Background: an optimization exercise with open tools, aiming at small area, a short achievable clock period and few clock cycles per item. Do not read the settings as production practice.
RTL that was checked went through simulation tests only; none was proved equivalent to the original.
The series may have gaps, and a smaller design here may also do less where the tests do not look.
Function not checked in runs 2 and 4 to 9: the RTL went through the layout flow alone.

**Run 1: local utilization**

The die is cut into 27 by 27 equal tiles; dark blue is low, red is high, 0 to 100% covered.
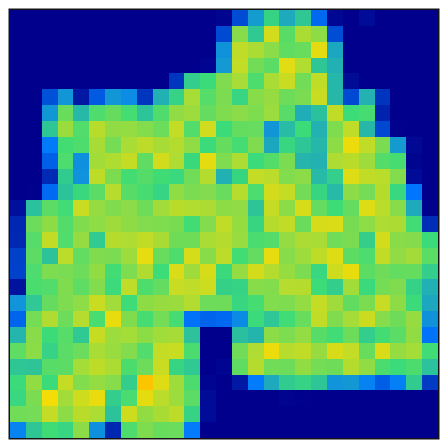
**Run 1: signal wires by layer**

(1 px per um) Two of the layers only.
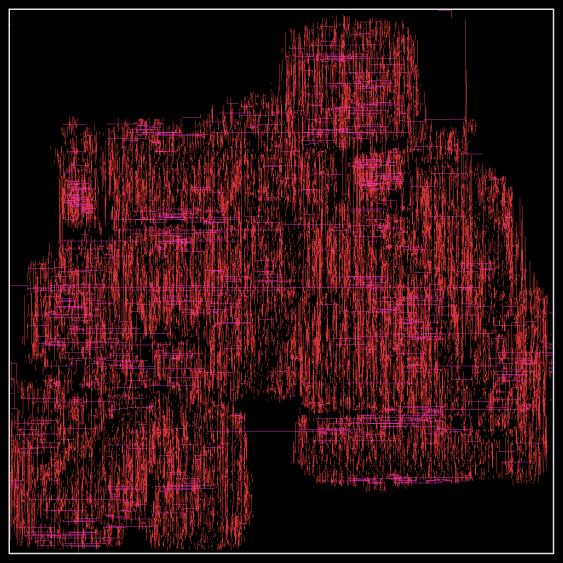
**Run 1: finished layout with every layer on**

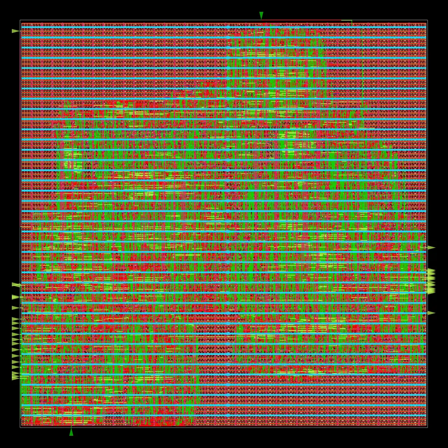
**Run 1: the metal 3 layer**

(1 px per um) Cells faint in the background.
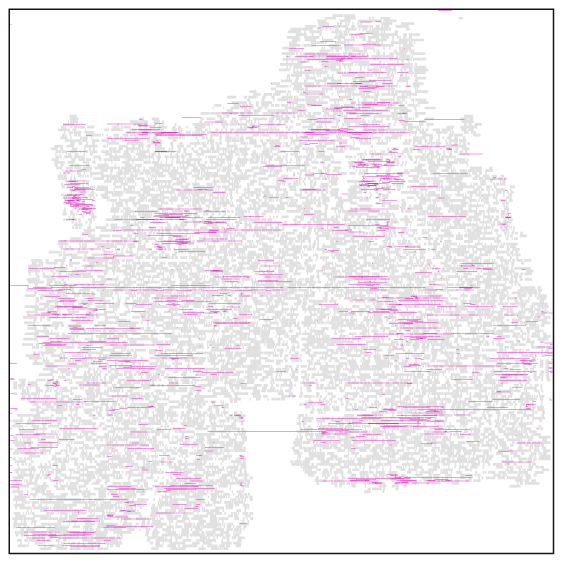
<file path="flow/design.v">
module net_4_8_12_16_16_1_10 (clk, reset, input_valid, input_ready, input_data, output_valid, output_ready, output_data);
parameter M1 = 8;
parameter M2 = 12;
parameter M3 = 16;
parameter N = 4;
parameter T = 16;
parameter R = 1;
parameter B = 10;
parameter P1 = 2;
parameter P2 = 3;
parameter P3 = 4;
input clk, reset, input_valid, output_ready;
input signed [T-1:0] input_data;
output logic signed [T-1:0] output_data;
output output_valid, input_ready;
logic output_ready1, output_ready2;
logic output_valid1, output_valid2;
logic [T-1:0] output_data1, output_data2;
l1_fc1_8_4_16_1_2 #(8, 4, 16, 1, 2) layer1(clk, reset, input_valid, input_ready, input_data, output_valid1, output_ready1, output_data1);
l2_fc2_12_8_16_1_3 #(12, 8, 16, 1, 3) layer2(clk, reset, output_valid1, output_ready1, output_data1, output_valid2, output_ready2, output_data2);
l3_fc3_16_12_16_1_4 #(16, 12, 16, 1, 4) layer3(clk, reset, output_valid2, output_ready2, output_data2, output_valid, output_ready, output_data);
endmodule
module l1_fc1_8_4_16_1_2(clk, reset, input_valid, input_ready, input_data, output_valid, output_ready, output_data);
parameter M = 8;
parameter N = 4;
parameter T = 16;
parameter R = 1;
parameter P = 2;
input clk, reset, input_valid, output_ready;
input signed [T-1:0] input_data;
output logic signed [T-1:0] output_data;
output output_valid, input_ready;
logic wr_en_x, clear_acc, en_acc, valid_en_acc;
localparam WIDTH_W=T, SIZE_W=(M*N);
localparam LOGSIZE_W = $clog2(SIZE_W); 
logic [LOGSIZE_W-1:0] addr_w;
localparam WIDTH_X=T, SIZE_X=(N);
localparam LOGSIZE_X = $clog2(SIZE_X); 
logic [LOGSIZE_X-1:0] addr_x;
logic signed [T-1:0] mem_x;
logic signed [T-1:0] mem_w_1;
logic signed [T-1:0] mem_w_2;
logic signed [T-1:0] output_data_1;
logic signed [T-1:0] output_data_2;
localparam SEL = P;
localparam LOGSIZE_SEL = $clog2(SEL);
logic [LOGSIZE_SEL:0] sel;
	memory #(16, 4) memV_l1_fc1_8_4_16_1_2(clk, input_data, mem_x, addr_x, wr_en_x);
	l1_fc1_8_4_16_1_2_W_rom_1 romW_1(clk, addr_w, mem_w_1);
	l1_fc1_8_4_16_1_2_W_rom_2 romW_2(clk, addr_w, mem_w_2);
	l1_fc1_8_4_16_1_2_control #(8, 4, 16, 1, 2) control_l1_fc1_8_4_16_1_2(clk, reset, input_valid, output_ready, addr_x, wr_en_x, addr_w, clear_acc, valid_en_acc, input_ready, output_valid, sel);
	l1_fc1_8_4_16_1_2_datapath #(8, 4, 16, 1, 2) dp_1_l1_fc1_8_4_16_1_2(clk, reset, input_data, addr_x, wr_en_x, addr_w, clear_acc, valid_en_acc, output_data_1, mem_x, mem_w_1);
	l1_fc1_8_4_16_1_2_datapath #(8, 4, 16, 1, 2) dp_2_l1_fc1_8_4_16_1_2(clk, reset, input_data, addr_x, wr_en_x, addr_w, clear_acc, valid_en_acc, output_data_2, mem_x, mem_w_2);
	always_comb begin
		if (sel == 0)
			output_data = output_data_1;
		else if (sel == 1)
			output_data = output_data_2;
		else 
			output_data = output_data_1;
	end
endmodule
module l1_fc1_8_4_16_1_2_datapath(clk, reset, input_data, addr_x, wr_en_x, addr_w, clear_acc, valid_en_acc, output_data, mem_x, mem_w);
parameter M = 8;
parameter N = 4;
parameter T = 16;
parameter R = 1;
parameter P = 2;
input clk, reset;
input signed [T-1:0] input_data;
input wr_en_x, clear_acc, valid_en_acc;
localparam WIDTH_W=T, SIZE_W=(M*N);
localparam LOGSIZE_W = $clog2(SIZE_W); 
input [LOGSIZE_W-1:0] addr_w;
localparam WIDTH_X=T, SIZE_X=(N);
localparam LOGSIZE_X = $clog2(SIZE_X); 
input [LOGSIZE_X-1:0] addr_x;
output logic signed [T-1:0] output_data;		
input logic signed [T-1:0] mem_x, mem_w;
logic en_acc, temp;
logic signed [T-1:0] wire_add, wire_mul_out, acc_in, wire_fb, output_acc, input_relu;
logic signed [(2*T)-1:0] wire_mul; 
	always_comb begin 
		wire_mul = mem_x * mem_w;
		if(wire_mul > ((2**(T-1)) -1)) begin
			wire_mul_out = (2**(T-1)) -1;
		end
		else if (wire_mul < (-(2**(T-1))))begin
			wire_mul_out = -(2**(T-1));
		end
		else begin
			wire_mul_out = wire_mul;  
		end
		wire_add = acc_in + output_acc;
		wire_fb = output_acc;
		if((wire_fb[T-1] && acc_in[T-1] && (~wire_add[T-1])) || (~wire_fb[T-1]) && (~acc_in[T-1]) && (wire_add[T-1])) begin
			if(wire_fb[T-1] == 0) begin
				wire_add = (2**(T-1)) -1;				
			end
			else begin
				wire_add = -(2**(T-1));			
			end
		end
		else begin
				wire_add = acc_in + wire_fb;
		end							
	end
	dff reg_C1(valid_en_acc, temp, clk, reset);
	dff reg_C2(temp, en_acc, clk, reset);
	dff #(T) reg_C3(wire_mul_out, acc_in, clk, reset);
	acc #(T) reg_acc(wire_add, output_acc, clk, en_acc, clear_acc);	
	always_comb begin
		input_relu = output_acc;
		if (R == 1) begin		
			if(output_acc[T-1] == 0) begin
				output_data = input_relu;				
			end
			else begin
				output_data = 0;			
			end
		end
		else begin
			output_data = input_relu;
		end
	end
endmodule
module l1_fc1_8_4_16_1_2_control(clk, reset, input_valid, output_ready, addr_x, wr_en_x, addr_w, clear_acc, valid_en_acc, input_ready, output_valid, sel);
input clk, reset, input_valid, output_ready;
output logic output_valid, input_ready;	
output logic wr_en_x, clear_acc, valid_en_acc;
parameter M = 8;
parameter N = 4;
parameter T = 16;
parameter R = 1;
parameter P = 2;
localparam WIDTH_W=T, SIZE_W=(M*N); 
localparam LOGSIZE_W = $clog2(SIZE_W); 
output logic [LOGSIZE_W-1:0] addr_w;
localparam WIDTH_X=T, SIZE_X=N;	
localparam LOGSIZE_X = $clog2(SIZE_X); 
output logic [LOGSIZE_X-1:0] addr_x;
localparam SIZE_M = (M/P);
localparam LOGSIZE_M = $clog2(SIZE_M);
localparam SIZE_COUNT_READ = N+1;
localparam LOGSIZE_COUNT_READ = $clog2(SIZE_COUNT_READ);
localparam SIZE_COUNT_ACC = ((M+1)/P);
localparam LOGSIZE_COUNT_ACC = $clog2(SIZE_COUNT_ACC);
localparam SIZE_COUNT_MUX = P;
localparam LOGSIZE_COUNT_MUX = $clog2(SIZE_COUNT_MUX);
parameter [2:0] rst=3'b000, idle=3'b001, load_x=3'b011, read=3'b100, output_state=3'b101, clear=3'b110, done=3'b111;   
logic [2:0] state;
logic reset_countX, reset_count_op, reset_count_acc, reset_count_read, reset_en_acc, reset_mux; 
logic incr_vector, incr_row, incr_count_read, incr_en_acc, incr_mux;
logic overflow_v, overflow_row, overflow_acc, overflow_count_read, overflow_en_acc, overflow_mux;
logic [LOGSIZE_X:0] count_x, count;
logic [LOGSIZE_M:0] count_acc;
logic flag_acc; 
logic [LOGSIZE_COUNT_READ:0] count_read;
logic [LOGSIZE_COUNT_ACC:0] count_en_acc;
output logic [LOGSIZE_COUNT_MUX:0] sel;
counter #(N) countV(clk, reset_countX, incr_vector, count_x, overflow_v);	
counter #(N) countOP(clk, reset_count_op, incr_row, count, overflow_row);  
counter #(M/P) countCLR(clk, reset_count_acc, flag_acc, count_acc, overflow_acc);  
counter #(N+1) countREAD(clk, reset_count_read, incr_count_read, count_read, overflow_count_read);
counter #((M+1)/P) countACC(clk, reset_en_acc, incr_en_acc, count_en_acc, overflow_en_acc);
counter #(P) countMUX(clk, reset_mux, incr_mux, sel, overflow_mux);
always_comb begin
	if (overflow_count_read == 1)
		flag_acc = 1;
	else
		flag_acc = 0;
end
always_comb begin
  if ((state == load_x) && (input_valid == 1) && (overflow_v == 0))
		incr_vector = 1;
	else
		incr_vector = 0;
end
always_comb begin 
 if ((input_valid == 1) && (state == load_x)) begin
 		if (overflow_v == 1) begin
		  input_ready = 0;
		  wr_en_x = 0;
		end
		else begin
		  input_ready = 1;
  		wr_en_x = 1;
		end
	end
	else begin
		wr_en_x =0;
		input_ready = 0;
	end
end
always_comb begin
	if (state == output_state) begin
		if (overflow_mux == 0)
			output_valid = 1;
		else
			output_valid = 0;
	end
	else
		output_valid = 0;
end
always_comb begin
	if (state == rst) begin
		addr_w = 0;
		addr_x = 0;
		clear_acc = 1;
	end
	else if (state == load_x) begin
		addr_w = 0;
		addr_x = count_x;
		clear_acc = 0;
	end
	else if (state == idle) begin
		addr_w = 0;
		addr_x = 0;
		clear_acc = 0;
	end
	else if (state == read) begin
		addr_w = (count + (count_acc*N));
		addr_x = count;
		clear_acc = 0;
	end
	else if (state == output_state) begin
		addr_w = 0;
		addr_x = 0;
		clear_acc = 0;
	end
	else if (state == clear) begin
		addr_w = 0;
		addr_x = 0;
		clear_acc = 1;
	end
	else if (state == done) begin
		addr_w = 0;
		addr_x = 0;
		clear_acc = 1;
	end
	else begin
		addr_w = 0;
		addr_x = 0;
		clear_acc = 0;
	end
end
always_comb begin
	if (state == read) begin
		if (overflow_row == 1)
		    incr_row = 0;
		else
    		incr_row = 1;
		if (overflow_en_acc == 0) begin
		    incr_en_acc = 1;
		end
		else begin
		    incr_en_acc = 0;
		end
		incr_count_read = 1;
	end
	else begin
		incr_row = 0;
		incr_en_acc = 0;
		incr_count_read = 0;
	end
end
always_comb begin
	if ((state == read) && (overflow_row ==0))
		valid_en_acc = 1;
	else
		valid_en_acc = 0;
end
always_comb begin
	if((state == output_state) && (output_ready == 1))
		incr_mux = 1;
	else
		incr_mux = 0;
end
	always_ff @(posedge clk) begin
		if (reset == 1) begin
			state <= rst;
			reset_countX <= 1;
 			reset_count_op <= 1;
			reset_count_acc <= 1;
			reset_count_read <= 1;
			reset_en_acc <= 1;
			reset_mux <= 1;
		end		
	else begin
 		 if ((overflow_v == 0) && (overflow_row == 0) && (overflow_acc == 0))begin 
			state <= load_x;
			reset_countX <= 0;
 			reset_count_op <= 0;
			reset_count_acc <= 0;
			reset_count_read <= 0;
			reset_en_acc <= 0;
			reset_mux <= 0;
		end
		else if (((state == load_x) || (state == clear)) && (overflow_v == 1) && (overflow_acc == 0))begin 
			state <= idle;
			reset_countX <= 0;
 			reset_count_op <= 0;
			reset_count_acc <= 0;
			reset_count_read <= 0;
			reset_en_acc <= 0;
			reset_mux <= 0;
		end
		else if ((state == idle) && (overflow_v == 1) && (overflow_acc == 0)) begin
			state <= read;
			reset_countX <= 0;
 			reset_count_op <= 0;
			reset_count_acc <= 0;
			reset_count_read <= 0;
			reset_en_acc <= 0;
			reset_mux <= 0;	
		end
		else if ((overflow_v == 1) && (overflow_row == 1) && (overflow_count_read == 1)) begin
			state <= output_state;
			reset_countX <= 0;
 			reset_count_op <= 0;
			reset_count_acc <= 0;
			reset_count_read <= 1;
			reset_en_acc <= 1;
			reset_mux <= 0;
		end
		else if ((state == output_state) && (overflow_mux == 1) && (overflow_v == 1) && (overflow_acc == 0)) begin
			state <= clear;
			reset_countX <= 0;
 			reset_count_op <= 1;
			reset_count_acc <= 0;
			reset_count_read <= 0;
			reset_en_acc <= 0;
			reset_mux <= 1;
		end
    else if ((state == output_state) && (overflow_mux == 1) && (overflow_v == 1) && (overflow_acc == 1)) begin
			state <= done;
			reset_countX <= 1;
 			reset_count_op <= 1;
			reset_count_acc <= 1;
			reset_count_read <= 1;
			reset_en_acc <= 1;
			reset_mux <= 1;
		end
	 end				
	end			
endmodule
module l1_fc1_8_4_16_1_2_W_rom_1(clk, addr, z);
   input clk;
   input [4:0] addr;
   output logic signed [15:0] z;
   always_ff @(posedge clk) begin
      case(addr)
        0: z <= 16'd1;
        1: z <= -16'd5;
        2: z <= -16'd8;
        3: z <= -16'd7;
        4: z <= 16'd2;
        5: z <= -16'd7;
        6: z <= 16'd5;
        7: z <= 16'd7;
        8: z <= 16'd4;
        9: z <= -16'd7;
        10: z <= 16'd6;
        11: z <= 16'd7;
        12: z <= -16'd2;
        13: z <= 16'd4;
        14: z <= 16'd1;
        15: z <= 16'd1;
      endcase
   end
endmodule
module l1_fc1_8_4_16_1_2_W_rom_2(clk, addr, z);
   input clk;
   input [4:0] addr;
   output logic signed [15:0] z;
   always_ff @(posedge clk) begin
      case(addr)
        0: z <= 16'd1;
        1: z <= -16'd3;
        2: z <= 16'd7;
        3: z <= 16'd4;
        4: z <= 16'd6;
        5: z <= -16'd1;
        6: z <= 16'd7;
        7: z <= 16'd5;
        8: z <= 16'd7;
        9: z <= 16'd7;
        10: z <= 16'd3;
        11: z <= -16'd8;
        12: z <= 16'd4;
        13: z <= 16'd2;
        14: z <= -16'd4;
        15: z <= -16'd3;
      endcase
   end
endmodule
module l2_fc2_12_8_16_1_3(clk, reset, input_valid, input_ready, input_data, output_valid, output_ready, output_data);
parameter M = 12;
parameter N = 8;
parameter T = 16;
parameter R = 1;
parameter P = 3;
input clk, reset, input_valid, output_ready;
input signed [T-1:0] input_data;
output logic signed [T-1:0] output_data;
output output_valid, input_ready;
logic wr_en_x, clear_acc, en_acc, valid_en_acc;
localparam WIDTH_W=T, SIZE_W=(M*N);
localparam LOGSIZE_W = $clog2(SIZE_W); 
logic [LOGSIZE_W-1:0] addr_w;
localparam WIDTH_X=T, SIZE_X=(N);
localparam LOGSIZE_X = $clog2(SIZE_X); 
logic [LOGSIZE_X-1:0] addr_x;
logic signed [T-1:0] mem_x;
logic signed [T-1:0] mem_w_1;
logic signed [T-1:0] mem_w_2;
logic signed [T-1:0] mem_w_3;
logic signed [T-1:0] output_data_1;
logic signed [T-1:0] output_data_2;
logic signed [T-1:0] output_data_3;
localparam SEL = P;
localparam LOGSIZE_SEL = $clog2(SEL);
logic [LOGSIZE_SEL:0] sel;
	memory #(16, 8) memV_l2_fc2_12_8_16_1_3(clk, input_data, mem_x, addr_x, wr_en_x);
	l2_fc2_12_8_16_1_3_W_rom_1 romW_1(clk, addr_w, mem_w_1);
	l2_fc2_12_8_16_1_3_W_rom_2 romW_2(clk, addr_w, mem_w_2);
	l2_fc2_12_8_16_1_3_W_rom_3 romW_3(clk, addr_w, mem_w_3);
	l2_fc2_12_8_16_1_3_control #(12, 8, 16, 1, 3) control_l2_fc2_12_8_16_1_3(clk, reset, input_valid, output_ready, addr_x, wr_en_x, addr_w, clear_acc, valid_en_acc, input_ready, output_valid, sel);
	l2_fc2_12_8_16_1_3_datapath #(12, 8, 16, 1, 3) dp_1_l2_fc2_12_8_16_1_3(clk, reset, input_data, addr_x, wr_en_x, addr_w, clear_acc, valid_en_acc, output_data_1, mem_x, mem_w_1);
	l2_fc2_12_8_16_1_3_datapath #(12, 8, 16, 1, 3) dp_2_l2_fc2_12_8_16_1_3(clk, reset, input_data, addr_x, wr_en_x, addr_w, clear_acc, valid_en_acc, output_data_2, mem_x, mem_w_2);
	l2_fc2_12_8_16_1_3_datapath #(12, 8, 16, 1, 3) dp_3_l2_fc2_12_8_16_1_3(clk, reset, input_data, addr_x, wr_en_x, addr_w, clear_acc, valid_en_acc, output_data_3, mem_x, mem_w_3);
	always_comb begin
		if (sel == 0)
			output_data = output_data_1;
		else if (sel == 1)
			output_data = output_data_2;
		else if (sel == 2)
			output_data = output_data_3;
		else 
			output_data = output_data_1;
	end
endmodule
module l2_fc2_12_8_16_1_3_datapath(clk, reset, input_data, addr_x, wr_en_x, addr_w, clear_acc, valid_en_acc, output_data, mem_x, mem_w);
parameter M = 12;
parameter N = 8;
parameter T = 16;
parameter R = 1;
parameter P = 3;
input clk, reset;
input signed [T-1:0] input_data;
input wr_en_x, clear_acc, valid_en_acc;
localparam WIDTH_W=T, SIZE_W=(M*N);
localparam LOGSIZE_W = $clog2(SIZE_W); 
input [LOGSIZE_W-1:0] addr_w;
localparam WIDTH_X=T, SIZE_X=(N);
localparam LOGSIZE_X = $clog2(SIZE_X); 
input [LOGSIZE_X-1:0] addr_x;
output logic signed [T-1:0] output_data;		
input logic signed [T-1:0] mem_x, mem_w;
logic en_acc, temp;
logic signed [T-1:0] wire_add, wire_mul_out, acc_in, wire_fb, output_acc, input_relu;
logic signed [(2*T)-1:0] wire_mul; 
	always_comb begin 
		wire_mul = mem_x * mem_w;
		if(wire_mul > ((2**(T-1)) -1)) begin
			wire_mul_out = (2**(T-1)) -1;
		end
		else if (wire_mul < (-(2**(T-1))))begin
			wire_mul_out = -(2**(T-1));
		end
		else begin
			wire_mul_out = wire_mul;  
		end
		wire_add = acc_in + output_acc;
		wire_fb = output_acc;
		if((wire_fb[T-1] && acc_in[T-1] && (~wire_add[T-1])) || (~wire_fb[T-1]) && (~acc_in[T-1]) && (wire_add[T-1])) begin
			if(wire_fb[T-1] == 0) begin
				wire_add = (2**(T-1)) -1;				
			end
			else begin
				wire_add = -(2**(T-1));			
			end
		end
		else begin
				wire_add = acc_in + wire_fb;
		end							
	end
	dff reg_C1(valid_en_acc, temp, clk, reset);
	dff reg_C2(temp, en_acc, clk, reset);
	dff #(T) reg_C3(wire_mul_out, acc_in, clk, reset);
	acc #(T) reg_acc(wire_add, output_acc, clk, en_acc, clear_acc);	
	always_comb begin
		input_relu = output_acc;
		if (R == 1) begin		
			if(output_acc[T-1] == 0) begin
				output_data = input_relu;				
			end
			else begin
				output_data = 0;			
			end
		end
		else begin
			output_data = input_relu;
		end
	end
endmodule
module l2_fc2_12_8_16_1_3_control(clk, reset, input_valid, output_ready, addr_x, wr_en_x, addr_w, clear_acc, valid_en_acc, input_ready, output_valid, sel);
input clk, reset, input_valid, output_ready;
output logic output_valid, input_ready;	
output logic wr_en_x, clear_acc, valid_en_acc;
parameter M = 12;
parameter N = 8;
parameter T = 16;
parameter R = 1;
parameter P = 3;
localparam WIDTH_W=T, SIZE_W=(M*N); 
localparam LOGSIZE_W = $clog2(SIZE_W); 
output logic [LOGSIZE_W-1:0] addr_w;
localparam WIDTH_X=T, SIZE_X=N;	
localparam LOGSIZE_X = $clog2(SIZE_X); 
output logic [LOGSIZE_X-1:0] addr_x;
localparam SIZE_M = (M/P);
localparam LOGSIZE_M = $clog2(SIZE_M);
localparam SIZE_COUNT_READ = N+1;
localparam LOGSIZE_COUNT_READ = $clog2(SIZE_COUNT_READ);
localparam SIZE_COUNT_ACC = ((M+1)/P);
localparam LOGSIZE_COUNT_ACC = $clog2(SIZE_COUNT_ACC);
localparam SIZE_COUNT_MUX = P;
localparam LOGSIZE_COUNT_MUX = $clog2(SIZE_COUNT_MUX);
parameter [2:0] rst=3'b000, idle=3'b001, load_x=3'b011, read=3'b100, output_state=3'b101, clear=3'b110, done=3'b111;   
logic [2:0] state;
logic reset_countX, reset_count_op, reset_count_acc, reset_count_read, reset_en_acc, reset_mux; 
logic incr_vector, incr_row, incr_count_read, incr_en_acc, incr_mux;
logic overflow_v, overflow_row, overflow_acc, overflow_count_read, overflow_en_acc, overflow_mux;
logic [LOGSIZE_X:0] count_x, count;
logic [LOGSIZE_M:0] count_acc;
logic flag_acc; 
logic [LOGSIZE_COUNT_READ:0] count_read;
logic [LOGSIZE_COUNT_ACC:0] count_en_acc;
output logic [LOGSIZE_COUNT_MUX:0] sel;
counter #(N) countV(clk, reset_countX, incr_vector, count_x, overflow_v);	
counter #(N) countOP(clk, reset_count_op, incr_row, count, overflow_row);  
counter #(M/P) countCLR(clk, reset_count_acc, flag_acc, count_acc, overflow_acc);  
counter #(N+1) countREAD(clk, reset_count_read, incr_count_read, count_read, overflow_count_read);
counter #((M+1)/P) countACC(clk, reset_en_acc, incr_en_acc, count_en_acc, overflow_en_acc);
counter #(P) countMUX(clk, reset_mux, incr_mux, sel, overflow_mux);
always_comb begin
	if (overflow_count_read == 1)
		flag_acc = 1;
	else
		flag_acc = 0;
end
always_comb begin
  if ((state == load_x) && (input_valid == 1) && (overflow_v == 0))
		incr_vector = 1;
	else
		incr_vector = 0;
end
always_comb begin 
 if ((input_valid == 1) && (state == load_x)) begin
 		if (overflow_v == 1) begin
		  input_ready = 0;
		  wr_en_x = 0;
		end
		else begin
		  input_ready = 1;
  		wr_en_x = 1;
		end
	end
	else begin
		wr_en_x =0;
		input_ready = 0;
	end
end
always_comb begin
	if (state == output_state) begin
		if (overflow_mux == 0)
			output_valid = 1;
		else
			output_valid = 0;
	end
	else
		output_valid = 0;
end
always_comb begin
	if (state == rst) begin
		addr_w = 0;
		addr_x = 0;
		clear_acc = 1;
	end
	else if (state == load_x) begin
		addr_w = 0;
		addr_x = count_x;
		clear_acc = 0;
	end
	else if (state == idle) begin
		addr_w = 0;
		addr_x = 0;
		clear_acc = 0;
	end
	else if (state == read) begin
		addr_w = (count + (count_acc*N));
		addr_x = count;
		clear_acc = 0;
	end
	else if (state == output_state) begin
		addr_w = 0;
		addr_x = 0;
		clear_acc = 0;
	end
	else if (state == clear) begin
		addr_w = 0;
		addr_x = 0;
		clear_acc = 1;
	end
	else if (state == done) begin
		addr_w = 0;
		addr_x = 0;
		clear_acc = 1;
	end
	else begin
		addr_w = 0;
		addr_x = 0;
		clear_acc = 0;
	end
end
always_comb begin
	if (state == read) begin
		if (overflow_row == 1)
		    incr_row = 0;
		else
    		incr_row = 1;
		if (overflow_en_acc == 0) begin
		    incr_en_acc = 1;
		end
		else begin
		    incr_en_acc = 0;
		end
		incr_count_read = 1;
	end
	else begin
		incr_row = 0;
		incr_en_acc = 0;
		incr_count_read = 0;
	end
end
always_comb begin
	if ((state == read) && (overflow_row ==0))
		valid_en_acc = 1;
	else
		valid_en_acc = 0;
end
always_comb begin
	if((state == output_state) && (output_ready == 1))
		incr_mux = 1;
	else
		incr_mux = 0;
end
	always_ff @(posedge clk) begin
		if (reset == 1) begin
			state <= rst;
			reset_countX <= 1;
 			reset_count_op <= 1;
			reset_count_acc <= 1;
			reset_count_read <= 1;
			reset_en_acc <= 1;
			reset_mux <= 1;
		end		
	else begin
 		 if ((overflow_v == 0) && (overflow_row == 0) && (overflow_acc == 0))begin 
			state <= load_x;
			reset_countX <= 0;
 			reset_count_op <= 0;
			reset_count_acc <= 0;
			reset_count_read <= 0;
			reset_en_acc <= 0;
			reset_mux <= 0;
		end
		else if (((state == load_x) || (state == clear)) && (overflow_v == 1) && (overflow_acc == 0))begin 
			state <= idle;
			reset_countX <= 0;
 			reset_count_op <= 0;
			reset_count_acc <= 0;
			reset_count_read <= 0;
			reset_en_acc <= 0;
			reset_mux <= 0;
		end
		else if ((state == idle) && (overflow_v == 1) && (overflow_acc == 0)) begin
			state <= read;
			reset_countX <= 0;
 			reset_count_op <= 0;
			reset_count_acc <= 0;
			reset_count_read <= 0;
			reset_en_acc <= 0;
			reset_mux <= 0;	
		end
		else if ((overflow_v == 1) && (overflow_row == 1) && (overflow_count_read == 1)) begin
			state <= output_state;
			reset_countX <= 0;
 			reset_count_op <= 0;
			reset_count_acc <= 0;
			reset_count_read <= 1;
			reset_en_acc <= 1;
			reset_mux <= 0;
		end
		else if ((state == output_state) && (overflow_mux == 1) && (overflow_v == 1) && (overflow_acc == 0)) begin
			state <= clear;
			reset_countX <= 0;
 			reset_count_op <= 1;
			reset_count_acc <= 0;
			reset_count_read <= 0;
			reset_en_acc <= 0;
			reset_mux <= 1;
		end
    else if ((state == output_state) && (overflow_mux == 1) && (overflow_v == 1) && (overflow_acc == 1)) begin
			state <= done;
			reset_countX <= 1;
 			reset_count_op <= 1;
			reset_count_acc <= 1;
			reset_count_read <= 1;
			reset_en_acc <= 1;
			reset_mux <= 1;
		end
	 end				
	end			
endmodule
module l2_fc2_12_8_16_1_3_W_rom_1(clk, addr, z);
   input clk;
   input [6:0] addr;
   output logic signed [15:0] z;
   always_ff @(posedge clk) begin
      case(addr)
        0: z <= 16'd5;
        1: z <= -16'd4;
        2: z <= -16'd1;
        3: z <= -16'd2;
        4: z <= 16'd2;
        5: z <= -16'd2;
        6: z <= -16'd6;
        7: z <= -16'd4;
        8: z <= 16'd3;
        9: z <= 16'd5;
        10: z <= -16'd8;
        11: z <= -16'd1;
        12: z <= -16'd1;
        13: z <= -16'd4;
        14: z <= 16'd4;
        15: z <= -16'd4;
        16: z <= 16'd6;
        17: z <= 16'd2;
        18: z <= -16'd5;
        19: z <= 16'd7;
        20: z <= 16'd0;
        21: z <= -16'd2;
        22: z <= -16'd1;
        23: z <= -16'd5;
        24: z <= 16'd1;
        25: z <= 16'd7;
        26: z <= -16'd2;
        27: z <= -16'd3;
        28: z <= 16'd3;
        29: z <= 16'd5;
        30: z <= -16'd3;
        31: z <= 16'd1;
      endcase
   end
endmodule
module l2_fc2_12_8_16_1_3_W_rom_2(clk, addr, z);
   input clk;
   input [6:0] addr;
   output logic signed [15:0] z;
   always_ff @(posedge clk) begin
      case(addr)
        0: z <= 16'd0;
        1: z <= 16'd7;
        2: z <= -16'd5;
        3: z <= -16'd2;
        4: z <= -16'd1;
        5: z <= -16'd6;
        6: z <= -16'd5;
        7: z <= -16'd5;
        8: z <= 16'd1;
        9: z <= -16'd5;
        10: z <= 16'd2;
        11: z <= -16'd5;
        12: z <= 16'd2;
        13: z <= 16'd5;
        14: z <= -16'd1;
        15: z <= -16'd6;
        16: z <= -16'd5;
        17: z <= -16'd1;
        18: z <= 16'd2;
        19: z <= 16'd2;
        20: z <= 16'd4;
        21: z <= -16'd1;
        22: z <= 16'd6;
        23: z <= -16'd3;
        24: z <= -16'd1;
        25: z <= 16'd0;
        26: z <= 16'd0;
        27: z <= 16'd7;
        28: z <= 16'd7;
        29: z <= 16'd7;
        30: z <= -16'd5;
        31: z <= -16'd6;
      endcase
   end
endmodule
module l2_fc2_12_8_16_1_3_W_rom_3(clk, addr, z);
   input clk;
   input [6:0] addr;
   output logic signed [15:0] z;
   always_ff @(posedge clk) begin
      case(addr)
        0: z <= -16'd5;
        1: z <= -16'd6;
        2: z <= -16'd5;
        3: z <= -16'd5;
        4: z <= -16'd7;
        5: z <= 16'd6;
        6: z <= -16'd5;
        7: z <= -16'd1;
        8: z <= 16'd4;
        9: z <= 16'd2;
        10: z <= 16'd0;
        11: z <= -16'd5;
        12: z <= 16'd4;
        13: z <= 16'd4;
        14: z <= -16'd1;
        15: z <= -16'd8;
        16: z <= 16'd2;
        17: z <= 16'd1;
        18: z <= 16'd0;
        19: z <= -16'd4;
        20: z <= -16'd2;
        21: z <= 16'd7;
        22: z <= -16'd2;
        23: z <= -16'd6;
        24: z <= -16'd1;
        25: z <= 16'd5;
        26: z <= 16'd5;
        27: z <= -16'd5;
        28: z <= -16'd4;
        29: z <= 16'd3;
        30: z <= 16'd0;
        31: z <= 16'd7;
      endcase
   end
endmodule
module l3_fc3_16_12_16_1_4(clk, reset, input_valid, input_ready, input_data, output_valid, output_ready, output_data);
parameter M = 16;
parameter N = 12;
parameter T = 16;
parameter R = 1;
parameter P = 4;
input clk, reset, input_valid, output_ready;
input signed [T-1:0] input_data;
output logic signed [T-1:0] output_data;
output output_valid, input_ready;
logic wr_en_x, clear_acc, en_acc, valid_en_acc;
localparam WIDTH_W=T, SIZE_W=(M*N);
localparam LOGSIZE_W = $clog2(SIZE_W); 
logic [LOGSIZE_W-1:0] addr_w;
localparam WIDTH_X=T, SIZE_X=(N);
localparam LOGSIZE_X = $clog2(SIZE_X); 
logic [LOGSIZE_X-1:0] addr_x;
logic signed [T-1:0] mem_x;
logic signed [T-1:0] mem_w_1;
logic signed [T-1:0] mem_w_2;
logic signed [T-1:0] mem_w_3;
logic signed [T-1:0] mem_w_4;
logic signed [T-1:0] output_data_1;
logic signed [T-1:0] output_data_2;
logic signed [T-1:0] output_data_3;
logic signed [T-1:0] output_data_4;
localparam SEL = P;
localparam LOGSIZE_SEL = $clog2(SEL);
logic [LOGSIZE_SEL:0] sel;
	memory #(16, 12) memV_l3_fc3_16_12_16_1_4(clk, input_data, mem_x, addr_x, wr_en_x);
	l3_fc3_16_12_16_1_4_W_rom_1 romW_1(clk, addr_w, mem_w_1);
	l3_fc3_16_12_16_1_4_W_rom_2 romW_2(clk, addr_w, mem_w_2);
	l3_fc3_16_12_16_1_4_W_rom_3 romW_3(clk, addr_w, mem_w_3);
	l3_fc3_16_12_16_1_4_W_rom_4 romW_4(clk, addr_w, mem_w_4);
	l3_fc3_16_12_16_1_4_control #(16, 12, 16, 1, 4) control_l3_fc3_16_12_16_1_4(clk, reset, input_valid, output_ready, addr_x, wr_en_x, addr_w, clear_acc, valid_en_acc, input_ready, output_valid, sel);
	l3_fc3_16_12_16_1_4_datapath #(16, 12, 16, 1, 4) dp_1_l3_fc3_16_12_16_1_4(clk, reset, input_data, addr_x, wr_en_x, addr_w, clear_acc, valid_en_acc, output_data_1, mem_x, mem_w_1);
	l3_fc3_16_12_16_1_4_datapath #(16, 12, 16, 1, 4) dp_2_l3_fc3_16_12_16_1_4(clk, reset, input_data, addr_x, wr_en_x, addr_w, clear_acc, valid_en_acc, output_data_2, mem_x, mem_w_2);
	l3_fc3_16_12_16_1_4_datapath #(16, 12, 16, 1, 4) dp_3_l3_fc3_16_12_16_1_4(clk, reset, input_data, addr_x, wr_en_x, addr_w, clear_acc, valid_en_acc, output_data_3, mem_x, mem_w_3);
	l3_fc3_16_12_16_1_4_datapath #(16, 12, 16, 1, 4) dp_4_l3_fc3_16_12_16_1_4(clk, reset, input_data, addr_x, wr_en_x, addr_w, clear_acc, valid_en_acc, output_data_4, mem_x, mem_w_4);
	always_comb begin
		if (sel == 0)
			output_data = output_data_1;
		else if (sel == 1)
			output_data = output_data_2;
		else if (sel == 2)
			output_data = output_data_3;
		else if (sel == 3)
			output_data = output_data_4;
		else 
			output_data = output_data_1;
	end
endmodule
module l3_fc3_16_12_16_1_4_datapath(clk, reset, input_data, addr_x, wr_en_x, addr_w, clear_acc, valid_en_acc, output_data, mem_x, mem_w);
parameter M = 16;
parameter N = 12;
parameter T = 16;
parameter R = 1;
parameter P = 4;
input clk, reset;
input signed [T-1:0] input_data;
input wr_en_x, clear_acc, valid_en_acc;
localparam WIDTH_W=T, SIZE_W=(M*N);
localparam LOGSIZE_W = $clog2(SIZE_W); 
input [LOGSIZE_W-1:0] addr_w;
localparam WIDTH_X=T, SIZE_X=(N);
localparam LOGSIZE_X = $clog2(SIZE_X); 
input [LOGSIZE_X-1:0] addr_x;
output logic signed [T-1:0] output_data;		
input logic signed [T-1:0] mem_x, mem_w;
logic en_acc, temp;
logic signed [T-1:0] wire_add, wire_mul_out, acc_in, wire_fb, output_acc, input_relu;
logic signed [(2*T)-1:0] wire_mul; 
	always_comb begin 
		wire_mul = mem_x * mem_w;
		if(wire_mul > ((2**(T-1)) -1)) begin
			wire_mul_out = (2**(T-1)) -1;
		end
		else if (wire_mul < (-(2**(T-1))))begin
			wire_mul_out = -(2**(T-1));
		end
		else begin
			wire_mul_out = wire_mul;  
		end
		wire_add = acc_in + output_acc;
		wire_fb = output_acc;
		if((wire_fb[T-1] && acc_in[T-1] && (~wire_add[T-1])) || (~wire_fb[T-1]) && (~acc_in[T-1]) && (wire_add[T-1])) begin
			if(wire_fb[T-1] == 0) begin
				wire_add = (2**(T-1)) -1;				
			end
			else begin
				wire_add = -(2**(T-1));			
			end
		end
		else begin
				wire_add = acc_in + wire_fb;
		end							
	end
	dff reg_C1(valid_en_acc, temp, clk, reset);
	dff reg_C2(temp, en_acc, clk, reset);
	dff #(T) reg_C3(wire_mul_out, acc_in, clk, reset);
	acc #(T) reg_acc(wire_add, output_acc, clk, en_acc, clear_acc);	
	always_comb begin
		input_relu = output_acc;
		if (R == 1) begin		
			if(output_acc[T-1] == 0) begin
				output_data = input_relu;				
			end
			else begin
				output_data = 0;			
			end
		end
		else begin
			output_data = input_relu;
		end
	end
endmodule
module l3_fc3_16_12_16_1_4_control(clk, reset, input_valid, output_ready, addr_x, wr_en_x, addr_w, clear_acc, valid_en_acc, input_ready, output_valid, sel);
input clk, reset, input_valid, output_ready;
output logic output_valid, input_ready;	
output logic wr_en_x, clear_acc, valid_en_acc;
parameter M = 16;
parameter N = 12;
parameter T = 16;
parameter R = 1;
parameter P = 4;
localparam WIDTH_W=T, SIZE_W=(M*N); 
localparam LOGSIZE_W = $clog2(SIZE_W); 
output logic [LOGSIZE_W-1:0] addr_w;
localparam WIDTH_X=T, SIZE_X=N;	
localparam LOGSIZE_X = $clog2(SIZE_X); 
output logic [LOGSIZE_X-1:0] addr_x;
localparam SIZE_M = (M/P);
localparam LOGSIZE_M = $clog2(SIZE_M);
localparam SIZE_COUNT_READ = N+1;
localparam LOGSIZE_COUNT_READ = $clog2(SIZE_COUNT_READ);
localparam SIZE_COUNT_ACC = ((M+1)/P);
localparam LOGSIZE_COUNT_ACC = $clog2(SIZE_COUNT_ACC);
localparam SIZE_COUNT_MUX = P;
localparam LOGSIZE_COUNT_MUX = $clog2(SIZE_COUNT_MUX);
parameter [2:0] rst=3'b000, idle=3'b001, load_x=3'b011, read=3'b100, output_state=3'b101, clear=3'b110, done=3'b111;   
logic [2:0] state;
logic reset_countX, reset_count_op, reset_count_acc, reset_count_read, reset_en_acc, reset_mux; 
logic incr_vector, incr_row, incr_count_read, incr_en_acc, incr_mux;
logic overflow_v, overflow_row, overflow_acc, overflow_count_read, overflow_en_acc, overflow_mux;
logic [LOGSIZE_X:0] count_x, count;
logic [LOGSIZE_M:0] count_acc;
logic flag_acc; 
logic [LOGSIZE_COUNT_READ:0] count_read;
logic [LOGSIZE_COUNT_ACC:0] count_en_acc;
output logic [LOGSIZE_COUNT_MUX:0] sel;
counter #(N) countV(clk, reset_countX, incr_vector, count_x, overflow_v);	
counter #(N) countOP(clk, reset_count_op, incr_row, count, overflow_row);  
counter #(M/P) countCLR(clk, reset_count_acc, flag_acc, count_acc, overflow_acc);  
counter #(N+1) countREAD(clk, reset_count_read, incr_count_read, count_read, overflow_count_read);
counter #((M+1)/P) countACC(clk, reset_en_acc, incr_en_acc, count_en_acc, overflow_en_acc);
counter #(P) countMUX(clk, reset_mux, incr_mux, sel, overflow_mux);
always_comb begin
	if (overflow_count_read == 1)
		flag_acc = 1;
	else
		flag_acc = 0;
end
always_comb begin
  if ((state == load_x) && (input_valid == 1) && (overflow_v == 0))
		incr_vector = 1;
	else
		incr_vector = 0;
end
always_comb begin 
 if ((input_valid == 1) && (state == load_x)) begin
 		if (overflow_v == 1) begin
		  input_ready = 0;
		  wr_en_x = 0;
		end
		else begin
		  input_ready = 1;
  		wr_en_x = 1;
		end
	end
	else begin
		wr_en_x =0;
		input_ready = 0;
	end
end
always_comb begin
	if (state == output_state) begin
		if (overflow_mux == 0)
			output_valid = 1;
		else
			output_valid = 0;
	end
	else
		output_valid = 0;
end
always_comb begin
	if (state == rst) begin
		addr_w = 0;
		addr_x = 0;
		clear_acc = 1;
	end
	else if (state == load_x) begin
		addr_w = 0;
		addr_x = count_x;
		clear_acc = 0;
	end
	else if (state == idle) begin
		addr_w = 0;
		addr_x = 0;
		clear_acc = 0;
	end
	else if (state == read) begin
		addr_w = (count + (count_acc*N));
		addr_x = count;
		clear_acc = 0;
	end
	else if (state == output_state) begin
		addr_w = 0;
		addr_x = 0;
		clear_acc = 0;
	end
	else if (state == clear) begin
		addr_w = 0;
		addr_x = 0;
		clear_acc = 1;
	end
	else if (state == done) begin
		addr_w = 0;
		addr_x = 0;
		clear_acc = 1;
	end
	else begin
		addr_w = 0;
		addr_x = 0;
		clear_acc = 0;
	end
end
always_comb begin
	if (state == read) begin
		if (overflow_row == 1)
		    incr_row = 0;
		else
    		incr_row = 1;
		if (overflow_en_acc == 0) begin
		    incr_en_acc = 1;
		end
		else begin
		    incr_en_acc = 0;
		end
		incr_count_read = 1;
	end
	else begin
		incr_row = 0;
		incr_en_acc = 0;
		incr_count_read = 0;
	end
end
always_comb begin
	if ((state == read) && (overflow_row ==0))
		valid_en_acc = 1;
	else
		valid_en_acc = 0;
end
always_comb begin
	if((state == output_state) && (output_ready == 1))
		incr_mux = 1;
	else
		incr_mux = 0;
end
	always_ff @(posedge clk) begin
		if (reset == 1) begin
			state <= rst;
			reset_countX <= 1;
 			reset_count_op <= 1;
			reset_count_acc <= 1;
			reset_count_read <= 1;
			reset_en_acc <= 1;
			reset_mux <= 1;
		end		
	else begin
 		 if ((overflow_v == 0) && (overflow_row == 0) && (overflow_acc == 0))begin 
			state <= load_x;
			reset_countX <= 0;
 			reset_count_op <= 0;
			reset_count_acc <= 0;
			reset_count_read <= 0;
			reset_en_acc <= 0;
			reset_mux <= 0;
		end
		else if (((state == load_x) || (state == clear)) && (overflow_v == 1) && (overflow_acc == 0))begin 
			state <= idle;
			reset_countX <= 0;
 			reset_count_op <= 0;
			reset_count_acc <= 0;
			reset_count_read <= 0;
			reset_en_acc <= 0;
			reset_mux <= 0;
		end
		else if ((state == idle) && (overflow_v == 1) && (overflow_acc == 0)) begin
			state <= read;
			reset_countX <= 0;
 			reset_count_op <= 0;
			reset_count_acc <= 0;
			reset_count_read <= 0;
			reset_en_acc <= 0;
			reset_mux <= 0;	
		end
		else if ((overflow_v == 1) && (overflow_row == 1) && (overflow_count_read == 1)) begin
			state <= output_state;
			reset_countX <= 0;
 			reset_count_op <= 0;
			reset_count_acc <= 0;
			reset_count_read <= 1;
			reset_en_acc <= 1;
			reset_mux <= 0;
		end
		else if ((state == output_state) && (overflow_mux == 1) && (overflow_v == 1) && (overflow_acc == 0)) begin
			state <= clear;
			reset_countX <= 0;
 			reset_count_op <= 1;
			reset_count_acc <= 0;
			reset_count_read <= 0;
			reset_en_acc <= 0;
			reset_mux <= 1;
		end
    else if ((state == output_state) && (overflow_mux == 1) && (overflow_v == 1) && (overflow_acc == 1)) begin
			state <= done;
			reset_countX <= 1;
 			reset_count_op <= 1;
			reset_count_acc <= 1;
			reset_count_read <= 1;
			reset_en_acc <= 1;
			reset_mux <= 1;
		end
	 end				
	end			
endmodule
module l3_fc3_16_12_16_1_4_W_rom_1(clk, addr, z);
   input clk;
   input [7:0] addr;
   output logic signed [15:0] z;
   always_ff @(posedge clk) begin
      case(addr)
        0: z <= -16'd4;
        1: z <= -16'd8;
        2: z <= -16'd5;
        3: z <= 16'd2;
        4: z <= 16'd7;
        5: z <= 16'd2;
        6: z <= 16'd5;
        7: z <= 16'd0;
        8: z <= 16'd1;
        9: z <= -16'd5;
        10: z <= 16'd5;
        11: z <= -16'd4;
        12: z <= -16'd1;
        13: z <= -16'd6;
        14: z <= -16'd4;
        15: z <= 16'd4;
        16: z <= 16'd3;
        17: z <= -16'd7;
        18: z <= 16'd0;
        19: z <= -16'd6;
        20: z <= 16'd3;
        21: z <= -16'd1;
        22: z <= 16'd6;
        23: z <= -16'd7;
        24: z <= 16'd2;
        25: z <= 16'd2;
        26: z <= -16'd7;
        27: z <= 16'd3;
        28: z <= -16'd5;
        29: z <= -16'd8;
        30: z <= -16'd7;
        31: z <= 16'd0;
        32: z <= -16'd3;
        33: z <= 16'd3;
        34: z <= 16'd4;
        35: z <= 16'd3;
        36: z <= -16'd6;
        37: z <= 16'd6;
        38: z <= 16'd7;
        39: z <= 16'd1;
        40: z <= 16'd7;
        41: z <= 16'd5;
        42: z <= 16'd2;
        43: z <= -16'd5;
        44: z <= 16'd3;
        45: z <= -16'd3;
        46: z <= -16'd5;
        47: z <= -16'd4;
      endcase
   end
endmodule
module l3_fc3_16_12_16_1_4_W_rom_2(clk, addr, z);
   input clk;
   input [7:0] addr;
   output logic signed [15:0] z;
   always_ff @(posedge clk) begin
      case(addr)
        0: z <= -16'd8;
        1: z <= -16'd5;
        2: z <= 16'd5;
        3: z <= -16'd1;
        4: z <= 16'd3;
        5: z <= -16'd3;
        6: z <= -16'd2;
        7: z <= 16'd2;
        8: z <= -16'd3;
        9: z <= 16'd1;
        10: z <= 16'd5;
        11: z <= 16'd4;
        12: z <= 16'd6;
        13: z <= 16'd0;
        14: z <= 16'd3;
        15: z <= -16'd3;
        16: z <= -16'd2;
        17: z <= 16'd7;
        18: z <= 16'd3;
        19: z <= 16'd6;
        20: z <= -16'd7;
        21: z <= 16'd1;
        22: z <= 16'd7;
        23: z <= -16'd3;
        24: z <= -16'd8;
        25: z <= 16'd1;
        26: z <= 16'd1;
        27: z <= 16'd0;
        28: z <= 16'd3;
        29: z <= -16'd4;
        30: z <= 16'd3;
        31: z <= 16'd7;
        32: z <= -16'd1;
        33: z <= -16'd8;
        34: z <= 16'd6;
        35: z <= -16'd7;
        36: z <= 16'd6;
        37: z <= -16'd3;
        38: z <= -16'd1;
        39: z <= -16'd7;
        40: z <= 16'd1;
        41: z <= -16'd2;
        42: z <= -16'd1;
        43: z <= 16'd5;
        44: z <= -16'd2;
        45: z <= -16'd2;
        46: z <= -16'd2;
        47: z <= -16'd7;
      endcase
   end
endmodule
module l3_fc3_16_12_16_1_4_W_rom_3(clk, addr, z);
   input clk;
   input [7:0] addr;
   output logic signed [15:0] z;
   always_ff @(posedge clk) begin
      case(addr)
        0: z <= -16'd1;
        1: z <= 16'd2;
        2: z <= 16'd7;
        3: z <= 16'd3;
        4: z <= -16'd3;
        5: z <= -16'd1;
        6: z <= 16'd2;
        7: z <= 16'd2;
        8: z <= -16'd1;
        9: z <= 16'd6;
        10: z <= -16'd4;
        11: z <= -16'd2;
        12: z <= -16'd3;
        13: z <= -16'd4;
        14: z <= 16'd2;
        15: z <= -16'd5;
        16: z <= -16'd2;
        17: z <= -16'd3;
        18: z <= 16'd5;
        19: z <= 16'd6;
        20: z <= -16'd1;
        21: z <= -16'd6;
        22: z <= 16'd2;
        23: z <= -16'd5;
        24: z <= -16'd4;
        25: z <= 16'd6;
        26: z <= 16'd2;
        27: z <= -16'd8;
        28: z <= 16'd1;
        29: z <= 16'd1;
        30: z <= -16'd6;
        31: z <= -16'd5;
        32: z <= -16'd5;
        33: z <= -16'd5;
        34: z <= 16'd7;
        35: z <= -16'd2;
        36: z <= -16'd7;
        37: z <= 16'd2;
        38: z <= 16'd5;
        39: z <= -16'd2;
        40: z <= 16'd0;
        41: z <= -16'd8;
        42: z <= -16'd2;
        43: z <= 16'd2;
        44: z <= 16'd7;
        45: z <= -16'd3;
        46: z <= -16'd5;
        47: z <= 16'd6;
      endcase
   end
endmodule
module l3_fc3_16_12_16_1_4_W_rom_4(clk, addr, z);
   input clk;
   input [7:0] addr;
   output logic signed [15:0] z;
   always_ff @(posedge clk) begin
      case(addr)
        0: z <= 16'd0;
        1: z <= -16'd7;
        2: z <= 16'd6;
        3: z <= -16'd7;
        4: z <= -16'd4;
        5: z <= 16'd3;
        6: z <= -16'd3;
        7: z <= -16'd4;
        8: z <= 16'd6;
        9: z <= -16'd6;
        10: z <= 16'd3;
        11: z <= 16'd2;
        12: z <= -16'd5;
        13: z <= -16'd5;
        14: z <= -16'd3;
        15: z <= 16'd7;
        16: z <= 16'd2;
        17: z <= -16'd5;
        18: z <= -16'd8;
        19: z <= 16'd1;
        20: z <= 16'd4;
        21: z <= 16'd3;
        22: z <= 16'd6;
        23: z <= -16'd6;
        24: z <= -16'd4;
        25: z <= -16'd8;
        26: z <= 16'd7;
        27: z <= 16'd1;
        28: z <= 16'd3;
        29: z <= 16'd3;
        30: z <= -16'd4;
        31: z <= 16'd3;
        32: z <= -16'd4;
        33: z <= 16'd6;
        34: z <= -16'd5;
        35: z <= -16'd8;
        36: z <= -16'd6;
        37: z <= 16'd6;
        38: z <= -16'd7;
        39: z <= 16'd5;
        40: z <= -16'd5;
        41: z <= -16'd4;
        42: z <= -16'd7;
        43: z <= -16'd7;
        44: z <= 16'd1;
        45: z <= 16'd0;
        46: z <= -16'd6;
        47: z <= -16'd6;
      endcase
   end
endmodule
module acc(d, q, clk, en_acc, clear_acc);
	parameter 	WIDTH=1;	
	input [WIDTH-1:0] d;
	input clk, en_acc, clear_acc;
	output logic signed [WIDTH-1:0] q;			
	always_ff @(posedge clk) begin
		if (clear_acc == 1 ) begin
			q <= 0;
		end
		else begin 
		if (en_acc == 1) 
			q <= d;
		end	
	end
endmodule
module dff(d,q,clk,reset);
	parameter 	WIDTH=1;	
	input [WIDTH-1:0] d;
	input clk, reset;
	output logic signed [WIDTH-1:0] q;			
	always_ff @(posedge clk) begin
		if (reset == 1 ) begin
			q <= 0;
		end
		else begin
			q <= d;
		end	
	end
endmodule
module counter (clk, reset, incr, regOut, overflow);
parameter OF = 2;
localparam LOGSIZE_OF = $clog2(OF);
input clk, reset, incr;
output logic overflow;
output logic [LOGSIZE_OF:0] regOut;
	always_ff @(posedge clk) begin
		if (reset == 1)
			regOut <= 0;
		else if (incr ==1) begin
			if (overflow == 1) begin
				regOut <= 0; 
			end
  			else begin
			regOut <= regOut+1;
			end
		end
	end
	always_comb begin 
		if (regOut == OF) begin
			overflow = 1; 
		end
		else begin 
			overflow = 0;
		end
	end
endmodule
module memory(clk, data_in, data_out, addr, wr_en);
parameter WIDTH=14, SIZE=9;
localparam LOGSIZE=$clog2(SIZE);
input [WIDTH-1:0] data_in;
output logic [WIDTH-1:0] data_out;
input [LOGSIZE-1:0] addr;
input clk, wr_en;
logic [SIZE-1:0][WIDTH-1:0] mem;
	always_ff @(posedge clk) begin	
		data_out <= mem[addr];
		if (wr_en)
 		mem[addr] <= data_in;
 	end
endmodule	
</file>
<file path="flow/run.sh">
#!/bin/bash
# synth_recipe.tcl (not shown) runs the flow's synth.tcl, then flattens the netlist and writes it again
# the make line also repeats each setting of config.mk as NAME=value (left out here)
make -C /OpenROAD-flow-scripts/flow DESIGN_CONFIG=/design/flow/config.mk WORK_HOME=/design/flow/orfs CLKGATE_MAP_FILE= SYNTH_SCRIPT=/design/flow/synth_recipe.tcl finish
</file>
<file path="flow/config.mk">
export PLATFORM = sky130hd
export DESIGN_NAME = net_4_8_12_16_16_1_10
export DESIGN_NICKNAME = net_4_8_12_16_16_1_10
export VERILOG_FILES = /design/flow/design.v
export SDC_FILE = /design/flow/constraint.sdc
export NUM_CORES = 4
export LEC_CHECK = 0
export CAP_MARGIN = 20
export CORE_MARGIN = 2
export CORE_UTILIZATION = 40
export SLEW_MARGIN = 20
</file>
<file path="flow/constraint.sdc">
create_clock -name core_clock -period 10.0 [get_ports {clk}]
set_input_delay 2.0000 -clock core_clock [delete_from_list [all_inputs] [get_ports {clk}]]
set_output_delay 2.0000 -clock core_clock [all_outputs]
set_load 0.01 [all_outputs]
</file>
==> results.tsv, run 1 <==
metric	value	unit
Tmin final	9.11	ns
Area contributors post-synth	fa_1 (30%), edfxtp_1 (11%), ha_1 (10%)	
post-synth top area share	30.2	%
antenna violations before repair	9	
hpwl dp	245000	um
die width	543	um
die area	295000	um^2
synthesized instance count	13004	
f_max	110	MHz
fin nets	15509	
FFs w/ async S/R, synth	0	%
root cell of the clock tree	clkbuf_16	
Clock Skew	0.105	ns
post-route setup TNS	0	ns
syn avg cell area	8.93	um^2
number of synthesized flops with an enable pin	420	
Crit. End Element	flop	
worst-skew pair later-pin latency	0.86	ns
CTS tree	yes	
relative slew slack	18.1	%
first-pass GRT wire length	498000	um
crit path kind	flop to flop	
vias in the first global route	88790	
# setup viols final	0	
area of the mapped netlist	116000	um^2
Final Hold Viols	0	
top_reg_cell synth	edfxtp_1	
biggest regs	layer3.memV_l3_fc3_16_12_16_1_4.mem (192), layer2.memV_l2_fc2_12_8_16_1_3.mem (128), layer1.memV_l1_fc1_8_4_16_1_2.mem (64)	
pin count of the biggest net entering global routing	119	
number of library cell types mapped by synthesis	101	
port bufs	36	
period utilization	91.1	%
Final ANT Viol Nets	0	
clk buf depth	4	
status	timing/DRC/antenna clean	
Yosys reg bits	835	
Num CTS Buffers	108	
synthesis-to-finish area growth	7.03	%
R2R cell count	24	
Post-CTS Hold Buffers	0	
Net Count, Synth	15731	
CP arrival	9.90	ns
max FFs per register	192	
gpl congestion	0.898	
post-CTS sizing	0	
setup repair bufs after CTS	0	
Slew Limit Fails	0	
die extent in y	543	um
vias per cell	5.24	
number of DRC markers in iteration 0	6125	
Least-Margin Pin Slew	1.21	ns
MaxCap Viol Count	0	
largest register by flop count	layer3.memV_l3_fc3_16_12_16_1_4.mem	
CTS clk-pin slew, worst paths	0.06	ns
Hold Crit Depth	1	
Ys Warns	32	
register area share after synthesis	18.0	%
total grt overflow	0	
Synth area leader	fa_1	
post-route insts no fill	16658	
type of origin of the critical path	flop	
Worst Path Max Fanout	25	
required time of the critical path	10.78	ns
Residual DRC	0	
1st-pass router iterations	5	
Min-Delay Path Class	flop to flop	
share of cells above drive strength 1	3.85	%
Clock Sinks	835	
RSZ-0062 raised after global routing	false	
Placed Instances	16452	
number of H-tree levels	3	
Testbench counts for the RTL of run 1, summed over its fixed seeds: cycles 26,760, items 192.
Back to the opening pictures, 'local utilization':
- tiles over 75% full: 0.10%
- mean over tiles: 41%
- fullest tile: 78%
- emptiest ninth of the die: top left
total core area: 288000 um^2
fin util: 43.1%
Starting Density: 40.3%

Back to the opening pictures, 'signal wires by layer':
- red: metal 2 (wire length 144 mm)
- magenta: metal 3 (wire length 16100 um)
Routed wire per std cell: 18.5 um
total wire length: 308000 um
Total GRT Usage: 21.1%
total number of vias: 87271

Back to the opening pictures, 'finished layout with every layer on':
Top-Level Pins: 38
std cell rows: 197

Back to the opening pictures, 'the metal 3 layer':
- main direction: horizontal
- share of all routed wire: 5.2%
- longest straight run: 198 um
- wire length on this layer: 16100 um
- nets with wire on the layer: 755
Global Route met3 Usage: 2.22%

==> run 1: worst paths after layout <==
path / start / endpoint / slack, ns
max: layer2.romW_3.z[14] / layer2.dp_3_l2_fc2_12_8_16_1_3.reg_C3.q[6] / 0.89
min: layer1.dp_1_l1_fc1_8_4_16_1_2.reg_C1.q / layer1.dp_1_l1_fc1_8_4_16_1_2.reg_C2.q / 0.43
max reg2reg: layer2.romW_3.z[14] / layer2.dp_3_l2_fc2_12_8_16_1_3.reg_C3.q[6] / 0.89
min reg2reg: layer1.dp_1_l1_fc1_8_4_16_1_2.reg_C1.q / layer1.dp_1_l1_fc1_8_4_16_1_2.reg_C2.q / 0.43
==> run 1: Yosys cell counts, types with 18 or more instances <==
master / instances
nand2b_1: 141
a311oi_1: 92
a211o_1: 21
fa_1: 1750
a22oi_1: 42
nor2_1: 663
xor2_1: 182
a21o_1: 176
and2_1: 351
edfxtp_1: 420
clkbuf_1: 487
dfxtp_1: 415
or3_1: 51
or2_2: 28
nor2b_1: 79
o21bai_1: 36
nor3_1: 169
a221o_1: 23
a2111oi_0: 18
a31o_2: 32
o211ai_1: 42
a211oi_1: 100
inv_1: 2734
nand4_1: 77
nand2_1: 1343
a31oi_1: 81
a221oi_1: 28
xnor2_1: 263
a22o_1: 123
buf_1: 29
o21ai_0: 608
o31ai_1: 37
o21a_1: 80
o22ai_1: 47
nor3b_1: 32
mux2i_1: 72
a311o_1: 25
nor4_1: 41
and3_1: 80
a21oi_1: 455
nand3_1: 281
ha_1: 957
==> run 1: cell type report <==
class                      instances  area [um^2]
fill                           28586       164000
multi-input combinational       8898        83100
sequential                       835        20900
inverter                        2750        10300
tap                             3781         4730
clock buffer                     143         3020
timing repair buffer             189         1520
clock inverter                    56          648
antenna                            6         15.0
==> run 1: cell families after synthesis <==
kind of cell    Yosys count  synth area share, %
compound gates         2224                 12.6
xor+xnor                445                 3.36
buf+inv                3271                 10.6
simple gates           3418                 13.8
other cells               1              0.00323
mux                     103                 1.08
flops                   835                 18.0
fa+ha+maj              2707                 40.5
==> run 1: routing by layer <==
layer  global-route usage [%]  share of wire (%)
met1                     29.3                 45
met2                     34.8                 47
met3                     2.22                5.2
met4                     6.05                3.1
met5                        0                  0
==> run 1: worst max-delay path: stages (launching register included) <==
cell and delay (ns):
edfxtp_1 0.98, clkinv_1 0.64, nor2_1 0.24, ha_1 0.16, a31o_2 0.17, fa_1 0.46, fa_1 0.52, inv_1 0.07
fa_1 0.53, inv_1 0.05, fa_1 0.47, inv_1 0.05, fa_1 0.47, inv_1 0.04, ha_1 0.21, or2_2 0.31
a2111oi_0 0.81, o311a_1 0.42, o21a_1 0.25, nor2_1 0.07, nor3_1 0.27, nand2_1 0.09, o41ai_1 1.06, nand2_1 0.53
a21oi_1 0.24
==> run 1: cells in the final DEF (no fill, tap or decap), types with 99 or more instances in the layout <==
| cell | instances |
|---|---|
| fa_1 | 1750 |
| and2_1 | 351 |
| a21o_1 | 176 |
| o21ai_0 | 608 |
| xor2_1 | 182 |
| clkbuf_16 | 111 |
| dfxtp_1 | 411 |
| a21oi_1 | 455 |
| nand2b_1 | 141 |
| inv_1 | 2732 |
| nor2_1 | 658 |
| edfxtp_1 | 420 |
| buf_4 | 151 |
| a211oi_1 | 99 |
| nand2_1 | 1341 |
| nor3_1 | 164 |
| a22o_1 | 123 |
| nand3_1 | 281 |
| xnor2_1 | 262 |
| ha_1 | 957 |
==> run 1: per-stage QoR <==
| step | utilization [%] | hold WS [ns] | area (um^2) | setup WS, ns |
|---|---|---|---|---|
| 5_1_grt | 43.1 | 0.448 | 124000 | 0.393 |
| 6_report | 43.1 | 0.434 | 124000 | 0.887 |
| 4_1_cts | 43.1 | 0.433 | 124000 | 1.14 |
| 2_1_floorplan | - | 0.414 | 116000 | 0.406 |
| 3_3_place_gp | 41.8 | 0.419 | 121000 | 1.20 |
| 3_5_place_dp | 41.8 | 0.425 | 121000 | 1.10 |
==> run 2: a larger rewrite; changed files in full <==
==> flow/design.v <==
module fcn_mac_u #(parameter FIRST = 0) (
  input  logic [14:0]        h,
  input  logic signed [3:0]  w,
  input  logic signed [15:0] acc_in,
  output logic signed [15:0] acc_out
);
  logic signed [19:0] p;
  logic signed [15:0] ps;
  logic signed [16:0] sum;
  always_comb begin
    p = $signed({1'b0, h}) * w;
    ps = (p > 20'sd32767) ? 16'sh7fff : (p < -20'sd32768) ? 16'sh8000 : p[15:0];
    sum = (FIRST ? 17'sd0 : {acc_in[15], acc_in}) + {ps[15], ps};
    acc_out = (sum[16] != sum[15]) ? {sum[16], {15{~sum[16]}}} : sum[15:0];
  end
endmodule
module fcn_mac_s #(parameter FIRST = 0) (
  input  logic signed [15:0] x,
  input  logic signed [3:0]  w,
  input  logic signed [15:0] acc_in,
  output logic signed [15:0] acc_out
);
  logic signed [19:0] p;
  logic signed [15:0] ps;
  logic signed [16:0] sum;
  always_comb begin
    p = x * w;
    ps = (p > 20'sd32767) ? 16'sh7fff : (p < -20'sd32768) ? 16'sh8000 : p[15:0];
    sum = (FIRST ? 17'sd0 : {acc_in[15], acc_in}) + {ps[15], ps};
    acc_out = (sum[16] != sum[15]) ? {sum[16], {15{~sum[16]}}} : sum[15:0];
  end
endmodule
module net_4_8_12_16_16_1_10 (clk, reset, input_valid, input_ready, input_data, output_valid, output_ready, output_data);
input clk, reset, input_valid, output_ready;
input signed [15:0] input_data;
output logic signed [15:0] output_data;
output output_valid, input_ready;
function automatic logic signed [3:0] l1_w(input logic [3:0] c, input int j);
  logic signed [3:0] w;
  w = 4'sd0;
  case (j)
    0: case (c)
      4'd0: w = 4'sd1;
      4'd1: w = 4'sd1;
      4'd2: w = 4'sd2;
      4'd3: w = 4'sd6;
      4'd4: w = 4'sd4;
      4'd5: w = 4'sd7;
      4'd6: w = -4'sd2;
      4'd7: w = 4'sd4;
      default: w = 4'sd0;
    endcase
    1: case (c)
      4'd1: w = -4'sd5;
      4'd2: w = -4'sd3;
      4'd3: w = -4'sd7;
      4'd4: w = -4'sd1;
      4'd5: w = -4'sd7;
      4'd6: w = 4'sd7;
      4'd7: w = 4'sd4;
      4'd8: w = 4'sd2;
      default: w = 4'sd0;
    endcase
    2: case (c)
      4'd2: w = -4'sd8;
      4'd3: w = 4'sd7;
      4'd4: w = 4'sd5;
      4'd5: w = 4'sd7;
      4'd6: w = 4'sd6;
      4'd7: w = 4'sd3;
      4'd8: w = 4'sd1;
      4'd9: w = -4'sd4;
      default: w = 4'sd0;
    endcase
    3: case (c)
      4'd3: w = -4'sd7;
      4'd4: w = 4'sd4;
      4'd5: w = 4'sd7;
      4'd6: w = 4'sd5;
      4'd7: w = 4'sd7;
      4'd8: w = -4'sd8;
      4'd9: w = 4'sd1;
      4'd10: w = -4'sd3;
      default: w = 4'sd0;
    endcase
    default: w = 4'sd0;
  endcase
  l1_w = w;
endfunction
function automatic logic signed [3:0] l2_w(input logic [3:0] c, input int j);
  logic signed [3:0] w;
  w = 4'sd0;
  case (j)
    0: case (c)
      4'd4: w = 4'sd5;
      4'd5: w = 4'sd0;
      4'd6: w = -4'sd5;
      4'd7: w = 4'sd3;
      4'd8: w = 4'sd1;
      4'd9: w = 4'sd4;
      4'd10: w = 4'sd6;
      4'd11: w = -4'sd5;
      4'd12: w = 4'sd2;
      4'd13: w = 4'sd1;
      4'd14: w = -4'sd1;
      4'd15: w = -4'sd1;
      default: w = 4'sd0;
    endcase
    1: case (c)
      4'd0: w = 4'sd5;
      4'd5: w = -4'sd4;
      4'd6: w = 4'sd7;
      4'd7: w = -4'sd6;
      4'd8: w = 4'sd5;
      4'd9: w = -4'sd5;
      4'd10: w = 4'sd2;
      4'd11: w = 4'sd2;
      4'd12: w = -4'sd1;
      4'd13: w = 4'sd1;
      4'd14: w = 4'sd7;
      4'd15: w = 4'sd0;
      default: w = 4'sd0;
    endcase
    2: case (c)
      4'd0: w = 4'sd0;
      4'd1: w = 4'sd5;
      4'd6: w = -4'sd1;
      4'd7: w = -4'sd5;
      4'd8: w = -4'sd5;
      4'd9: w = -4'sd8;
      4'd10: w = 4'sd2;
      4'd11: w = 4'sd0;
      4'd12: w = -4'sd5;
      4'd13: w = 4'sd2;
      4'd14: w = 4'sd0;
      4'd15: w = -4'sd2;
      default: w = 4'sd0;
    endcase
    3: case (c)
      4'd0: w = -4'sd3;
      4'd1: w = 4'sd7;
      4'd2: w = -4'sd5;
      4'd7: w = -4'sd2;
      4'd8: w = -4'sd2;
      4'd9: w = -4'sd5;
      4'd10: w = -4'sd1;
      4'd11: w = -4'sd5;
      4'd12: w = -4'sd5;
      4'd13: w = 4'sd7;
      4'd14: w = 4'sd2;
      4'd15: w = -4'sd4;
      default: w = 4'sd0;
    endcase
    4: case (c)
      4'd0: w = -4'sd2;
      4'd1: w = 4'sd3;
      4'd2: w = 4'sd7;
      4'd3: w = -4'sd4;
      4'd8: w = 4'sd2;
      4'd9: w = -4'sd1;
      4'd10: w = -4'sd7;
      4'd11: w = -4'sd1;
      4'd12: w = 4'sd2;
      4'd13: w = 4'sd4;
      4'd14: w = 4'sd0;
      4'd15: w = 4'sd4;
      default: w = 4'sd0;
    endcase
    5: case (c)
      4'd0: w = -4'sd1;
      4'd1: w = 4'sd7;
      4'd2: w = 4'sd5;
      4'd3: w = 4'sd7;
      4'd4: w = 4'sd3;
      4'd9: w = -4'sd2;
      4'd10: w = -4'sd6;
      4'd11: w = 4'sd6;
      4'd12: w = -4'sd4;
      4'd13: w = 4'sd5;
      4'd14: w = 4'sd4;
      4'd15: w = -4'sd2;
      default: w = 4'sd0;
    endcase
    6: case (c)
      4'd0: w = -4'sd1;
      4'd1: w = 4'sd6;
      4'd2: w = -4'sd2;
      4'd3: w = -4'sd3;
      4'd4: w = -4'sd5;
      4'd5: w = 4'sd0;
      4'd10: w = -4'sd6;
      4'd11: w = -4'sd5;
      4'd12: w = -4'sd5;
      4'd13: w = 4'sd4;
      4'd14: w = -4'sd1;
      4'd15: w = -4'sd1;
      default: w = 4'sd0;
    endcase
    7: case (c)
      4'd0: w = -4'sd8;
      4'd1: w = -4'sd5;
      4'd2: w = -4'sd3;
      4'd3: w = -4'sd6;
      4'd4: w = 4'sd1;
      4'd5: w = -4'sd6;
      4'd6: w = 4'sd7;
      4'd11: w = -4'sd4;
      4'd12: w = -4'sd5;
      4'd13: w = -4'sd1;
      4'd14: w = -4'sd4;
      4'd15: w = -4'sd6;
      default: w = 4'sd0;
    endcase
    default: w = 4'sd0;
  endcase
  l2_w = w;
endfunction
function automatic logic signed [3:0] l3_w(input logic [3:0] c, input int j);
  logic signed [3:0] w;
  w = 4'sd0;
  case (j)
    0: case (c)
      4'd0: w = -4'sd1;
      4'd1: w = 4'sd6;
      4'd2: w = -4'sd3;
      4'd3: w = -4'sd5;
      4'd4: w = 4'sd2;
      4'd5: w = -4'sd8;
      4'd6: w = -4'sd4;
      4'd7: w = -4'sd4;
      4'd8: w = -4'sd6;
      4'd9: w = 4'sd6;
      4'd10: w = -4'sd7;
      4'd11: w = -4'sd6;
      4'd12: w = -4'sd4;
      4'd13: w = -4'sd8;
      4'd14: w = -4'sd1;
      4'd15: w = 4'sd0;
      default: w = 4'sd0;
    endcase
    1: case (c)
      4'd0: w = -4'sd7;
      4'd1: w = -4'sd6;
      4'd2: w = 4'sd0;
      4'd3: w = -4'sd4;
      4'd4: w = -4'sd5;
      4'd5: w = 4'sd2;
      4'd6: w = 4'sd1;
      4'd7: w = 4'sd6;
      4'd8: w = -4'sd8;
      4'd9: w = 4'sd6;
      4'd10: w = -4'sd3;
      4'd11: w = 4'sd2;
      4'd12: w = 4'sd6;
      4'd13: w = -4'sd8;
      4'd14: w = -4'sd5;
      4'd15: w = 4'sd2;
      default: w = 4'sd0;
    endcase
    2: case (c)
      4'd0: w = 4'sd7;
      4'd1: w = 4'sd6;
      4'd2: w = -4'sd4;
      4'd3: w = 4'sd3;
      4'd4: w = 4'sd2;
      4'd5: w = -4'sd3;
      4'd6: w = -4'sd7;
      4'd7: w = 4'sd1;
      4'd8: w = 4'sd2;
      4'd9: w = 4'sd7;
      4'd10: w = 4'sd7;
      4'd11: w = -4'sd1;
      4'd12: w = 4'sd5;
      4'd13: w = -4'sd7;
      4'd14: w = -4'sd5;
      4'd15: w = 4'sd5;
      default: w = 4'sd0;
    endcase
    3: case (c)
      4'd0: w = -4'sd1;
      4'd1: w = 4'sd3;
      4'd2: w = -4'sd7;
      4'd3: w = 4'sd4;
      4'd4: w = -4'sd3;
      4'd5: w = -4'sd5;
      4'd6: w = 4'sd7;
      4'd7: w = 4'sd3;
      4'd8: w = 4'sd0;
      4'd9: w = -4'sd8;
      4'd10: w = 4'sd1;
      4'd11: w = 4'sd1;
      4'd12: w = -4'sd7;
      4'd13: w = -4'sd2;
      4'd14: w = 4'sd5;
      4'd15: w = 4'sd2;
      default: w = 4'sd0;
    endcase
    4: case (c)
      4'd0: w = 4'sd7;
      4'd1: w = 4'sd3;
      4'd2: w = -4'sd3;
      4'd3: w = -4'sd4;
      4'd4: w = 4'sd3;
      4'd5: w = -4'sd2;
      4'd6: w = -4'sd2;
      4'd7: w = 4'sd2;
      4'd8: w = -4'sd5;
      4'd9: w = 4'sd3;
      4'd10: w = 4'sd1;
      4'd11: w = 4'sd3;
      4'd12: w = 4'sd7;
      4'd13: w = 4'sd1;
      4'd14: w = 4'sd0;
      4'd15: w = -4'sd5;
      default: w = 4'sd0;
    endcase
    5: case (c)
      4'd0: w = -4'sd4;
      4'd1: w = 4'sd2;
      4'd2: w = -4'sd3;
      4'd3: w = -4'sd1;
      4'd4: w = 4'sd3;
      4'd5: w = -4'sd7;
      4'd6: w = 4'sd7;
      4'd7: w = -4'sd3;
      4'd8: w = -4'sd5;
      4'd9: w = -4'sd8;
      4'd10: w = -4'sd4;
      4'd11: w = 4'sd1;
      4'd12: w = 4'sd3;
      4'd13: w = 4'sd5;
      4'd14: w = -4'sd2;
      4'd15: w = -4'sd8;
      default: w = 4'sd0;
    endcase
    6: case (c)
      4'd0: w = -4'sd2;
      4'd1: w = -4'sd7;
      4'd2: w = 4'sd5;
      4'd3: w = -4'sd2;
      4'd4: w = 4'sd2;
      4'd5: w = -4'sd3;
      4'd6: w = 4'sd0;
      4'd7: w = 4'sd3;
      4'd8: w = 4'sd5;
      4'd9: w = -4'sd8;
      4'd10: w = -4'sd7;
      4'd11: w = 4'sd3;
      4'd12: w = -4'sd6;
      4'd13: w = -4'sd4;
      4'd14: w = 4'sd2;
      4'd15: w = -4'sd1;
      default: w = 4'sd0;
    endcase
    7: case (c)
      4'd0: w = 4'sd5;
      4'd1: w = 4'sd2;
      4'd2: w = -4'sd7;
      4'd3: w = 4'sd0;
      4'd4: w = 4'sd2;
      4'd5: w = 4'sd2;
      4'd6: w = -4'sd4;
      4'd7: w = -4'sd6;
      4'd8: w = 4'sd6;
      4'd9: w = 4'sd6;
      4'd10: w = 4'sd1;
      4'd11: w = 4'sd0;
      4'd12: w = 4'sd7;
      4'd13: w = -4'sd5;
      4'd14: w = 4'sd3;
      4'd15: w = -4'sd5;
      default: w = 4'sd0;
    endcase
    8: case (c)
      4'd0: w = 4'sd3;
      4'd1: w = -4'sd2;
      4'd2: w = 4'sd7;
      4'd3: w = 4'sd1;
      4'd4: w = 4'sd1;
      4'd5: w = -4'sd3;
      4'd6: w = -4'sd1;
      4'd7: w = 4'sd6;
      4'd8: w = 4'sd3;
      4'd9: w = -4'sd7;
      4'd10: w = -4'sd1;
      4'd11: w = 4'sd4;
      4'd12: w = -4'sd3;
      4'd13: w = -4'sd1;
      4'd14: w = -4'sd5;
      4'd15: w = -4'sd4;
      default: w = 4'sd0;
    endcase
    9: case (c)
      4'd0: w = 4'sd6;
      4'd1: w = -4'sd3;
      4'd2: w = -4'sd2;
      4'd3: w = -4'sd3;
      4'd4: w = 4'sd0;
      4'd5: w = -4'sd5;
      4'd6: w = 4'sd1;
      4'd7: w = 4'sd6;
      4'd8: w = -4'sd6;
      4'd9: w = -4'sd1;
      4'd10: w = 4'sd1;
      4'd11: w = -4'sd6;
      4'd12: w = 4'sd3;
      4'd13: w = 4'sd3;
      4'd14: w = -4'sd8;
      4'd15: w = -4'sd5;
      default: w = 4'sd0;
    endcase
    10: case (c)
      4'd0: w = 4'sd7;
      4'd1: w = -4'sd5;
      4'd2: w = -4'sd5;
      4'd3: w = -4'sd2;
      4'd4: w = -4'sd5;
      4'd5: w = -4'sd6;
      4'd6: w = 4'sd5;
      4'd7: w = 4'sd5;
      4'd8: w = -4'sd4;
      4'd9: w = 4'sd3;
      4'd10: w = 4'sd6;
      4'd11: w = 4'sd7;
      4'd12: w = 4'sd2;
      4'd13: w = 4'sd6;
      4'd14: w = 4'sd4;
      4'd15: w = 4'sd6;
      default: w = 4'sd0;
    endcase
    11: case (c)
      4'd0: w = -4'sd7;
      4'd1: w = -4'sd2;
      4'd2: w = -4'sd8;
      4'd3: w = -4'sd4;
      4'd4: w = -4'sd7;
      4'd5: w = 4'sd6;
      4'd6: w = -4'sd6;
      4'd7: w = -4'sd4;
      4'd8: w = 4'sd4;
      4'd9: w = -4'sd2;
      4'd10: w = 4'sd2;
      4'd11: w = -4'sd7;
      4'd12: w = -4'sd3;
      4'd13: w = -4'sd5;
      4'd14: w = -4'sd6;
      4'd15: w = 4'sd3;
      default: w = 4'sd0;
    endcase
    default: w = 4'sd0;
  endcase
  l3_w = w;
endfunction
  logic [3:0] c;            
  logic       v0, v1, v2;   
  logic [2:0] wcnt;         
  logic       ovalid, adv, empty, take, full_next, launch;
  assign ovalid = c[3] ? v1 : v2;
  assign adv    = ~(ovalid & ~output_ready);
  assign empty  = ~(v0 | v1 | v2);
  assign input_ready = ~wcnt[2] & ~(v0 & ({1'b0, c} < 5'(wcnt) + 5'd8));
  assign take      = input_valid & input_ready;
  assign full_next = wcnt[2] | (wcnt[1] & wcnt[0] & take);
  assign launch    = adv & full_next & (empty | (c == 4'd15));
  always_ff @(posedge clk) begin
    if (reset) begin
      c <= 4'd0;
      v0 <= 1'b0; v1 <= 1'b0; v2 <= 1'b0;
      wcnt <= 3'd0;
    end else begin
      if (launch)
        wcnt <= 3'd0;
      else if (take)
        wcnt <= wcnt + 3'd1;
      if (adv) begin
        c <= launch ? 4'd0 : c + 4'd1;
        if (launch | (c == 4'd15)) begin
          v0 <= launch; v1 <= v0; v2 <= v1;
        end
      end
    end
  end
  assign output_valid = ovalid;
  logic signed [15:0] x [4];
  always_ff @(posedge clk)
    if (take) x[wcnt[1:0]] <= input_data;
  logic signed [15:0] a1 [4];    
  logic signed [15:0] r1 [3];    
  for (genvar j = 0; j < 4; j++) begin : g_l1
    fcn_mac_s #(.FIRST(j == 0)) u (.x(x[j]), .w(l1_w(c, j)), .acc_in(j == 0 ? 16'sd0 : r1[j == 0 ? 0 : j-1]), .acc_out(a1[j]));
    if (j < 3) begin : g_r
      always_ff @(posedge clk) if (adv) r1[j] <= a1[j];
    end
  end
  logic [14:0] h1bus;
  assign h1bus = a1[3][15] ? 15'd0 : a1[3][14:0];
  logic [14:0] h1 [8];
  logic signed [15:0] a2 [8];
  logic signed [15:0] r2 [7];
  for (genvar j = 0; j < 8; j++) begin : g_l2
    always_ff @(posedge clk) if (adv && c == 4'(3 + j)) h1[j] <= h1bus;
    fcn_mac_u #(.FIRST(j == 0)) u (.h(h1[j]), .w(l2_w(c, j)), .acc_in(j == 0 ? 16'sd0 : r2[j == 0 ? 0 : j-1]), .acc_out(a2[j]));
    if (j < 7) begin : g_r
      always_ff @(posedge clk) if (adv) r2[j] <= a2[j];
    end
  end
  logic [14:0] h2bus;
  assign h2bus = a2[7][15] ? 15'd0 : a2[7][14:0];
  logic [14:0] h2 [12];
  logic signed [15:0] a3 [12];
  logic signed [15:0] r3 [11];
  for (genvar j = 0; j < 12; j++) begin : g_l3
    always_ff @(posedge clk) if (adv && c == 4'((11 + j) % 16)) h2[j] <= h2bus;
    fcn_mac_u #(.FIRST(j == 0)) u (.h(h2[j]), .w(l3_w(c, j)), .acc_in(j == 0 ? 16'sd0 : r3[j == 0 ? 0 : j-1]), .acc_out(a3[j]));
    if (j < 11) begin : g_r
      always_ff @(posedge clk) if (adv) r3[j] <= a3[j];
    end
  end
  logic [14:0] yreg;
  always_ff @(posedge clk) if (adv) yreg <= a3[11][15] ? 15'd0 : a3[11][14:0];
  assign output_data = {1'b0, yreg};
endmodule
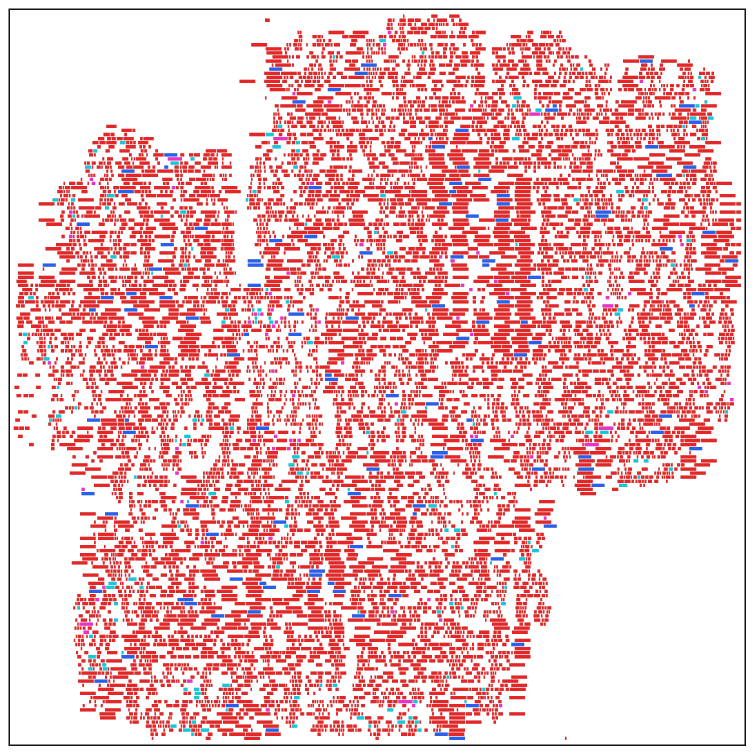
**Above:** run 2 (cell sizes after repair).
(1.5 px per um)
- red: _0 and _1 cells (cells 9381; share 96%)
- magenta: _3 and _4 cells (cells 84; share 0.86%)
- cyan: _2 cells (cells 168; share 1.7%)
- blue: _6 and larger (cells 125; share 1.3%)
synthesis-to-finish area growth: 7.51%
cell area after layout: 101000 um^2
Non-clk bufs: 92

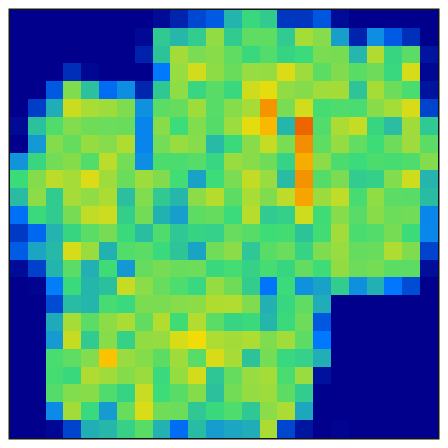
**Above:** run 2 (local utilization).
The die is cut into 24 by 24 equal tiles; dark blue is low, red is high, 0 to 100% covered.
- nearly empty tiles: 19%
- emptiest ninth of the die: bottom right
- fullest tile: 89%
- tiles over 75% full: 1.4%
fin util: 43.2%
total core area: 235000 um^2
Starting Density: 40.2%

==> results.tsv, run 2 <==
metric	value	unit	change
status	timing/DRC/antenna clean		unchanged
Final ANT Viol Nets	0		unchanged
number of synthesized flops with an enable pin	715		was 420
Least-Margin Pin Slew	1.12	ns	was 1.21 ns
number of library cell types mapped by synthesis	119		was 101
number of H-tree levels	3		unchanged
Global Route met3 Usage	2.51	%	was 2.22%
total wire length	248000	um	was 308000 um
register area share after synthesis	25.0	%	was 18.0%
Placed Instances	12727		was 16452
Residual DRC	0		unchanged
Worst R2R Start	g_l2[4].u.w[3]		was layer2.romW_3.z[14]
max FFs per register	180		was 192
area of the mapped netlist	94300	um^2	was 116000 um^2
Crit. End Element	flop		unchanged
Synth area leader	edfxtp_1		was fa_1
Top-Level Pins	38		unchanged
post-CTS sizing	0		unchanged
Num CTS Buffers	96		was 108
number of DRC markers in iteration 0	4912		was 6125
first-pass GRT wire length	393000	um	was 498000 um
vias in the first global route	69881		was 88790
share of cells above drive strength 1	3.86	%	was 3.85%
f_max	110	MHz	about the same
commonest non-fill, non-tap cell in the layout	ha_1		was inv_1
total grt overflow	0		unchanged
biggest regs	h2 (180), r3 (176), h1 (120)		was layer3.memV_l3_fc3_16_12_16_1_4.mem (192), layer2.memV_l2_fc2_12_8_16_1_3.mem (128), layer1.memV_l1_fc1_8_4_16_1_2.mem (64)
worst-skew pair later-pin latency	0.77	ns	was 0.86 ns
synthesized instance count	9727		was 13004
Critical R2R Capture	r2[4][7]		was layer2.dp_3_l2_fc2_12_8_16_1_3.reg_C3.q[6]
Min-Delay Path Class	flop to flop		unchanged
die area	240000	um^2	was 295000 um^2
CTS tree	yes		unchanged
commonest non-fill, non-tap cells in the layout	ha_1 (1280), and2_1 (909), edfxtp_1 (715)		was inv_1 (2732), fa_1 (1750), nand2_1 (1341)
Net Count, Synth	11721		was 15731
Slowest Stage Delay on Critical Path	0.71	ns	was 1.06 ns
Hold Crit Depth	2		was 1
die width	490	um	was 543 um
Tmin final	9.13	ns	was 9.11 ns
FFs w/ async S/R, synth	0	%	unchanged
Total GRT Usage	20.5	%	was 21.1%
synth cell count leaders	ha_1 (1280), and2_1 (910), a21oi_1 (716)		was inv_1 (2734), fa_1 (1750), nand2_1 (1343)
required time of the critical path	10.47	ns	was 10.78 ns
type of origin of the critical path	flop		unchanged
# setup viols final	0		unchanged
syn avg cell area	9.70	um^2	was 8.93 um^2
hold path startpoint	v2		was layer1.dp_1_l1_fc1_8_4_16_1_2.reg_C1.q
setup repair bufs after CTS	0		unchanged
period utilization	91.3	%	was 91.1%
pin count of the biggest net entering global routing	102		was 119
crit path kind	flop to flop		unchanged
hpwl dp	199000	um	was 245000 um
GR Util met1	28.8	%	was 29.3%
R2R Setup Slk	0.87	ns	was 0.89 ns
vias per cell	5.43		was 5.24
clk buf depth	3		was 4
total number of vias	70200		was 87271
Area contributors post-synth	edfxtp_1 (23%), ha_1 (17%), fa_1 (15%)		was fa_1 (30%), edfxtp_1 (11%), ha_1 (10%)
met2 global-route usage	33.0	%	was 34.8%
Worst Path Max Fanout	17		was 25
root cell of the clock tree	clkbuf_16		unchanged
Filler cells	22528		was 28586
die extent in y	490	um	was 543 um
GR peak layer	met2		unchanged
antenna violations before repair	23		was 9
CP arrival	9.59	ns	was 9.90 ns
largest register by flop count	h2		was layer3.memV_l3_fc3_16_12_16_1_4.mem
relative slew slack	25.6	%	was 18.1%
fin nets	11669		was 15509
port bufs	36		unchanged
most frequent CP cell	fa_1		unchanged
gpl congestion	0.935		was 0.898
Final Hold Viols	0		unchanged
Routed wire per std cell	19.2	um	was 18.5 um
CTS clk-pin slew, worst paths	0.06	ns	about the same
slowest stage cell, crit path	dfxtp_1		was o41ai_1
post-route setup TNS	0	ns	unchanged
1st-pass router iterations	5		unchanged
top_reg_cell synth	edfxtp_1		unchanged
Yosys reg bits	821		was 835
most common cell in the netlist	ha_1		was inv_1
Ys Warns	18		was 32
post-synth top area share	22.8	%	was 30.2%
Post-CTS Hold Buffers	0		unchanged
Worst Hold Path EP	v2		was layer1.dp_1_l1_fc1_8_4_16_1_2.reg_C2.q
RSZ-0062 raised after global routing	false		unchanged
Slew Limit Fails	0		unchanged
MaxCap Viol Count	0		unchanged
R2R cell count	28		was 24
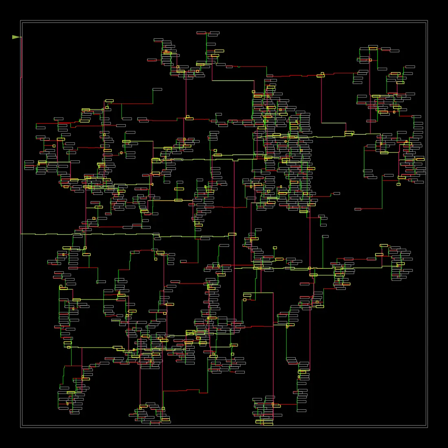
**Above:** run 2 (the clock network).
Clock Sinks: 821
FF+latch count: 821
Clock Skew: 0.0518 ns

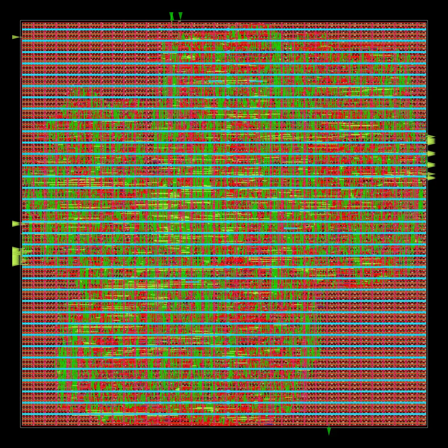
**Above:** run 2 (finished layout with every layer on).
post-route insts no fill: 12917
std cell rows: 178

[run 2: changes by cell type after synthesis, moves of 261 or more]
cell	before	now
dfxtp_1	415	106
and2_1	351	910
clkbuf_1	487	189
nand2_1	1343	529
edfxtp_1	420	715
inv_1	2734	671
a21oi_1	455	716
nor2b_1	79	367
fa_1	1750	694
ha_1	957	1280
[run 2: layout make-up]
class	count	area, um^2	share of cell area (%)
antenna	9	22.5	0.0222
clock buffer	118	2580	2.54
clock inverter	63	703	0.693
inverter	676	2540	2.51
multi-input combinational	7988	67300	66.3
sequential	821	23600	23.3
tap	3150	3940	3.89
timing repair buffer	92	781	0.770
[run 2: layer usage]
metal,wire length (um),up-vias
li1,-,34200
met1,116000,34238
met2,113000,1440
met3,11100,314
met4,8130,8
met5,55,-
[run 2: worst max-delay path by stage]
stage / start / end / slack (ns) / cells after the start
after floorplan: output_ready / g_l2[6].u.w[1] / 1.65 / 12
after global placement: g_l2[4].u.w[3] / r2[4][13] / 1.16 / 28
after detailed placement: g_l2[4].u.w[3] / r2[4][8] / 1.05 / 28
after CTS: g_l2[4].u.w[3] / r2[4][7] / 1.02 / 28
after global routing: g_l2[4].u.w[3] / r2[4][7] / 0.20 / 28
final: g_l2[4].u.w[3] / r2[4][7] / 0.87 / 28
[run 2: cell families (layout without fill, tap and decap cells)]
logic type	Yosys count	in the layout	share of synthesized area [%]
DFF	821	821	25.0
and+or+nand+nor	2951	2951	16.7
other	1	10	0.00398
muxes	29	29	0.326
xor gates and xnor gates	571	571	5.32
adders and majority gates	1997	1997	31.9
buffers and inverters	918	949	3.75
AOI/OAI and AO/OA	2439	2439	16.9
[run 2: stage by stage]
stage | utilization, % | instance area [um^2] | hold slack (ns) | setup WS [ns]
2_1_floorplan | - | 94300 | 0.448 | 1.65
5_1_grt | 43.2 | 101000 | 0.540 | 0.204
3_3_place_gp | 41.7 | 98100 | 0.462 | 1.16
6_report | 43.2 | 101000 | 0.503 | 0.874
3_5_place_dp | 41.7 | 98100 | 0.480 | 1.05
4_1_cts | 43.1 | 101000 | 0.490 | 1.02
[run 2: critical path: cells and delay by family, from the launching register on]
family	cells	cell delay [ns]
AO/OA/AOI/OAI	12	3.32
adder cells (fa/ha/maj)	7	2.71
buffers and inverters	2	0.14
flip-flops	1	0.71
multiplexers	1	0.36
AND/OR/NAND/NOR	6	1.59
==> run 2 -> run 3 <==
--- a/flow/design.v
+++ b/flow/design.v
@@ -6,8 +6,9 @@
 );
   logic signed [19:0] p;
-  logic signed [15:0] ps;
+  logic signed [15:0] ps, hs;
   logic signed [16:0] sum;
   always_comb begin
-    p = $signed({1'b0, h}) * w;
+    hs = {1'b0, h};
+    p = hs * w;
     ps = (p > 20'sd32767) ? 16'sh7fff : (p < -20'sd32768) ? 16'sh8000 : p[15:0];
     sum = (FIRST ? 17'sd0 : {acc_in[15], acc_in}) + {ps[15], ps};
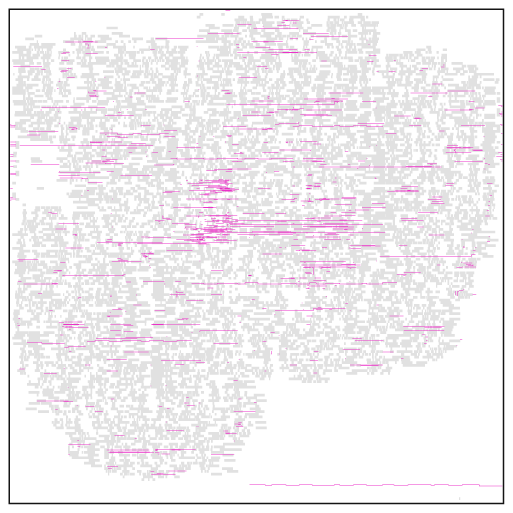
**Above:** run 3 (the metal 3 layer).
(1 px per um) Cells faint in the background.
- main direction: horizontal
- share of all routed wire: 3.8%
total wire length: 244000 um
Global Route met3 Usage: 2.15%

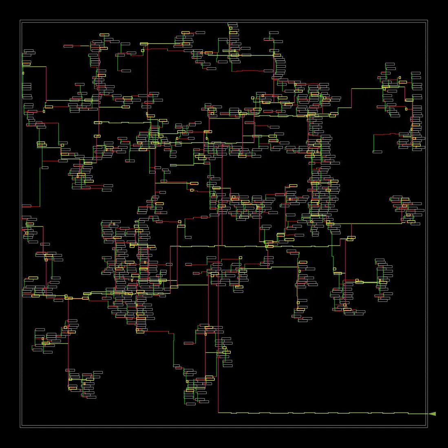
**Above:** run 3 (the clock network).
worst-skew pair later-pin latency: 0.78 ns
clkbuf count: 119
Num CTS Buffers: 99

==> results.tsv, run 3 <==
metric	value	unit	change
die extent in y	493	um	was 490 um
most frequent CP cell	fa_1		unchanged
commonest non-fill, non-tap cells in the layout	ha_1 (1280), and2_1 (920), a21oi_1 (718)		was ha_1 (1280), and2_1 (909), edfxtp_1 (715)
slowest stage cell, crit path	a21oi_2		was dfxtp_1
MaxCap Viol Count	0		unchanged
largest register by flop count	h2		unchanged
Residual DRC	0		unchanged
hpwl dp	196000	um	was 199000 um
std cell rows	179		was 178
biggest regs	h2 (180), r3 (176), h1 (120)		unchanged
status	timing/DRC/antenna clean		unchanged
gpl congestion	0.908		was 0.935
register area share after synthesis	24.7	%	was 25.0%
crit path kind	flop to flop		unchanged
Worst R2R Start	g_l2[7].u.w[2]		was g_l2[4].u.w[3]
total grt overflow	0		unchanged
Crit. End Element	flop		unchanged
share of cells above drive strength 1	4.24	%	was 3.86%
CP Buf/Inv Count	5		was 2
vias per cell	5.48		was 5.43
Top-Level Pins	38		unchanged
die width	493	um	was 490 um
max FFs per register	180		unchanged
Tmin final	8.56	ns	was 9.13 ns
die area	243000	um^2	was 240000 um^2
# setup viols final	0		unchanged
Final ANT Viol Nets	0		unchanged
met2 global-route usage	33.5	%	was 33.0%
launch point of the critical path	g_l2[7].u.w[2]		was g_l2[4].u.w[3]
total number of vias	71714		was 70200
relative slew slack	21.6	%	was 25.6%
number of synthesized flops with an enable pin	715		unchanged
syn avg cell area	9.67	um^2	was 9.70 um^2
hold path startpoint	v0		was v2
FFs w/ async S/R, synth	0	%	unchanged
Slowest Stage Delay on Critical Path	0.81	ns	was 0.71 ns
Total GRT Usage	20.0	%	was 20.5%
vias in the first global route	72129		was 69881
delay-heaviest family, CP	compound AO/OA/AOI/OAI gates		unchanged
Area contributors post-synth	edfxtp_1 (22%), ha_1 (17%), fa_1 (15%)		was edfxtp_1 (23%), ha_1 (17%), fa_1 (15%)
1st-pass router iterations	6		was 5
CTS clk-pin slew, worst paths	0.06	ns	about the same
Filler cells	22709		was 22528
RSZ-0062 raised after global routing	false		unchanged
Clock Skew	0.0566	ns	was 0.0518 ns
root cell of the clock tree	clkbuf_16		unchanged
fin nets	11809		was 11669
port bufs	36		unchanged
CTS tree	yes		unchanged
type of origin of the critical path	flop		unchanged
number of library cell types mapped by synthesis	114		was 119
GR Util met1	27.3	%	was 28.8%
placed inst area	99400	um^2	was 98100 um^2
Ys Warns	18		unchanged
number of H-tree levels	3		unchanged
Slew Limit Fails	0		unchanged
Routed wire per std cell	18.6	um	was 19.2 um
Net Count, Synth	11868		was 11721
Synth area leader	edfxtp_1		unchanged
synth cell count leaders	ha_1 (1280), and2_1 (923), a21oi_1 (733)		was ha_1 (1280), and2_1 (910), a21oi_1 (716)
pin count of the biggest net entering global routing	93		was 102
f_max	117	MHz	was 110 MHz
GR peak layer	met2		unchanged
number of DRC markers in iteration 0	4425		was 4912
post-route setup TNS	0	ns	unchanged
CP arrival	8.95	ns	was 9.59 ns
first-pass GRT wire length	394000	um	was 393000 um
top_reg_cell synth	edfxtp_1		unchanged
Least-Margin Pin Slew	1.18	ns	was 1.12 ns
post-synth top area share	22.5	%	was 22.8%
Yosys reg bits	821		unchanged
clk buf depth	3		unchanged
area of the mapped netlist	95500	um^2	was 94300 um^2
pre-CTS setup slack	1.35	ns	was 1.05 ns
Worst Path Max Fanout	16		was 17
antenna violations before repair	21		was 23
Min-Delay Path Class	flop to flop		unchanged
required time of the critical path	10.39	ns	was 10.47 ns
Testbench counts for the RTL of run 3, summed over its fixed seeds: cycles 3,296, items 192.
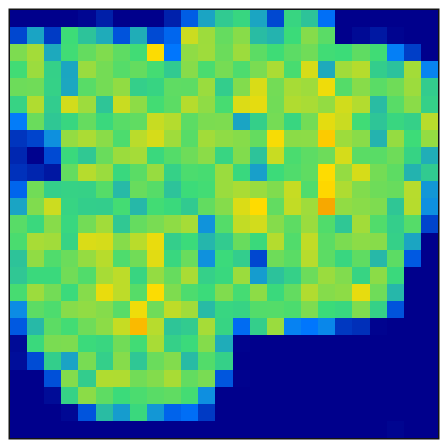
**Above:** run 3 (local utilization).
The die is cut into 25 by 25 equal tiles; dark blue is low, red is high, 0 to 100% covered.
- nearly empty tiles: 21%
- fullest tile: 81%
- emptiest ninth of the die: bottom right
- tiles over 75% full: 0.80%
- mean over tiles: 41%
fin util: 43.3%
total core area: 238000 um^2
Starting Density: 40.2%

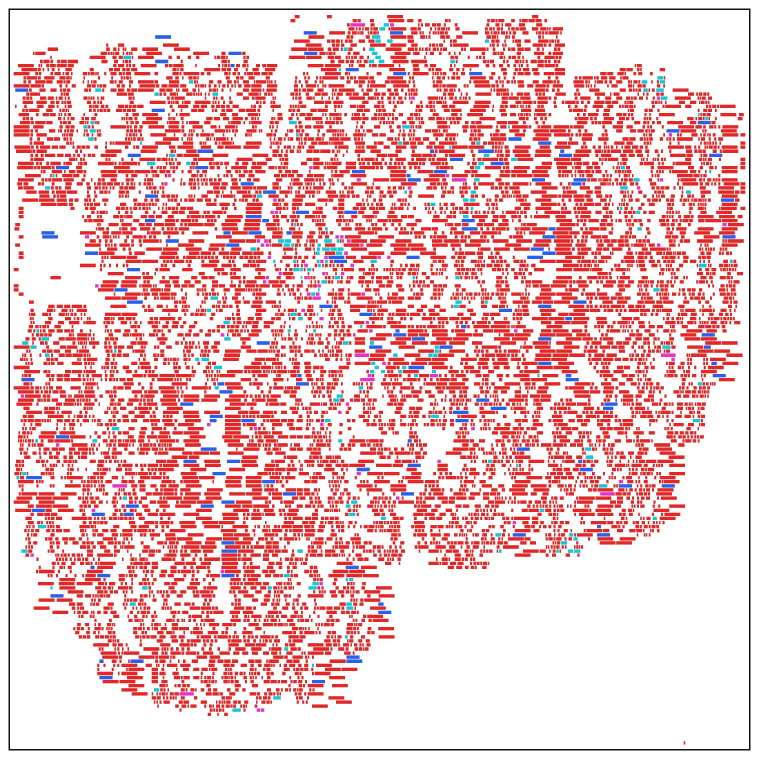
**Above:** run 3 (cell sizes after repair).
(1.5 px per um)
- cyan: _2 cells (cells 194; share 2.0%)
- magenta: _3 and _4 cells (cells 83; share 0.84%)
- red: _0 and _1 cells (cells 9481; share 96%)
- blue: _6 and larger (cells 143; share 1.4%)
synthesis-to-finish area growth: 7.83%
Non-clk bufs: 99
cell area after layout: 103000 um^2
Setup WS post-layout: 1.44 ns

-- run 3: cell types whose count changed after synthesis, moves of 23 or more --
cell and change:
buf_2 +29, nand2_1 -27, nand3_1 +32, o21ai_1 -99, o21ai_0 +107, nor2_1 -43
a211oi_1 +32, xnor2_1 -23, o21a_1 -81
-- run 3: through the flow --
step                util (%)  std cells  hold WS (ns)
finish                  43.3      13075         0.508
global route            43.3      13070         0.540
CTS                     43.3      13067         0.503
detailed placement      41.8      12880         0.493
global placement        41.8      12878         0.486
floorplan                  -       9874         0.460
-- run 3: final timing paths --
path	to	slack [ns]	cells past startpoint
min	v0	0.51	2
min reg2reg	v0	0.51	2
max reg2reg	h2[11][6]	1.44	29
max	h2[11][6]	1.44	29
-- run 3: cell type report --
type                    count  area (um^2)  area share, %
diodes                      7         17.5         0.0170
clock inverters            68          893          0.867
flip-flops and latches    821        23600           22.9
clock buffers             119         2640           2.57
well taps                3167         3960           3.85
inverters                 683         2570           2.50
multi-input cells        8111        68500           66.5
repair buffers             99          832          0.808
-- run 3: per-layer routing --
| metal | vias to the layer above | share of wire [%] |
|---|---|---|
| met4 | 2 | 2.8 |
| met1 | 34974 | 47 |
| met2 | 1373 | 47 |
| li1 | 35059 | - |
| met3 | 306 | 3.8 |
| met5 | - | 0.0082 |
-- run 3: logic make-up (layout without fill, tap and decap cells) --
group,count (synthesis),after routing,share of synthesized area (%)
and+or+nand+nor,3002,3002,17.0
AOI/OAI and AO/OA,2505,2505,17.2
adders and majority gates,2007,2007,31.7
buffers and inverters,942,969,3.83
DFF,821,821,24.7
xor gates and xnor gates,552,552,5.07
muxes,44,44,0.477
other,1,8,0.00393
-- run 3: worst min-delay path: cells and delay by family (launching register included) --
family	cells	cell delay (ns)
and+or+nand+nor	1	0.06
DFF	1	0.34
AOI/OAI and AO/OA	1	0.06
==> run 4: a larger rewrite; changed files in full <==
==> flow/design.v <==
module fcn_prod_u (
  input  logic [14:0]       h,
  input  logic signed [3:0] w,
  output logic [15:0]       pm,
  output logic              s
);
  logic        op;
  logic [3:0]  mag;
  logic [17:0] a, b, bx, m;
  always_comb begin
    s   = w[3];
    mag = s ? 4'(-w) : 4'(w);
    case (mag)
      4'd3, 4'd4, 4'd5, 4'd6: a = {1'b0, h, 2'b00};
      4'd7, 4'd8:             a = {h, 3'b000};
      default:                a = 18'd0;
    endcase
    case (mag)
      4'd1, 4'd3, 4'd5, 4'd7: b = {3'b000, h};
      4'd2, 4'd6:             b = {2'b00, h, 1'b0};
      default:                b = 18'd0;
    endcase
    op = (mag == 4'd3) || (mag == 4'd7);
    bx = b ^ {18{op}};
  end
  assign m = a + bx + 18'(op);
  assign pm = (m[17:15] != 3'd0) ? {s, {15{~s}}} : {1'b0, m[14:0]};
endmodule
module fcn_acc #(parameter FIRST = 0) (
  input  logic [15:0]        pm,
  input  logic               s,
  input  logic signed [15:0] acc_in,
  output logic signed [15:0] acc_out
);
  logic [16:0] a, bx, sum;
  assign a  = FIRST ? 17'd0 : {acc_in[15], acc_in};
  assign bx = {1'b0, pm} ^ {17{s}};
  assign sum = a + bx + 17'(s);
  assign acc_out = (sum[16] != sum[15]) ? {sum[16], {15{~sum[16]}}} : sum[15:0];
endmodule
module fcn_prod_s (
  input  logic signed [15:0] x,
  input  logic signed [3:0]  w,
  output logic [15:0]        pm,
  output logic               s
);
  logic signed [19:0] p;
  logic signed [15:0] ps;
  always_comb begin
    p  = x * w;
    ps = (p > 20'sd32767) ? 16'sh7fff : (p < -20'sd32768) ? 16'sh8000 : p[15:0];
    s  = ps[15];
    pm = s ? 16'(-ps) : ps;
  end
endmodule
module net_4_8_12_16_16_1_10 (clk, reset, input_valid, input_ready, input_data, output_valid, output_ready, output_data);
input clk, reset, input_valid, output_ready;
input signed [15:0] input_data;
output logic signed [15:0] output_data;
output output_valid, input_ready;
function automatic logic signed [3:0] l1_w(input logic [3:0] c, input int j);
  logic signed [3:0] w;
  w = 4'sd0;
  case (j)
    0: case (c)
      4'd0: w = 4'sd1;
      4'd1: w = 4'sd2;
      4'd2: w = 4'sd6;
      4'd3: w = 4'sd4;
      4'd4: w = 4'sd7;
      4'd5: w = -4'sd2;
      4'd6: w = 4'sd4;
      4'd15: w = 4'sd1;
      default: w = 4'sd0;
    endcase
    1: case (c)
      4'd0: w = -4'sd5;
      4'd1: w = -4'sd3;
      4'd2: w = -4'sd7;
      4'd3: w = -4'sd1;
      4'd4: w = -4'sd7;
      4'd5: w = 4'sd7;
      4'd6: w = 4'sd4;
      4'd7: w = 4'sd2;
      default: w = 4'sd0;
    endcase
    2: case (c)
      4'd1: w = -4'sd8;
      4'd2: w = 4'sd7;
      4'd3: w = 4'sd5;
      4'd4: w = 4'sd7;
      4'd5: w = 4'sd6;
      4'd6: w = 4'sd3;
      4'd7: w = 4'sd1;
      4'd8: w = -4'sd4;
      default: w = 4'sd0;
    endcase
    3: case (c)
      4'd2: w = -4'sd7;
      4'd3: w = 4'sd4;
      4'd4: w = 4'sd7;
      4'd5: w = 4'sd5;
      4'd6: w = 4'sd7;
      4'd7: w = -4'sd8;
      4'd8: w = 4'sd1;
      4'd9: w = -4'sd3;
      default: w = 4'sd0;
    endcase
    default: w = 4'sd0;
  endcase
  l1_w = w;
endfunction
function automatic logic signed [3:0] l2_w(input logic [3:0] c, input int j);
  logic signed [3:0] w;
  w = 4'sd0;
  case (j)
    0: case (c)
      4'd4: w = 4'sd5;
      4'd5: w = 4'sd0;
      4'd6: w = -4'sd5;
      4'd7: w = 4'sd3;
      4'd8: w = 4'sd1;
      4'd9: w = 4'sd4;
      4'd10: w = 4'sd6;
      4'd11: w = -4'sd5;
      4'd12: w = 4'sd2;
      4'd13: w = 4'sd1;
      4'd14: w = -4'sd1;
      4'd15: w = -4'sd1;
      default: w = 4'sd0;
    endcase
    1: case (c)
      4'd0: w = 4'sd5;
      4'd5: w = -4'sd4;
      4'd6: w = 4'sd7;
      4'd7: w = -4'sd6;
      4'd8: w = 4'sd5;
      4'd9: w = -4'sd5;
      4'd10: w = 4'sd2;
      4'd11: w = 4'sd2;
      4'd12: w = -4'sd1;
      4'd13: w = 4'sd1;
      4'd14: w = 4'sd7;
      4'd15: w = 4'sd0;
      default: w = 4'sd0;
    endcase
    2: case (c)
      4'd0: w = 4'sd0;
      4'd1: w = 4'sd5;
      4'd6: w = -4'sd1;
      4'd7: w = -4'sd5;
      4'd8: w = -4'sd5;
      4'd9: w = -4'sd8;
      4'd10: w = 4'sd2;
      4'd11: w = 4'sd0;
      4'd12: w = -4'sd5;
      4'd13: w = 4'sd2;
      4'd14: w = 4'sd0;
      4'd15: w = -4'sd2;
      default: w = 4'sd0;
    endcase
    3: case (c)
      4'd0: w = -4'sd3;
      4'd1: w = 4'sd7;
      4'd2: w = -4'sd5;
      4'd7: w = -4'sd2;
      4'd8: w = -4'sd2;
      4'd9: w = -4'sd5;
      4'd10: w = -4'sd1;
      4'd11: w = -4'sd5;
      4'd12: w = -4'sd5;
      4'd13: w = 4'sd7;
      4'd14: w = 4'sd2;
      4'd15: w = -4'sd4;
      default: w = 4'sd0;
    endcase
    4: case (c)
      4'd0: w = -4'sd2;
      4'd1: w = 4'sd3;
      4'd2: w = 4'sd7;
      4'd3: w = -4'sd4;
      4'd8: w = 4'sd2;
      4'd9: w = -4'sd1;
      4'd10: w = -4'sd7;
      4'd11: w = -4'sd1;
      4'd12: w = 4'sd2;
      4'd13: w = 4'sd4;
      4'd14: w = 4'sd0;
      4'd15: w = 4'sd4;
      default: w = 4'sd0;
    endcase
    5: case (c)
      4'd0: w = -4'sd1;
      4'd1: w = 4'sd7;
      4'd2: w = 4'sd5;
      4'd3: w = 4'sd7;
      4'd4: w = 4'sd3;
      4'd9: w = -4'sd2;
      4'd10: w = -4'sd6;
      4'd11: w = 4'sd6;
      4'd12: w = -4'sd4;
      4'd13: w = 4'sd5;
      4'd14: w = 4'sd4;
      4'd15: w = -4'sd2;
      default: w = 4'sd0;
    endcase
    6: case (c)
      4'd0: w = -4'sd1;
      4'd1: w = 4'sd6;
      4'd2: w = -4'sd2;
      4'd3: w = -4'sd3;
      4'd4: w = -4'sd5;
      4'd5: w = 4'sd0;
      4'd10: w = -4'sd6;
      4'd11: w = -4'sd5;
      4'd12: w = -4'sd5;
      4'd13: w = 4'sd4;
      4'd14: w = -4'sd1;
      4'd15: w = -4'sd1;
      default: w = 4'sd0;
    endcase
    7: case (c)
      4'd0: w = -4'sd8;
      4'd1: w = -4'sd5;
      4'd2: w = -4'sd3;
      4'd3: w = -4'sd6;
      4'd4: w = 4'sd1;
      4'd5: w = -4'sd6;
      4'd6: w = 4'sd7;
      4'd11: w = -4'sd4;
      4'd12: w = -4'sd5;
      4'd13: w = -4'sd1;
      4'd14: w = -4'sd4;
      4'd15: w = -4'sd6;
      default: w = 4'sd0;
    endcase
    default: w = 4'sd0;
  endcase
  l2_w = w;
endfunction
function automatic logic signed [3:0] l3_w(input logic [3:0] c, input int j);
  logic signed [3:0] w;
  w = 4'sd0;
  case (j)
    0: case (c)
      4'd0: w = 4'sd0;
      4'd1: w = -4'sd1;
      4'd2: w = 4'sd6;
      4'd3: w = -4'sd3;
      4'd4: w = -4'sd5;
      4'd5: w = 4'sd2;
      4'd6: w = -4'sd8;
      4'd7: w = -4'sd4;
      4'd8: w = -4'sd4;
      4'd9: w = -4'sd6;
      4'd10: w = 4'sd6;
      4'd11: w = -4'sd7;
      4'd12: w = -4'sd6;
      4'd13: w = -4'sd4;
      4'd14: w = -4'sd8;
      4'd15: w = -4'sd1;
      default: w = 4'sd0;
    endcase
    1: case (c)
      4'd0: w = 4'sd2;
      4'd1: w = -4'sd7;
      4'd2: w = -4'sd6;
      4'd3: w = 4'sd0;
      4'd4: w = -4'sd4;
      4'd5: w = -4'sd5;
      4'd6: w = 4'sd2;
      4'd7: w = 4'sd1;
      4'd8: w = 4'sd6;
      4'd9: w = -4'sd8;
      4'd10: w = 4'sd6;
      4'd11: w = -4'sd3;
      4'd12: w = 4'sd2;
      4'd13: w = 4'sd6;
      4'd14: w = -4'sd8;
      4'd15: w = -4'sd5;
      default: w = 4'sd0;
    endcase
    2: case (c)
      4'd0: w = 4'sd5;
      4'd1: w = 4'sd7;
      4'd2: w = 4'sd6;
      4'd3: w = -4'sd4;
      4'd4: w = 4'sd3;
      4'd5: w = 4'sd2;
      4'd6: w = -4'sd3;
      4'd7: w = -4'sd7;
      4'd8: w = 4'sd1;
      4'd9: w = 4'sd2;
      4'd10: w = 4'sd7;
      4'd11: w = 4'sd7;
      4'd12: w = -4'sd1;
      4'd13: w = 4'sd5;
      4'd14: w = -4'sd7;
      4'd15: w = -4'sd5;
      default: w = 4'sd0;
    endcase
    3: case (c)
      4'd0: w = 4'sd2;
      4'd1: w = -4'sd1;
      4'd2: w = 4'sd3;
      4'd3: w = -4'sd7;
      4'd4: w = 4'sd4;
      4'd5: w = -4'sd3;
      4'd6: w = -4'sd5;
      4'd7: w = 4'sd7;
      4'd8: w = 4'sd3;
      4'd9: w = 4'sd0;
      4'd10: w = -4'sd8;
      4'd11: w = 4'sd1;
      4'd12: w = 4'sd1;
      4'd13: w = -4'sd7;
      4'd14: w = -4'sd2;
      4'd15: w = 4'sd5;
      default: w = 4'sd0;
    endcase
    4: case (c)
      4'd0: w = -4'sd5;
      4'd1: w = 4'sd7;
      4'd2: w = 4'sd3;
      4'd3: w = -4'sd3;
      4'd4: w = -4'sd4;
      4'd5: w = 4'sd3;
      4'd6: w = -4'sd2;
      4'd7: w = -4'sd2;
      4'd8: w = 4'sd2;
      4'd9: w = -4'sd5;
      4'd10: w = 4'sd3;
      4'd11: w = 4'sd1;
      4'd12: w = 4'sd3;
      4'd13: w = 4'sd7;
      4'd14: w = 4'sd1;
      4'd15: w = 4'sd0;
      default: w = 4'sd0;
    endcase
    5: case (c)
      4'd0: w = -4'sd8;
      4'd1: w = -4'sd4;
      4'd2: w = 4'sd2;
      4'd3: w = -4'sd3;
      4'd4: w = -4'sd1;
      4'd5: w = 4'sd3;
      4'd6: w = -4'sd7;
      4'd7: w = 4'sd7;
      4'd8: w = -4'sd3;
      4'd9: w = -4'sd5;
      4'd10: w = -4'sd8;
      4'd11: w = -4'sd4;
      4'd12: w = 4'sd1;
      4'd13: w = 4'sd3;
      4'd14: w = 4'sd5;
      4'd15: w = -4'sd2;
      default: w = 4'sd0;
    endcase
    6: case (c)
      4'd0: w = -4'sd1;
      4'd1: w = -4'sd2;
      4'd2: w = -4'sd7;
      4'd3: w = 4'sd5;
      4'd4: w = -4'sd2;
      4'd5: w = 4'sd2;
      4'd6: w = -4'sd3;
      4'd7: w = 4'sd0;
      4'd8: w = 4'sd3;
      4'd9: w = 4'sd5;
      4'd10: w = -4'sd8;
      4'd11: w = -4'sd7;
      4'd12: w = 4'sd3;
      4'd13: w = -4'sd6;
      4'd14: w = -4'sd4;
      4'd15: w = 4'sd2;
      default: w = 4'sd0;
    endcase
    7: case (c)
      4'd0: w = -4'sd5;
      4'd1: w = 4'sd5;
      4'd2: w = 4'sd2;
      4'd3: w = -4'sd7;
      4'd4: w = 4'sd0;
      4'd5: w = 4'sd2;
      4'd6: w = 4'sd2;
      4'd7: w = -4'sd4;
      4'd8: w = -4'sd6;
      4'd9: w = 4'sd6;
      4'd10: w = 4'sd6;
      4'd11: w = 4'sd1;
      4'd12: w = 4'sd0;
      4'd13: w = 4'sd7;
      4'd14: w = -4'sd5;
      4'd15: w = 4'sd3;
      default: w = 4'sd0;
    endcase
    8: case (c)
      4'd0: w = -4'sd4;
      4'd1: w = 4'sd3;
      4'd2: w = -4'sd2;
      4'd3: w = 4'sd7;
      4'd4: w = 4'sd1;
      4'd5: w = 4'sd1;
      4'd6: w = -4'sd3;
      4'd7: w = -4'sd1;
      4'd8: w = 4'sd6;
      4'd9: w = 4'sd3;
      4'd10: w = -4'sd7;
      4'd11: w = -4'sd1;
      4'd12: w = 4'sd4;
      4'd13: w = -4'sd3;
      4'd14: w = -4'sd1;
      4'd15: w = -4'sd5;
      default: w = 4'sd0;
    endcase
    9: case (c)
      4'd0: w = -4'sd5;
      4'd1: w = 4'sd6;
      4'd2: w = -4'sd3;
      4'd3: w = -4'sd2;
      4'd4: w = -4'sd3;
      4'd5: w = 4'sd0;
      4'd6: w = -4'sd5;
      4'd7: w = 4'sd1;
      4'd8: w = 4'sd6;
      4'd9: w = -4'sd6;
      4'd10: w = -4'sd1;
      4'd11: w = 4'sd1;
      4'd12: w = -4'sd6;
      4'd13: w = 4'sd3;
      4'd14: w = 4'sd3;
      4'd15: w = -4'sd8;
      default: w = 4'sd0;
    endcase
    10: case (c)
      4'd0: w = 4'sd6;
      4'd1: w = 4'sd7;
      4'd2: w = -4'sd5;
      4'd3: w = -4'sd5;
      4'd4: w = -4'sd2;
      4'd5: w = -4'sd5;
      4'd6: w = -4'sd6;
      4'd7: w = 4'sd5;
      4'd8: w = 4'sd5;
      4'd9: w = -4'sd4;
      4'd10: w = 4'sd3;
      4'd11: w = 4'sd6;
      4'd12: w = 4'sd7;
      4'd13: w = 4'sd2;
      4'd14: w = 4'sd6;
      4'd15: w = 4'sd4;
      default: w = 4'sd0;
    endcase
    11: case (c)
      4'd0: w = 4'sd3;
      4'd1: w = -4'sd7;
      4'd2: w = -4'sd2;
      4'd3: w = -4'sd8;
      4'd4: w = -4'sd4;
      4'd5: w = -4'sd7;
      4'd6: w = 4'sd6;
      4'd7: w = -4'sd6;
      4'd8: w = -4'sd4;
      4'd9: w = 4'sd4;
      4'd10: w = -4'sd2;
      4'd11: w = 4'sd2;
      4'd12: w = -4'sd7;
      4'd13: w = -4'sd3;
      4'd14: w = -4'sd5;
      4'd15: w = -4'sd6;
      default: w = 4'sd0;
    endcase
    default: w = 4'sd0;
  endcase
  l3_w = w;
endfunction
  logic [3:0] c;            
  logic       v0, v1, v2;   
  logic [2:0] wcnt;         
  logic       ovalid, adv, empty, take, full_next, launch;
  assign ovalid = (c >= 4'd10) ? v1 : v2;
  assign adv    = ~(ovalid & ~output_ready);
  assign empty  = ~(v0 | v1 | v2);
  assign input_ready = ~wcnt[2] & ~(v0 & ({1'b0, c} < 5'(wcnt) + 5'd8));
  assign take      = input_valid & input_ready;
  assign full_next = wcnt[2] | (wcnt[1] & wcnt[0] & take);
  assign launch    = adv & full_next & (c == 4'd15);
  always_ff @(posedge clk) begin
    if (reset) begin
      c <= 4'd15;
      v0 <= 1'b0; v1 <= 1'b0; v2 <= 1'b0;
      wcnt <= 3'd0;
    end else begin
      if (launch)
        wcnt <= 3'd0;
      else if (take)
        wcnt <= wcnt + 3'd1;
      if (adv) begin
        c <= (empty & ~launch) ? 4'd15 : c + 4'd1;
        if (c == 4'd15) begin
          v0 <= launch; v1 <= v0; v2 <= v1;
        end
      end
    end
  end
  assign output_valid = ovalid;
  logic signed [15:0] x [4];
  always_ff @(posedge clk)
    if (take) x[wcnt[1:0]] <= input_data;
  logic signed [15:0] a1 [4];
  logic signed [15:0] r1 [4];
  logic [15:0] pm1 [4];
  logic        ps1 [4];
  for (genvar j = 0; j < 4; j++) begin : g_l1
    logic [15:0] pmc; logic psc;
    fcn_prod_s u_p (.x(x[j]), .w(l1_w(c, j)), .pm(pmc), .s(psc));
    always_ff @(posedge clk) if (adv) begin pm1[j] <= pmc; ps1[j] <= psc; end
    fcn_acc #(.FIRST(j == 0)) u_a (.pm(pm1[j]), .s(ps1[j]), .acc_in(j == 0 ? 16'sd0 : r1[j == 0 ? 0 : j-1]), .acc_out(a1[j]));
    if (j < 3) begin : g_r
      always_ff @(posedge clk) if (adv) r1[j] <= a1[j];
    end
  end
  logic [14:0] h1bus;
  assign h1bus = a1[3][15] ? 15'd0 : a1[3][14:0];
  logic [14:0] h1 [8];
  logic signed [15:0] a2 [8];
  logic signed [15:0] r2 [8];
  logic [15:0] pm2 [8];
  logic        ps2 [8];
  for (genvar j = 0; j < 8; j++) begin : g_l2
    always_ff @(posedge clk) if (adv && c == 4'((3 + j) % 16)) h1[j] <= h1bus;
    logic [15:0] pmc; logic psc;
    fcn_prod_u u_p (.h(h1[j]), .w(l2_w(c, j)), .pm(pmc), .s(psc));
    always_ff @(posedge clk) if (adv) begin pm2[j] <= pmc; ps2[j] <= psc; end
    fcn_acc #(.FIRST(j == 0)) u_a (.pm(pm2[j]), .s(ps2[j]), .acc_in(j == 0 ? 16'sd0 : r2[j == 0 ? 0 : j-1]), .acc_out(a2[j]));
    if (j < 7) begin : g_r
      always_ff @(posedge clk) if (adv) r2[j] <= a2[j];
    end
  end
  logic [14:0] h2bus;
  assign h2bus = a2[7][15] ? 15'd0 : a2[7][14:0];
  logic [14:0] h2 [12];
  logic signed [15:0] a3 [12];
  logic signed [15:0] r3 [12];
  logic [15:0] pm3 [12];
  logic        ps3 [12];
  for (genvar j = 0; j < 12; j++) begin : g_l3
    always_ff @(posedge clk) if (adv && c == 4'((12 + j) % 16)) h2[j] <= h2bus;
    logic [15:0] pmc; logic psc;
    fcn_prod_u u_p (.h(h2[j]), .w(l3_w(c, j)), .pm(pmc), .s(psc));
    always_ff @(posedge clk) if (adv) begin pm3[j] <= pmc; ps3[j] <= psc; end
    fcn_acc #(.FIRST(j == 0)) u_a (.pm(pm3[j]), .s(ps3[j]), .acc_in(j == 0 ? 16'sd0 : r3[j == 0 ? 0 : j-1]), .acc_out(a3[j]));
    if (j < 11) begin : g_r
      always_ff @(posedge clk) if (adv) r3[j] <= a3[j];
    end
  end
  logic [14:0] yreg;
  always_ff @(posedge clk) if (adv) yreg <= a3[11][15] ? 15'd0 : a3[11][14:0];
  assign output_data = {1'b0, yreg};
endmodule
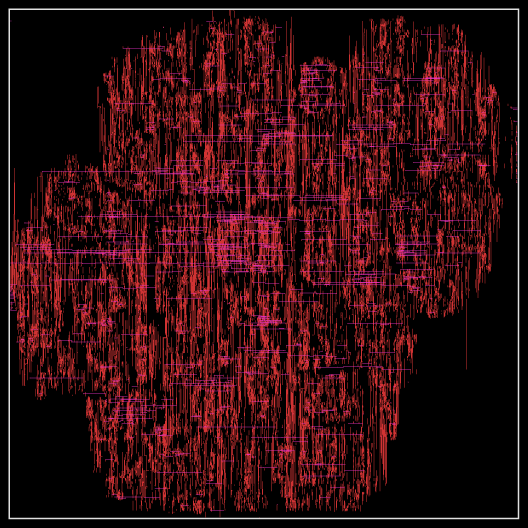
**Above:** run 4 (signal wires by layer).
(1 px per um) Two of the layers only.
- magenta: metal 3 (wire length 12100 um)
- red: metal 2 (wire length 121 mm)
Routed wire per std cell: 18.3 um
total number of vias: 77926
total wire length: 255000 um
Total GRT Usage: 19.3%

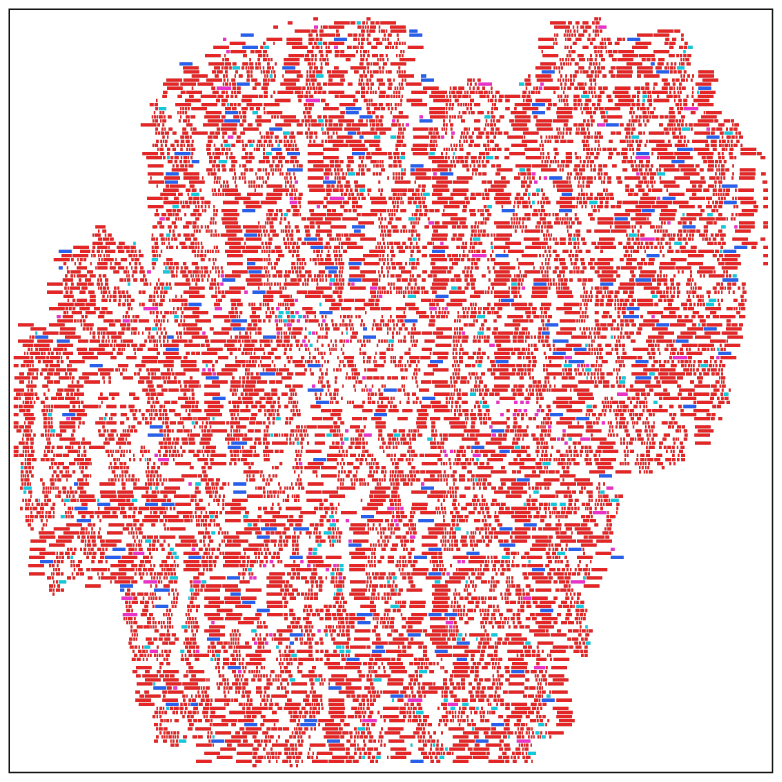
**Above:** run 4 (cell sizes after repair).
(1.5 px per um)
- blue: _6 and larger (cells 201; share 1.9%)
- magenta: _3 and _4 cells (cells 162; share 1.5%)
- red: _0 and _1 cells (cells 9950; share 94%)
- cyan: _2 cells (cells 238; share 2.3%)
cell area after layout: 110000 um^2
synthesis-to-finish area growth: 8.59%
Setup WS post-layout: 1.99 ns
Non-clk bufs: 134

==> results.tsv, run 4 <==
metric	value	unit	change
Final ANT Viol Nets	0		unchanged
register area share after synthesis	35.3	%	was 24.7%
Residual DRC	0		unchanged
Synth area leader	edfxtp_1		unchanged
commonest non-fill, non-tap cells in the layout	a21oi_1 (1139), edfxtp_1 (1123), ha_1 (874)		was ha_1 (1280), and2_1 (920), a21oi_1 (718)
post-route insts no fill	13902		was 13075
clk buf depth	3		unchanged
post-synth top area share	33.2	%	was 22.5%
Post-CTS Hold Buffers	0		unchanged
share of cells above drive strength 1	5.70	%	was 4.24%
Hold WS	0.487	ns	was 0.508 ns
CP arrival	8.69	ns	was 8.95 ns
commonest non-fill, non-tap cell in the layout	a21oi_1		was ha_1
biggest regs	pm3 (192), h2 (180), r3 (176)		was h2 (180), r3 (176), h1 (120)
Min-Delay Path Class	flop to flop		unchanged
Net Count, Synth	11617		was 11868
relative slew slack	23.1	%	was 21.6%
Yosys reg bits	1229		was 821
crit path kind	flop to flop		unchanged
total core area	252000	um^2	was 238000 um^2
post-route setup TNS	0	ns	unchanged
CTS clk-pin slew, worst paths	0.06	ns	about the same
fin nets	11474		was 11809
MaxCap Viol Count	0		unchanged
Placed Instances	13623		was 12880
1st-pass router iterations	8		was 6
Crit. End Element	flop		unchanged
Critical R2R Capture	pm1[1][12]		was h2[11][6]
most common cell in the netlist	a21oi_1		was ha_1
FFs w/ async S/R, synth	0	%	unchanged
synthesized instance count	10570		was 9874
Final Hold Viols	0		unchanged
setup repair bufs after CTS	0		unchanged
hpwl dp	192000	um	was 196000 um
syn avg cell area	9.60	um^2	was 9.67 um^2
vias in the first global route	74236		was 72129
period utilization	80.1	%	was 85.6%
number of DRC markers in iteration 0	5762		was 4425
f_max	125	MHz	was 117 MHz
placed inst area	105000	um^2	was 99400 um^2
Starting Density	40.3	%	was 40.2%
vias per cell	5.61		was 5.48
RSZ-0062 raised after global routing	false		unchanged
largest register by flop count	pm3		was h2
R2R cell count	27		was 29
number of library cell types mapped by synthesis	131		was 114
gpl congestion	0.900		was 0.908
Worst Hold Path EP	v2		was v0
total grt overflow	0		unchanged
Least-Margin Pin Slew	1.15	ns	was 1.18 ns
Slowest Stage Delay on Critical Path	0.69	ns	was 0.81 ns
synth cell count leaders	a21oi_1 (1149), edfxtp_1 (1123), ha_1 (874)		was ha_1 (1280), and2_1 (923), a21oi_1 (733)
hold path startpoint	v1		was v0
CTS tree	yes		unchanged
CP Buf/Inv Count	5		unchanged
Worst R2R Start	c[3]		was g_l2[7].u.w[2]
type of origin of the critical path	flop		unchanged
post-CTS sizing	0		unchanged
slowest stage cell, crit path	dfxtp_1		was a21oi_2
number of synthesized flops with an enable pin	1123		was 715
pre-CTS setup slack	2.14	ns	was 1.35 ns
number of H-tree levels	4		was 3
Hold Crit Depth	2		unchanged
R2R Setup Slk	1.99	ns	was 1.44 ns
max FFs per register	192		was 180
first-pass GRT wire length	404000	um	was 394000 um
Clock Skew	0.0324	ns	was 0.0566 ns
Clock Sinks	1229		was 821
pin count of the biggest net entering global routing	166		was 93
status	timing/DRC/antenna clean		unchanged
antenna violations before repair	16		was 21
port bufs	36		unchanged
Area contributors post-synth	edfxtp_1 (33%), ha_1 (11%), a21oi_1 (5.7%)		was edfxtp_1 (22%), ha_1 (17%), fa_1 (15%)
Tmin final	8.01	ns	was 8.56 ns
most frequent CP cell	fa_1		unchanged
Num CTS Buffers	146		was 99
root cell of the clock tree	clkbuf_16		unchanged
top_reg_cell synth	edfxtp_1		unchanged
area of the mapped netlist	102000	um^2	was 95500 um^2
delay-heaviest family, CP	adder cells		was compound AO/OA/AOI/OAI gates
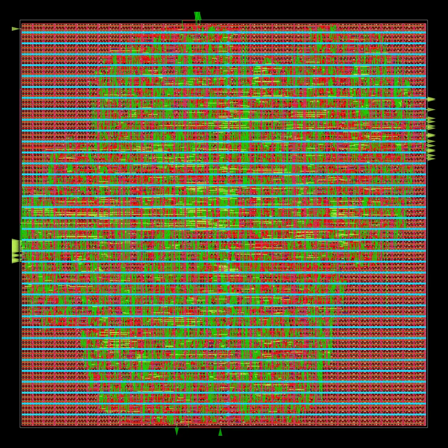
**Above:** run 4 (finished layout with every layer on).
die area: 258000 um^2
std cell rows: 184
fin util: 43.8%
die width: 508 um

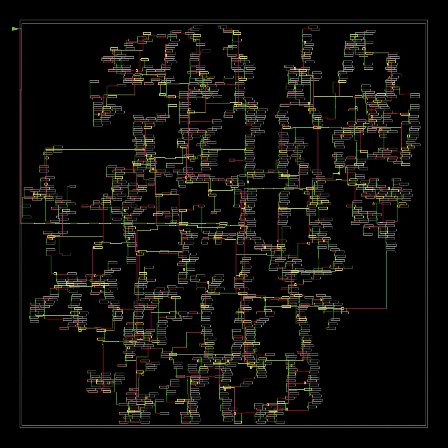
**Above:** run 4 (the clock network).
FF+latch count: 1229
worst-skew pair later-pin latency: 0.84 ns

## run 4: worst reg2reg max path: cells and delay by family (launching register included)
| kind | cells | cell delay, ns |
|---|---|---|
| flops | 1 | 0.69 |
| xor+xnor | 1 | 0.10 |
| buf+inv | 5 | 0.85 |
| fa+ha+maj | 6 | 2.43 |
| compound gates | 9 | 1.90 |
| simple gates | 6 | 1.90 |
## run 4: worst max-delay path by stage
stage | slack, ns | start | depth (start not counted) | endpoint
2_1_floorplan | 1.17 | output_ready | 4 | h1[3][0]
3_3_place_gp | 2.24 | c[3] | 27 | pm1[1][10]
3_5_place_dp | 2.14 | c[3] | 27 | pm1[1][10]
4_1_cts | 2.07 | c[3] | 27 | pm1[1][12]
5_1_grt | 1.30 | c[3] | 27 | pm1[1][12]
6_report | 1.99 | c[3] | 27 | pm1[1][12]
## run 4: per-layer routing
metal / part of all wire [%] / vias to the layer above / routed length (um) / GRT usage, %
met5: 0 / - / 0 / 0
met4: 3.0 / 0 / 7640 / 5.97
met3: 4.8 / 369 / 12100 / 2.19
li1: - / 38580 / - / -
met2: 47 / 1843 / 121000 / 32.5
met1: 45 / 37134 / 114000 / 25.8
## run 4: cells by family after synthesis
family                   share of synthesized area [%]
flip-flops                                        35.3
other                                          0.00369
adder cells (fa/ha/maj)                           14.1
multiplexers                                      3.31
AND/OR/NAND/NOR                                   12.7
buffers and inverters                             3.51
XOR/XNOR                                          9.88
AO/OA/AOI/OAI                                     21.2
## run 4: layout make-up
cell class                      instances  area, um^2
Tap cell                             3348        4190
Timing Repair Buffer                  134        1140
Inverter                              429        1610
Clock buffer                          179        3890
Multi-Input combinational cell       8487       62200
Clock inverter                         93        1330
Sequential cell                      1229       35800
Antenna cell                            3        7.51
Fill cell                           23827      142000
--- run 5 (changed files replaced; the others as in run 4) ---
==> flow/design.v <==
module fcn_prod #(parameter HW = 15) (
  input  logic [HW-1:0]     h,
  input  logic              hs,
  input  logic signed [3:0] w,
  output logic [15:0]       pm,
  output logic              s
);
  logic          op;
  logic [3:0]    mag;
  logic [HW+2:0] a, b, m;
  always_comb begin
    s   = hs ^ w[3];
    mag = w[3] ? 4'(-w) : 4'(w);
    case (mag)
      4'd3, 4'd4, 4'd5, 4'd6: a = {1'b0, h, 2'b00};
      4'd7, 4'd8:             a = {h, 3'b000};
      default:                a = '0;
    endcase
    case (mag)
      4'd1, 4'd3, 4'd5, 4'd7: b = {3'b000, h};
      4'd2, 4'd6:             b = {2'b00, h, 1'b0};
      default:                b = '0;
    endcase
    op = (mag == 4'd3) || (mag == 4'd7);
    m  = a + (b ^ {(HW+3){op}}) + (HW+3)'(op);
    pm = (m[HW+2:15] != '0) ? {s, {15{~s}}} : {1'b0, m[14:0]};
  end
endmodule
module fcn_acc (
  input  logic [15:0]        pm,
  input  logic               s,
  input  logic signed [15:0] acc_in,
  output logic signed [15:0] acc_out
);
  logic [16:0] sum;
  always_comb begin
    sum = {acc_in[15], acc_in} + ({1'b0, pm} ^ {17{s}}) + 17'(s);
    acc_out = (sum[16] != sum[15]) ? {sum[16], {15{~sum[16]}}} : sum[15:0];
  end
endmodule
module net_4_8_12_16_16_1_10 (clk, reset, input_valid, input_ready, input_data, output_valid, output_ready, output_data);
input clk, reset, input_valid, output_ready;
input signed [15:0] input_data;
output logic signed [15:0] output_data;
output output_valid, input_ready;
function automatic logic signed [3:0] l1_w(input logic [3:0] c, input int j);
  logic signed [3:0] w;
  w = 4'sd0;
  case (j)
    0: case (c)
      4'd0: w = 4'sd1;
      4'd1: w = 4'sd1;
      4'd2: w = 4'sd2;
      4'd3: w = 4'sd6;
      4'd4: w = 4'sd4;
      4'd5: w = 4'sd7;
      4'd6: w = -4'sd2;
      4'd7: w = 4'sd4;
      default: w = 4'sd0;
    endcase
    1: case (c)
      4'd0: w = -4'sd5;
      4'd1: w = -4'sd3;
      4'd2: w = -4'sd7;
      4'd3: w = -4'sd1;
      4'd4: w = -4'sd7;
      4'd5: w = 4'sd7;
      4'd6: w = 4'sd4;
      4'd7: w = 4'sd2;
      default: w = 4'sd0;
    endcase
    2: case (c)
      4'd1: w = -4'sd8;
      4'd2: w = 4'sd7;
      4'd3: w = 4'sd5;
      4'd4: w = 4'sd7;
      4'd5: w = 4'sd6;
      4'd6: w = 4'sd3;
      4'd7: w = 4'sd1;
      4'd8: w = -4'sd4;
      default: w = 4'sd0;
    endcase
    3: case (c)
      4'd2: w = -4'sd7;
      4'd3: w = 4'sd4;
      4'd4: w = 4'sd7;
      4'd5: w = 4'sd5;
      4'd6: w = 4'sd7;
      4'd7: w = -4'sd8;
      4'd8: w = 4'sd1;
      4'd9: w = -4'sd3;
      default: w = 4'sd0;
    endcase
    default: w = 4'sd0;
  endcase
  l1_w = w;
endfunction
function automatic logic signed [3:0] l2_w(input logic [3:0] c, input int j);
  logic signed [3:0] w;
  w = 4'sd0;
  case (j)
    0: case (c)
      4'd0: w = -4'sd1;
      4'd5: w = 4'sd5;
      4'd6: w = 4'sd0;
      4'd7: w = -4'sd5;
      4'd8: w = 4'sd3;
      4'd9: w = 4'sd1;
      4'd10: w = 4'sd4;
      4'd11: w = 4'sd6;
      4'd12: w = -4'sd5;
      4'd13: w = 4'sd2;
      4'd14: w = 4'sd1;
      4'd15: w = -4'sd1;
      default: w = 4'sd0;
    endcase
    1: case (c)
      4'd0: w = 4'sd5;
      4'd5: w = -4'sd4;
      4'd6: w = 4'sd7;
      4'd7: w = -4'sd6;
      4'd8: w = 4'sd5;
      4'd9: w = -4'sd5;
      4'd10: w = 4'sd2;
      4'd11: w = 4'sd2;
      4'd12: w = -4'sd1;
      4'd13: w = 4'sd1;
      4'd14: w = 4'sd7;
      4'd15: w = 4'sd0;
      default: w = 4'sd0;
    endcase
    2: case (c)
      4'd0: w = 4'sd0;
      4'd1: w = 4'sd5;
      4'd6: w = -4'sd1;
      4'd7: w = -4'sd5;
      4'd8: w = -4'sd5;
      4'd9: w = -4'sd8;
      4'd10: w = 4'sd2;
      4'd11: w = 4'sd0;
      4'd12: w = -4'sd5;
      4'd13: w = 4'sd2;
      4'd14: w = 4'sd0;
      4'd15: w = -4'sd2;
      default: w = 4'sd0;
    endcase
    3: case (c)
      4'd0: w = -4'sd3;
      4'd1: w = 4'sd7;
      4'd2: w = -4'sd5;
      4'd7: w = -4'sd2;
      4'd8: w = -4'sd2;
      4'd9: w = -4'sd5;
      4'd10: w = -4'sd1;
      4'd11: w = -4'sd5;
      4'd12: w = -4'sd5;
      4'd13: w = 4'sd7;
      4'd14: w = 4'sd2;
      4'd15: w = -4'sd4;
      default: w = 4'sd0;
    endcase
    4: case (c)
      4'd0: w = -4'sd2;
      4'd1: w = 4'sd3;
      4'd2: w = 4'sd7;
      4'd3: w = -4'sd4;
      4'd8: w = 4'sd2;
      4'd9: w = -4'sd1;
      4'd10: w = -4'sd7;
      4'd11: w = -4'sd1;
      4'd12: w = 4'sd2;
      4'd13: w = 4'sd4;
      4'd14: w = 4'sd0;
      4'd15: w = 4'sd4;
      default: w = 4'sd0;
    endcase
    5: case (c)
      4'd0: w = -4'sd1;
      4'd1: w = 4'sd7;
      4'd2: w = 4'sd5;
      4'd3: w = 4'sd7;
      4'd4: w = 4'sd3;
      4'd9: w = -4'sd2;
      4'd10: w = -4'sd6;
      4'd11: w = 4'sd6;
      4'd12: w = -4'sd4;
      4'd13: w = 4'sd5;
      4'd14: w = 4'sd4;
      4'd15: w = -4'sd2;
      default: w = 4'sd0;
    endcase
    6: case (c)
      4'd0: w = -4'sd1;
      4'd1: w = 4'sd6;
      4'd2: w = -4'sd2;
      4'd3: w = -4'sd3;
      4'd4: w = -4'sd5;
      4'd5: w = 4'sd0;
      4'd10: w = -4'sd6;
      4'd11: w = -4'sd5;
      4'd12: w = -4'sd5;
      4'd13: w = 4'sd4;
      4'd14: w = -4'sd1;
      4'd15: w = -4'sd1;
      default: w = 4'sd0;
    endcase
    7: case (c)
      4'd0: w = -4'sd8;
      4'd1: w = -4'sd5;
      4'd2: w = -4'sd3;
      4'd3: w = -4'sd6;
      4'd4: w = 4'sd1;
      4'd5: w = -4'sd6;
      4'd6: w = 4'sd7;
      4'd11: w = -4'sd4;
      4'd12: w = -4'sd5;
      4'd13: w = -4'sd1;
      4'd14: w = -4'sd4;
      4'd15: w = -4'sd6;
      default: w = 4'sd0;
    endcase
    default: w = 4'sd0;
  endcase
  l2_w = w;
endfunction
function automatic logic signed [3:0] l3_w(input logic [3:0] c, input int j);
  logic signed [3:0] w;
  w = 4'sd0;
  case (j)
    0: case (c)
      4'd0: w = 4'sd0;
      4'd1: w = -4'sd1;
      4'd2: w = 4'sd6;
      4'd3: w = -4'sd3;
      4'd4: w = -4'sd5;
      4'd5: w = 4'sd2;
      4'd6: w = -4'sd8;
      4'd7: w = -4'sd4;
      4'd8: w = -4'sd4;
      4'd9: w = -4'sd6;
      4'd10: w = 4'sd6;
      4'd11: w = -4'sd7;
      4'd12: w = -4'sd6;
      4'd13: w = -4'sd4;
      4'd14: w = -4'sd8;
      4'd15: w = -4'sd1;
      default: w = 4'sd0;
    endcase
    1: case (c)
      4'd0: w = 4'sd2;
      4'd1: w = -4'sd7;
      4'd2: w = -4'sd6;
      4'd3: w = 4'sd0;
      4'd4: w = -4'sd4;
      4'd5: w = -4'sd5;
      4'd6: w = 4'sd2;
      4'd7: w = 4'sd1;
      4'd8: w = 4'sd6;
      4'd9: w = -4'sd8;
      4'd10: w = 4'sd6;
      4'd11: w = -4'sd3;
      4'd12: w = 4'sd2;
      4'd13: w = 4'sd6;
      4'd14: w = -4'sd8;
      4'd15: w = -4'sd5;
      default: w = 4'sd0;
    endcase
    2: case (c)
      4'd0: w = 4'sd5;
      4'd1: w = 4'sd7;
      4'd2: w = 4'sd6;
      4'd3: w = -4'sd4;
      4'd4: w = 4'sd3;
      4'd5: w = 4'sd2;
      4'd6: w = -4'sd3;
      4'd7: w = -4'sd7;
      4'd8: w = 4'sd1;
      4'd9: w = 4'sd2;
      4'd10: w = 4'sd7;
      4'd11: w = 4'sd7;
      4'd12: w = -4'sd1;
      4'd13: w = 4'sd5;
      4'd14: w = -4'sd7;
      4'd15: w = -4'sd5;
      default: w = 4'sd0;
    endcase
    3: case (c)
      4'd0: w = 4'sd2;
      4'd1: w = -4'sd1;
      4'd2: w = 4'sd3;
      4'd3: w = -4'sd7;
      4'd4: w = 4'sd4;
      4'd5: w = -4'sd3;
      4'd6: w = -4'sd5;
      4'd7: w = 4'sd7;
      4'd8: w = 4'sd3;
      4'd9: w = 4'sd0;
      4'd10: w = -4'sd8;
      4'd11: w = 4'sd1;
      4'd12: w = 4'sd1;
      4'd13: w = -4'sd7;
      4'd14: w = -4'sd2;
      4'd15: w = 4'sd5;
      default: w = 4'sd0;
    endcase
    4: case (c)
      4'd0: w = -4'sd5;
      4'd1: w = 4'sd7;
      4'd2: w = 4'sd3;
      4'd3: w = -4'sd3;
      4'd4: w = -4'sd4;
      4'd5: w = 4'sd3;
      4'd6: w = -4'sd2;
      4'd7: w = -4'sd2;
      4'd8: w = 4'sd2;
      4'd9: w = -4'sd5;
      4'd10: w = 4'sd3;
      4'd11: w = 4'sd1;
      4'd12: w = 4'sd3;
      4'd13: w = 4'sd7;
      4'd14: w = 4'sd1;
      4'd15: w = 4'sd0;
      default: w = 4'sd0;
    endcase
    5: case (c)
      4'd0: w = -4'sd8;
      4'd1: w = -4'sd4;
      4'd2: w = 4'sd2;
      4'd3: w = -4'sd3;
      4'd4: w = -4'sd1;
      4'd5: w = 4'sd3;
      4'd6: w = -4'sd7;
      4'd7: w = 4'sd7;
      4'd8: w = -4'sd3;
      4'd9: w = -4'sd5;
      4'd10: w = -4'sd8;
      4'd11: w = -4'sd4;
      4'd12: w = 4'sd1;
      4'd13: w = 4'sd3;
      4'd14: w = 4'sd5;
      4'd15: w = -4'sd2;
      default: w = 4'sd0;
    endcase
    6: case (c)
      4'd0: w = -4'sd1;
      4'd1: w = -4'sd2;
      4'd2: w = -4'sd7;
      4'd3: w = 4'sd5;
      4'd4: w = -4'sd2;
      4'd5: w = 4'sd2;
      4'd6: w = -4'sd3;
      4'd7: w = 4'sd0;
      4'd8: w = 4'sd3;
      4'd9: w = 4'sd5;
      4'd10: w = -4'sd8;
      4'd11: w = -4'sd7;
      4'd12: w = 4'sd3;
      4'd13: w = -4'sd6;
      4'd14: w = -4'sd4;
      4'd15: w = 4'sd2;
      default: w = 4'sd0;
    endcase
    7: case (c)
      4'd0: w = -4'sd5;
      4'd1: w = 4'sd5;
      4'd2: w = 4'sd2;
      4'd3: w = -4'sd7;
      4'd4: w = 4'sd0;
      4'd5: w = 4'sd2;
      4'd6: w = 4'sd2;
      4'd7: w = -4'sd4;
      4'd8: w = -4'sd6;
      4'd9: w = 4'sd6;
      4'd10: w = 4'sd6;
      4'd11: w = 4'sd1;
      4'd12: w = 4'sd0;
      4'd13: w = 4'sd7;
      4'd14: w = -4'sd5;
      4'd15: w = 4'sd3;
      default: w = 4'sd0;
    endcase
    8: case (c)
      4'd0: w = -4'sd4;
      4'd1: w = 4'sd3;
      4'd2: w = -4'sd2;
      4'd3: w = 4'sd7;
      4'd4: w = 4'sd1;
      4'd5: w = 4'sd1;
      4'd6: w = -4'sd3;
      4'd7: w = -4'sd1;
      4'd8: w = 4'sd6;
      4'd9: w = 4'sd3;
      4'd10: w = -4'sd7;
      4'd11: w = -4'sd1;
      4'd12: w = 4'sd4;
      4'd13: w = -4'sd3;
      4'd14: w = -4'sd1;
      4'd15: w = -4'sd5;
      default: w = 4'sd0;
    endcase
    9: case (c)
      4'd0: w = -4'sd5;
      4'd1: w = 4'sd6;
      4'd2: w = -4'sd3;
      4'd3: w = -4'sd2;
      4'd4: w = -4'sd3;
      4'd5: w = 4'sd0;
      4'd6: w = -4'sd5;
      4'd7: w = 4'sd1;
      4'd8: w = 4'sd6;
      4'd9: w = -4'sd6;
      4'd10: w = -4'sd1;
      4'd11: w = 4'sd1;
      4'd12: w = -4'sd6;
      4'd13: w = 4'sd3;
      4'd14: w = 4'sd3;
      4'd15: w = -4'sd8;
      default: w = 4'sd0;
    endcase
    10: case (c)
      4'd0: w = 4'sd6;
      4'd1: w = 4'sd7;
      4'd2: w = -4'sd5;
      4'd3: w = -4'sd5;
      4'd4: w = -4'sd2;
      4'd5: w = -4'sd5;
      4'd6: w = -4'sd6;
      4'd7: w = 4'sd5;
      4'd8: w = 4'sd5;
      4'd9: w = -4'sd4;
      4'd10: w = 4'sd3;
      4'd11: w = 4'sd6;
      4'd12: w = 4'sd7;
      4'd13: w = 4'sd2;
      4'd14: w = 4'sd6;
      4'd15: w = 4'sd4;
      default: w = 4'sd0;
    endcase
    11: case (c)
      4'd0: w = 4'sd3;
      4'd1: w = -4'sd7;
      4'd2: w = -4'sd2;
      4'd3: w = -4'sd8;
      4'd4: w = -4'sd4;
      4'd5: w = -4'sd7;
      4'd6: w = 4'sd6;
      4'd7: w = -4'sd6;
      4'd8: w = -4'sd4;
      4'd9: w = 4'sd4;
      4'd10: w = -4'sd2;
      4'd11: w = 4'sd2;
      4'd12: w = -4'sd7;
      4'd13: w = -4'sd3;
      4'd14: w = -4'sd5;
      4'd15: w = -4'sd6;
      default: w = 4'sd0;
    endcase
    default: w = 4'sd0;
  endcase
  l3_w = w;
endfunction
  logic [3:0] c;            
  logic       v0, v1, v2;   
  logic [2:0] wcnt;         
  logic       ovalid, adv, empty, take, full_next, launch;
  assign ovalid = (c >= 4'd10) ? v1 : v2;
  assign adv    = ~(ovalid & ~output_ready);
  assign empty  = ~(v0 | v1 | v2);
  assign input_ready = ~wcnt[2] & ~(v0 & ({1'b0, c} < 5'(wcnt) + 5'd8));
  assign take      = input_valid & input_ready;
  assign full_next = wcnt[2] | (wcnt[1] & wcnt[0] & take);
  assign launch    = adv & full_next & (c == 4'd15);
  always_ff @(posedge clk) begin
    if (reset) begin
      c <= 4'd15;
      v0 <= 1'b0; v1 <= 1'b0; v2 <= 1'b0;
      wcnt <= 3'd0;
    end else begin
      if (launch)
        wcnt <= 3'd0;
      else if (take)
        wcnt <= wcnt + 3'd1;
      if (adv) begin
        c <= (empty & ~launch) ? 4'd15 : c + 4'd1;
        if (c == 4'd15) begin
          v0 <= launch; v1 <= v0; v2 <= v1;
        end
      end
    end
  end
  assign output_valid = ovalid;
  logic [15:0] xm [4];
  logic        xs [4];
  always_ff @(posedge clk)
    if (take) begin
      xm[wcnt[1:0]] <= input_data[15] ? 16'(-input_data) : input_data;
      xs[wcnt[1:0]] <= input_data[15];
    end
  logic signed [15:0] a1 [4];    
  logic signed [15:0] r1 [3];    
  logic [15:0] l1_pm0; logic l1_s0;
  fcn_prod #(16) l1_p0 (.h(xm[0]), .hs(xs[0]), .w(l1_w(c, 0)), .pm(l1_pm0), .s(l1_s0));
  assign a1[0] = (l1_s0 ? 16'(-l1_pm0) : l1_pm0);
  always_ff @(posedge clk) if (adv) r1[0] <= a1[0];
  logic [15:0] l1_pm1; logic l1_s1;
  fcn_prod #(16) l1_p1 (.h(xm[1]), .hs(xs[1]), .w(l1_w(c, 1)), .pm(l1_pm1), .s(l1_s1));
  logic [15:0] l1_qm1; logic l1_qs1;
  always_ff @(posedge clk) if (adv) begin l1_qm1 <= l1_pm1; l1_qs1 <= l1_s1; end
  fcn_acc l1_a1 (.pm(l1_qm1), .s(l1_qs1), .acc_in(r1[0]), .acc_out(a1[1]));
  always_ff @(posedge clk) if (adv) r1[1] <= a1[1];
  logic [15:0] l1_pm2; logic l1_s2;
  fcn_prod #(16) l1_p2 (.h(xm[2]), .hs(xs[2]), .w(l1_w(c, 2)), .pm(l1_pm2), .s(l1_s2));
  logic [15:0] l1_qm2; logic l1_qs2;
  always_ff @(posedge clk) if (adv) begin l1_qm2 <= l1_pm2; l1_qs2 <= l1_s2; end
  fcn_acc l1_a2 (.pm(l1_qm2), .s(l1_qs2), .acc_in(r1[1]), .acc_out(a1[2]));
  always_ff @(posedge clk) if (adv) r1[2] <= a1[2];
  logic [15:0] l1_pm3; logic l1_s3;
  fcn_prod #(16) l1_p3 (.h(xm[3]), .hs(xs[3]), .w(l1_w(c, 3)), .pm(l1_pm3), .s(l1_s3));
  logic [15:0] l1_qm3; logic l1_qs3;
  always_ff @(posedge clk) if (adv) begin l1_qm3 <= l1_pm3; l1_qs3 <= l1_s3; end
  fcn_acc l1_a3 (.pm(l1_qm3), .s(l1_qs3), .acc_in(r1[2]), .acc_out(a1[3]));
  logic [14:0] h1bus;    
  assign h1bus = a1[3][15] ? 15'd0 : a1[3][14:0];
  logic [14:0] h1 [8];
  for (genvar j = 0; j < 8; j++) begin : g_h1
    always_ff @(posedge clk) if (adv && c == 4'((3 + j) % 16)) h1[j] <= h1bus;
  end
  logic signed [15:0] a2 [8];    
  logic signed [15:0] r2 [7];    
  logic [15:0] l2_pm0; logic l2_s0;
  fcn_prod #(15) l2_p0 (.h(h1[0]), .hs(1'b0), .w(l2_w(c, 0)), .pm(l2_pm0), .s(l2_s0));
  assign a2[0] = (l2_s0 ? 16'(-l2_pm0) : l2_pm0);
  always_ff @(posedge clk) if (adv) r2[0] <= a2[0];
  logic [15:0] l2_pm1; logic l2_s1;
  fcn_prod #(15) l2_p1 (.h(h1[1]), .hs(1'b0), .w(l2_w(c, 1)), .pm(l2_pm1), .s(l2_s1));
  logic [15:0] l2_qm1; logic l2_qs1;
  always_ff @(posedge clk) if (adv) begin l2_qm1 <= l2_pm1; l2_qs1 <= l2_s1; end
  fcn_acc l2_a1 (.pm(l2_qm1), .s(l2_qs1), .acc_in(r2[0]), .acc_out(a2[1]));
  always_ff @(posedge clk) if (adv) r2[1] <= a2[1];
  logic [15:0] l2_pm2; logic l2_s2;
  fcn_prod #(15) l2_p2 (.h(h1[2]), .hs(1'b0), .w(l2_w(c, 2)), .pm(l2_pm2), .s(l2_s2));
  logic [15:0] l2_qm2; logic l2_qs2;
  always_ff @(posedge clk) if (adv) begin l2_qm2 <= l2_pm2; l2_qs2 <= l2_s2; end
  fcn_acc l2_a2 (.pm(l2_qm2), .s(l2_qs2), .acc_in(r2[1]), .acc_out(a2[2]));
  always_ff @(posedge clk) if (adv) r2[2] <= a2[2];
  logic [15:0] l2_pm3; logic l2_s3;
  fcn_prod #(15) l2_p3 (.h(h1[3]), .hs(1'b0), .w(l2_w(c, 3)), .pm(l2_pm3), .s(l2_s3));
  logic [15:0] l2_qm3; logic l2_qs3;
  always_ff @(posedge clk) if (adv) begin l2_qm3 <= l2_pm3; l2_qs3 <= l2_s3; end
  fcn_acc l2_a3 (.pm(l2_qm3), .s(l2_qs3), .acc_in(r2[2]), .acc_out(a2[3]));
  always_ff @(posedge clk) if (adv) r2[3] <= a2[3];
  logic [15:0] l2_pm4; logic l2_s4;
  fcn_prod #(15) l2_p4 (.h(h1[4]), .hs(1'b0), .w(l2_w(c, 4)), .pm(l2_pm4), .s(l2_s4));
  logic [15:0] l2_qm4; logic l2_qs4;
  always_ff @(posedge clk) if (adv) begin l2_qm4 <= l2_pm4; l2_qs4 <= l2_s4; end
  fcn_acc l2_a4 (.pm(l2_qm4), .s(l2_qs4), .acc_in(r2[3]), .acc_out(a2[4]));
  always_ff @(posedge clk) if (adv) r2[4] <= a2[4];
  logic [15:0] l2_pm5; logic l2_s5;
  fcn_prod #(15) l2_p5 (.h(h1[5]), .hs(1'b0), .w(l2_w(c, 5)), .pm(l2_pm5), .s(l2_s5));
  logic [15:0] l2_qm5; logic l2_qs5;
  always_ff @(posedge clk) if (adv) begin l2_qm5 <= l2_pm5; l2_qs5 <= l2_s5; end
  fcn_acc l2_a5 (.pm(l2_qm5), .s(l2_qs5), .acc_in(r2[4]), .acc_out(a2[5]));
  always_ff @(posedge clk) if (adv) r2[5] <= a2[5];
  logic [15:0] l2_pm6; logic l2_s6;
  fcn_prod #(15) l2_p6 (.h(h1[6]), .hs(1'b0), .w(l2_w(c, 6)), .pm(l2_pm6), .s(l2_s6));
  logic [15:0] l2_qm6; logic l2_qs6;
  always_ff @(posedge clk) if (adv) begin l2_qm6 <= l2_pm6; l2_qs6 <= l2_s6; end
  fcn_acc l2_a6 (.pm(l2_qm6), .s(l2_qs6), .acc_in(r2[5]), .acc_out(a2[6]));
  always_ff @(posedge clk) if (adv) r2[6] <= a2[6];
  logic [15:0] l2_pm7; logic l2_s7;
  fcn_prod #(15) l2_p7 (.h(h1[7]), .hs(1'b0), .w(l2_w(c, 7)), .pm(l2_pm7), .s(l2_s7));
  logic [15:0] l2_qm7; logic l2_qs7;
  always_ff @(posedge clk) if (adv) begin l2_qm7 <= l2_pm7; l2_qs7 <= l2_s7; end
  fcn_acc l2_a7 (.pm(l2_qm7), .s(l2_qs7), .acc_in(r2[6]), .acc_out(a2[7]));
  logic [14:0] h2bus;    
  assign h2bus = a2[7][15] ? 15'd0 : a2[7][14:0];
  logic [14:0] h2 [12];
  for (genvar j = 0; j < 12; j++) begin : g_h2
    always_ff @(posedge clk) if (adv && c == 4'((12 + j) % 16)) h2[j] <= h2bus;
  end
  logic signed [15:0] a3 [12];    
  logic signed [15:0] r3 [11];    
  logic [15:0] l3_pm0; logic l3_s0;
  fcn_prod #(15) l3_p0 (.h(h2[0]), .hs(1'b0), .w(l3_w(c, 0)), .pm(l3_pm0), .s(l3_s0));
  logic signed [15:0] l3_q0;
  always_ff @(posedge clk) if (adv) l3_q0 <= (l3_s0 ? 16'(-l3_pm0) : l3_pm0);
  assign a3[0] = l3_q0;
  always_ff @(posedge clk) if (adv) r3[0] <= a3[0];
  logic [15:0] l3_pm1; logic l3_s1;
  fcn_prod #(15) l3_p1 (.h(h2[1]), .hs(1'b0), .w(l3_w(c, 1)), .pm(l3_pm1), .s(l3_s1));
  logic [15:0] l3_qm1; logic l3_qs1;
  always_ff @(posedge clk) if (adv) begin l3_qm1 <= l3_pm1; l3_qs1 <= l3_s1; end
  fcn_acc l3_a1 (.pm(l3_qm1), .s(l3_qs1), .acc_in(r3[0]), .acc_out(a3[1]));
  always_ff @(posedge clk) if (adv) r3[1] <= a3[1];
  logic [15:0] l3_pm2; logic l3_s2;
  fcn_prod #(15) l3_p2 (.h(h2[2]), .hs(1'b0), .w(l3_w(c, 2)), .pm(l3_pm2), .s(l3_s2));
  logic [15:0] l3_qm2; logic l3_qs2;
  always_ff @(posedge clk) if (adv) begin l3_qm2 <= l3_pm2; l3_qs2 <= l3_s2; end
  fcn_acc l3_a2 (.pm(l3_qm2), .s(l3_qs2), .acc_in(r3[1]), .acc_out(a3[2]));
  always_ff @(posedge clk) if (adv) r3[2] <= a3[2];
  logic [15:0] l3_pm3; logic l3_s3;
  fcn_prod #(15) l3_p3 (.h(h2[3]), .hs(1'b0), .w(l3_w(c, 3)), .pm(l3_pm3), .s(l3_s3));
  logic [15:0] l3_qm3; logic l3_qs3;
  always_ff @(posedge clk) if (adv) begin l3_qm3 <= l3_pm3; l3_qs3 <= l3_s3; end
  fcn_acc l3_a3 (.pm(l3_qm3), .s(l3_qs3), .acc_in(r3[2]), .acc_out(a3[3]));
  always_ff @(posedge clk) if (adv) r3[3] <= a3[3];
  logic [15:0] l3_pm4; logic l3_s4;
  fcn_prod #(15) l3_p4 (.h(h2[4]), .hs(1'b0), .w(l3_w(c, 4)), .pm(l3_pm4), .s(l3_s4));
  logic [15:0] l3_qm4; logic l3_qs4;
  always_ff @(posedge clk) if (adv) begin l3_qm4 <= l3_pm4; l3_qs4 <= l3_s4; end
  fcn_acc l3_a4 (.pm(l3_qm4), .s(l3_qs4), .acc_in(r3[3]), .acc_out(a3[4]));
  always_ff @(posedge clk) if (adv) r3[4] <= a3[4];
  logic [15:0] l3_pm5; logic l3_s5;
  fcn_prod #(15) l3_p5 (.h(h2[5]), .hs(1'b0), .w(l3_w(c, 5)), .pm(l3_pm5), .s(l3_s5));
  logic [15:0] l3_qm5; logic l3_qs5;
  always_ff @(posedge clk) if (adv) begin l3_qm5 <= l3_pm5; l3_qs5 <= l3_s5; end
  fcn_acc l3_a5 (.pm(l3_qm5), .s(l3_qs5), .acc_in(r3[4]), .acc_out(a3[5]));
  always_ff @(posedge clk) if (adv) r3[5] <= a3[5];
  logic [15:0] l3_pm6; logic l3_s6;
  fcn_prod #(15) l3_p6 (.h(h2[6]), .hs(1'b0), .w(l3_w(c, 6)), .pm(l3_pm6), .s(l3_s6));
  logic [15:0] l3_qm6; logic l3_qs6;
  always_ff @(posedge clk) if (adv) begin l3_qm6 <= l3_pm6; l3_qs6 <= l3_s6; end
  fcn_acc l3_a6 (.pm(l3_qm6), .s(l3_qs6), .acc_in(r3[5]), .acc_out(a3[6]));
  always_ff @(posedge clk) if (adv) r3[6] <= a3[6];
  logic [15:0] l3_pm7; logic l3_s7;
  fcn_prod #(15) l3_p7 (.h(h2[7]), .hs(1'b0), .w(l3_w(c, 7)), .pm(l3_pm7), .s(l3_s7));
  logic [15:0] l3_qm7; logic l3_qs7;
  always_ff @(posedge clk) if (adv) begin l3_qm7 <= l3_pm7; l3_qs7 <= l3_s7; end
  fcn_acc l3_a7 (.pm(l3_qm7), .s(l3_qs7), .acc_in(r3[6]), .acc_out(a3[7]));
  always_ff @(posedge clk) if (adv) r3[7] <= a3[7];
  logic [15:0] l3_pm8; logic l3_s8;
  fcn_prod #(15) l3_p8 (.h(h2[8]), .hs(1'b0), .w(l3_w(c, 8)), .pm(l3_pm8), .s(l3_s8));
  logic [15:0] l3_qm8; logic l3_qs8;
  always_ff @(posedge clk) if (adv) begin l3_qm8 <= l3_pm8; l3_qs8 <= l3_s8; end
  fcn_acc l3_a8 (.pm(l3_qm8), .s(l3_qs8), .acc_in(r3[7]), .acc_out(a3[8]));
  always_ff @(posedge clk) if (adv) r3[8] <= a3[8];
  logic [15:0] l3_pm9; logic l3_s9;
  fcn_prod #(15) l3_p9 (.h(h2[9]), .hs(1'b0), .w(l3_w(c, 9)), .pm(l3_pm9), .s(l3_s9));
  logic [15:0] l3_qm9; logic l3_qs9;
  always_ff @(posedge clk) if (adv) begin l3_qm9 <= l3_pm9; l3_qs9 <= l3_s9; end
  fcn_acc l3_a9 (.pm(l3_qm9), .s(l3_qs9), .acc_in(r3[8]), .acc_out(a3[9]));
  always_ff @(posedge clk) if (adv) r3[9] <= a3[9];
  logic [15:0] l3_pm10; logic l3_s10;
  fcn_prod #(15) l3_p10 (.h(h2[10]), .hs(1'b0), .w(l3_w(c, 10)), .pm(l3_pm10), .s(l3_s10));
  logic [15:0] l3_qm10; logic l3_qs10;
  always_ff @(posedge clk) if (adv) begin l3_qm10 <= l3_pm10; l3_qs10 <= l3_s10; end
  fcn_acc l3_a10 (.pm(l3_qm10), .s(l3_qs10), .acc_in(r3[9]), .acc_out(a3[10]));
  always_ff @(posedge clk) if (adv) r3[10] <= a3[10];
  logic [15:0] l3_pm11; logic l3_s11;
  fcn_prod #(15) l3_p11 (.h(h2[11]), .hs(1'b0), .w(l3_w(c, 11)), .pm(l3_pm11), .s(l3_s11));
  logic [15:0] l3_qm11; logic l3_qs11;
  always_ff @(posedge clk) if (adv) begin l3_qm11 <= l3_pm11; l3_qs11 <= l3_s11; end
  fcn_acc l3_a11 (.pm(l3_qm11), .s(l3_qs11), .acc_in(r3[10]), .acc_out(a3[11]));
  logic [14:0] yreg;
  always_ff @(posedge clk) if (adv) yreg <= a3[11][15] ? 15'd0 : a3[11][14:0];
  assign output_data = {1'b0, yreg};
endmodule
==> flow/config.mk <==
export PLATFORM = sky130hd
export DESIGN_NAME = net_4_8_12_16_16_1_10
export DESIGN_NICKNAME = net_4_8_12_16_16_1_10
export VERILOG_FILES = /design/flow/design.v
export SDC_FILE = /design/flow/constraint.sdc
export NUM_CORES = 4
export LEC_CHECK = 0
export ABC_CLOCK_PERIOD_IN_PS = 5000
export CAP_MARGIN = 20
export CORE_MARGIN = 2
export CORE_UTILIZATION = 40
export SETUP_SLACK_MARGIN = 4
export SLEW_MARGIN = 20
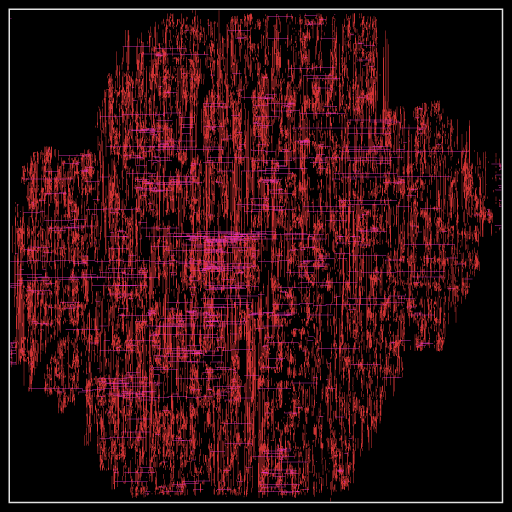
**Above:** run 5 (signal wires by layer).
(1 px per um) Two of the layers only.
- red: metal 2 (wire length 116 mm)
- magenta: metal 3 (wire length 11800 um)
total wire length: 249000 um
Total GRT Usage: 19.9%
Routed wire per std cell: 18.7 um
total number of vias: 74801

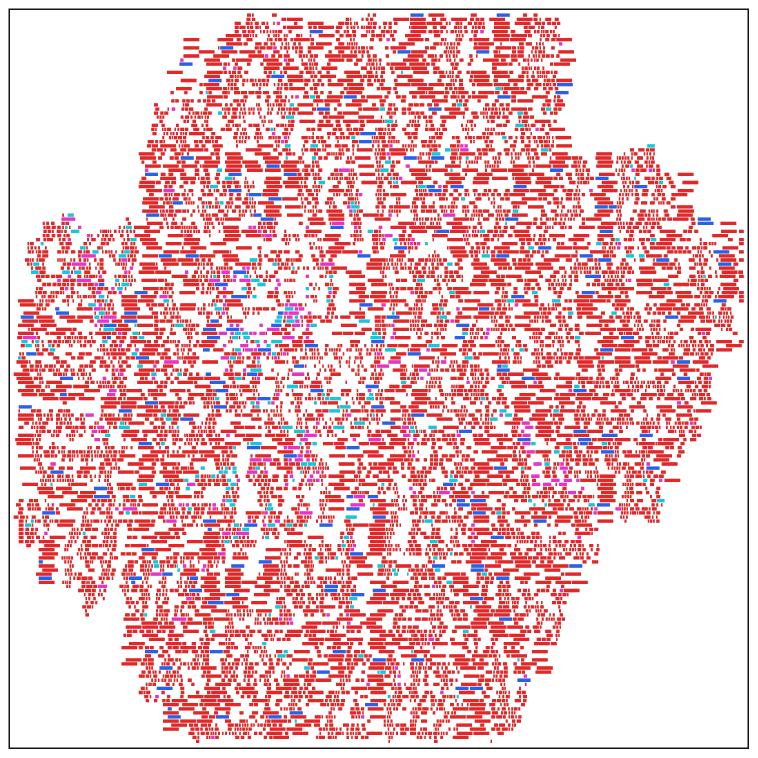
**Above:** run 5 (cell sizes after repair).
(1.5 px per um)
- red: _0 and _1 cells (cells 9342; share 92%)
- magenta: _3 and _4 cells (cells 298; share 2.9%)
- blue: _6 and larger (cells 194; share 1.9%)
- cyan: _2 cells (cells 297; share 2.9%)
cell area after layout: 105000 um^2
Setup WS post-layout: 4.22 ns
synthesis-to-finish area growth: 10.6%
Non-clk bufs: 234

==> results.tsv, run 5 <==
metric	value	unit	change
Slowest Stage Delay on Critical Path	0.39	ns	was 0.69 ns
most common cell in the netlist	a21oi_1		unchanged
biggest regs	h2 (180), r3 (176), h1 (120)		was pm3 (192), h2 (180), r3 (176)
die area	242000	um^2	was 258000 um^2
# setup viols final	0		unchanged
Min-Delay Path Class	flop to flop		unchanged
FFs w/ async S/R, synth	0	%	unchanged
period utilization	57.8	%	was 80.1%
gpl congestion	0.888		was 0.900
Least-Margin Pin Slew	1.27	ns	was 1.15 ns
hpwl dp	181000	um	was 192000 um
RSZ-0062 raised after global routing	true		was false
Tmin final	5.78	ns	was 8.01 ns
clk buf depth	3		unchanged
commonest non-fill, non-tap cell in the layout	edfxtp_1		was a21oi_1
post-route insts no fill	13300		was 13902
syn avg cell area	9.45	um^2	was 9.60 um^2
Hold WS	0.421	ns	was 0.487 ns
MaxCap Viol Count	0		unchanged
root cell of the clock tree	clkbuf_16		unchanged
Net Count, Synth	10907		was 11617
share of cells above drive strength 1	7.79	%	was 5.70%
register area share after synthesis	36.7	%	was 35.3%
post-synth top area share	34.5	%	was 33.2%
top_reg_cell synth	edfxtp_1		unchanged
CTS clk-pin slew, worst paths	0.06	ns	about the same
commonest non-fill, non-tap cells in the layout	edfxtp_1 (1092), a21oi_1 (1062), nor2_1 (812)		was a21oi_1 (1139), edfxtp_1 (1123), ha_1 (874)
Final ANT Viol Nets	0		unchanged
vias per cell	5.62		was 5.61
slowest stage cell, crit path	a221o_1		was dfxtp_1
pre-CTS setup slack	2.59	ns	was 2.14 ns
total grt overflow	0		unchanged
antenna violations before repair	15		was 16
Area contributors post-synth	edfxtp_1 (34%), ha_1 (11%), a21oi_1 (5.8%)		was edfxtp_1 (33%), ha_1 (11%), a21oi_1 (5.7%)
Ys Warns	20		was 28
vias in the first global route	70389		was 74236
1st-pass router iterations	6		was 8
synth cell count leaders	a21oi_1 (1102), edfxtp_1 (1092), nor2_1 (819)		was a21oi_1 (1149), edfxtp_1 (1123), ha_1 (874)
status	timing/DRC/antenna clean		unchanged
CP arrival	6.42	ns	was 8.69 ns
Top-Level Pins	38		unchanged
Post-CTS Hold Buffers	0		unchanged
number of synthesized flops with an enable pin	1092		was 1123
die width	492	um	was 508 um
Slew Limit Fails	0		unchanged
Synth area leader	edfxtp_1		unchanged
f_max	173	MHz	was 125 MHz
largest register by flop count	h2		was pm3
Yosys reg bits	1198		was 1229
crit path kind	flop to flop		unchanged
pin count of the biggest net entering global routing	178		was 166
std cell rows	179		was 184
delay-heaviest family, CP	compound AO/OA/AOI/OAI gates		was adder cells
area of the mapped netlist	95100	um^2	was 102000 um^2
Placed Instances	12954		was 13623
number of library cell types mapped by synthesis	116		was 131
Final Hold Viols	0		unchanged
type of origin of the critical path	flop		unchanged
die extent in y	492	um	was 508 um
Crit. End Element	flop		unchanged
max FFs per register	180		was 192
post-route setup TNS	0	ns	unchanged
synthesized instance count	10066		was 10570
Filler cells	22261		was 23827
CP Buf/Inv Count	3		was 5
relative slew slack	14.2	%	was 23.1%
port bufs	36		unchanged
CTS tree	yes		unchanged
first-pass GRT wire length	391000	um	was 404000 um
fin nets	10857		was 11474
placed inst area	99000	um^2	was 105000 um^2
number of H-tree levels	4		unchanged
number of DRC markers in iteration 0	5630		was 5762
Clock Skew	0.0412	ns	was 0.0324 ns
Worst Path Max Fanout	7		was 20
Residual DRC	0		unchanged
Num CTS Buffers	144		was 146
required time of the critical path	10.64	ns	was 10.68 ns
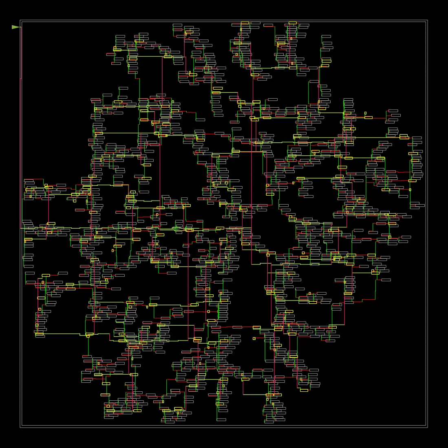
**Above:** run 5 (the clock network).
worst-skew pair later-pin latency: 0.81 ns
clkbuf count: 174
Clock Sinks: 1198

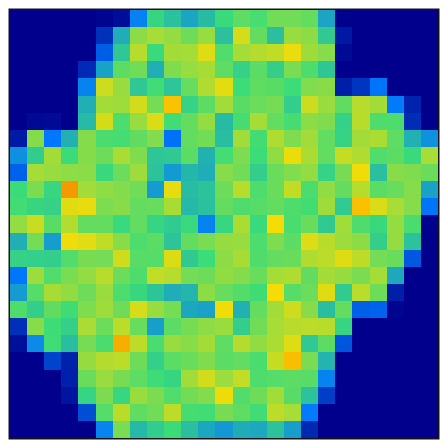
**Above:** run 5 (local utilization).
The die is cut into 25 by 25 equal tiles; dark blue is low, red is high, 0 to 100% covered.
- emptiest ninth of the die: bottom right
- fullest tile: 83%
- tiles over 75% full: 0.80%
- nearly empty tiles: 20%
Starting Density: 40.1%
fin util: 44.4%
total core area: 237000 um^2

## run 5: cell count changes after synthesis, moves of 74 or more
| cell | before | now |
|---|---|---|
| o21a_1 | 146 | 361 |
| and2_1 | 233 | 57 |
| inv_1 | 413 | 280 |
| fa_1 | 153 | 21 |
| o21ai_0 | 688 | 596 |
| ha_1 | 874 | 800 |
| nand2_1 | 696 | 770 |
## run 5: path summary, 6_finish.rpt
path | startpoint | endpoint | slack [ns] | depth (start not counted)
setup / recovery | l2_p0.w[0] | r2[0][14] | 4.22 | 27
hold / removal | l3_q0[7] | r3[0][7] | 0.42 | 0
setup reg to reg | l2_p0.w[0] | r2[0][14] | 4.22 | 27
hold reg to reg | l3_q0[7] | r3[0][7] | 0.42 | 0
## run 5: repair_timing
item | CTS | global route
resized for setup | 77 | 107
pin swaps | 9 | 29
buffers inserted | 24 | 51
setup endpoints to repair | 289 | 310
gates cloned | 3 | 5
## run 5: logic make-up (layout without fill, tap and decap cells)
group           Yosys count  after routing  share of synthesized area, %
buf+inv                 737            798                          3.11
simple gates           2421           2423                          11.5
flops                  1198           1198                          36.7
other cells               1              3                       0.00394
fa+ha+maj               821            821                          11.0
xor+xnor               1184           1184                          10.9
compound gates         3375           3377                          23.2
mux                     329            329                          3.58
## run 5: per-layer routing
metal	part of all wire (%)	global-route usage (%)
met2	46	32.7
met5	0.0096	0
met1	46	27.3
met4	2.5	5.59
met3	4.7	2.49
## run 5: area by class of cell
cell class	instances	area [um^2]	area share (%)
antenna	2	5.00	0.00476
tap	3167	3960	3.77
clock inverter	87	835	0.793
clock buffer	174	3870	3.68
multi-input combinational	8135	58400	55.5
sequential	1198	35000	33.2
inverter	303	1200	1.15
timing repair buffer	234	2010	1.91
==> run 5 -> run 6 <==
--- a/flow/design.v
+++ b/flow/design.v
@@ -463,12 +463,14 @@
   logic       v0, v1, v2;   
   logic [2:0] wcnt;         
-  logic       ovalid, adv, empty, take, full_next, launch;
-  assign ovalid = (c >= 4'd10) ? v1 : v2;
-  assign adv    = ~(ovalid & ~output_ready);
+  logic       pvalid;       
+  logic       skv;          
+  logic       adv;          
+  logic       empty, take, launch;
+  assign pvalid = (c >= 4'd10) ? v1 : v2;
+  assign adv    = ~skv;
   assign empty  = ~(v0 | v1 | v2);
   assign input_ready = ~wcnt[2] & ~(v0 & ({1'b0, c} < 5'(wcnt) + 5'd8));
-  assign take      = input_valid & input_ready;
-  assign full_next = wcnt[2] | (wcnt[1] & wcnt[0] & take);
-  assign launch    = adv & full_next & (c == 4'd15);
+  assign take   = input_valid & input_ready;
+  assign launch = adv & wcnt[2] & (c == 4'd15);
   always_ff @(posedge clk) begin
     if (reset) begin
@@ -476,4 +478,5 @@
       v0 <= 1'b0; v1 <= 1'b0; v2 <= 1'b0;
       wcnt <= 3'd0;
+      skv <= 1'b0;
     end else begin
       if (launch)
@@ -487,7 +490,10 @@
         end
       end
+      if (skv)
+        skv <= ~output_ready;
+      else
+        skv <= pvalid & ~output_ready;
     end
   end
-  assign output_valid = ovalid;
   logic [15:0] xm [4];
   logic        xs [4];
@@ -652,6 +658,8 @@
   always_ff @(posedge clk) if (adv) begin l3_qm11 <= l3_pm11; l3_qs11 <= l3_s11; end
   fcn_acc l3_a11 (.pm(l3_qm11), .s(l3_qs11), .acc_in(r3[10]), .acc_out(a3[11]));
-  logic [14:0] yreg;
+  logic [14:0] yreg, skd;
   always_ff @(posedge clk) if (adv) yreg <= a3[11][15] ? 15'd0 : a3[11][14:0];
-  assign output_data = {1'b0, yreg};
+  always_ff @(posedge clk) if (~skv) skd <= yreg;
+  assign output_valid = skv | pvalid;
+  assign output_data  = {1'b0, skv ? skd : yreg};
 endmodule
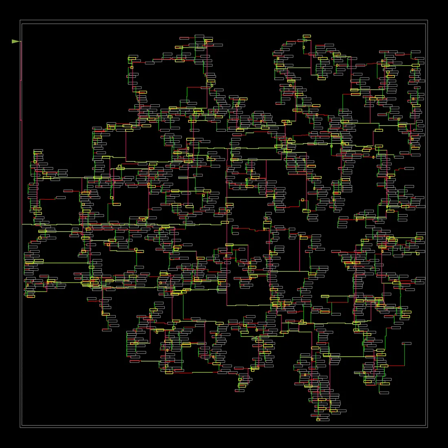
**Above:** run 6 (the clock network).
Clock Sinks: 1214
clkbuf count: 171
worst-skew pair later-pin latency: 0.82 ns
FF+latch count: 1214
Clock Skew: 0.0444 ns

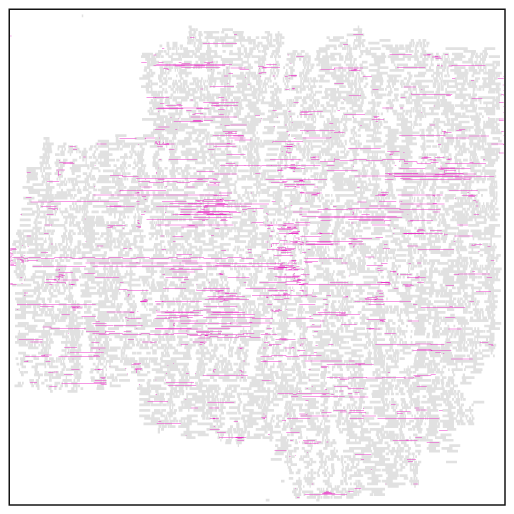
**Above:** run 6 (the metal 3 layer).
(1 px per um) Cells faint in the background.
- nets with wire on the layer: 702
- wire length on this layer: 12400 um
- share of all routed wire: 4.9%
- longest straight run: 192 um
- main direction: horizontal
total number of vias: 76556
total wire length: 253000 um
Global Route met3 Usage: 2.58%

==> results.tsv, run 6 <==
metric	value	unit	change
hpwl dp	184000	um	was 181000 um
Crit. End Element	flop		unchanged
gpl congestion	0.905		was 0.888
Ys Warns	20		unchanged
CP Buf/Inv Count	3		unchanged
most frequent CP cell	a21o_1		
vias per cell	5.72		was 5.62
max FFs per register	180		unchanged
delay-heaviest family, CP	compound AO/OA/AOI/OAI gates		unchanged
synthesized instance count	10188		was 10066
largest register by flop count	h2		unchanged
Final ANT Viol Nets	0		unchanged
FFs w/ async S/R, synth	0	%	unchanged
post-route insts no fill	13388		was 13300
number of DRC markers in iteration 0	6281		was 5630
Slew Limit Fails	0		unchanged
relative slew slack	20.2	%	was 14.2%
std cell rows	179		unchanged
port bufs	36		unchanged
commonest non-fill, non-tap cell in the layout	a21oi_1		was edfxtp_1
number of library cell types mapped by synthesis	106		was 116
Filler cells	22354		was 22261
crit path kind	flop to flop		unchanged
cell area after layout	107000	um^2	was 105000 um^2
total grt overflow	0		unchanged
register area share after synthesis	36.7	%	about the same
slowest stage cell, crit path	dfxtp_4		was a221o_1
antenna violations before repair	15		unchanged
Area contributors post-synth	edfxtp_1 (34%), ha_1 (10%), a21oi_1 (6.1%)		was edfxtp_1 (34%), ha_1 (11%), a21oi_1 (5.8%)
# setup viols final	0		unchanged
post-synth top area share	34.1	%	was 34.5%
type of origin of the critical path	flop		unchanged
f_max	171	MHz	was 173 MHz
Num CTS Buffers	145		was 144
area of the mapped netlist	96100	um^2	was 95100 um^2
vias in the first global route	71993		was 70389
placed inst area	99800	um^2	was 99000 um^2
die area	244000	um^2	was 242000 um^2
FF+latch area	35300	um^2	was 35000 um^2
share of cells above drive strength 1	8.11	%	was 7.79%
die width	494	um	was 492 um
Least-Margin Pin Slew	1.19	ns	was 1.27 ns
die extent in y	494	um	was 492 um
RSZ-0062 raised after global routing	true		unchanged
Net Count, Synth	11023		was 10907
Slowest Stage Delay on Critical Path	0.41	ns	was 0.39 ns
commonest non-fill, non-tap cells in the layout	a21oi_1 (1140), edfxtp_1 (1092), ha_1 (774)		was edfxtp_1 (1092), a21oi_1 (1062), nor2_1 (812)
CTS clk-pin slew, worst paths	0.06	ns	about the same
root cell of the clock tree	clkbuf_16		unchanged
Top-Level Pins	38		unchanged
Synth area leader	edfxtp_1		unchanged
clk buf depth	3		unchanged
pin count of the biggest net entering global routing	186		was 178
post-route setup TNS	0	ns	unchanged
Residual DRC	0		unchanged
Final Hold Viols	0		unchanged
top_reg_cell synth	edfxtp_1		unchanged
biggest regs	h2 (180), r3 (176), h1 (120)		unchanged
total core area	238000	um^2	was 237000 um^2
area of the multi-input gates	59300	um^2	was 58400 um^2
Placed Instances	13045		was 12954
most common cell in the netlist	a21oi_1		unchanged
MaxCap Viol Count	0		unchanged
number of H-tree levels	4		unchanged
synth cell count leaders	a21oi_1 (1179), edfxtp_1 (1092), ha_1 (794)		was a21oi_1 (1102), edfxtp_1 (1092), nor2_1 (819)
syn avg cell area	9.43	um^2	was 9.45 um^2
number of synthesized flops with an enable pin	1092		unchanged
Yosys reg bits	1214		was 1198
Worst Path Max Fanout	7		unchanged
status	timing/DRC/antenna clean		unchanged
period utilization	58.6	%	was 57.8%
fin nets	10935		was 10857
Tmin final	5.86	ns	was 5.78 ns
required time of the critical path	10.61	ns	was 10.64 ns
first-pass GRT wire length	396000	um	was 391000 um
CTS tree	yes		unchanged
Min-Delay Path Class	flop to flop		unchanged
CP arrival	6.47	ns	was 6.42 ns
1st-pass router iterations	8		was 6
synthesis-to-finish area growth	11.0	%	was 10.6%
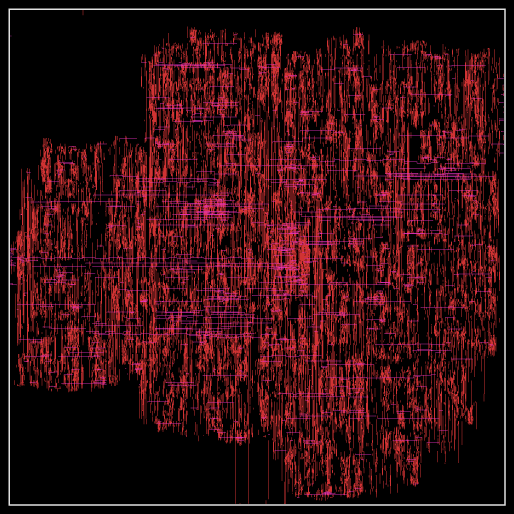
**Above:** run 6 (signal wires by layer).
(1 px per um) Two of the layers only.
- red: metal 2 (wire length 119 mm)
- magenta: metal 3 (wire length 12400 um)
Total GRT Usage: 19.9%
Routed wire per std cell: 18.9 um

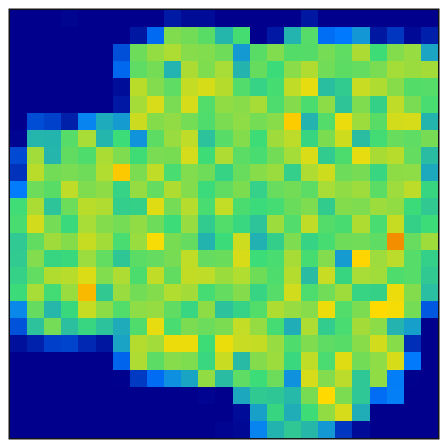
**Above:** run 6 (local utilization).
The die is cut into 25 by 25 equal tiles; dark blue is low, red is high, 0 to 100% covered.
- fullest tile: 84%
- tiles over 75% full: 1.1%
- nearly empty tiles: 20%
- emptiest ninth of the die: top left
- mean over tiles: 42%
fin util: 44.7%
Starting Density: 40.3%

==> run 6: kinds of logic (layout without fill, tap and decap cells) <==
logic type	Yosys count	in the layout	synth area share, %
simple gates	2464	2465	12.0
fa+ha+maj	816	816	10.8
flops	1214	1214	36.7
buf+inv	797	823	3.25
other cells	1	6	0.00390
compound gates	3274	3275	21.8
xor+xnor	1222	1222	11.1
mux	400	400	4.30
==> run 6: area by class of cell <==
class                           instances  share of cell area, %
Multi-Input combinational cell       8179                   55.6
Sequential cell                      1214                   33.1
Tap cell                             3167                   3.72
Clock buffer                          171                   3.64
Timing Repair Buffer                  204                   1.65
Inverter                              356                   1.30
Clock inverter                         92                   1.01
Antenna cell                            5                 0.0117
==> run 6: worst paths after layout <==
path,start,to,slack (ns),cells after the start
worst max-delay path,c[3],r1[0][14],4.14,28
worst min-delay path,l3_q0[1],r3[0][1],0.42,0
worst max register to register,c[3],r1[0][14],4.14,28
worst min register to register,l3_q0[1],r3[0][1],0.42,0
==> run 6: stage by stage <==
step / hold slack (ns) / util (%) / setup WS, ns
floorplan: 0.400 / - / 4.01
global placement: 0.406 / 41.9 / 2.02
detailed placement: 0.405 / 41.9 / 2.00
CTS: 0.422 / 44.3 / 4.00
global route: 0.431 / 44.7 / 3.91
finish: 0.419 / 44.7 / 4.14
==> run 6: routing by layer <==
| layer | up-vias | global-route usage (%) | routed length (um) |
|---|---|---|---|
| met5 | - | 0 | 26 |
| met4 | 4 | 6.27 | 8310 |
| met3 | 432 | 2.58 | 12400 |
| met2 | 1919 | 33.5 | 119000 |
| met1 | 36538 | 26.5 | 113000 |
| li1 | 37663 | - | - |
==> run 6: what timing repair did <==
action | CTS | global route
gates resized for setup | 108 | 150
hold buffers | 0 | 0
setup buffers | 27 | 40
endpoints found under the setup margin | 361 | 356
pin swaps | 18 | 37
gates cloned | 3 | 2
## Run 7: files that changed since run 6, shown whole
==> flow/design.v <==
module fcn_prod #(parameter HW = 15) (
  input  logic [HW-1:0] h,
  input  logic          hs,
  input  logic [5:0]    wc,
  output logic [15:0]   pm,
  output logic          s
);
  logic          op;
  logic [HW+2:0] a, b, m;
  always_comb begin
    s  = hs ^ wc[5];
    op = wc[4];
    a  = ({(HW+3){wc[3]}} & {1'b0, h, 2'b00}) | ({(HW+3){wc[2]}} & {h, 3'b000});
    b  = ({(HW+3){wc[1]}} & {3'b000, h}) | ({(HW+3){wc[0]}} & {2'b00, h, 1'b0});
    m  = a + (b ^ {(HW+3){op}}) + (HW+3)'(op);
    pm = (m[HW+2:15] != '0) ? {s, {15{~s}}} : {1'b0, m[14:0]};
  end
endmodule
module fcn_acc (
  input  logic [15:0]        pm,
  input  logic               s,
  input  logic signed [15:0] acc_in,
  output logic signed [15:0] acc_out
);
  logic [16:0] sum;
  always_comb begin
    sum = {acc_in[15], acc_in} + ({1'b0, pm} ^ {17{s}}) + 17'(s);
    acc_out = (sum[16] != sum[15]) ? {sum[16], {15{~sum[16]}}} : sum[15:0];
  end
endmodule
module net_4_8_12_16_16_1_10 (clk, reset, input_valid, input_ready, input_data, output_valid, output_ready, output_data);
input clk, reset, input_valid, output_ready;
input signed [15:0] input_data;
output logic signed [15:0] output_data;
output output_valid, input_ready;
function automatic logic [5:0] l1_w(input logic [3:0] c, input int j);
  logic [5:0] w;
  w = 6'd0;
  case (j)
    0: case (c)
      4'd0: w = 6'b000010;   
      4'd1: w = 6'b000001;   
      4'd2: w = 6'b001001;   
      4'd3: w = 6'b001000;   
      4'd4: w = 6'b010110;   
      4'd5: w = 6'b100001;   
      4'd6: w = 6'b001000;   
      4'd15: w = 6'b000010;   
      default: w = 6'd0;
    endcase
    1: case (c)
      4'd0: w = 6'b101010;   
      4'd1: w = 6'b111010;   
      4'd2: w = 6'b110110;   
      4'd3: w = 6'b100010;   
      4'd4: w = 6'b110110;   
      4'd5: w = 6'b010110;   
      4'd6: w = 6'b001000;   
      4'd7: w = 6'b000001;   
      default: w = 6'd0;
    endcase
    2: case (c)
      4'd1: w = 6'b100100;   
      4'd2: w = 6'b010110;   
      4'd3: w = 6'b001010;   
      4'd4: w = 6'b010110;   
      4'd5: w = 6'b001001;   
      4'd6: w = 6'b011010;   
      4'd7: w = 6'b000010;   
      4'd8: w = 6'b101000;   
      default: w = 6'd0;
    endcase
    3: case (c)
      4'd2: w = 6'b110110;   
      4'd3: w = 6'b001000;   
      4'd4: w = 6'b010110;   
      4'd5: w = 6'b001010;   
      4'd6: w = 6'b010110;   
      4'd7: w = 6'b100100;   
      4'd8: w = 6'b000010;   
      4'd9: w = 6'b111010;   
      default: w = 6'd0;
    endcase
    default: w = 6'd0;
  endcase
  l1_w = w;
endfunction
function automatic logic [5:0] l2_w(input logic [3:0] c, input int j);
  logic [5:0] w;
  w = 6'd0;
  case (j)
    0: case (c)
      4'd4: w = 6'b001010;   
      4'd5: w = 6'b000000;   
      4'd6: w = 6'b101010;   
      4'd7: w = 6'b011010;   
      4'd8: w = 6'b000010;   
      4'd9: w = 6'b001000;   
      4'd10: w = 6'b001001;   
      4'd11: w = 6'b101010;   
      4'd12: w = 6'b000001;   
      4'd13: w = 6'b000010;   
      4'd14: w = 6'b100010;   
      4'd15: w = 6'b100010;   
      default: w = 6'd0;
    endcase
    1: case (c)
      4'd0: w = 6'b001010;   
      4'd5: w = 6'b101000;   
      4'd6: w = 6'b010110;   
      4'd7: w = 6'b101001;   
      4'd8: w = 6'b001010;   
      4'd9: w = 6'b101010;   
      4'd10: w = 6'b000001;   
      4'd11: w = 6'b000001;   
      4'd12: w = 6'b100010;   
      4'd13: w = 6'b000010;   
      4'd14: w = 6'b010110;   
      4'd15: w = 6'b000000;   
      default: w = 6'd0;
    endcase
    2: case (c)
      4'd0: w = 6'b000000;   
      4'd1: w = 6'b001010;   
      4'd6: w = 6'b100010;   
      4'd7: w = 6'b101010;   
      4'd8: w = 6'b101010;   
      4'd9: w = 6'b100100;   
      4'd10: w = 6'b000001;   
      4'd11: w = 6'b000000;   
      4'd12: w = 6'b101010;   
      4'd13: w = 6'b000001;   
      4'd14: w = 6'b000000;   
      4'd15: w = 6'b100001;   
      default: w = 6'd0;
    endcase
    3: case (c)
      4'd0: w = 6'b111010;   
      4'd1: w = 6'b010110;   
      4'd2: w = 6'b101010;   
      4'd7: w = 6'b100001;   
      4'd8: w = 6'b100001;   
      4'd9: w = 6'b101010;   
      4'd10: w = 6'b100010;   
      4'd11: w = 6'b101010;   
      4'd12: w = 6'b101010;   
      4'd13: w = 6'b010110;   
      4'd14: w = 6'b000001;   
      4'd15: w = 6'b101000;   
      default: w = 6'd0;
    endcase
    4: case (c)
      4'd0: w = 6'b100001;   
      4'd1: w = 6'b011010;   
      4'd2: w = 6'b010110;   
      4'd3: w = 6'b101000;   
      4'd8: w = 6'b000001;   
      4'd9: w = 6'b100010;   
      4'd10: w = 6'b110110;   
      4'd11: w = 6'b100010;   
      4'd12: w = 6'b000001;   
      4'd13: w = 6'b001000;   
      4'd14: w = 6'b000000;   
      4'd15: w = 6'b001000;   
      default: w = 6'd0;
    endcase
    5: case (c)
      4'd0: w = 6'b100010;   
      4'd1: w = 6'b010110;   
      4'd2: w = 6'b001010;   
      4'd3: w = 6'b010110;   
      4'd4: w = 6'b011010;   
      4'd9: w = 6'b100001;   
      4'd10: w = 6'b101001;   
      4'd11: w = 6'b001001;   
      4'd12: w = 6'b101000;   
      4'd13: w = 6'b001010;   
      4'd14: w = 6'b001000;   
      4'd15: w = 6'b100001;   
      default: w = 6'd0;
    endcase
    6: case (c)
      4'd0: w = 6'b100010;   
      4'd1: w = 6'b001001;   
      4'd2: w = 6'b100001;   
      4'd3: w = 6'b111010;   
      4'd4: w = 6'b101010;   
      4'd5: w = 6'b000000;   
      4'd10: w = 6'b101001;   
      4'd11: w = 6'b101010;   
      4'd12: w = 6'b101010;   
      4'd13: w = 6'b001000;   
      4'd14: w = 6'b100010;   
      4'd15: w = 6'b100010;   
      default: w = 6'd0;
    endcase
    7: case (c)
      4'd0: w = 6'b100100;   
      4'd1: w = 6'b101010;   
      4'd2: w = 6'b111010;   
      4'd3: w = 6'b101001;   
      4'd4: w = 6'b000010;   
      4'd5: w = 6'b101001;   
      4'd6: w = 6'b010110;   
      4'd11: w = 6'b101000;   
      4'd12: w = 6'b101010;   
      4'd13: w = 6'b100010;   
      4'd14: w = 6'b101000;   
      4'd15: w = 6'b101001;   
      default: w = 6'd0;
    endcase
    default: w = 6'd0;
  endcase
  l2_w = w;
endfunction
function automatic logic [5:0] l3_w(input logic [3:0] c, input int j);
  logic [5:0] w;
  w = 6'd0;
  case (j)
    0: case (c)
      4'd0: w = 6'b000000;   
      4'd1: w = 6'b100010;   
      4'd2: w = 6'b001001;   
      4'd3: w = 6'b111010;   
      4'd4: w = 6'b101010;   
      4'd5: w = 6'b000001;   
      4'd6: w = 6'b100100;   
      4'd7: w = 6'b101000;   
      4'd8: w = 6'b101000;   
      4'd9: w = 6'b101001;   
      4'd10: w = 6'b001001;   
      4'd11: w = 6'b110110;   
      4'd12: w = 6'b101001;   
      4'd13: w = 6'b101000;   
      4'd14: w = 6'b100100;   
      4'd15: w = 6'b100010;   
      default: w = 6'd0;
    endcase
    1: case (c)
      4'd0: w = 6'b000001;   
      4'd1: w = 6'b110110;   
      4'd2: w = 6'b101001;   
      4'd3: w = 6'b000000;   
      4'd4: w = 6'b101000;   
      4'd5: w = 6'b101010;   
      4'd6: w = 6'b000001;   
      4'd7: w = 6'b000010;   
      4'd8: w = 6'b001001;   
      4'd9: w = 6'b100100;   
      4'd10: w = 6'b001001;   
      4'd11: w = 6'b111010;   
      4'd12: w = 6'b000001;   
      4'd13: w = 6'b001001;   
      4'd14: w = 6'b100100;   
      4'd15: w = 6'b101010;   
      default: w = 6'd0;
    endcase
    2: case (c)
      4'd0: w = 6'b001010;   
      4'd1: w = 6'b010110;   
      4'd2: w = 6'b001001;   
      4'd3: w = 6'b101000;   
      4'd4: w = 6'b011010;   
      4'd5: w = 6'b000001;   
      4'd6: w = 6'b111010;   
      4'd7: w = 6'b110110;   
      4'd8: w = 6'b000010;   
      4'd9: w = 6'b000001;   
      4'd10: w = 6'b010110;   
      4'd11: w = 6'b010110;   
      4'd12: w = 6'b100010;   
      4'd13: w = 6'b001010;   
      4'd14: w = 6'b110110;   
      4'd15: w = 6'b101010;   
      default: w = 6'd0;
    endcase
    3: case (c)
      4'd0: w = 6'b000001;   
      4'd1: w = 6'b100010;   
      4'd2: w = 6'b011010;   
      4'd3: w = 6'b110110;   
      4'd4: w = 6'b001000;   
      4'd5: w = 6'b111010;   
      4'd6: w = 6'b101010;   
      4'd7: w = 6'b010110;   
      4'd8: w = 6'b011010;   
      4'd9: w = 6'b000000;   
      4'd10: w = 6'b100100;   
      4'd11: w = 6'b000010;   
      4'd12: w = 6'b000010;   
      4'd13: w = 6'b110110;   
      4'd14: w = 6'b100001;   
      4'd15: w = 6'b001010;   
      default: w = 6'd0;
    endcase
    4: case (c)
      4'd0: w = 6'b101010;   
      4'd1: w = 6'b010110;   
      4'd2: w = 6'b011010;   
      4'd3: w = 6'b111010;   
      4'd4: w = 6'b101000;   
      4'd5: w = 6'b011010;   
      4'd6: w = 6'b100001;   
      4'd7: w = 6'b100001;   
      4'd8: w = 6'b000001;   
      4'd9: w = 6'b101010;   
      4'd10: w = 6'b011010;   
      4'd11: w = 6'b000010;   
      4'd12: w = 6'b011010;   
      4'd13: w = 6'b010110;   
      4'd14: w = 6'b000010;   
      4'd15: w = 6'b000000;   
      default: w = 6'd0;
    endcase
    5: case (c)
      4'd0: w = 6'b100100;   
      4'd1: w = 6'b101000;   
      4'd2: w = 6'b000001;   
      4'd3: w = 6'b111010;   
      4'd4: w = 6'b100010;   
      4'd5: w = 6'b011010;   
      4'd6: w = 6'b110110;   
      4'd7: w = 6'b010110;   
      4'd8: w = 6'b111010;   
      4'd9: w = 6'b101010;   
      4'd10: w = 6'b100100;   
      4'd11: w = 6'b101000;   
      4'd12: w = 6'b000010;   
      4'd13: w = 6'b011010;   
      4'd14: w = 6'b001010;   
      4'd15: w = 6'b100001;   
      default: w = 6'd0;
    endcase
    6: case (c)
      4'd0: w = 6'b100010;   
      4'd1: w = 6'b100001;   
      4'd2: w = 6'b110110;   
      4'd3: w = 6'b001010;   
      4'd4: w = 6'b100001;   
      4'd5: w = 6'b000001;   
      4'd6: w = 6'b111010;   
      4'd7: w = 6'b000000;   
      4'd8: w = 6'b011010;   
      4'd9: w = 6'b001010;   
      4'd10: w = 6'b100100;   
      4'd11: w = 6'b110110;   
      4'd12: w = 6'b011010;   
      4'd13: w = 6'b101001;   
      4'd14: w = 6'b101000;   
      4'd15: w = 6'b000001;   
      default: w = 6'd0;
    endcase
    7: case (c)
      4'd0: w = 6'b101010;   
      4'd1: w = 6'b001010;   
      4'd2: w = 6'b000001;   
      4'd3: w = 6'b110110;   
      4'd4: w = 6'b000000;   
      4'd5: w = 6'b000001;   
      4'd6: w = 6'b000001;   
      4'd7: w = 6'b101000;   
      4'd8: w = 6'b101001;   
      4'd9: w = 6'b001001;   
      4'd10: w = 6'b001001;   
      4'd11: w = 6'b000010;   
      4'd12: w = 6'b000000;   
      4'd13: w = 6'b010110;   
      4'd14: w = 6'b101010;   
      4'd15: w = 6'b011010;   
      default: w = 6'd0;
    endcase
    8: case (c)
      4'd0: w = 6'b101000;   
      4'd1: w = 6'b011010;   
      4'd2: w = 6'b100001;   
      4'd3: w = 6'b010110;   
      4'd4: w = 6'b000010;   
      4'd5: w = 6'b000010;   
      4'd6: w = 6'b111010;   
      4'd7: w = 6'b100010;   
      4'd8: w = 6'b001001;   
      4'd9: w = 6'b011010;   
      4'd10: w = 6'b110110;   
      4'd11: w = 6'b100010;   
      4'd12: w = 6'b001000;   
      4'd13: w = 6'b111010;   
      4'd14: w = 6'b100010;   
      4'd15: w = 6'b101010;   
      default: w = 6'd0;
    endcase
    9: case (c)
      4'd0: w = 6'b101010;   
      4'd1: w = 6'b001001;   
      4'd2: w = 6'b111010;   
      4'd3: w = 6'b100001;   
      4'd4: w = 6'b111010;   
      4'd5: w = 6'b000000;   
      4'd6: w = 6'b101010;   
      4'd7: w = 6'b000010;   
      4'd8: w = 6'b001001;   
      4'd9: w = 6'b101001;   
      4'd10: w = 6'b100010;   
      4'd11: w = 6'b000010;   
      4'd12: w = 6'b101001;   
      4'd13: w = 6'b011010;   
      4'd14: w = 6'b011010;   
      4'd15: w = 6'b100100;   
      default: w = 6'd0;
    endcase
    10: case (c)
      4'd0: w = 6'b001001;   
      4'd1: w = 6'b010110;   
      4'd2: w = 6'b101010;   
      4'd3: w = 6'b101010;   
      4'd4: w = 6'b100001;   
      4'd5: w = 6'b101010;   
      4'd6: w = 6'b101001;   
      4'd7: w = 6'b001010;   
      4'd8: w = 6'b001010;   
      4'd9: w = 6'b101000;   
      4'd10: w = 6'b011010;   
      4'd11: w = 6'b001001;   
      4'd12: w = 6'b010110;   
      4'd13: w = 6'b000001;   
      4'd14: w = 6'b001001;   
      4'd15: w = 6'b001000;   
      default: w = 6'd0;
    endcase
    11: case (c)
      4'd0: w = 6'b011010;   
      4'd1: w = 6'b110110;   
      4'd2: w = 6'b100001;   
      4'd3: w = 6'b100100;   
      4'd4: w = 6'b101000;   
      4'd5: w = 6'b110110;   
      4'd6: w = 6'b001001;   
      4'd7: w = 6'b101001;   
      4'd8: w = 6'b101000;   
      4'd9: w = 6'b001000;   
      4'd10: w = 6'b100001;   
      4'd11: w = 6'b000001;   
      4'd12: w = 6'b110110;   
      4'd13: w = 6'b111010;   
      4'd14: w = 6'b101010;   
      4'd15: w = 6'b101001;   
      default: w = 6'd0;
    endcase
    default: w = 6'd0;
  endcase
  l3_w = w;
endfunction
  logic [3:0] c;            
  logic       v0, v1, v2;   
  logic [2:0] wcnt;         
  logic       pvalid;       
  logic       skv;          
  logic       adv;          
  logic       empty, take, launch;
  assign pvalid = (c >= 4'd10) ? v1 : v2;
  assign adv    = ~skv;
  assign empty  = ~(v0 | v1 | v2);
  assign input_ready = ~wcnt[2] & ~(v0 & ({1'b0, c} < 5'(wcnt) + 5'd8));
  assign take   = input_valid & input_ready;
  assign launch = adv & wcnt[2] & (c == 4'd15);
  always_ff @(posedge clk) begin
    if (reset) begin
      c <= 4'd15;
      v0 <= 1'b0; v1 <= 1'b0; v2 <= 1'b0;
      wcnt <= 3'd0;
      skv <= 1'b0;
    end else begin
      if (launch)
        wcnt <= 3'd0;
      else if (take)
        wcnt <= wcnt + 3'd1;
      if (adv) begin
        c <= (empty & ~launch) ? 4'd15 : c + 4'd1;
        if (c == 4'd15) begin
          v0 <= launch; v1 <= v0; v2 <= v1;
        end
      end
      if (skv)
        skv <= ~output_ready;
      else
        skv <= pvalid & ~output_ready;
    end
  end
  logic [15:0] xm [4];
  logic        xs [4];
  always_ff @(posedge clk)
    if (take) begin
      xm[wcnt[1:0]] <= input_data[15] ? 16'(-input_data) : input_data;
      xs[wcnt[1:0]] <= input_data[15];
    end
  logic signed [15:0] a1 [4];    
  logic signed [15:0] r1 [3];    
  logic [15:0] l1_pm0; logic l1_s0;
  fcn_prod #(16) l1_p0 (.h(xm[0]), .hs(xs[0]), .wc(l1_w(c, 0)), .pm(l1_pm0), .s(l1_s0));
  logic [15:0] l1_qm0; logic l1_qs0;
  always_ff @(posedge clk) if (adv) begin l1_qm0 <= l1_pm0; l1_qs0 <= l1_s0; end
  assign a1[0] = l1_qs0 ? 16'(-l1_qm0) : l1_qm0;
  always_ff @(posedge clk) if (adv) r1[0] <= a1[0];
  logic [15:0] l1_pm1; logic l1_s1;
  fcn_prod #(16) l1_p1 (.h(xm[1]), .hs(xs[1]), .wc(l1_w(c, 1)), .pm(l1_pm1), .s(l1_s1));
  logic [15:0] l1_qm1; logic l1_qs1;
  always_ff @(posedge clk) if (adv) begin l1_qm1 <= l1_pm1; l1_qs1 <= l1_s1; end
  fcn_acc l1_a1 (.pm(l1_qm1), .s(l1_qs1), .acc_in(r1[0]), .acc_out(a1[1]));
  always_ff @(posedge clk) if (adv) r1[1] <= a1[1];
  logic [15:0] l1_pm2; logic l1_s2;
  fcn_prod #(16) l1_p2 (.h(xm[2]), .hs(xs[2]), .wc(l1_w(c, 2)), .pm(l1_pm2), .s(l1_s2));
  logic [15:0] l1_qm2; logic l1_qs2;
  always_ff @(posedge clk) if (adv) begin l1_qm2 <= l1_pm2; l1_qs2 <= l1_s2; end
  fcn_acc l1_a2 (.pm(l1_qm2), .s(l1_qs2), .acc_in(r1[1]), .acc_out(a1[2]));
  always_ff @(posedge clk) if (adv) r1[2] <= a1[2];
  logic [15:0] l1_pm3; logic l1_s3;
  fcn_prod #(16) l1_p3 (.h(xm[3]), .hs(xs[3]), .wc(l1_w(c, 3)), .pm(l1_pm3), .s(l1_s3));
  logic [15:0] l1_qm3; logic l1_qs3;
  always_ff @(posedge clk) if (adv) begin l1_qm3 <= l1_pm3; l1_qs3 <= l1_s3; end
  fcn_acc l1_a3 (.pm(l1_qm3), .s(l1_qs3), .acc_in(r1[2]), .acc_out(a1[3]));
  logic [14:0] h1bus;    
  assign h1bus = a1[3][15] ? 15'd0 : a1[3][14:0];
  logic [14:0] h1 [8];
  for (genvar j = 0; j < 8; j++) begin : g_h1
    always_ff @(posedge clk) if (adv && c == 4'((3 + j) % 16)) h1[j] <= h1bus;
  end
  logic signed [15:0] a2 [8];    
  logic signed [15:0] r2 [7];    
  logic [15:0] l2_pm0; logic l2_s0;
  fcn_prod #(15) l2_p0 (.h(h1[0]), .hs(1'b0), .wc(l2_w(c, 0)), .pm(l2_pm0), .s(l2_s0));
  logic [15:0] l2_qm0; logic l2_qs0;
  always_ff @(posedge clk) if (adv) begin l2_qm0 <= l2_pm0; l2_qs0 <= l2_s0; end
  assign a2[0] = l2_qs0 ? 16'(-l2_qm0) : l2_qm0;
  always_ff @(posedge clk) if (adv) r2[0] <= a2[0];
  logic [15:0] l2_pm1; logic l2_s1;
  fcn_prod #(15) l2_p1 (.h(h1[1]), .hs(1'b0), .wc(l2_w(c, 1)), .pm(l2_pm1), .s(l2_s1));
  logic [15:0] l2_qm1; logic l2_qs1;
  always_ff @(posedge clk) if (adv) begin l2_qm1 <= l2_pm1; l2_qs1 <= l2_s1; end
  fcn_acc l2_a1 (.pm(l2_qm1), .s(l2_qs1), .acc_in(r2[0]), .acc_out(a2[1]));
  always_ff @(posedge clk) if (adv) r2[1] <= a2[1];
  logic [15:0] l2_pm2; logic l2_s2;
  fcn_prod #(15) l2_p2 (.h(h1[2]), .hs(1'b0), .wc(l2_w(c, 2)), .pm(l2_pm2), .s(l2_s2));
  logic [15:0] l2_qm2; logic l2_qs2;
  always_ff @(posedge clk) if (adv) begin l2_qm2 <= l2_pm2; l2_qs2 <= l2_s2; end
  fcn_acc l2_a2 (.pm(l2_qm2), .s(l2_qs2), .acc_in(r2[1]), .acc_out(a2[2]));
  always_ff @(posedge clk) if (adv) r2[2] <= a2[2];
  logic [15:0] l2_pm3; logic l2_s3;
  fcn_prod #(15) l2_p3 (.h(h1[3]), .hs(1'b0), .wc(l2_w(c, 3)), .pm(l2_pm3), .s(l2_s3));
  logic [15:0] l2_qm3; logic l2_qs3;
  always_ff @(posedge clk) if (adv) begin l2_qm3 <= l2_pm3; l2_qs3 <= l2_s3; end
  fcn_acc l2_a3 (.pm(l2_qm3), .s(l2_qs3), .acc_in(r2[2]), .acc_out(a2[3]));
  always_ff @(posedge clk) if (adv) r2[3] <= a2[3];
  logic [15:0] l2_pm4; logic l2_s4;
  fcn_prod #(15) l2_p4 (.h(h1[4]), .hs(1'b0), .wc(l2_w(c, 4)), .pm(l2_pm4), .s(l2_s4));
  logic [15:0] l2_qm4; logic l2_qs4;
  always_ff @(posedge clk) if (adv) begin l2_qm4 <= l2_pm4; l2_qs4 <= l2_s4; end
  fcn_acc l2_a4 (.pm(l2_qm4), .s(l2_qs4), .acc_in(r2[3]), .acc_out(a2[4]));
  always_ff @(posedge clk) if (adv) r2[4] <= a2[4];
  logic [15:0] l2_pm5; logic l2_s5;
  fcn_prod #(15) l2_p5 (.h(h1[5]), .hs(1'b0), .wc(l2_w(c, 5)), .pm(l2_pm5), .s(l2_s5));
  logic [15:0] l2_qm5; logic l2_qs5;
  always_ff @(posedge clk) if (adv) begin l2_qm5 <= l2_pm5; l2_qs5 <= l2_s5; end
  fcn_acc l2_a5 (.pm(l2_qm5), .s(l2_qs5), .acc_in(r2[4]), .acc_out(a2[5]));
  always_ff @(posedge clk) if (adv) r2[5] <= a2[5];
  logic [15:0] l2_pm6; logic l2_s6;
  fcn_prod #(15) l2_p6 (.h(h1[6]), .hs(1'b0), .wc(l2_w(c, 6)), .pm(l2_pm6), .s(l2_s6));
  logic [15:0] l2_qm6; logic l2_qs6;
  always_ff @(posedge clk) if (adv) begin l2_qm6 <= l2_pm6; l2_qs6 <= l2_s6; end
  fcn_acc l2_a6 (.pm(l2_qm6), .s(l2_qs6), .acc_in(r2[5]), .acc_out(a2[6]));
  always_ff @(posedge clk) if (adv) r2[6] <= a2[6];
  logic [15:0] l2_pm7; logic l2_s7;
  fcn_prod #(15) l2_p7 (.h(h1[7]), .hs(1'b0), .wc(l2_w(c, 7)), .pm(l2_pm7), .s(l2_s7));
  logic [15:0] l2_qm7; logic l2_qs7;
  always_ff @(posedge clk) if (adv) begin l2_qm7 <= l2_pm7; l2_qs7 <= l2_s7; end
  fcn_acc l2_a7 (.pm(l2_qm7), .s(l2_qs7), .acc_in(r2[6]), .acc_out(a2[7]));
  logic [14:0] h2bus;    
  assign h2bus = a2[7][15] ? 15'd0 : a2[7][14:0];
  logic [14:0] h2 [12];
  for (genvar j = 0; j < 12; j++) begin : g_h2
    always_ff @(posedge clk) if (adv && c == 4'((12 + j) % 16)) h2[j] <= h2bus;
  end
  logic signed [15:0] a3 [12];    
  logic signed [15:0] r3 [11];    
  logic [15:0] l3_pm0; logic l3_s0;
  fcn_prod #(15) l3_p0 (.h(h2[0]), .hs(1'b0), .wc(l3_w(c, 0)), .pm(l3_pm0), .s(l3_s0));
  logic [15:0] l3_qm0; logic l3_qs0;
  always_ff @(posedge clk) if (adv) begin l3_qm0 <= l3_pm0; l3_qs0 <= l3_s0; end
  assign a3[0] = l3_qs0 ? 16'(-l3_qm0) : l3_qm0;
  always_ff @(posedge clk) if (adv) r3[0] <= a3[0];
  logic [15:0] l3_pm1; logic l3_s1;
  fcn_prod #(15) l3_p1 (.h(h2[1]), .hs(1'b0), .wc(l3_w(c, 1)), .pm(l3_pm1), .s(l3_s1));
  logic [15:0] l3_qm1; logic l3_qs1;
  always_ff @(posedge clk) if (adv) begin l3_qm1 <= l3_pm1; l3_qs1 <= l3_s1; end
  fcn_acc l3_a1 (.pm(l3_qm1), .s(l3_qs1), .acc_in(r3[0]), .acc_out(a3[1]));
  always_ff @(posedge clk) if (adv) r3[1] <= a3[1];
  logic [15:0] l3_pm2; logic l3_s2;
  fcn_prod #(15) l3_p2 (.h(h2[2]), .hs(1'b0), .wc(l3_w(c, 2)), .pm(l3_pm2), .s(l3_s2));
  logic [15:0] l3_qm2; logic l3_qs2;
  always_ff @(posedge clk) if (adv) begin l3_qm2 <= l3_pm2; l3_qs2 <= l3_s2; end
  fcn_acc l3_a2 (.pm(l3_qm2), .s(l3_qs2), .acc_in(r3[1]), .acc_out(a3[2]));
  always_ff @(posedge clk) if (adv) r3[2] <= a3[2];
  logic [15:0] l3_pm3; logic l3_s3;
  fcn_prod #(15) l3_p3 (.h(h2[3]), .hs(1'b0), .wc(l3_w(c, 3)), .pm(l3_pm3), .s(l3_s3));
  logic [15:0] l3_qm3; logic l3_qs3;
  always_ff @(posedge clk) if (adv) begin l3_qm3 <= l3_pm3; l3_qs3 <= l3_s3; end
  fcn_acc l3_a3 (.pm(l3_qm3), .s(l3_qs3), .acc_in(r3[2]), .acc_out(a3[3]));
  always_ff @(posedge clk) if (adv) r3[3] <= a3[3];
  logic [15:0] l3_pm4; logic l3_s4;
  fcn_prod #(15) l3_p4 (.h(h2[4]), .hs(1'b0), .wc(l3_w(c, 4)), .pm(l3_pm4), .s(l3_s4));
  logic [15:0] l3_qm4; logic l3_qs4;
  always_ff @(posedge clk) if (adv) begin l3_qm4 <= l3_pm4; l3_qs4 <= l3_s4; end
  fcn_acc l3_a4 (.pm(l3_qm4), .s(l3_qs4), .acc_in(r3[3]), .acc_out(a3[4]));
  always_ff @(posedge clk) if (adv) r3[4] <= a3[4];
  logic [15:0] l3_pm5; logic l3_s5;
  fcn_prod #(15) l3_p5 (.h(h2[5]), .hs(1'b0), .wc(l3_w(c, 5)), .pm(l3_pm5), .s(l3_s5));
  logic [15:0] l3_qm5; logic l3_qs5;
  always_ff @(posedge clk) if (adv) begin l3_qm5 <= l3_pm5; l3_qs5 <= l3_s5; end
  fcn_acc l3_a5 (.pm(l3_qm5), .s(l3_qs5), .acc_in(r3[4]), .acc_out(a3[5]));
  always_ff @(posedge clk) if (adv) r3[5] <= a3[5];
  logic [15:0] l3_pm6; logic l3_s6;
  fcn_prod #(15) l3_p6 (.h(h2[6]), .hs(1'b0), .wc(l3_w(c, 6)), .pm(l3_pm6), .s(l3_s6));
  logic [15:0] l3_qm6; logic l3_qs6;
  always_ff @(posedge clk) if (adv) begin l3_qm6 <= l3_pm6; l3_qs6 <= l3_s6; end
  fcn_acc l3_a6 (.pm(l3_qm6), .s(l3_qs6), .acc_in(r3[5]), .acc_out(a3[6]));
  always_ff @(posedge clk) if (adv) r3[6] <= a3[6];
  logic [15:0] l3_pm7; logic l3_s7;
  fcn_prod #(15) l3_p7 (.h(h2[7]), .hs(1'b0), .wc(l3_w(c, 7)), .pm(l3_pm7), .s(l3_s7));
  logic [15:0] l3_qm7; logic l3_qs7;
  always_ff @(posedge clk) if (adv) begin l3_qm7 <= l3_pm7; l3_qs7 <= l3_s7; end
  fcn_acc l3_a7 (.pm(l3_qm7), .s(l3_qs7), .acc_in(r3[6]), .acc_out(a3[7]));
  always_ff @(posedge clk) if (adv) r3[7] <= a3[7];
  logic [15:0] l3_pm8; logic l3_s8;
  fcn_prod #(15) l3_p8 (.h(h2[8]), .hs(1'b0), .wc(l3_w(c, 8)), .pm(l3_pm8), .s(l3_s8));
  logic [15:0] l3_qm8; logic l3_qs8;
  always_ff @(posedge clk) if (adv) begin l3_qm8 <= l3_pm8; l3_qs8 <= l3_s8; end
  fcn_acc l3_a8 (.pm(l3_qm8), .s(l3_qs8), .acc_in(r3[7]), .acc_out(a3[8]));
  always_ff @(posedge clk) if (adv) r3[8] <= a3[8];
  logic [15:0] l3_pm9; logic l3_s9;
  fcn_prod #(15) l3_p9 (.h(h2[9]), .hs(1'b0), .wc(l3_w(c, 9)), .pm(l3_pm9), .s(l3_s9));
  logic [15:0] l3_qm9; logic l3_qs9;
  always_ff @(posedge clk) if (adv) begin l3_qm9 <= l3_pm9; l3_qs9 <= l3_s9; end
  fcn_acc l3_a9 (.pm(l3_qm9), .s(l3_qs9), .acc_in(r3[8]), .acc_out(a3[9]));
  always_ff @(posedge clk) if (adv) r3[9] <= a3[9];
  logic [15:0] l3_pm10; logic l3_s10;
  fcn_prod #(15) l3_p10 (.h(h2[10]), .hs(1'b0), .wc(l3_w(c, 10)), .pm(l3_pm10), .s(l3_s10));
  logic [15:0] l3_qm10; logic l3_qs10;
  always_ff @(posedge clk) if (adv) begin l3_qm10 <= l3_pm10; l3_qs10 <= l3_s10; end
  fcn_acc l3_a10 (.pm(l3_qm10), .s(l3_qs10), .acc_in(r3[9]), .acc_out(a3[10]));
  always_ff @(posedge clk) if (adv) r3[10] <= a3[10];
  logic [15:0] l3_pm11; logic l3_s11;
  fcn_prod #(15) l3_p11 (.h(h2[11]), .hs(1'b0), .wc(l3_w(c, 11)), .pm(l3_pm11), .s(l3_s11));
  logic [15:0] l3_qm11; logic l3_qs11;
  always_ff @(posedge clk) if (adv) begin l3_qm11 <= l3_pm11; l3_qs11 <= l3_s11; end
  fcn_acc l3_a11 (.pm(l3_qm11), .s(l3_qs11), .acc_in(r3[10]), .acc_out(a3[11]));
  logic [14:0] yreg, skd;
  always_ff @(posedge clk) if (adv) yreg <= a3[11][15] ? 15'd0 : a3[11][14:0];
  always_ff @(posedge clk) if (~skv) skd <= yreg;
  assign output_valid = skv | pvalid;
  assign output_data  = {1'b0, skv ? skd : yreg};
endmodule
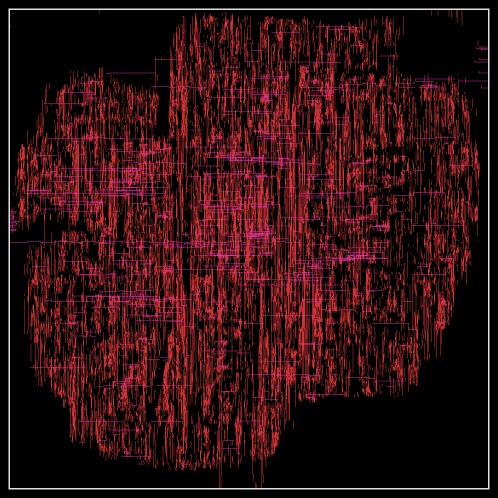
**Above:** run 7 (signal wires by layer).
(1 px per um) Two of the layers only.
- magenta: metal 3 (wire length 10300 um)
- red: metal 2 (wire length 106 mm)
Routed wire per std cell: 20.0 um
total number of vias: 64472
total wire length: 231000 um
Total GRT Usage: 19.7%

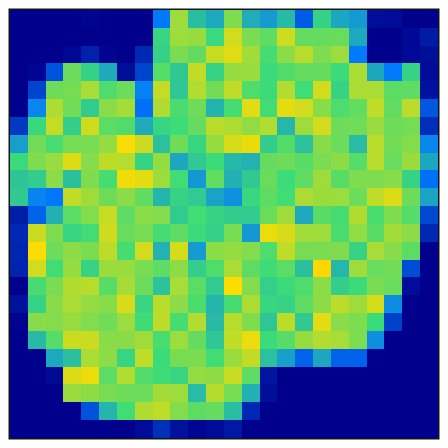
**Above:** run 7 (local utilization).
The die is cut into 24 by 24 equal tiles; dark blue is low, red is high, 0 to 100% covered.
- mean over tiles: 41%
- fullest tile: 76%
- emptiest ninth of the die: bottom right
- nearly empty tiles: 19%
fin util: 44.0%
Starting Density: 40.1%
total core area: 224000 um^2

==> results.tsv, run 7 <==
metric	value	unit	change
required time of the critical path	8.00	ns	was 10.61 ns
most common cell in the netlist	edfxtp_1		was a21oi_1
RSZ-0062 raised after global routing	false		was true
type of origin of the critical path	flop		unchanged
largest register by flop count	h2		unchanged
f_max	179	MHz	was 171 MHz
number of synthesized flops with an enable pin	1127		was 1092
status	timing/DRC/antenna clean		unchanged
Slowest Stage Delay on Critical Path	0.90	ns	was 0.41 ns
CTS tree	yes		unchanged
hpwl dp	173000	um	was 184000 um
synthesized instance count	8513		was 10188
crit path kind	flop to output pin		was flop to flop
max FFs per register	180		unchanged
area of the mapped netlist	89900	um^2	was 96100 um^2
MaxCap Viol Count	0		unchanged
Clock Sinks	1289		was 1214
worst-skew pair later-pin latency	0.82	ns	about the same
FFs w/ async S/R, synth	0	%	unchanged
slowest stage cell, crit path	dfxtp_2		was dfxtp_4
Crit. End Element	output pin		was flop
antenna violations before repair	11		was 15
R2R Setup Slk	4.76	ns	was 4.14 ns
Final ANT Viol Nets	0		unchanged
1st-pass router iterations	6		was 8
pre-CTS setup slack	4.36	ns	was 2.00 ns
Clock Skew	0.0585	ns	was 0.0444 ns
Setup WS post-layout	4.42	ns	was 4.14 ns
post-CTS sizing	0		was 108
Least-Margin Pin Slew	1.13	ns	was 1.19 ns
commonest non-fill, non-tap cells in the layout	edfxtp_1 (1127), xnor2_1 (812), ha_1 (750)		was a21oi_1 (1140), edfxtp_1 (1092), ha_1 (774)
total grt overflow	0		unchanged
number of library cell types mapped by synthesis	96		was 106
vias in the first global route	62428		was 71993
Num CTS Buffers	153		was 145
CP arrival	3.58	ns	was 6.47 ns
Setup crit end	output_valid		was r1[0][14]
synth cell count leaders	edfxtp_1 (1127), xnor2_1 (818), ha_1 (750)		was a21oi_1 (1179), edfxtp_1 (1092), ha_1 (794)
R2R cell count	13		was 28
Slew Limit Fails	0		unchanged
launch point of the critical path	skv		was c[3]
critical-path cell list	clkinv_16 > buf_4 > nand2_1 > clkdlybuf4s50_1		
relative slew slack	24.2	%	was 20.2%
placed inst area	93200	um^2	was 99800 um^2
Area contributors post-synth	edfxtp_1 (38%), ha_1 (10%), xnor2_1 (8.0%)		was edfxtp_1 (34%), ha_1 (10%), a21oi_1 (6.1%)
number of H-tree levels	4		unchanged
commonest non-fill, non-tap cell in the layout	edfxtp_1		was a21oi_1
number of DRC markers in iteration 0	5417		was 6281
synthesis-to-finish area growth	9.53	%	was 11.0%
port bufs	36		unchanged
fin nets	9223		was 10935
first-pass GRT wire length	358000	um	was 396000 um
Critical R2R Capture	h2[5][13]		was r1[0][14]
post-route setup TNS	0	ns	unchanged
Final Hold Viols	0		unchanged
biggest regs	h2 (180), r3 (176), h1 (120)		unchanged
Residual DRC	0		unchanged
top_reg_cell synth	edfxtp_1		unchanged
Synth area leader	edfxtp_1		unchanged
Ys Warns	20		unchanged
Worst R2R Start	l2_qs7		was c[3]
clk buf depth	3		unchanged
Top-Level Pins	38		unchanged
Yosys reg bits	1289		was 1214
share of cells above drive strength 1	4.88	%	was 8.11%
Net Count, Synth	9305		was 11023
vias per cell	5.58		was 5.72
register area share after synthesis	41.3	%	was 36.7%
pin count of the biggest net entering global routing	154		was 186
Hold WS	0.475	ns	was 0.419 ns
root cell of the clock tree	clkbuf_16		unchanged
period utilization	55.8	%	was 58.6%
post-synth top area share	37.6	%	was 34.1%
Min-Delay Path Class	flop to flop		unchanged
# setup viols final	0		unchanged
syn avg cell area	10.6	um^2	was 9.43 um^2
gpl congestion	0.899		was 0.905
Tmin final	5.58	ns	was 5.86 ns
Worst Path Max Fanout	153		was 7
Post-CTS Hold Buffers	0		unchanged
die width	478	um	was 494 um
hold path startpoint	skd[14]		was l3_q0[1]
setup repair bufs after CTS	0		was 27
CTS clk-pin slew, worst paths	0.06	ns	about the same
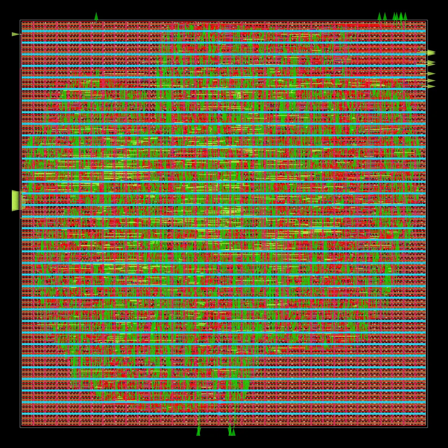
**Above:** run 7 (finished layout with every layer on).
std cell rows: 174
die area: 229000 um^2
cell area after layout: 98500 um^2
die extent in y: 478 um

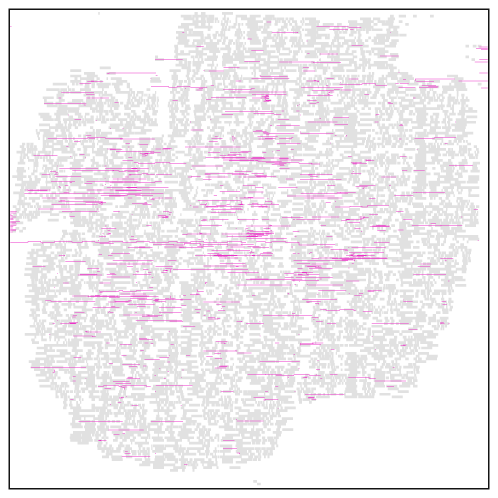
**Above:** run 7 (the metal 3 layer).
(1 px per um) Cells faint in the background.
- wire length on this layer: 10300 um
- main direction: horizontal
Global Route met3 Usage: 2.37%

-- run 7: cell types whose count changed in the layout (fill, tap and decap cells not counted), sizes merged, moves of 59 or more --
cell,before,now
buf,166,64
xnor2,598,818
nor2,700,313
a22oi,116,317
nand2,783,493
nand3,143,84
a21o,184,297
o21ai,585,404
inv,348,241
a211oi,141,46
mux2i,309,207
nor3,182,73
a21oi,1183,745
-- run 7: critical path: cells and delay by family (launching register included) --
kind | cells | cell delay, ns
AND/OR/NAND/NOR | 1 | 0.23
flip-flops | 1 | 0.90
buffers and inverters | 3 | 1.63
-- run 7: layout make-up --
class	count	area, um^2
Fill cell	20800	126000
Timing Repair Buffer	100	868
Clock buffer	188	4090
Multi-Input combinational cell	6650	50700
Clock inverter	93	1010
Sequential cell	1289	37100
Tap cell	2992	3740
Antenna cell	3	7.51
Inverter	237	916
-- run 7: how the worst min path moves through the flow --
stage	slack, ns	endpoint	cells past startpoint
final	0.47	skd[14]	1
after global routing	0.50	skd[3]	1
after CTS	0.48	skd[14]	1
after detailed placement	0.46	skd[14]	1
after global placement	0.46	skd[14]	1
after floorplan	0.41	l2_qs1	0
-- run 7: metrics by stage --
| stage | util [%] | std cells |
|---|---|---|
| after global placement | 41.6 | 11265 |
| after floorplan | - | 8513 |
| after global routing | 44.0 | 11550 |
| after CTS | 43.9 | 11547 |
| after detailed placement | 41.6 | 11266 |
| final | 44.0 | 11552 |
-- run 7: logic make-up after synthesis --
kind of cell             Yosys count  synth area share, %
multiplexers                     247                 2.81
other                              1              0.00417
AO/OA/AOI/OAI                   2756                 20.6
XOR/XNOR                        1435                 14.0
flip-flops                      1289                 41.3
adder cells (fa/ha/maj)          827                 11.5
buffers and inverters            574                 2.53
AND/OR/NAND/NOR                 1384                 7.29
-- run 7: per-layer routing --
metal  track usage (%)  vias to the layer above  wire, um  part of all wire [%]
met5                 0                        -         0                     0
met4              5.12                        0      5170                   2.2
met3              2.37                      306     10300                   4.4
met2              32.1                     1491    106000                    46
met1              27.6                    31025    110000                    47
li1                  -                    31650         -                     -
--- run 8: outline of the changes from run 7 ---
flow/design.v: 659 -> 655 lines; modules unchanged: 2
  net_4_8_12_16_16_1_10: edited, 629 -> 625 lines
--- a/flow/config.mk
+++ b/flow/config.mk
@@ -6,8 +6,8 @@
 export NUM_CORES = 4
 export LEC_CHECK = 0
-export ABC_CLOCK_PERIOD_IN_PS = 5000
+export ABC_CLOCK_PERIOD_IN_PS = 4000
 export CAP_MARGIN = 20
 export CORE_MARGIN = 2
 export CORE_UTILIZATION = 40
-export SETUP_SLACK_MARGIN = 4
+export SETUP_SLACK_MARGIN = 5
 export SLEW_MARGIN = 20
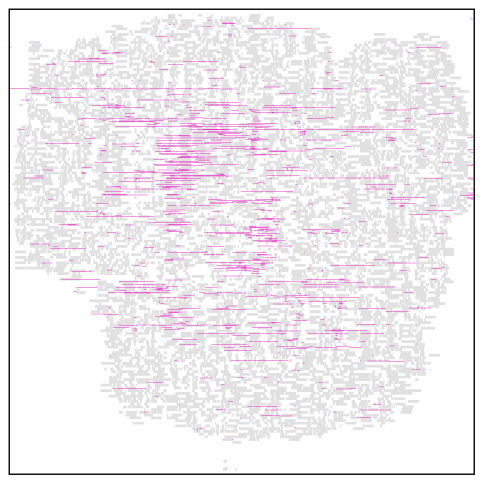
**Above:** run 8 (the metal 3 layer).
(1 px per um) Cells faint in the background.
- nets with wire on the layer: 493
- share of all routed wire: 4.6%
total wire length: 223000 um
Global Route met3 Usage: 2.24%
total number of vias: 61057

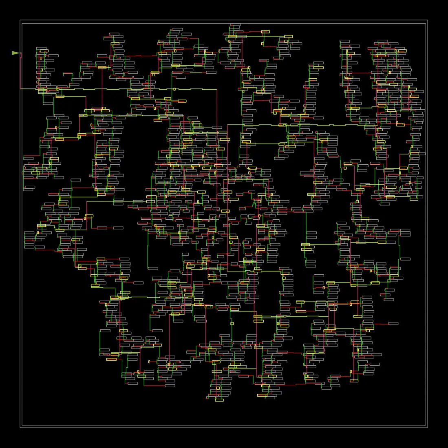
**Above:** run 8 (the clock network).
worst-skew pair later-pin latency: 0.80 ns
Num CTS Buffers: 143
Clock Sinks: 1227

==> results.tsv, run 8 <==
metric	value	unit	change
Synth area leader	edfxtp_1		unchanged
register area share after synthesis	41.8	%	was 41.3%
Slowest Stage Delay on Critical Path	0.52	ns	was 0.90 ns
fin nets	8576		was 9223
port bufs	36		unchanged
number of synthesized flops with an enable pin	1076		was 1127
die extent in y	464	um	was 478 um
CP arrival	2.87	ns	was 3.58 ns
met3 WL post-DR	10200	um	was 10300 um
Final ANT Viol Nets	0		unchanged
root cell of the clock tree	clkbuf_16		unchanged
Slew Limit Fails	0		unchanged
Hold WS	0.415	ns	was 0.475 ns
type of origin of the critical path	flop		unchanged
syn avg cell area	10.6	um^2	about the same
post-route insts no fill	10816		was 11552
gpl congestion	0.961		was 0.899
die area	215000	um^2	was 229000 um^2
Area contributors post-synth	edfxtp_1 (38%), ha_1 (9.6%), xnor2_1 (7.0%)		was edfxtp_1 (38%), ha_1 (10%), xnor2_1 (8.0%)
crit path kind	flop to output pin		unchanged
1st-pass router iterations	6		unchanged
Clock Skew	0.0310	ns	was 0.0585 ns
Setup WS post-layout	5.13	ns	was 4.42 ns
Ys Warns	18		was 20
largest register by flop count	h2		unchanged
hpwl dp	164000	um	was 173000 um
share of cells above drive strength 1	7.74	%	was 4.88%
Filler cells	19792		was 20800
f_max	205	MHz	was 179 MHz
status	timing/DRC/antenna clean		unchanged
biggest regs	h2 (180), rb (176), h1 (120)		was h2 (180), r3 (176), h1 (120)
commonest non-fill, non-tap cell in the layout	edfxtp_1		unchanged
first-pass GRT wire length	343000	um	was 358000 um
Tmin final	4.87	ns	was 5.58 ns
required time of the critical path	8.00	ns	about the same
pre-CTS setup slack	3.53	ns	was 4.36 ns
Least-Margin Pin Slew	1.18	ns	was 1.13 ns
FF+latch area	35400	um^2	was 37100 um^2
std cell rows	168		was 174
Worst Path Max Fanout	5		was 153
most common cell in the netlist	edfxtp_1		unchanged
synthesized instance count	7936		was 8513
Min-Delay Path Class	flop to flop		unchanged
vias in the first global route	58985		was 62428
relative slew slack	21.5	%	was 24.2%
top routing layer in use	met4		unchanged
post-route setup TNS	0	ns	unchanged
M1 WL	101000	um	was 110000 um
FFs w/ async S/R, synth	0	%	unchanged
RSZ-0062 raised after global routing	false		unchanged
number of DRC markers in iteration 0	4681		was 5417
pin count of the biggest net entering global routing	173		was 154
area of the mapped netlist	84500	um^2	was 89900 um^2
area of the multi-input gates	47400	um^2	was 50700 um^2
Placed Instances	10502		was 11266
post-synth top area share	38.2	%	was 37.6%
number of H-tree levels	4		unchanged
Residual DRC	0		unchanged
cell area after layout	93000	um^2	was 98500 um^2
Crit. End Element	output pin		unchanged
number of library cell types mapped by synthesis	94		was 96
Final Hold Viols	0		unchanged
placed inst area	87600	um^2	was 93200 um^2
CTS clk-pin slew, worst paths	0.06	ns	about the same
synthesis-to-finish area growth	10.1	%	was 9.53%
antenna violations before repair	7		was 11
vias per cell	5.65		was 5.58
Yosys reg bits	1227		was 1289
critical-path cell list	inv_1 > ha_2 > o211ai_1 > mux2i_2 > buf_4 > nand2_1 > clkdlybuf4s50_1		was clkinv_16 > buf_4 > nand2_1 > clkdlybuf4s50_1
MaxCap Viol Count	0		unchanged
max FFs per register	180		unchanged
WL met2	106000	um	about the same
clk buf depth	3		unchanged
die width	464	um	was 478 um
CTS tree	yes		unchanged
Post-CTS Hold Buffers	0		unchanged
top_reg_cell synth	edfxtp_1		unchanged
Top-Level Pins	38		unchanged
commonest non-fill, non-tap cells in the layout	edfxtp_1 (1076), xnor2_1 (672), ha_1 (638)		was edfxtp_1 (1127), xnor2_1 (812), ha_1 (750)
# setup viols final	0		unchanged
slowest stage cell, crit path	clkdlybuf4s50_1		was dfxtp_2
Net Count, Synth	8620		was 9305
period utilization	48.7	%	was 55.8%
synth cell count leaders	edfxtp_1 (1076), xnor2_1 (679), ha_1 (646)		was edfxtp_1 (1127), xnor2_1 (818), ha_1 (750)
total grt overflow	0		unchanged
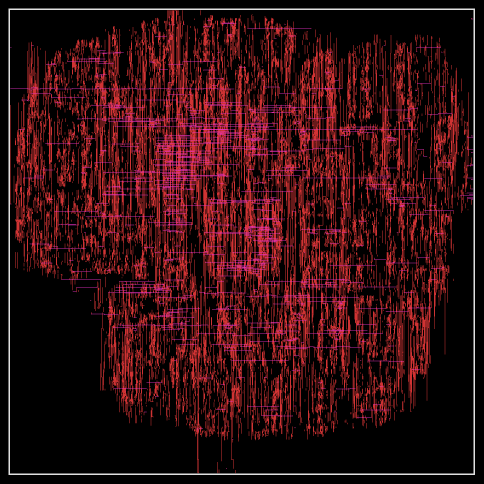
**Above:** run 8 (signal wires by layer).
(1 px per um) Two of the layers only.
- red: metal 2 (wire length 106 mm)
- magenta: metal 3 (wire length 10200 um)
Routed wire per std cell: 20.6 um
Total GRT Usage: 20.1%

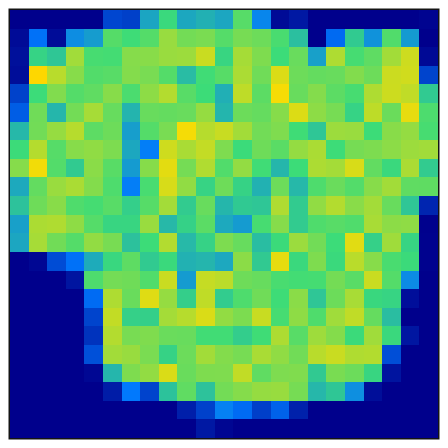
**Above:** run 8 (local utilization).
The die is cut into 23 by 23 equal tiles; dark blue is low, red is high, 0 to 100% covered.
- tiles over 75% full: 0.20%
- nearly empty tiles: 19%
- fullest tile: 76%
- mean over tiles: 42%
- emptiest ninth of the die: bottom left
total core area: 210000 um^2
Starting Density: 40.3%
fin util: 44.3%

## run 8: cell count changes after synthesis, moves of 40 or more
cell / before / now
a21o_1: 297 / 257
a21oi_1: 741 / 564
a22o_1: 324 / 254
edfxtp_1: 1127 / 1076
ha_1: 750 / 646
inv_1: 225 / 185
mux2_2: 36 / 159
mux2i_1: 207 / 278
nand2_1: 493 / 430
o21ai_0: 201 / 405
o21ai_1: 201 / 6
o21bai_1: 140 / 63
xnor2_1: 818 / 679
xor2_1: 617 / 524
## run 8: cell families after synthesis
logic type | Yosys count | share of synthesized area (%)
other | 1 | 0.00444
AND/OR/NAND/NOR | 1492 | 8.58
multiplexers | 438 | 5.43
AO/OA/AOI/OAI | 2358 | 18.9
XOR/XNOR | 1203 | 12.5
adder cells (fa/ha/maj) | 702 | 10.4
buffers and inverters | 515 | 2.39
flip-flops | 1227 | 41.8
## run 8: what timing repair did
item | CTS | global route
buffers inserted | 8 | 39
pin swaps | 3 | 1
cloned | 1 | 0
gates resized for setup | 18 | 30
endpoints found under the setup margin | 211 | 356
## run 8: worst paths after layout
path / from / to / slack [ns] / cells past startpoint
setup / recovery: c[0] / output_valid / 5.13 / 7
hold / removal: dl[0][4] / dl[1][4] / 0.42 / 0
setup reg to reg: a7_w[6] / a7_qm[1] / 5.24 / 14
hold reg to reg: dl[0][4] / dl[1][4] / 0.42 / 0
## run 8: layout make-up
cell class	instances	share of cell area (%)
tap	2805	3.77
clock buffer	165	3.99
timing repair buffer	138	1.26
clock inverter	96	1.17
inverter	187	0.759
sequential	1227	38.0
timing repair inverter	1	0.00538
multi-input combinational	6194	51.0
antenna	3	0.00807
## run 8: critical path: cells and delay by family, from the launching register on
family	cells	cell delay [ns]
buffers and inverters	3	0.81
DFF	1	0.42
adders and majority gates	1	0.27
AOI/OAI and AO/OA	1	0.27
muxes	1	0.23
and+or+nand+nor	1	0.08
## run 8: metal layers
metal / vias to the layer above / track usage, %
li1: 29756 / -
met2: 1456 / 33.8
met1: 29506 / 27.1
met3: 339 / 2.24
met4: 0 / 6.14
met5: - / 0
==> run 8 -> run 9 <==
--- a/flow/config.mk
+++ b/flow/config.mk
@@ -6,8 +6,8 @@
 export NUM_CORES = 4
 export LEC_CHECK = 0
-export ABC_CLOCK_PERIOD_IN_PS = 4000
+export ABC_CLOCK_PERIOD_IN_PS = 5000
 export CAP_MARGIN = 20
 export CORE_MARGIN = 2
 export CORE_UTILIZATION = 40
-export SETUP_SLACK_MARGIN = 5
+export SETUP_SLACK_MARGIN = 4
 export SLEW_MARGIN = 20
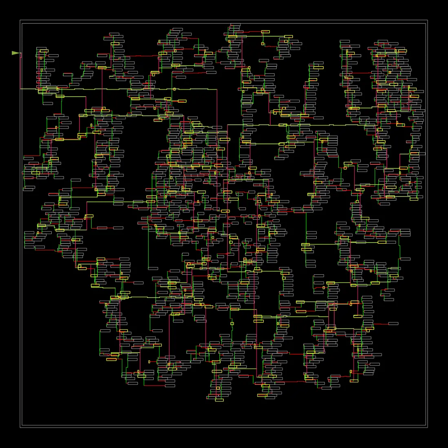
**Above:** run 9 (the clock network).
Clock Skew: 0.0291 ns
FF+latch count: 1227
clkbuf count: 165

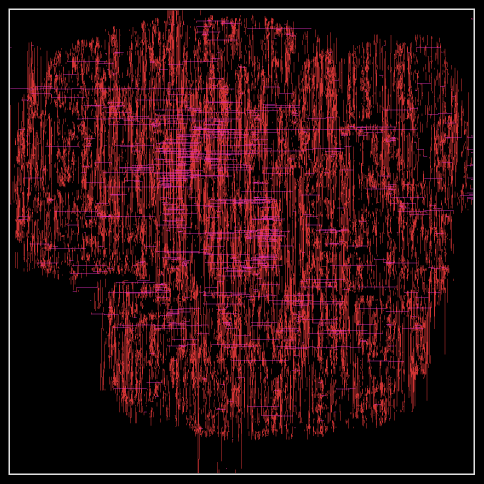
**Above:** run 9 (signal wires by layer).
(1 px per um) Two of the layers only.
- red: metal 2 (wire length 105 mm)
- magenta: metal 3 (wire length 9950 um)
total wire length: 222000 um
Routed wire per std cell: 20.6 um
total number of vias: 60784
Total GRT Usage: 20.1%

==> results.tsv, run 9 <==
metric	value	unit	change
status	timing/DRC/antenna clean		unchanged
1st-pass router iterations	6		unchanged
Area contributors post-synth	edfxtp_1 (38%), ha_1 (9.6%), xnor2_1 (7.0%)		unchanged
Final ANT Viol Nets	0		unchanged
vias in the first global route	58903		was 58985
crit path kind	flop to flop		was flop to output pin
R2R cell count	14		unchanged
Net Count, Synth	8620		unchanged
syn avg cell area	10.6	um^2	unchanged
number of H-tree levels	4		unchanged
most frequent CP cell	o21ai_0		
Filler cells	19804		was 19792
number of DRC markers in iteration 0	4768		was 4681
Tmin final	5.72	ns	was 4.87 ns
Slowest Stage Delay on Critical Path	0.85	ns	was 0.52 ns
vias per cell	5.64		was 5.65
number of synthesized flops with an enable pin	1076		unchanged
share of cells above drive strength 1	6.81	%	was 7.74%
type of origin of the critical path	flop		unchanged
fin nets	8528		was 8576
post-route setup TNS	0	ns	unchanged
Residual DRC	0		unchanged
clk buf depth	3		unchanged
Worst Hold Path EP	dl[1][4]		unchanged
post-synth top area share	38.2	%	unchanged
root cell of the clock tree	clkbuf_16		unchanged
first-pass GRT wire length	342000	um	was 343000 um
hpwl dp	164000	um	unchanged
pre-CTS setup slack	3.53	ns	unchanged
top_reg_cell synth	edfxtp_1		unchanged
# setup viols final	0		unchanged
Post-CTS Hold Buffers	0		unchanged
f_max	175	MHz	was 205 MHz
synthesis-to-finish area growth	9.46	%	was 10.1%
Num CTS Buffers	143		unchanged
synth cell count leaders	edfxtp_1 (1076), xnor2_1 (679), ha_1 (646)		unchanged
Worst Path Max Fanout	20		was 5
Ys Warns	18		unchanged
antenna violations before repair	7		unchanged
Yosys reg bits	1227		unchanged
register area share after synthesis	41.8	%	unchanged
Slew Limit Fails	0		unchanged
CP Buf/Inv Count	0		was 3
required time of the critical path	10.54	ns	was 8.00 ns
launch point of the critical path	a7_w[6]		was c[0]
Starting Density	40.3	%	unchanged
setup repair bufs after CTS	0		was 8
Top-Level Pins	38		unchanged
area of the mapped netlist	84500	um^2	unchanged
Setup WS post-layout	4.28	ns	was 5.13 ns
Hold Crit Depth	0		unchanged
Synth area leader	edfxtp_1		unchanged
CTS clk-pin slew, worst paths	0.06	ns	about the same
commonest non-fill, non-tap cells in the layout	edfxtp_1 (1076), xnor2_1 (674), ha_1 (639)		was edfxtp_1 (1076), xnor2_1 (672), ha_1 (638)
gpl congestion	0.961		unchanged
total core area	210000	um^2	unchanged
MaxCap Viol Count	0		unchanged
critical-path cell list	mux2_2 > a22oi_1 > xnor2_1 > ha_1 > a2111oi_0 > o21ai_0 > a41oi_1 > o21ai_0 > o41a_1 > o21ai_0 > xnor2_1 > and3_1 > o21ai_2 > mux2_2		was inv_1 > ha_2 > o211ai_1 > mux2i_2 > buf_4 > nand2_1 > clkdlybuf4s50_1
CTS tree	yes		unchanged
commonest non-fill, non-tap cell in the layout	edfxtp_1		unchanged
Worst R2R Start	a7_w[6]		unchanged
die width	464	um	unchanged
FFs w/ async S/R, synth	0	%	unchanged
period utilization	57.2	%	was 48.7%
cell depth of the worst setup path	14		was 7
synthesized instance count	7936		unchanged
post-CTS sizing	0		was 18
number of library cell types mapped by synthesis	94		unchanged
Least-Margin Pin Slew	1.15	ns	was 1.18 ns
Critical R2R Capture	a7_qm[1]		unchanged
Final Hold Viols	0		unchanged
RSZ-0062 raised after global routing	false		unchanged
delay-heaviest family, CP	compound AO/OA/AOI/OAI gates		was buffers and inverters
port bufs	36		unchanged
slowest stage cell, crit path	dfxtp_1		was clkdlybuf4s50_1
R2R Setup Slk	4.28	ns	was 5.24 ns
total grt overflow	0		unchanged
largest register by flop count	h2		unchanged
most common cell in the netlist	edfxtp_1		unchanged
std cell rows	168		unchanged
relative slew slack	23.1	%	was 21.5%
max FFs per register	180		unchanged
worst-skew pair later-pin latency	0.80	ns	about the same
biggest regs	h2 (180), rb (176), h1 (120)		unchanged
pin count of the biggest net entering global routing	173		unchanged
Min-Delay Path Class	flop to flop		unchanged
CP arrival	6.26	ns	was 2.87 ns
Clock Sinks	1227		unchanged
hold path startpoint	dl[0][4]		unchanged
Crit. End Element	flop		was output pin
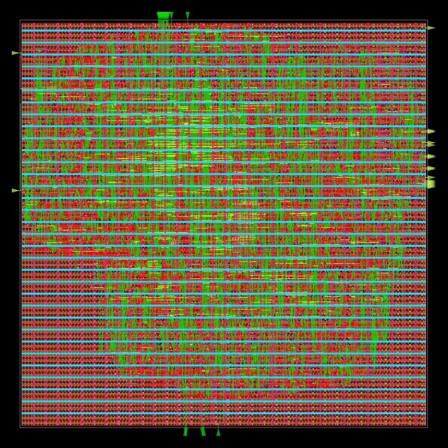
**Above:** run 9 (finished layout with every layer on).
die extent in y: 464 um
post-route insts no fill: 10768
die area: 215000 um^2

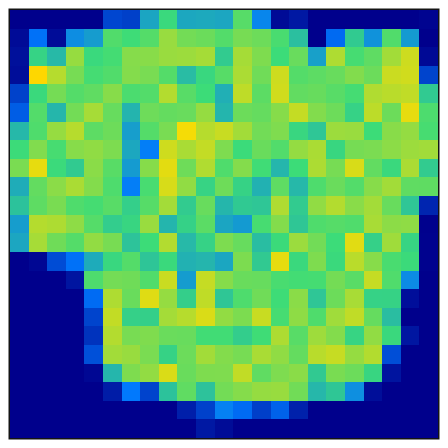
**Above:** run 9 (local utilization).
The die is cut into 23 by 23 equal tiles; dark blue is low, red is high, 0 to 100% covered.
- tiles over 75% full: 0.20%
- nearly empty tiles: 19%
- fullest tile: 76%
- mean over tiles: 41%
- emptiest ninth of the die: bottom left
fin util: 44.1%

-- run 9: cell counts after synthesis --
No cell type changed its count.
-- run 9: routing by layer --
layer | GRT usage [%] | wire (um) | share of wire (%) | vias to the layer above
li1 | - | - | - | 29658
met1 | 27.1 | 100000 | 45 | 29361
met2 | 33.7 | 105000 | 47 | 1447
met3 | 2.24 | 9950 | 4.5 | 318
met4 | 6.12 | 6340 | 2.9 | 0
met5 | 0 | 0 | 0 | -
-- run 9: worst max path at each step --
stage,endpoint
6_report,a7_qm[1]
5_1_grt,a2_qm[15]
4_1_cts,output_valid
3_5_place_dp,b9_w[1]
3_3_place_gp,b9_w[1]
2_1_floorplan,b0_w[0]
-- run 9: through the flow --
step	area [um^2]	hold WS (ns)	utilization (%)	instances
2_1_floorplan	84700	0.400	-	7936
3_3_place_gp	87600	0.401	41.8	10502
3_5_place_dp	87600	0.405	41.8	10502
4_1_cts	92400	0.415	44.1	10763
5_1_grt	92500	0.420	44.1	10766
6_report	92500	0.415	44.1	10768
-- run 9: final cells by class --
cell class | count | area (um^2) | area share [%]
multi-input combinational | 6194 | 47300 | 51.2
sequential | 1227 | 35300 | 38.2
clock buffer | 165 | 3710 | 4.02
tap | 2805 | 3510 | 3.80
clock inverter | 96 | 1080 | 1.17
timing repair buffer | 91 | 790 | 0.854
inverter | 187 | 706 | 0.763
antenna | 3 | 7.51 | 0.00812
-- run 9: worst reg2reg max path: stages (launching register included) --
cell and delay [ns]:
dfxtp_1 0.85, mux2_2 0.46, a22oi_1 0.25, xnor2_1 0.10
ha_1 0.41, a2111oi_0 0.41, o21ai_0 0.23, a41oi_1 0.42
o21ai_0 0.23, o41a_1 0.39, o21ai_0 0.23, xnor2_1 0.09
and3_1 0.19, o21ai_2 0.79, mux2_2 0.43
-- run 9: cell families (layout without fill, tap and decap cells) --
logic type	count (synthesis)	in the layout	synth area share, %
buffers and inverters	515	539	2.39
DFF	1227	1227	41.8
AOI/OAI and AO/OA	2358	2358	18.9
and+or+nand+nor	1492	1492	8.58
other	1	4	0.00444
muxes	438	438	5.43
xor gates and xnor gates	1203	1203	12.5
adders and majority gates	702	702	10.4
## Run 10: large edit since run 9, in outline
flow/design.v: 655 -> 666 lines; modules unchanged: 0
  fcn_prod: edited, 18 -> 18 lines
  fcn_acc: edited, 12 -> 12 lines
  net_4_8_12_16_16_1_10: edited, 625 -> 636 lines
==> module fcn_prod as of run 10 <==
module fcn_prod #(parameter HW = 15) (
  input  logic [HW-1:0] h,
  input  logic          hs,
  input  logic [5:0]    wc,
  output logic [15:0]   t,
  output logic          s
);
  logic          op;
  logic [HW+2:0] a, b, m;
  always_comb begin
    s  = hs ^ wc[5];
    op = wc[4];
    a  = ({(HW+3){wc[3]}} & {1'b0, h, 2'b00}) | ({(HW+3){wc[2]}} & {h, 3'b000});
    b  = ({(HW+3){wc[1]}} & {3'b000, h}) | ({(HW+3){wc[0]}} & {2'b00, h, 1'b0});
    m  = a + (b ^ {(HW+3){op}}) + (HW+3)'(op);
    t  = (m[HW+2:15] != '0) ? 16'h7fff : ({1'b0, m[14:0]} ^ {16{s}});
  end
endmodule
==> module fcn_acc as of run 10 <==
module fcn_acc (
  input  logic [15:0]        t,
  input  logic               s,
  input  logic signed [15:0] acc_in,
  output logic signed [15:0] acc_out
);
  logic [16:0] sum;
  always_comb begin
    sum = {acc_in[15], acc_in} + {s, t} + 17'(s);
    acc_out = (sum[16] != sum[15]) ? {sum[16], {15{~sum[16]}}} : sum[15:0];
  end
endmodule
--- a/flow/config.mk
+++ b/flow/config.mk
@@ -6,8 +6,8 @@
 export NUM_CORES = 4
 export LEC_CHECK = 0
-export ABC_CLOCK_PERIOD_IN_PS = 5000
+export ABC_CLOCK_PERIOD_IN_PS = 2500
 export CAP_MARGIN = 20
 export CORE_MARGIN = 2
 export CORE_UTILIZATION = 40
-export SETUP_SLACK_MARGIN = 4
+export SETUP_SLACK_MARGIN = 5
 export SLEW_MARGIN = 20
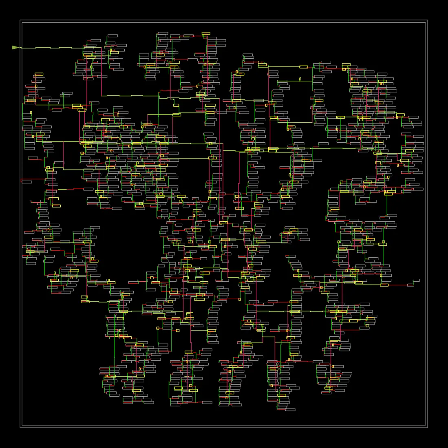
**Above:** run 10 (the clock network).
worst-skew pair later-pin latency: 0.81 ns
Clock Sinks: 1229
Num CTS Buffers: 142
FF+latch count: 1229

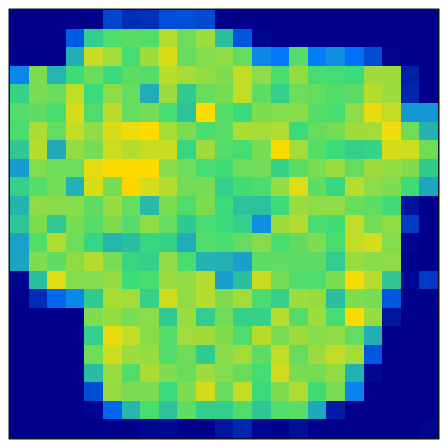
**Above:** run 10 (local utilization).
The die is cut into 23 by 23 equal tiles; dark blue is low, red is high, 0 to 100% covered.
- fullest tile: 76%
- mean over tiles: 42%
- tiles over 75% full: 0.80%
- nearly empty tiles: 22%
Starting Density: 40.2%
total core area: 209000 um^2
fin util: 44.1%

==> results.tsv, run 10 <==
metric	value	unit	change
Min-Delay Path Class	flop to flop		unchanged
crit path kind	input pin to flop		was flop to flop
number of library cell types mapped by synthesis	104		was 94
Slowest Stage Delay on Critical Path	0.63	ns	was 0.85 ns
Setup WS post-layout	5.21	ns	was 4.28 ns
top_reg_cell synth	edfxtp_1		unchanged
period utilization	47.9	%	was 57.2%
number of synthesized flops with an enable pin	1091		was 1076
CTS tree	yes		unchanged
register area share after synthesis	42.2	%	was 41.8%
first-pass GRT wire length	339000	um	was 342000 um
Final Hold Viols	0		unchanged
die width	463	um	was 464 um
syn avg cell area	10.4	um^2	was 10.6 um^2
relative slew slack	24.7	%	was 23.1%
pin count of the biggest net entering global routing	137		was 173
synthesis-to-finish area growth	9.69	%	was 9.46%
CTS clk-pin slew, worst paths	0.06	ns	about the same
antenna violations before repair	14		was 7
die area	214000	um^2	was 215000 um^2
type of origin of the critical path	input pin		was flop
clk buf depth	3		unchanged
Clock Skew	0.0427	ns	was 0.0291 ns
Final ANT Viol Nets	0		unchanged
Least-Margin Pin Slew	1.13	ns	was 1.15 ns
commonest non-fill, non-tap cell in the layout	edfxtp_1		unchanged
port bufs	36		unchanged
1st-pass router iterations	7		was 6
die extent in y	463	um	was 464 um
met2 global-route usage	32.8	%	was 33.7%
slowest stage cell, crit path	o31ai_1		was dfxtp_1
share of cells above drive strength 1	7.46	%	was 6.81%
Post-CTS Hold Buffers	0		unchanged
MaxCap Viol Count	0		unchanged
Yosys reg bits	1229		was 1227
total grt overflow	0		unchanged
required time of the critical path	10.65	ns	was 10.54 ns
status	timing/DRC/antenna clean		unchanged
most common cell in the netlist	edfxtp_1		unchanged
GR peak layer	met2		unchanged
GR Util met1	26.7	%	was 27.1%
Tmin final	4.79	ns	was 5.72 ns
root cell of the clock tree	clkbuf_16		unchanged
Top-Level Pins	38		unchanged
placed inst area	87500	um^2	was 87600 um^2
Crit. End Element	flop		unchanged
number of H-tree levels	4		unchanged
gpl congestion	0.904		was 0.961
biggest regs	h2 (180), rb (176), h1 (120)		unchanged
vias per cell	5.63		was 5.64
std cell rows	168		unchanged
post-synth top area share	38.9	%	was 38.2%
setup repair bufs after CTS	0		unchanged
Area contributors post-synth	edfxtp_1 (39%), xnor2_1 (10%), ha_1 (9.6%)		was edfxtp_1 (38%), ha_1 (9.6%), xnor2_1 (7.0%)
synth cell count leaders	edfxtp_1 (1091), xnor2_1 (958), ha_1 (647)		was edfxtp_1 (1076), xnor2_1 (679), ha_1 (646)
post-route setup TNS	0	ns	unchanged
RSZ-0062 raised after global routing	false		unchanged
max FFs per register	180		unchanged
Worst Path Max Fanout	32		was 20
pre-CTS setup slack	4.49	ns	was 3.53 ns
Ys Warns	18		unchanged
Slew Limit Fails	0		unchanged
Testbench counts for the RTL of run 10, summed over its fixed seeds: cycles 3,352, items 192.
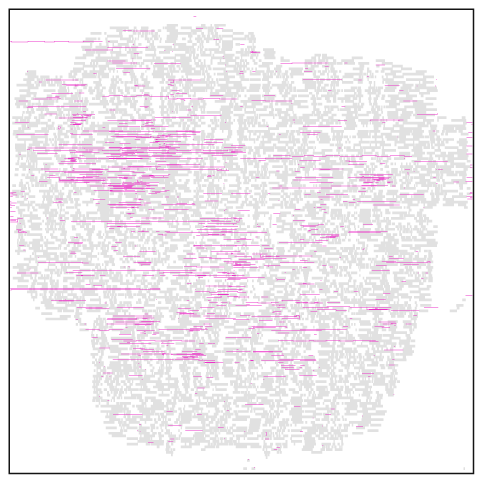
**Above:** run 10 (the metal 3 layer).
(1 px per um) Cells faint in the background.
- longest straight run: 149 um
- wire length on this layer: 11800 um
total number of vias: 61561
total wire length: 218000 um
Global Route met3 Usage: 2.85%

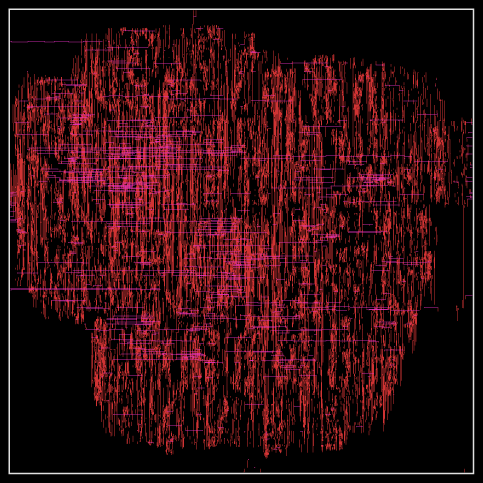
**Above:** run 10 (signal wires by layer).
(1 px per um) Two of the layers only.
- red: metal 2 (wire length 102 mm)
- magenta: metal 3 (wire length 11800 um)
Routed wire per std cell: 20.0 um
Total GRT Usage: 19.8%

## run 10: cell count changes in the layout (fill, tap and decap cells not counted), sizes merged, moves of 31 or more
cell / delta
o21ai: -62
a21o: -98
xnor2: +281
a21oi: +79
inv: +107
mux2i: -267
o211ai: +49
nand2: +208
nor3: +45
nand3: +55
and3: +31
xor2: -258
nor2: -41
## run 10: cell type report
class / count / area (um^2)
inverters: 294 / 1130
repair buffers: 117 / 968
diodes: 1 / 2.50
clock inverters: 96 / 951
fillers: 19738 / 117000
clock buffers: 165 / 3720
well taps: 2805 / 3510
multi-input cells: 6219 / 46500
flip-flops and latches: 1229 / 35500
## run 10: path summary, 6_finish.rpt
path,slack [ns],depth (start not counted),end,start
setup / recovery,5.21,10,b5_w[5],reset
hold / removal,0.41,0,dl[1][10],dl[0][10]
setup reg to reg,5.31,11,b6_qm[9],b6_w[4]
hold reg to reg,0.41,0,dl[1][10],dl[0][10]
## run 10: stage by stage
step / std cells / hold slack [ns] / utilization (%)
floorplan: 8058 / 0.400 / -
global placement: 10662 / 0.400 / 41.8
detailed placement: 10664 / 0.405 / 41.8
CTS: 10925 / 0.415 / 44.0
global route: 10926 / 0.411 / 44.1
finish: 10926 / 0.414 / 44.1
## run 10: cell families (layout without fill, tap and decap cells)
kind of cell | count (synthesis) | count (layout) | synth area share (%)
AO/OA/AOI/OAI | 2327 | 2327 | 18.9
multiplexers | 148 | 148 | 1.99
flip-flops | 1229 | 1229 | 42.2
buffers and inverters | 610 | 672 | 2.92
XOR/XNOR | 1226 | 1226 | 12.8
adder cells (fa/ha/maj) | 726 | 726 | 11.0
other | 1 | 2 | 0.00446
AND/OR/NAND/NOR | 1791 | 1791 | 10.2
## run 10: timing repair
| action | CTS | global route |
|---|---|---|
| resized for setup | 2 | 13 |
| setup endpoints to repair | 1 | 120 |
| pin swaps | 0 | 0 |
## run 10: worst max-delay path, delay by kind of cell
kind            cells  cell delay (ns)
fa+ha+maj           1             0.54
buf+inv             4             1.50
simple gates        2             0.62
compound gates      3             0.77
## run 10: layer usage
| metal | up-vias | part of all wire [%] | wire length, um |
|---|---|---|---|
| met5 | - | 0.023 | 51 |
| met4 | 8 | 3.1 | 6770 |
| met3 | 347 | 5.4 | 11800 |
| met2 | 1552 | 47 | 102000 |
| met1 | 29677 | 45 | 97900 |
| li1 | 29977 | - | - |
==> run 10 -> run 11 <==
--- a/flow/config.mk
+++ b/flow/config.mk
@@ -6,5 +6,5 @@
 export NUM_CORES = 4
 export LEC_CHECK = 0
-export ABC_CLOCK_PERIOD_IN_PS = 2500
+export ABC_CLOCK_PERIOD_IN_PS = 4000
 export CAP_MARGIN = 20
 export CORE_MARGIN = 2
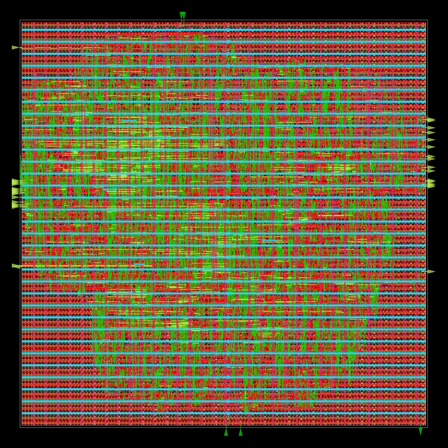
**Above:** run 11 (finished layout with every layer on).
std cell rows: 168
die area: 214000 um^2
cell area after layout: 92300 um^2
die extent in y: 463 um
post-route insts no fill: 10926

==> results.tsv, run 11 <==
metric	value	unit	change
status	timing/DRC/antenna clean		unchanged
Slowest Stage Delay on Critical Path	0.63	ns	about the same
Total GRT Usage	19.8	%	unchanged
number of DRC markers in iteration 0	5073		unchanged
Slew Limit Fails	0		unchanged
synth cell count leaders	edfxtp_1 (1091), xnor2_1 (958), ha_1 (647)		unchanged
1st-pass router iterations	7		unchanged
total grt overflow	0		unchanged
number of library cell types mapped by synthesis	104		unchanged
Routed wire per std cell	20.0	um	unchanged
Residual DRC	0		unchanged
Tmin final	4.79	ns	unchanged
commonest non-fill, non-tap cells in the layout	edfxtp_1 (1091), xnor2_1 (952), ha_1 (647)		unchanged
total number of vias	61561		unchanged
vias per cell	5.63		unchanged
RSZ-0062 raised after global routing	false		unchanged
mux share of post-synthesis cell area	1.99	%	unchanged
Worst Path Max Fanout	32		unchanged
clk buf depth	3		unchanged
crit path kind	input pin to flop		unchanged
Ys Warns	18		unchanged
fin util	44.1	%	unchanged
biggest regs	h2 (180), rb (176), h1 (120)		unchanged
first-pass GRT wire length	339000	um	unchanged
Placed Instances	10664		unchanged
Top-Level Pins	38		unchanged
worst-skew pair later-pin latency	0.81	ns	about the same
f_max	209	MHz	unchanged
syn avg cell area	10.4	um^2	unchanged
# setup viols final	0		unchanged
relative slew slack	24.7	%	unchanged
Hold Crit Depth	0		unchanged
Synth Area in Compound Gates	18.9	%	unchanged
pin count of the biggest net entering global routing	137		unchanged
total core area	209000	um^2	unchanged
CTS tree	yes		unchanged
Starting Density	40.2	%	unchanged
type of origin of the critical path	input pin		unchanged
share of cells above drive strength 1	7.46	%	unchanged
CP arrival	5.45	ns	about the same
post-synthesis adder-cell area fraction	11.0	%	unchanged
commonest non-fill, non-tap cell in the layout	edfxtp_1		unchanged
number of H-tree levels	4		unchanged
Num CTS Buffers	142		unchanged
Min-Delay Path Class	flop to flop		unchanged
R2R cell count	11		unchanged
Area contributors post-synth	edfxtp_1 (39%), xnor2_1 (10%), ha_1 (9.6%)		unchanged
Final ANT Viol Nets	0		unchanged
gpl congestion	0.904		unchanged
number of synthesized flops with an enable pin	1091		unchanged
Synth area leader	edfxtp_1		unchanged
slowest stage cell, crit path	o31ai_1		unchanged
critical-path cell list	clkdlybuf4s50_1 > buf_4 > inv_1 > nand2_1 > inv_1 > ha_1 > o31ai_1 > a21oi_1 > nor2_1 > a21oi_1		unchanged
port bufs	36		unchanged
Post-CTS Hold Buffers	0		unchanged
Synth Area in XOR/XNOR	12.8	%	unchanged
Yosys reg bits	1229		unchanged
Final Hold Viols	0		unchanged
Synth Area in Simple Gates	10.2	%	unchanged
largest family of logic cells by synthesized area	compound AO/OA/AOI/OAI gates		unchanged
Net Count, Synth	8761		unchanged
FFs w/ async S/R, synth	0	%	unchanged
max FFs per register	180		unchanged
Crit. End Element	flop		unchanged
die width	463	um	unchanged
root cell of the clock tree	clkbuf_16		unchanged
register area share after synthesis	42.2	%	unchanged
Clock Sinks	1229		unchanged
post-synth top area share	38.9	%	unchanged
fin nets	8706		unchanged
largest register by flop count	h2		unchanged
Clock Skew	0.0427	ns	unchanged
Filler cells	19738		unchanged
period utilization	47.9	%	unchanged
setup repair bufs after CTS	0		unchanged
area of the mapped netlist	84200	um^2	unchanged
Least-Margin Pin Slew	1.13	ns	unchanged
MaxCap Viol Count	0		unchanged
synthesized instance count	8058		unchanged
CTS clk-pin slew, worst paths	0.06	ns	about the same
required time of the critical path	10.65	ns	about the same
most common cell in the netlist	edfxtp_1		unchanged
vias in the first global route	59309		unchanged
top_reg_cell synth	edfxtp_1		unchanged
hpwl dp	163000	um	unchanged
post-route setup TNS	0	ns	unchanged
total wire length	218000	um	unchanged
antenna violations before repair	14		unchanged
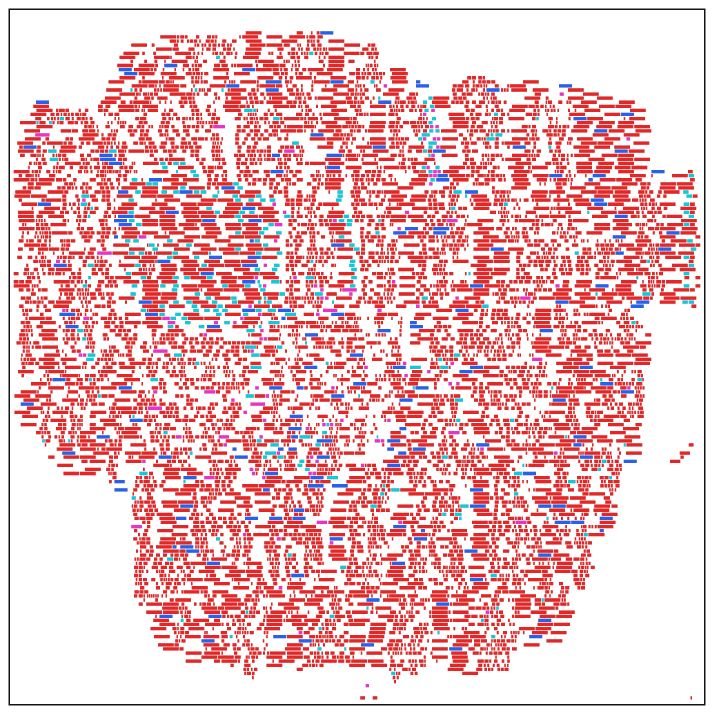
**Above:** run 11 (cell sizes after repair).
(1.5 px per um)
- cyan: _2 cells (cells 302; share 3.7%)
- magenta: _3 and _4 cells (cells 123; share 1.5%)
- blue: _6 and larger (cells 181; share 2.2%)
- red: _0 and _1 cells (cells 7514; share 93%)
synthesis-to-finish area growth: 9.69%
Setup WS post-layout: 5.21 ns
Non-clk bufs: 117

run 11: cell counts in the layout (fill, tap and decap cells not counted):
No cell type changed its count.
run 11: cell families (layout without fill, tap and decap cells):
| group | after synthesis | after routing |
|---|---|---|
| xor gates and xnor gates | 1226 | 1226 |
| DFF | 1229 | 1229 |
| and+or+nand+nor | 1791 | 1791 |
| buffers and inverters | 610 | 672 |
| other | 1 | 2 |
| muxes | 148 | 148 |
| adders and majority gates | 726 | 726 |
| AOI/OAI and AO/OA | 2327 | 2327 |
run 11: worst paths after layout:
| kind | from | slack (ns) | endpoint |
|---|---|---|---|
| worst min-delay path | dl[0][10] | 0.41 | dl[1][10] |
| worst max register to register | b6_w[4] | 5.31 | b6_qm[9] |
| worst min register to register | dl[0][10] | 0.41 | dl[1][10] |
| worst max-delay path | reset | 5.21 | b5_w[5] |
run 11: cell type report:
class / instances / area [um^2] / share of cell area (%)
diodes: 1 / 2.50 / 0.00271
well taps: 2805 / 3510 / 3.80
clock inverters: 96 / 951 / 1.03
flip-flops and latches: 1229 / 35500 / 38.5
inverters: 294 / 1130 / 1.22
repair buffers: 117 / 968 / 1.05
multi-input cells: 6219 / 46500 / 50.4
clock buffers: 165 / 3720 / 4.03
run 11: timing repair:
action                                  4_1_cts  5_1_grt
gates cloned                                  0        0
gates resized for setup                       2       13
endpoints found under the setup margin        1      120
run 11: critical path, delay by kind of cell:
family          cells  cell delay [ns]
fa+ha+maj           1             0.54
simple gates        2             0.62
buf+inv             4             1.50
compound gates      3             0.77
run 11: routing by layer:
layer / routed length, um / GRT usage [%] / vias up / share of wire, %
met5: 51 / 0 / - / 0.023
met4: 6770 / 6.33 / 8 / 3.1
met3: 11800 / 2.85 / 347 / 5.4
met2: 102000 / 32.8 / 1552 / 47
met1: 97900 / 26.7 / 29677 / 45
li1: - / - / 29977 / -
run 11: per-stage QoR:
stage	hold WS, ns	cell area, um^2	setup WS [ns]
2_1_floorplan	0.400	84200	5.05
3_3_place_gp	0.400	87500	4.52
3_5_place_dp	0.405	87500	4.49
4_1_cts	0.415	92200	5.08
5_1_grt	0.411	92300	5.04
6_report	0.414	92300	5.21

==> layout pictures side by side <==
Finished layout with every layer on.
shot_01.png
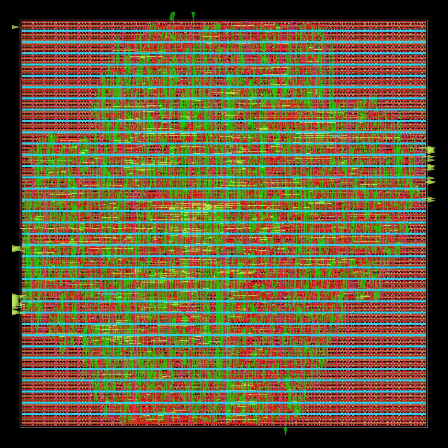
shot_02.png
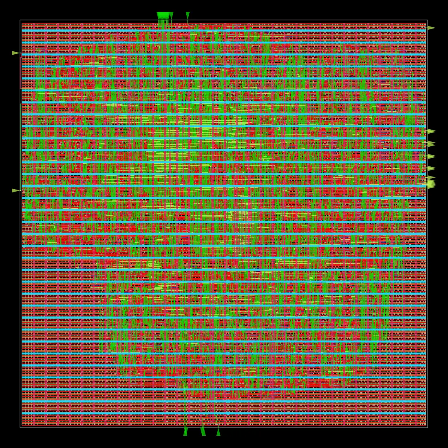
shot_03.png
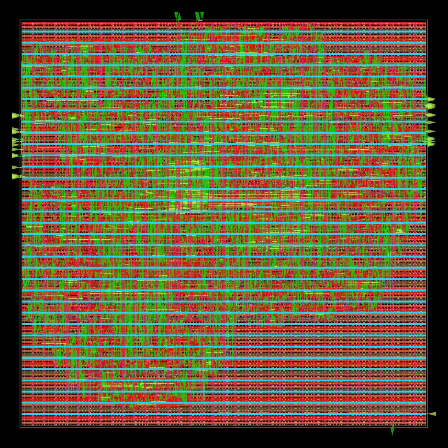
shot_04.png
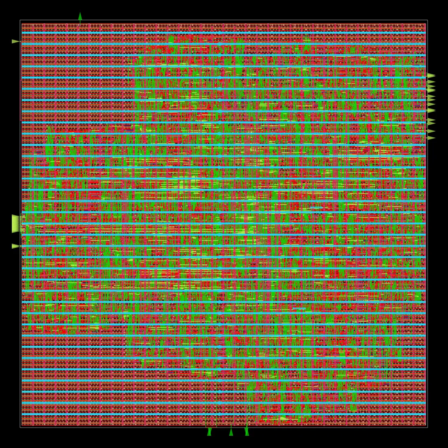
- fewest cells: shot_02.png
shot_04.png: run 6
shot_01.png: run 5
shot_02.png: run 8
shot_03.png: run 3


==> gallery <==
Cell sizes after repair.
(1.5 px per um)
Plate I
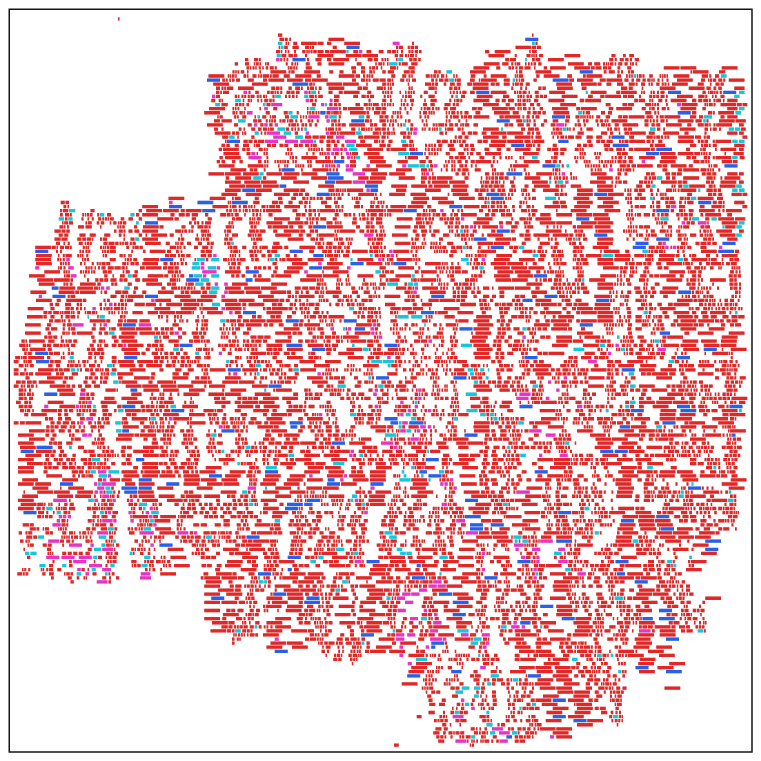
Plate II
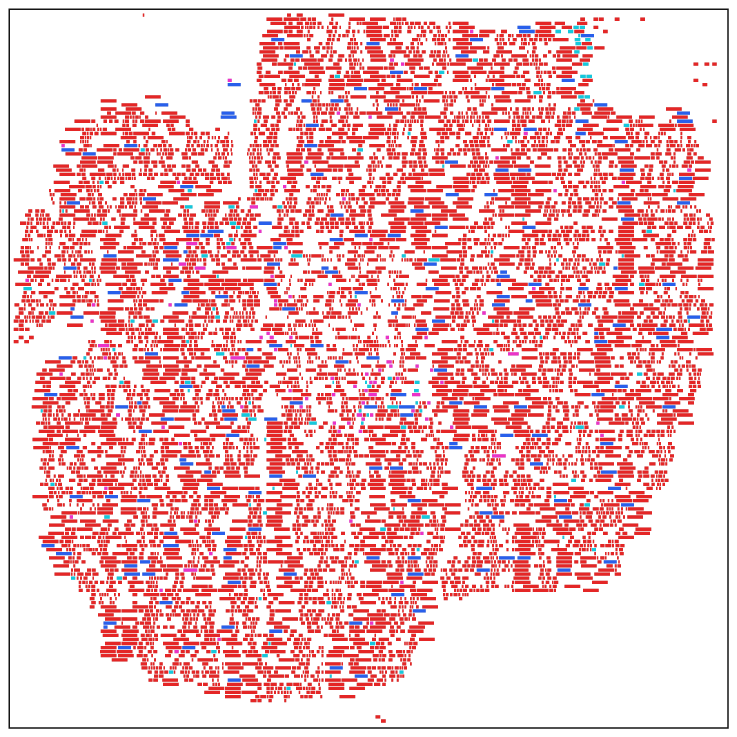
Plate III
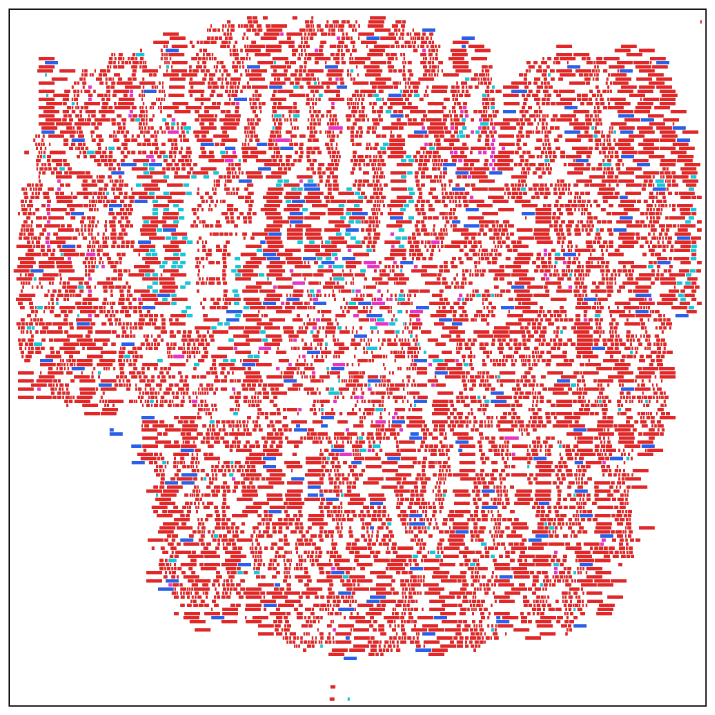
Plate II -> run 7
Plate I -> run 6
Plate III -> run 8

Key to Plate III:
- blue: _6 and larger (cells 188; share 2.3%)
- red: _0 and _1 cells (cells 7388; share 92%)
- magenta: _3 and _4 cells (cells 140; share 1.7%)
- cyan: _2 cells (cells 292; share 3.6%)

## separate check: timing with driven ports
The results above use ideal ports. As a check the final layouts listed here were re-extracted and re-timed, cells and wires unchanged.
Step 1 assumes that a clkbuf_16 drives the clock port and a buf_2 every other input.
Step 2 moves the port delays by t, midway between the first and last clock arrival at a register: inputs arrive t later, outputs are due t later. That takes back most of the time a late clock gives input paths.
Slacks: ideal / step 1 / step 2; pairs: ideal / step 1.
run	t, ns	setup slack, ns	worst register clock-pin slew, ns	worst slew at a driven data input, ns
run 1	0.914	0.887 / 0.887 / 0.887	0.09 / 0.09	0.08
run 2	0.840	0.874 / 0.874 / 0.874	0.08 / 0.08	0.18
run 3	0.845	1.442 / 1.442 / 1.442	0.07 / 0.07	0.13
run 4	0.911	1.989 / 1.989 / 1.989	0.07 / 0.07	0.18
run 5	0.883	4.224 / 4.224 / 3.622	0.07 / 0.07	0.18
run 6	0.885	4.138 / 4.138 / 3.645	0.07 / 0.07	0.13
run 7	0.885	4.417 / 4.329 / 4.144	0.07 / 0.07	0.16
run 8	0.875	5.132 / 5.040 / 4.690	0.07 / 0.07	0.14
run 9	0.872	4.277 / 4.246 / 3.920	0.07 / 0.07	0.14
run 10	0.873	5.207 / 5.174 / 4.399	0.07 / 0.07	0.17
run 11	0.873	5.207 / 5.174 / 4.399	0.07 / 0.07	0.17
After both steps setup and hold are still met in every run listed.
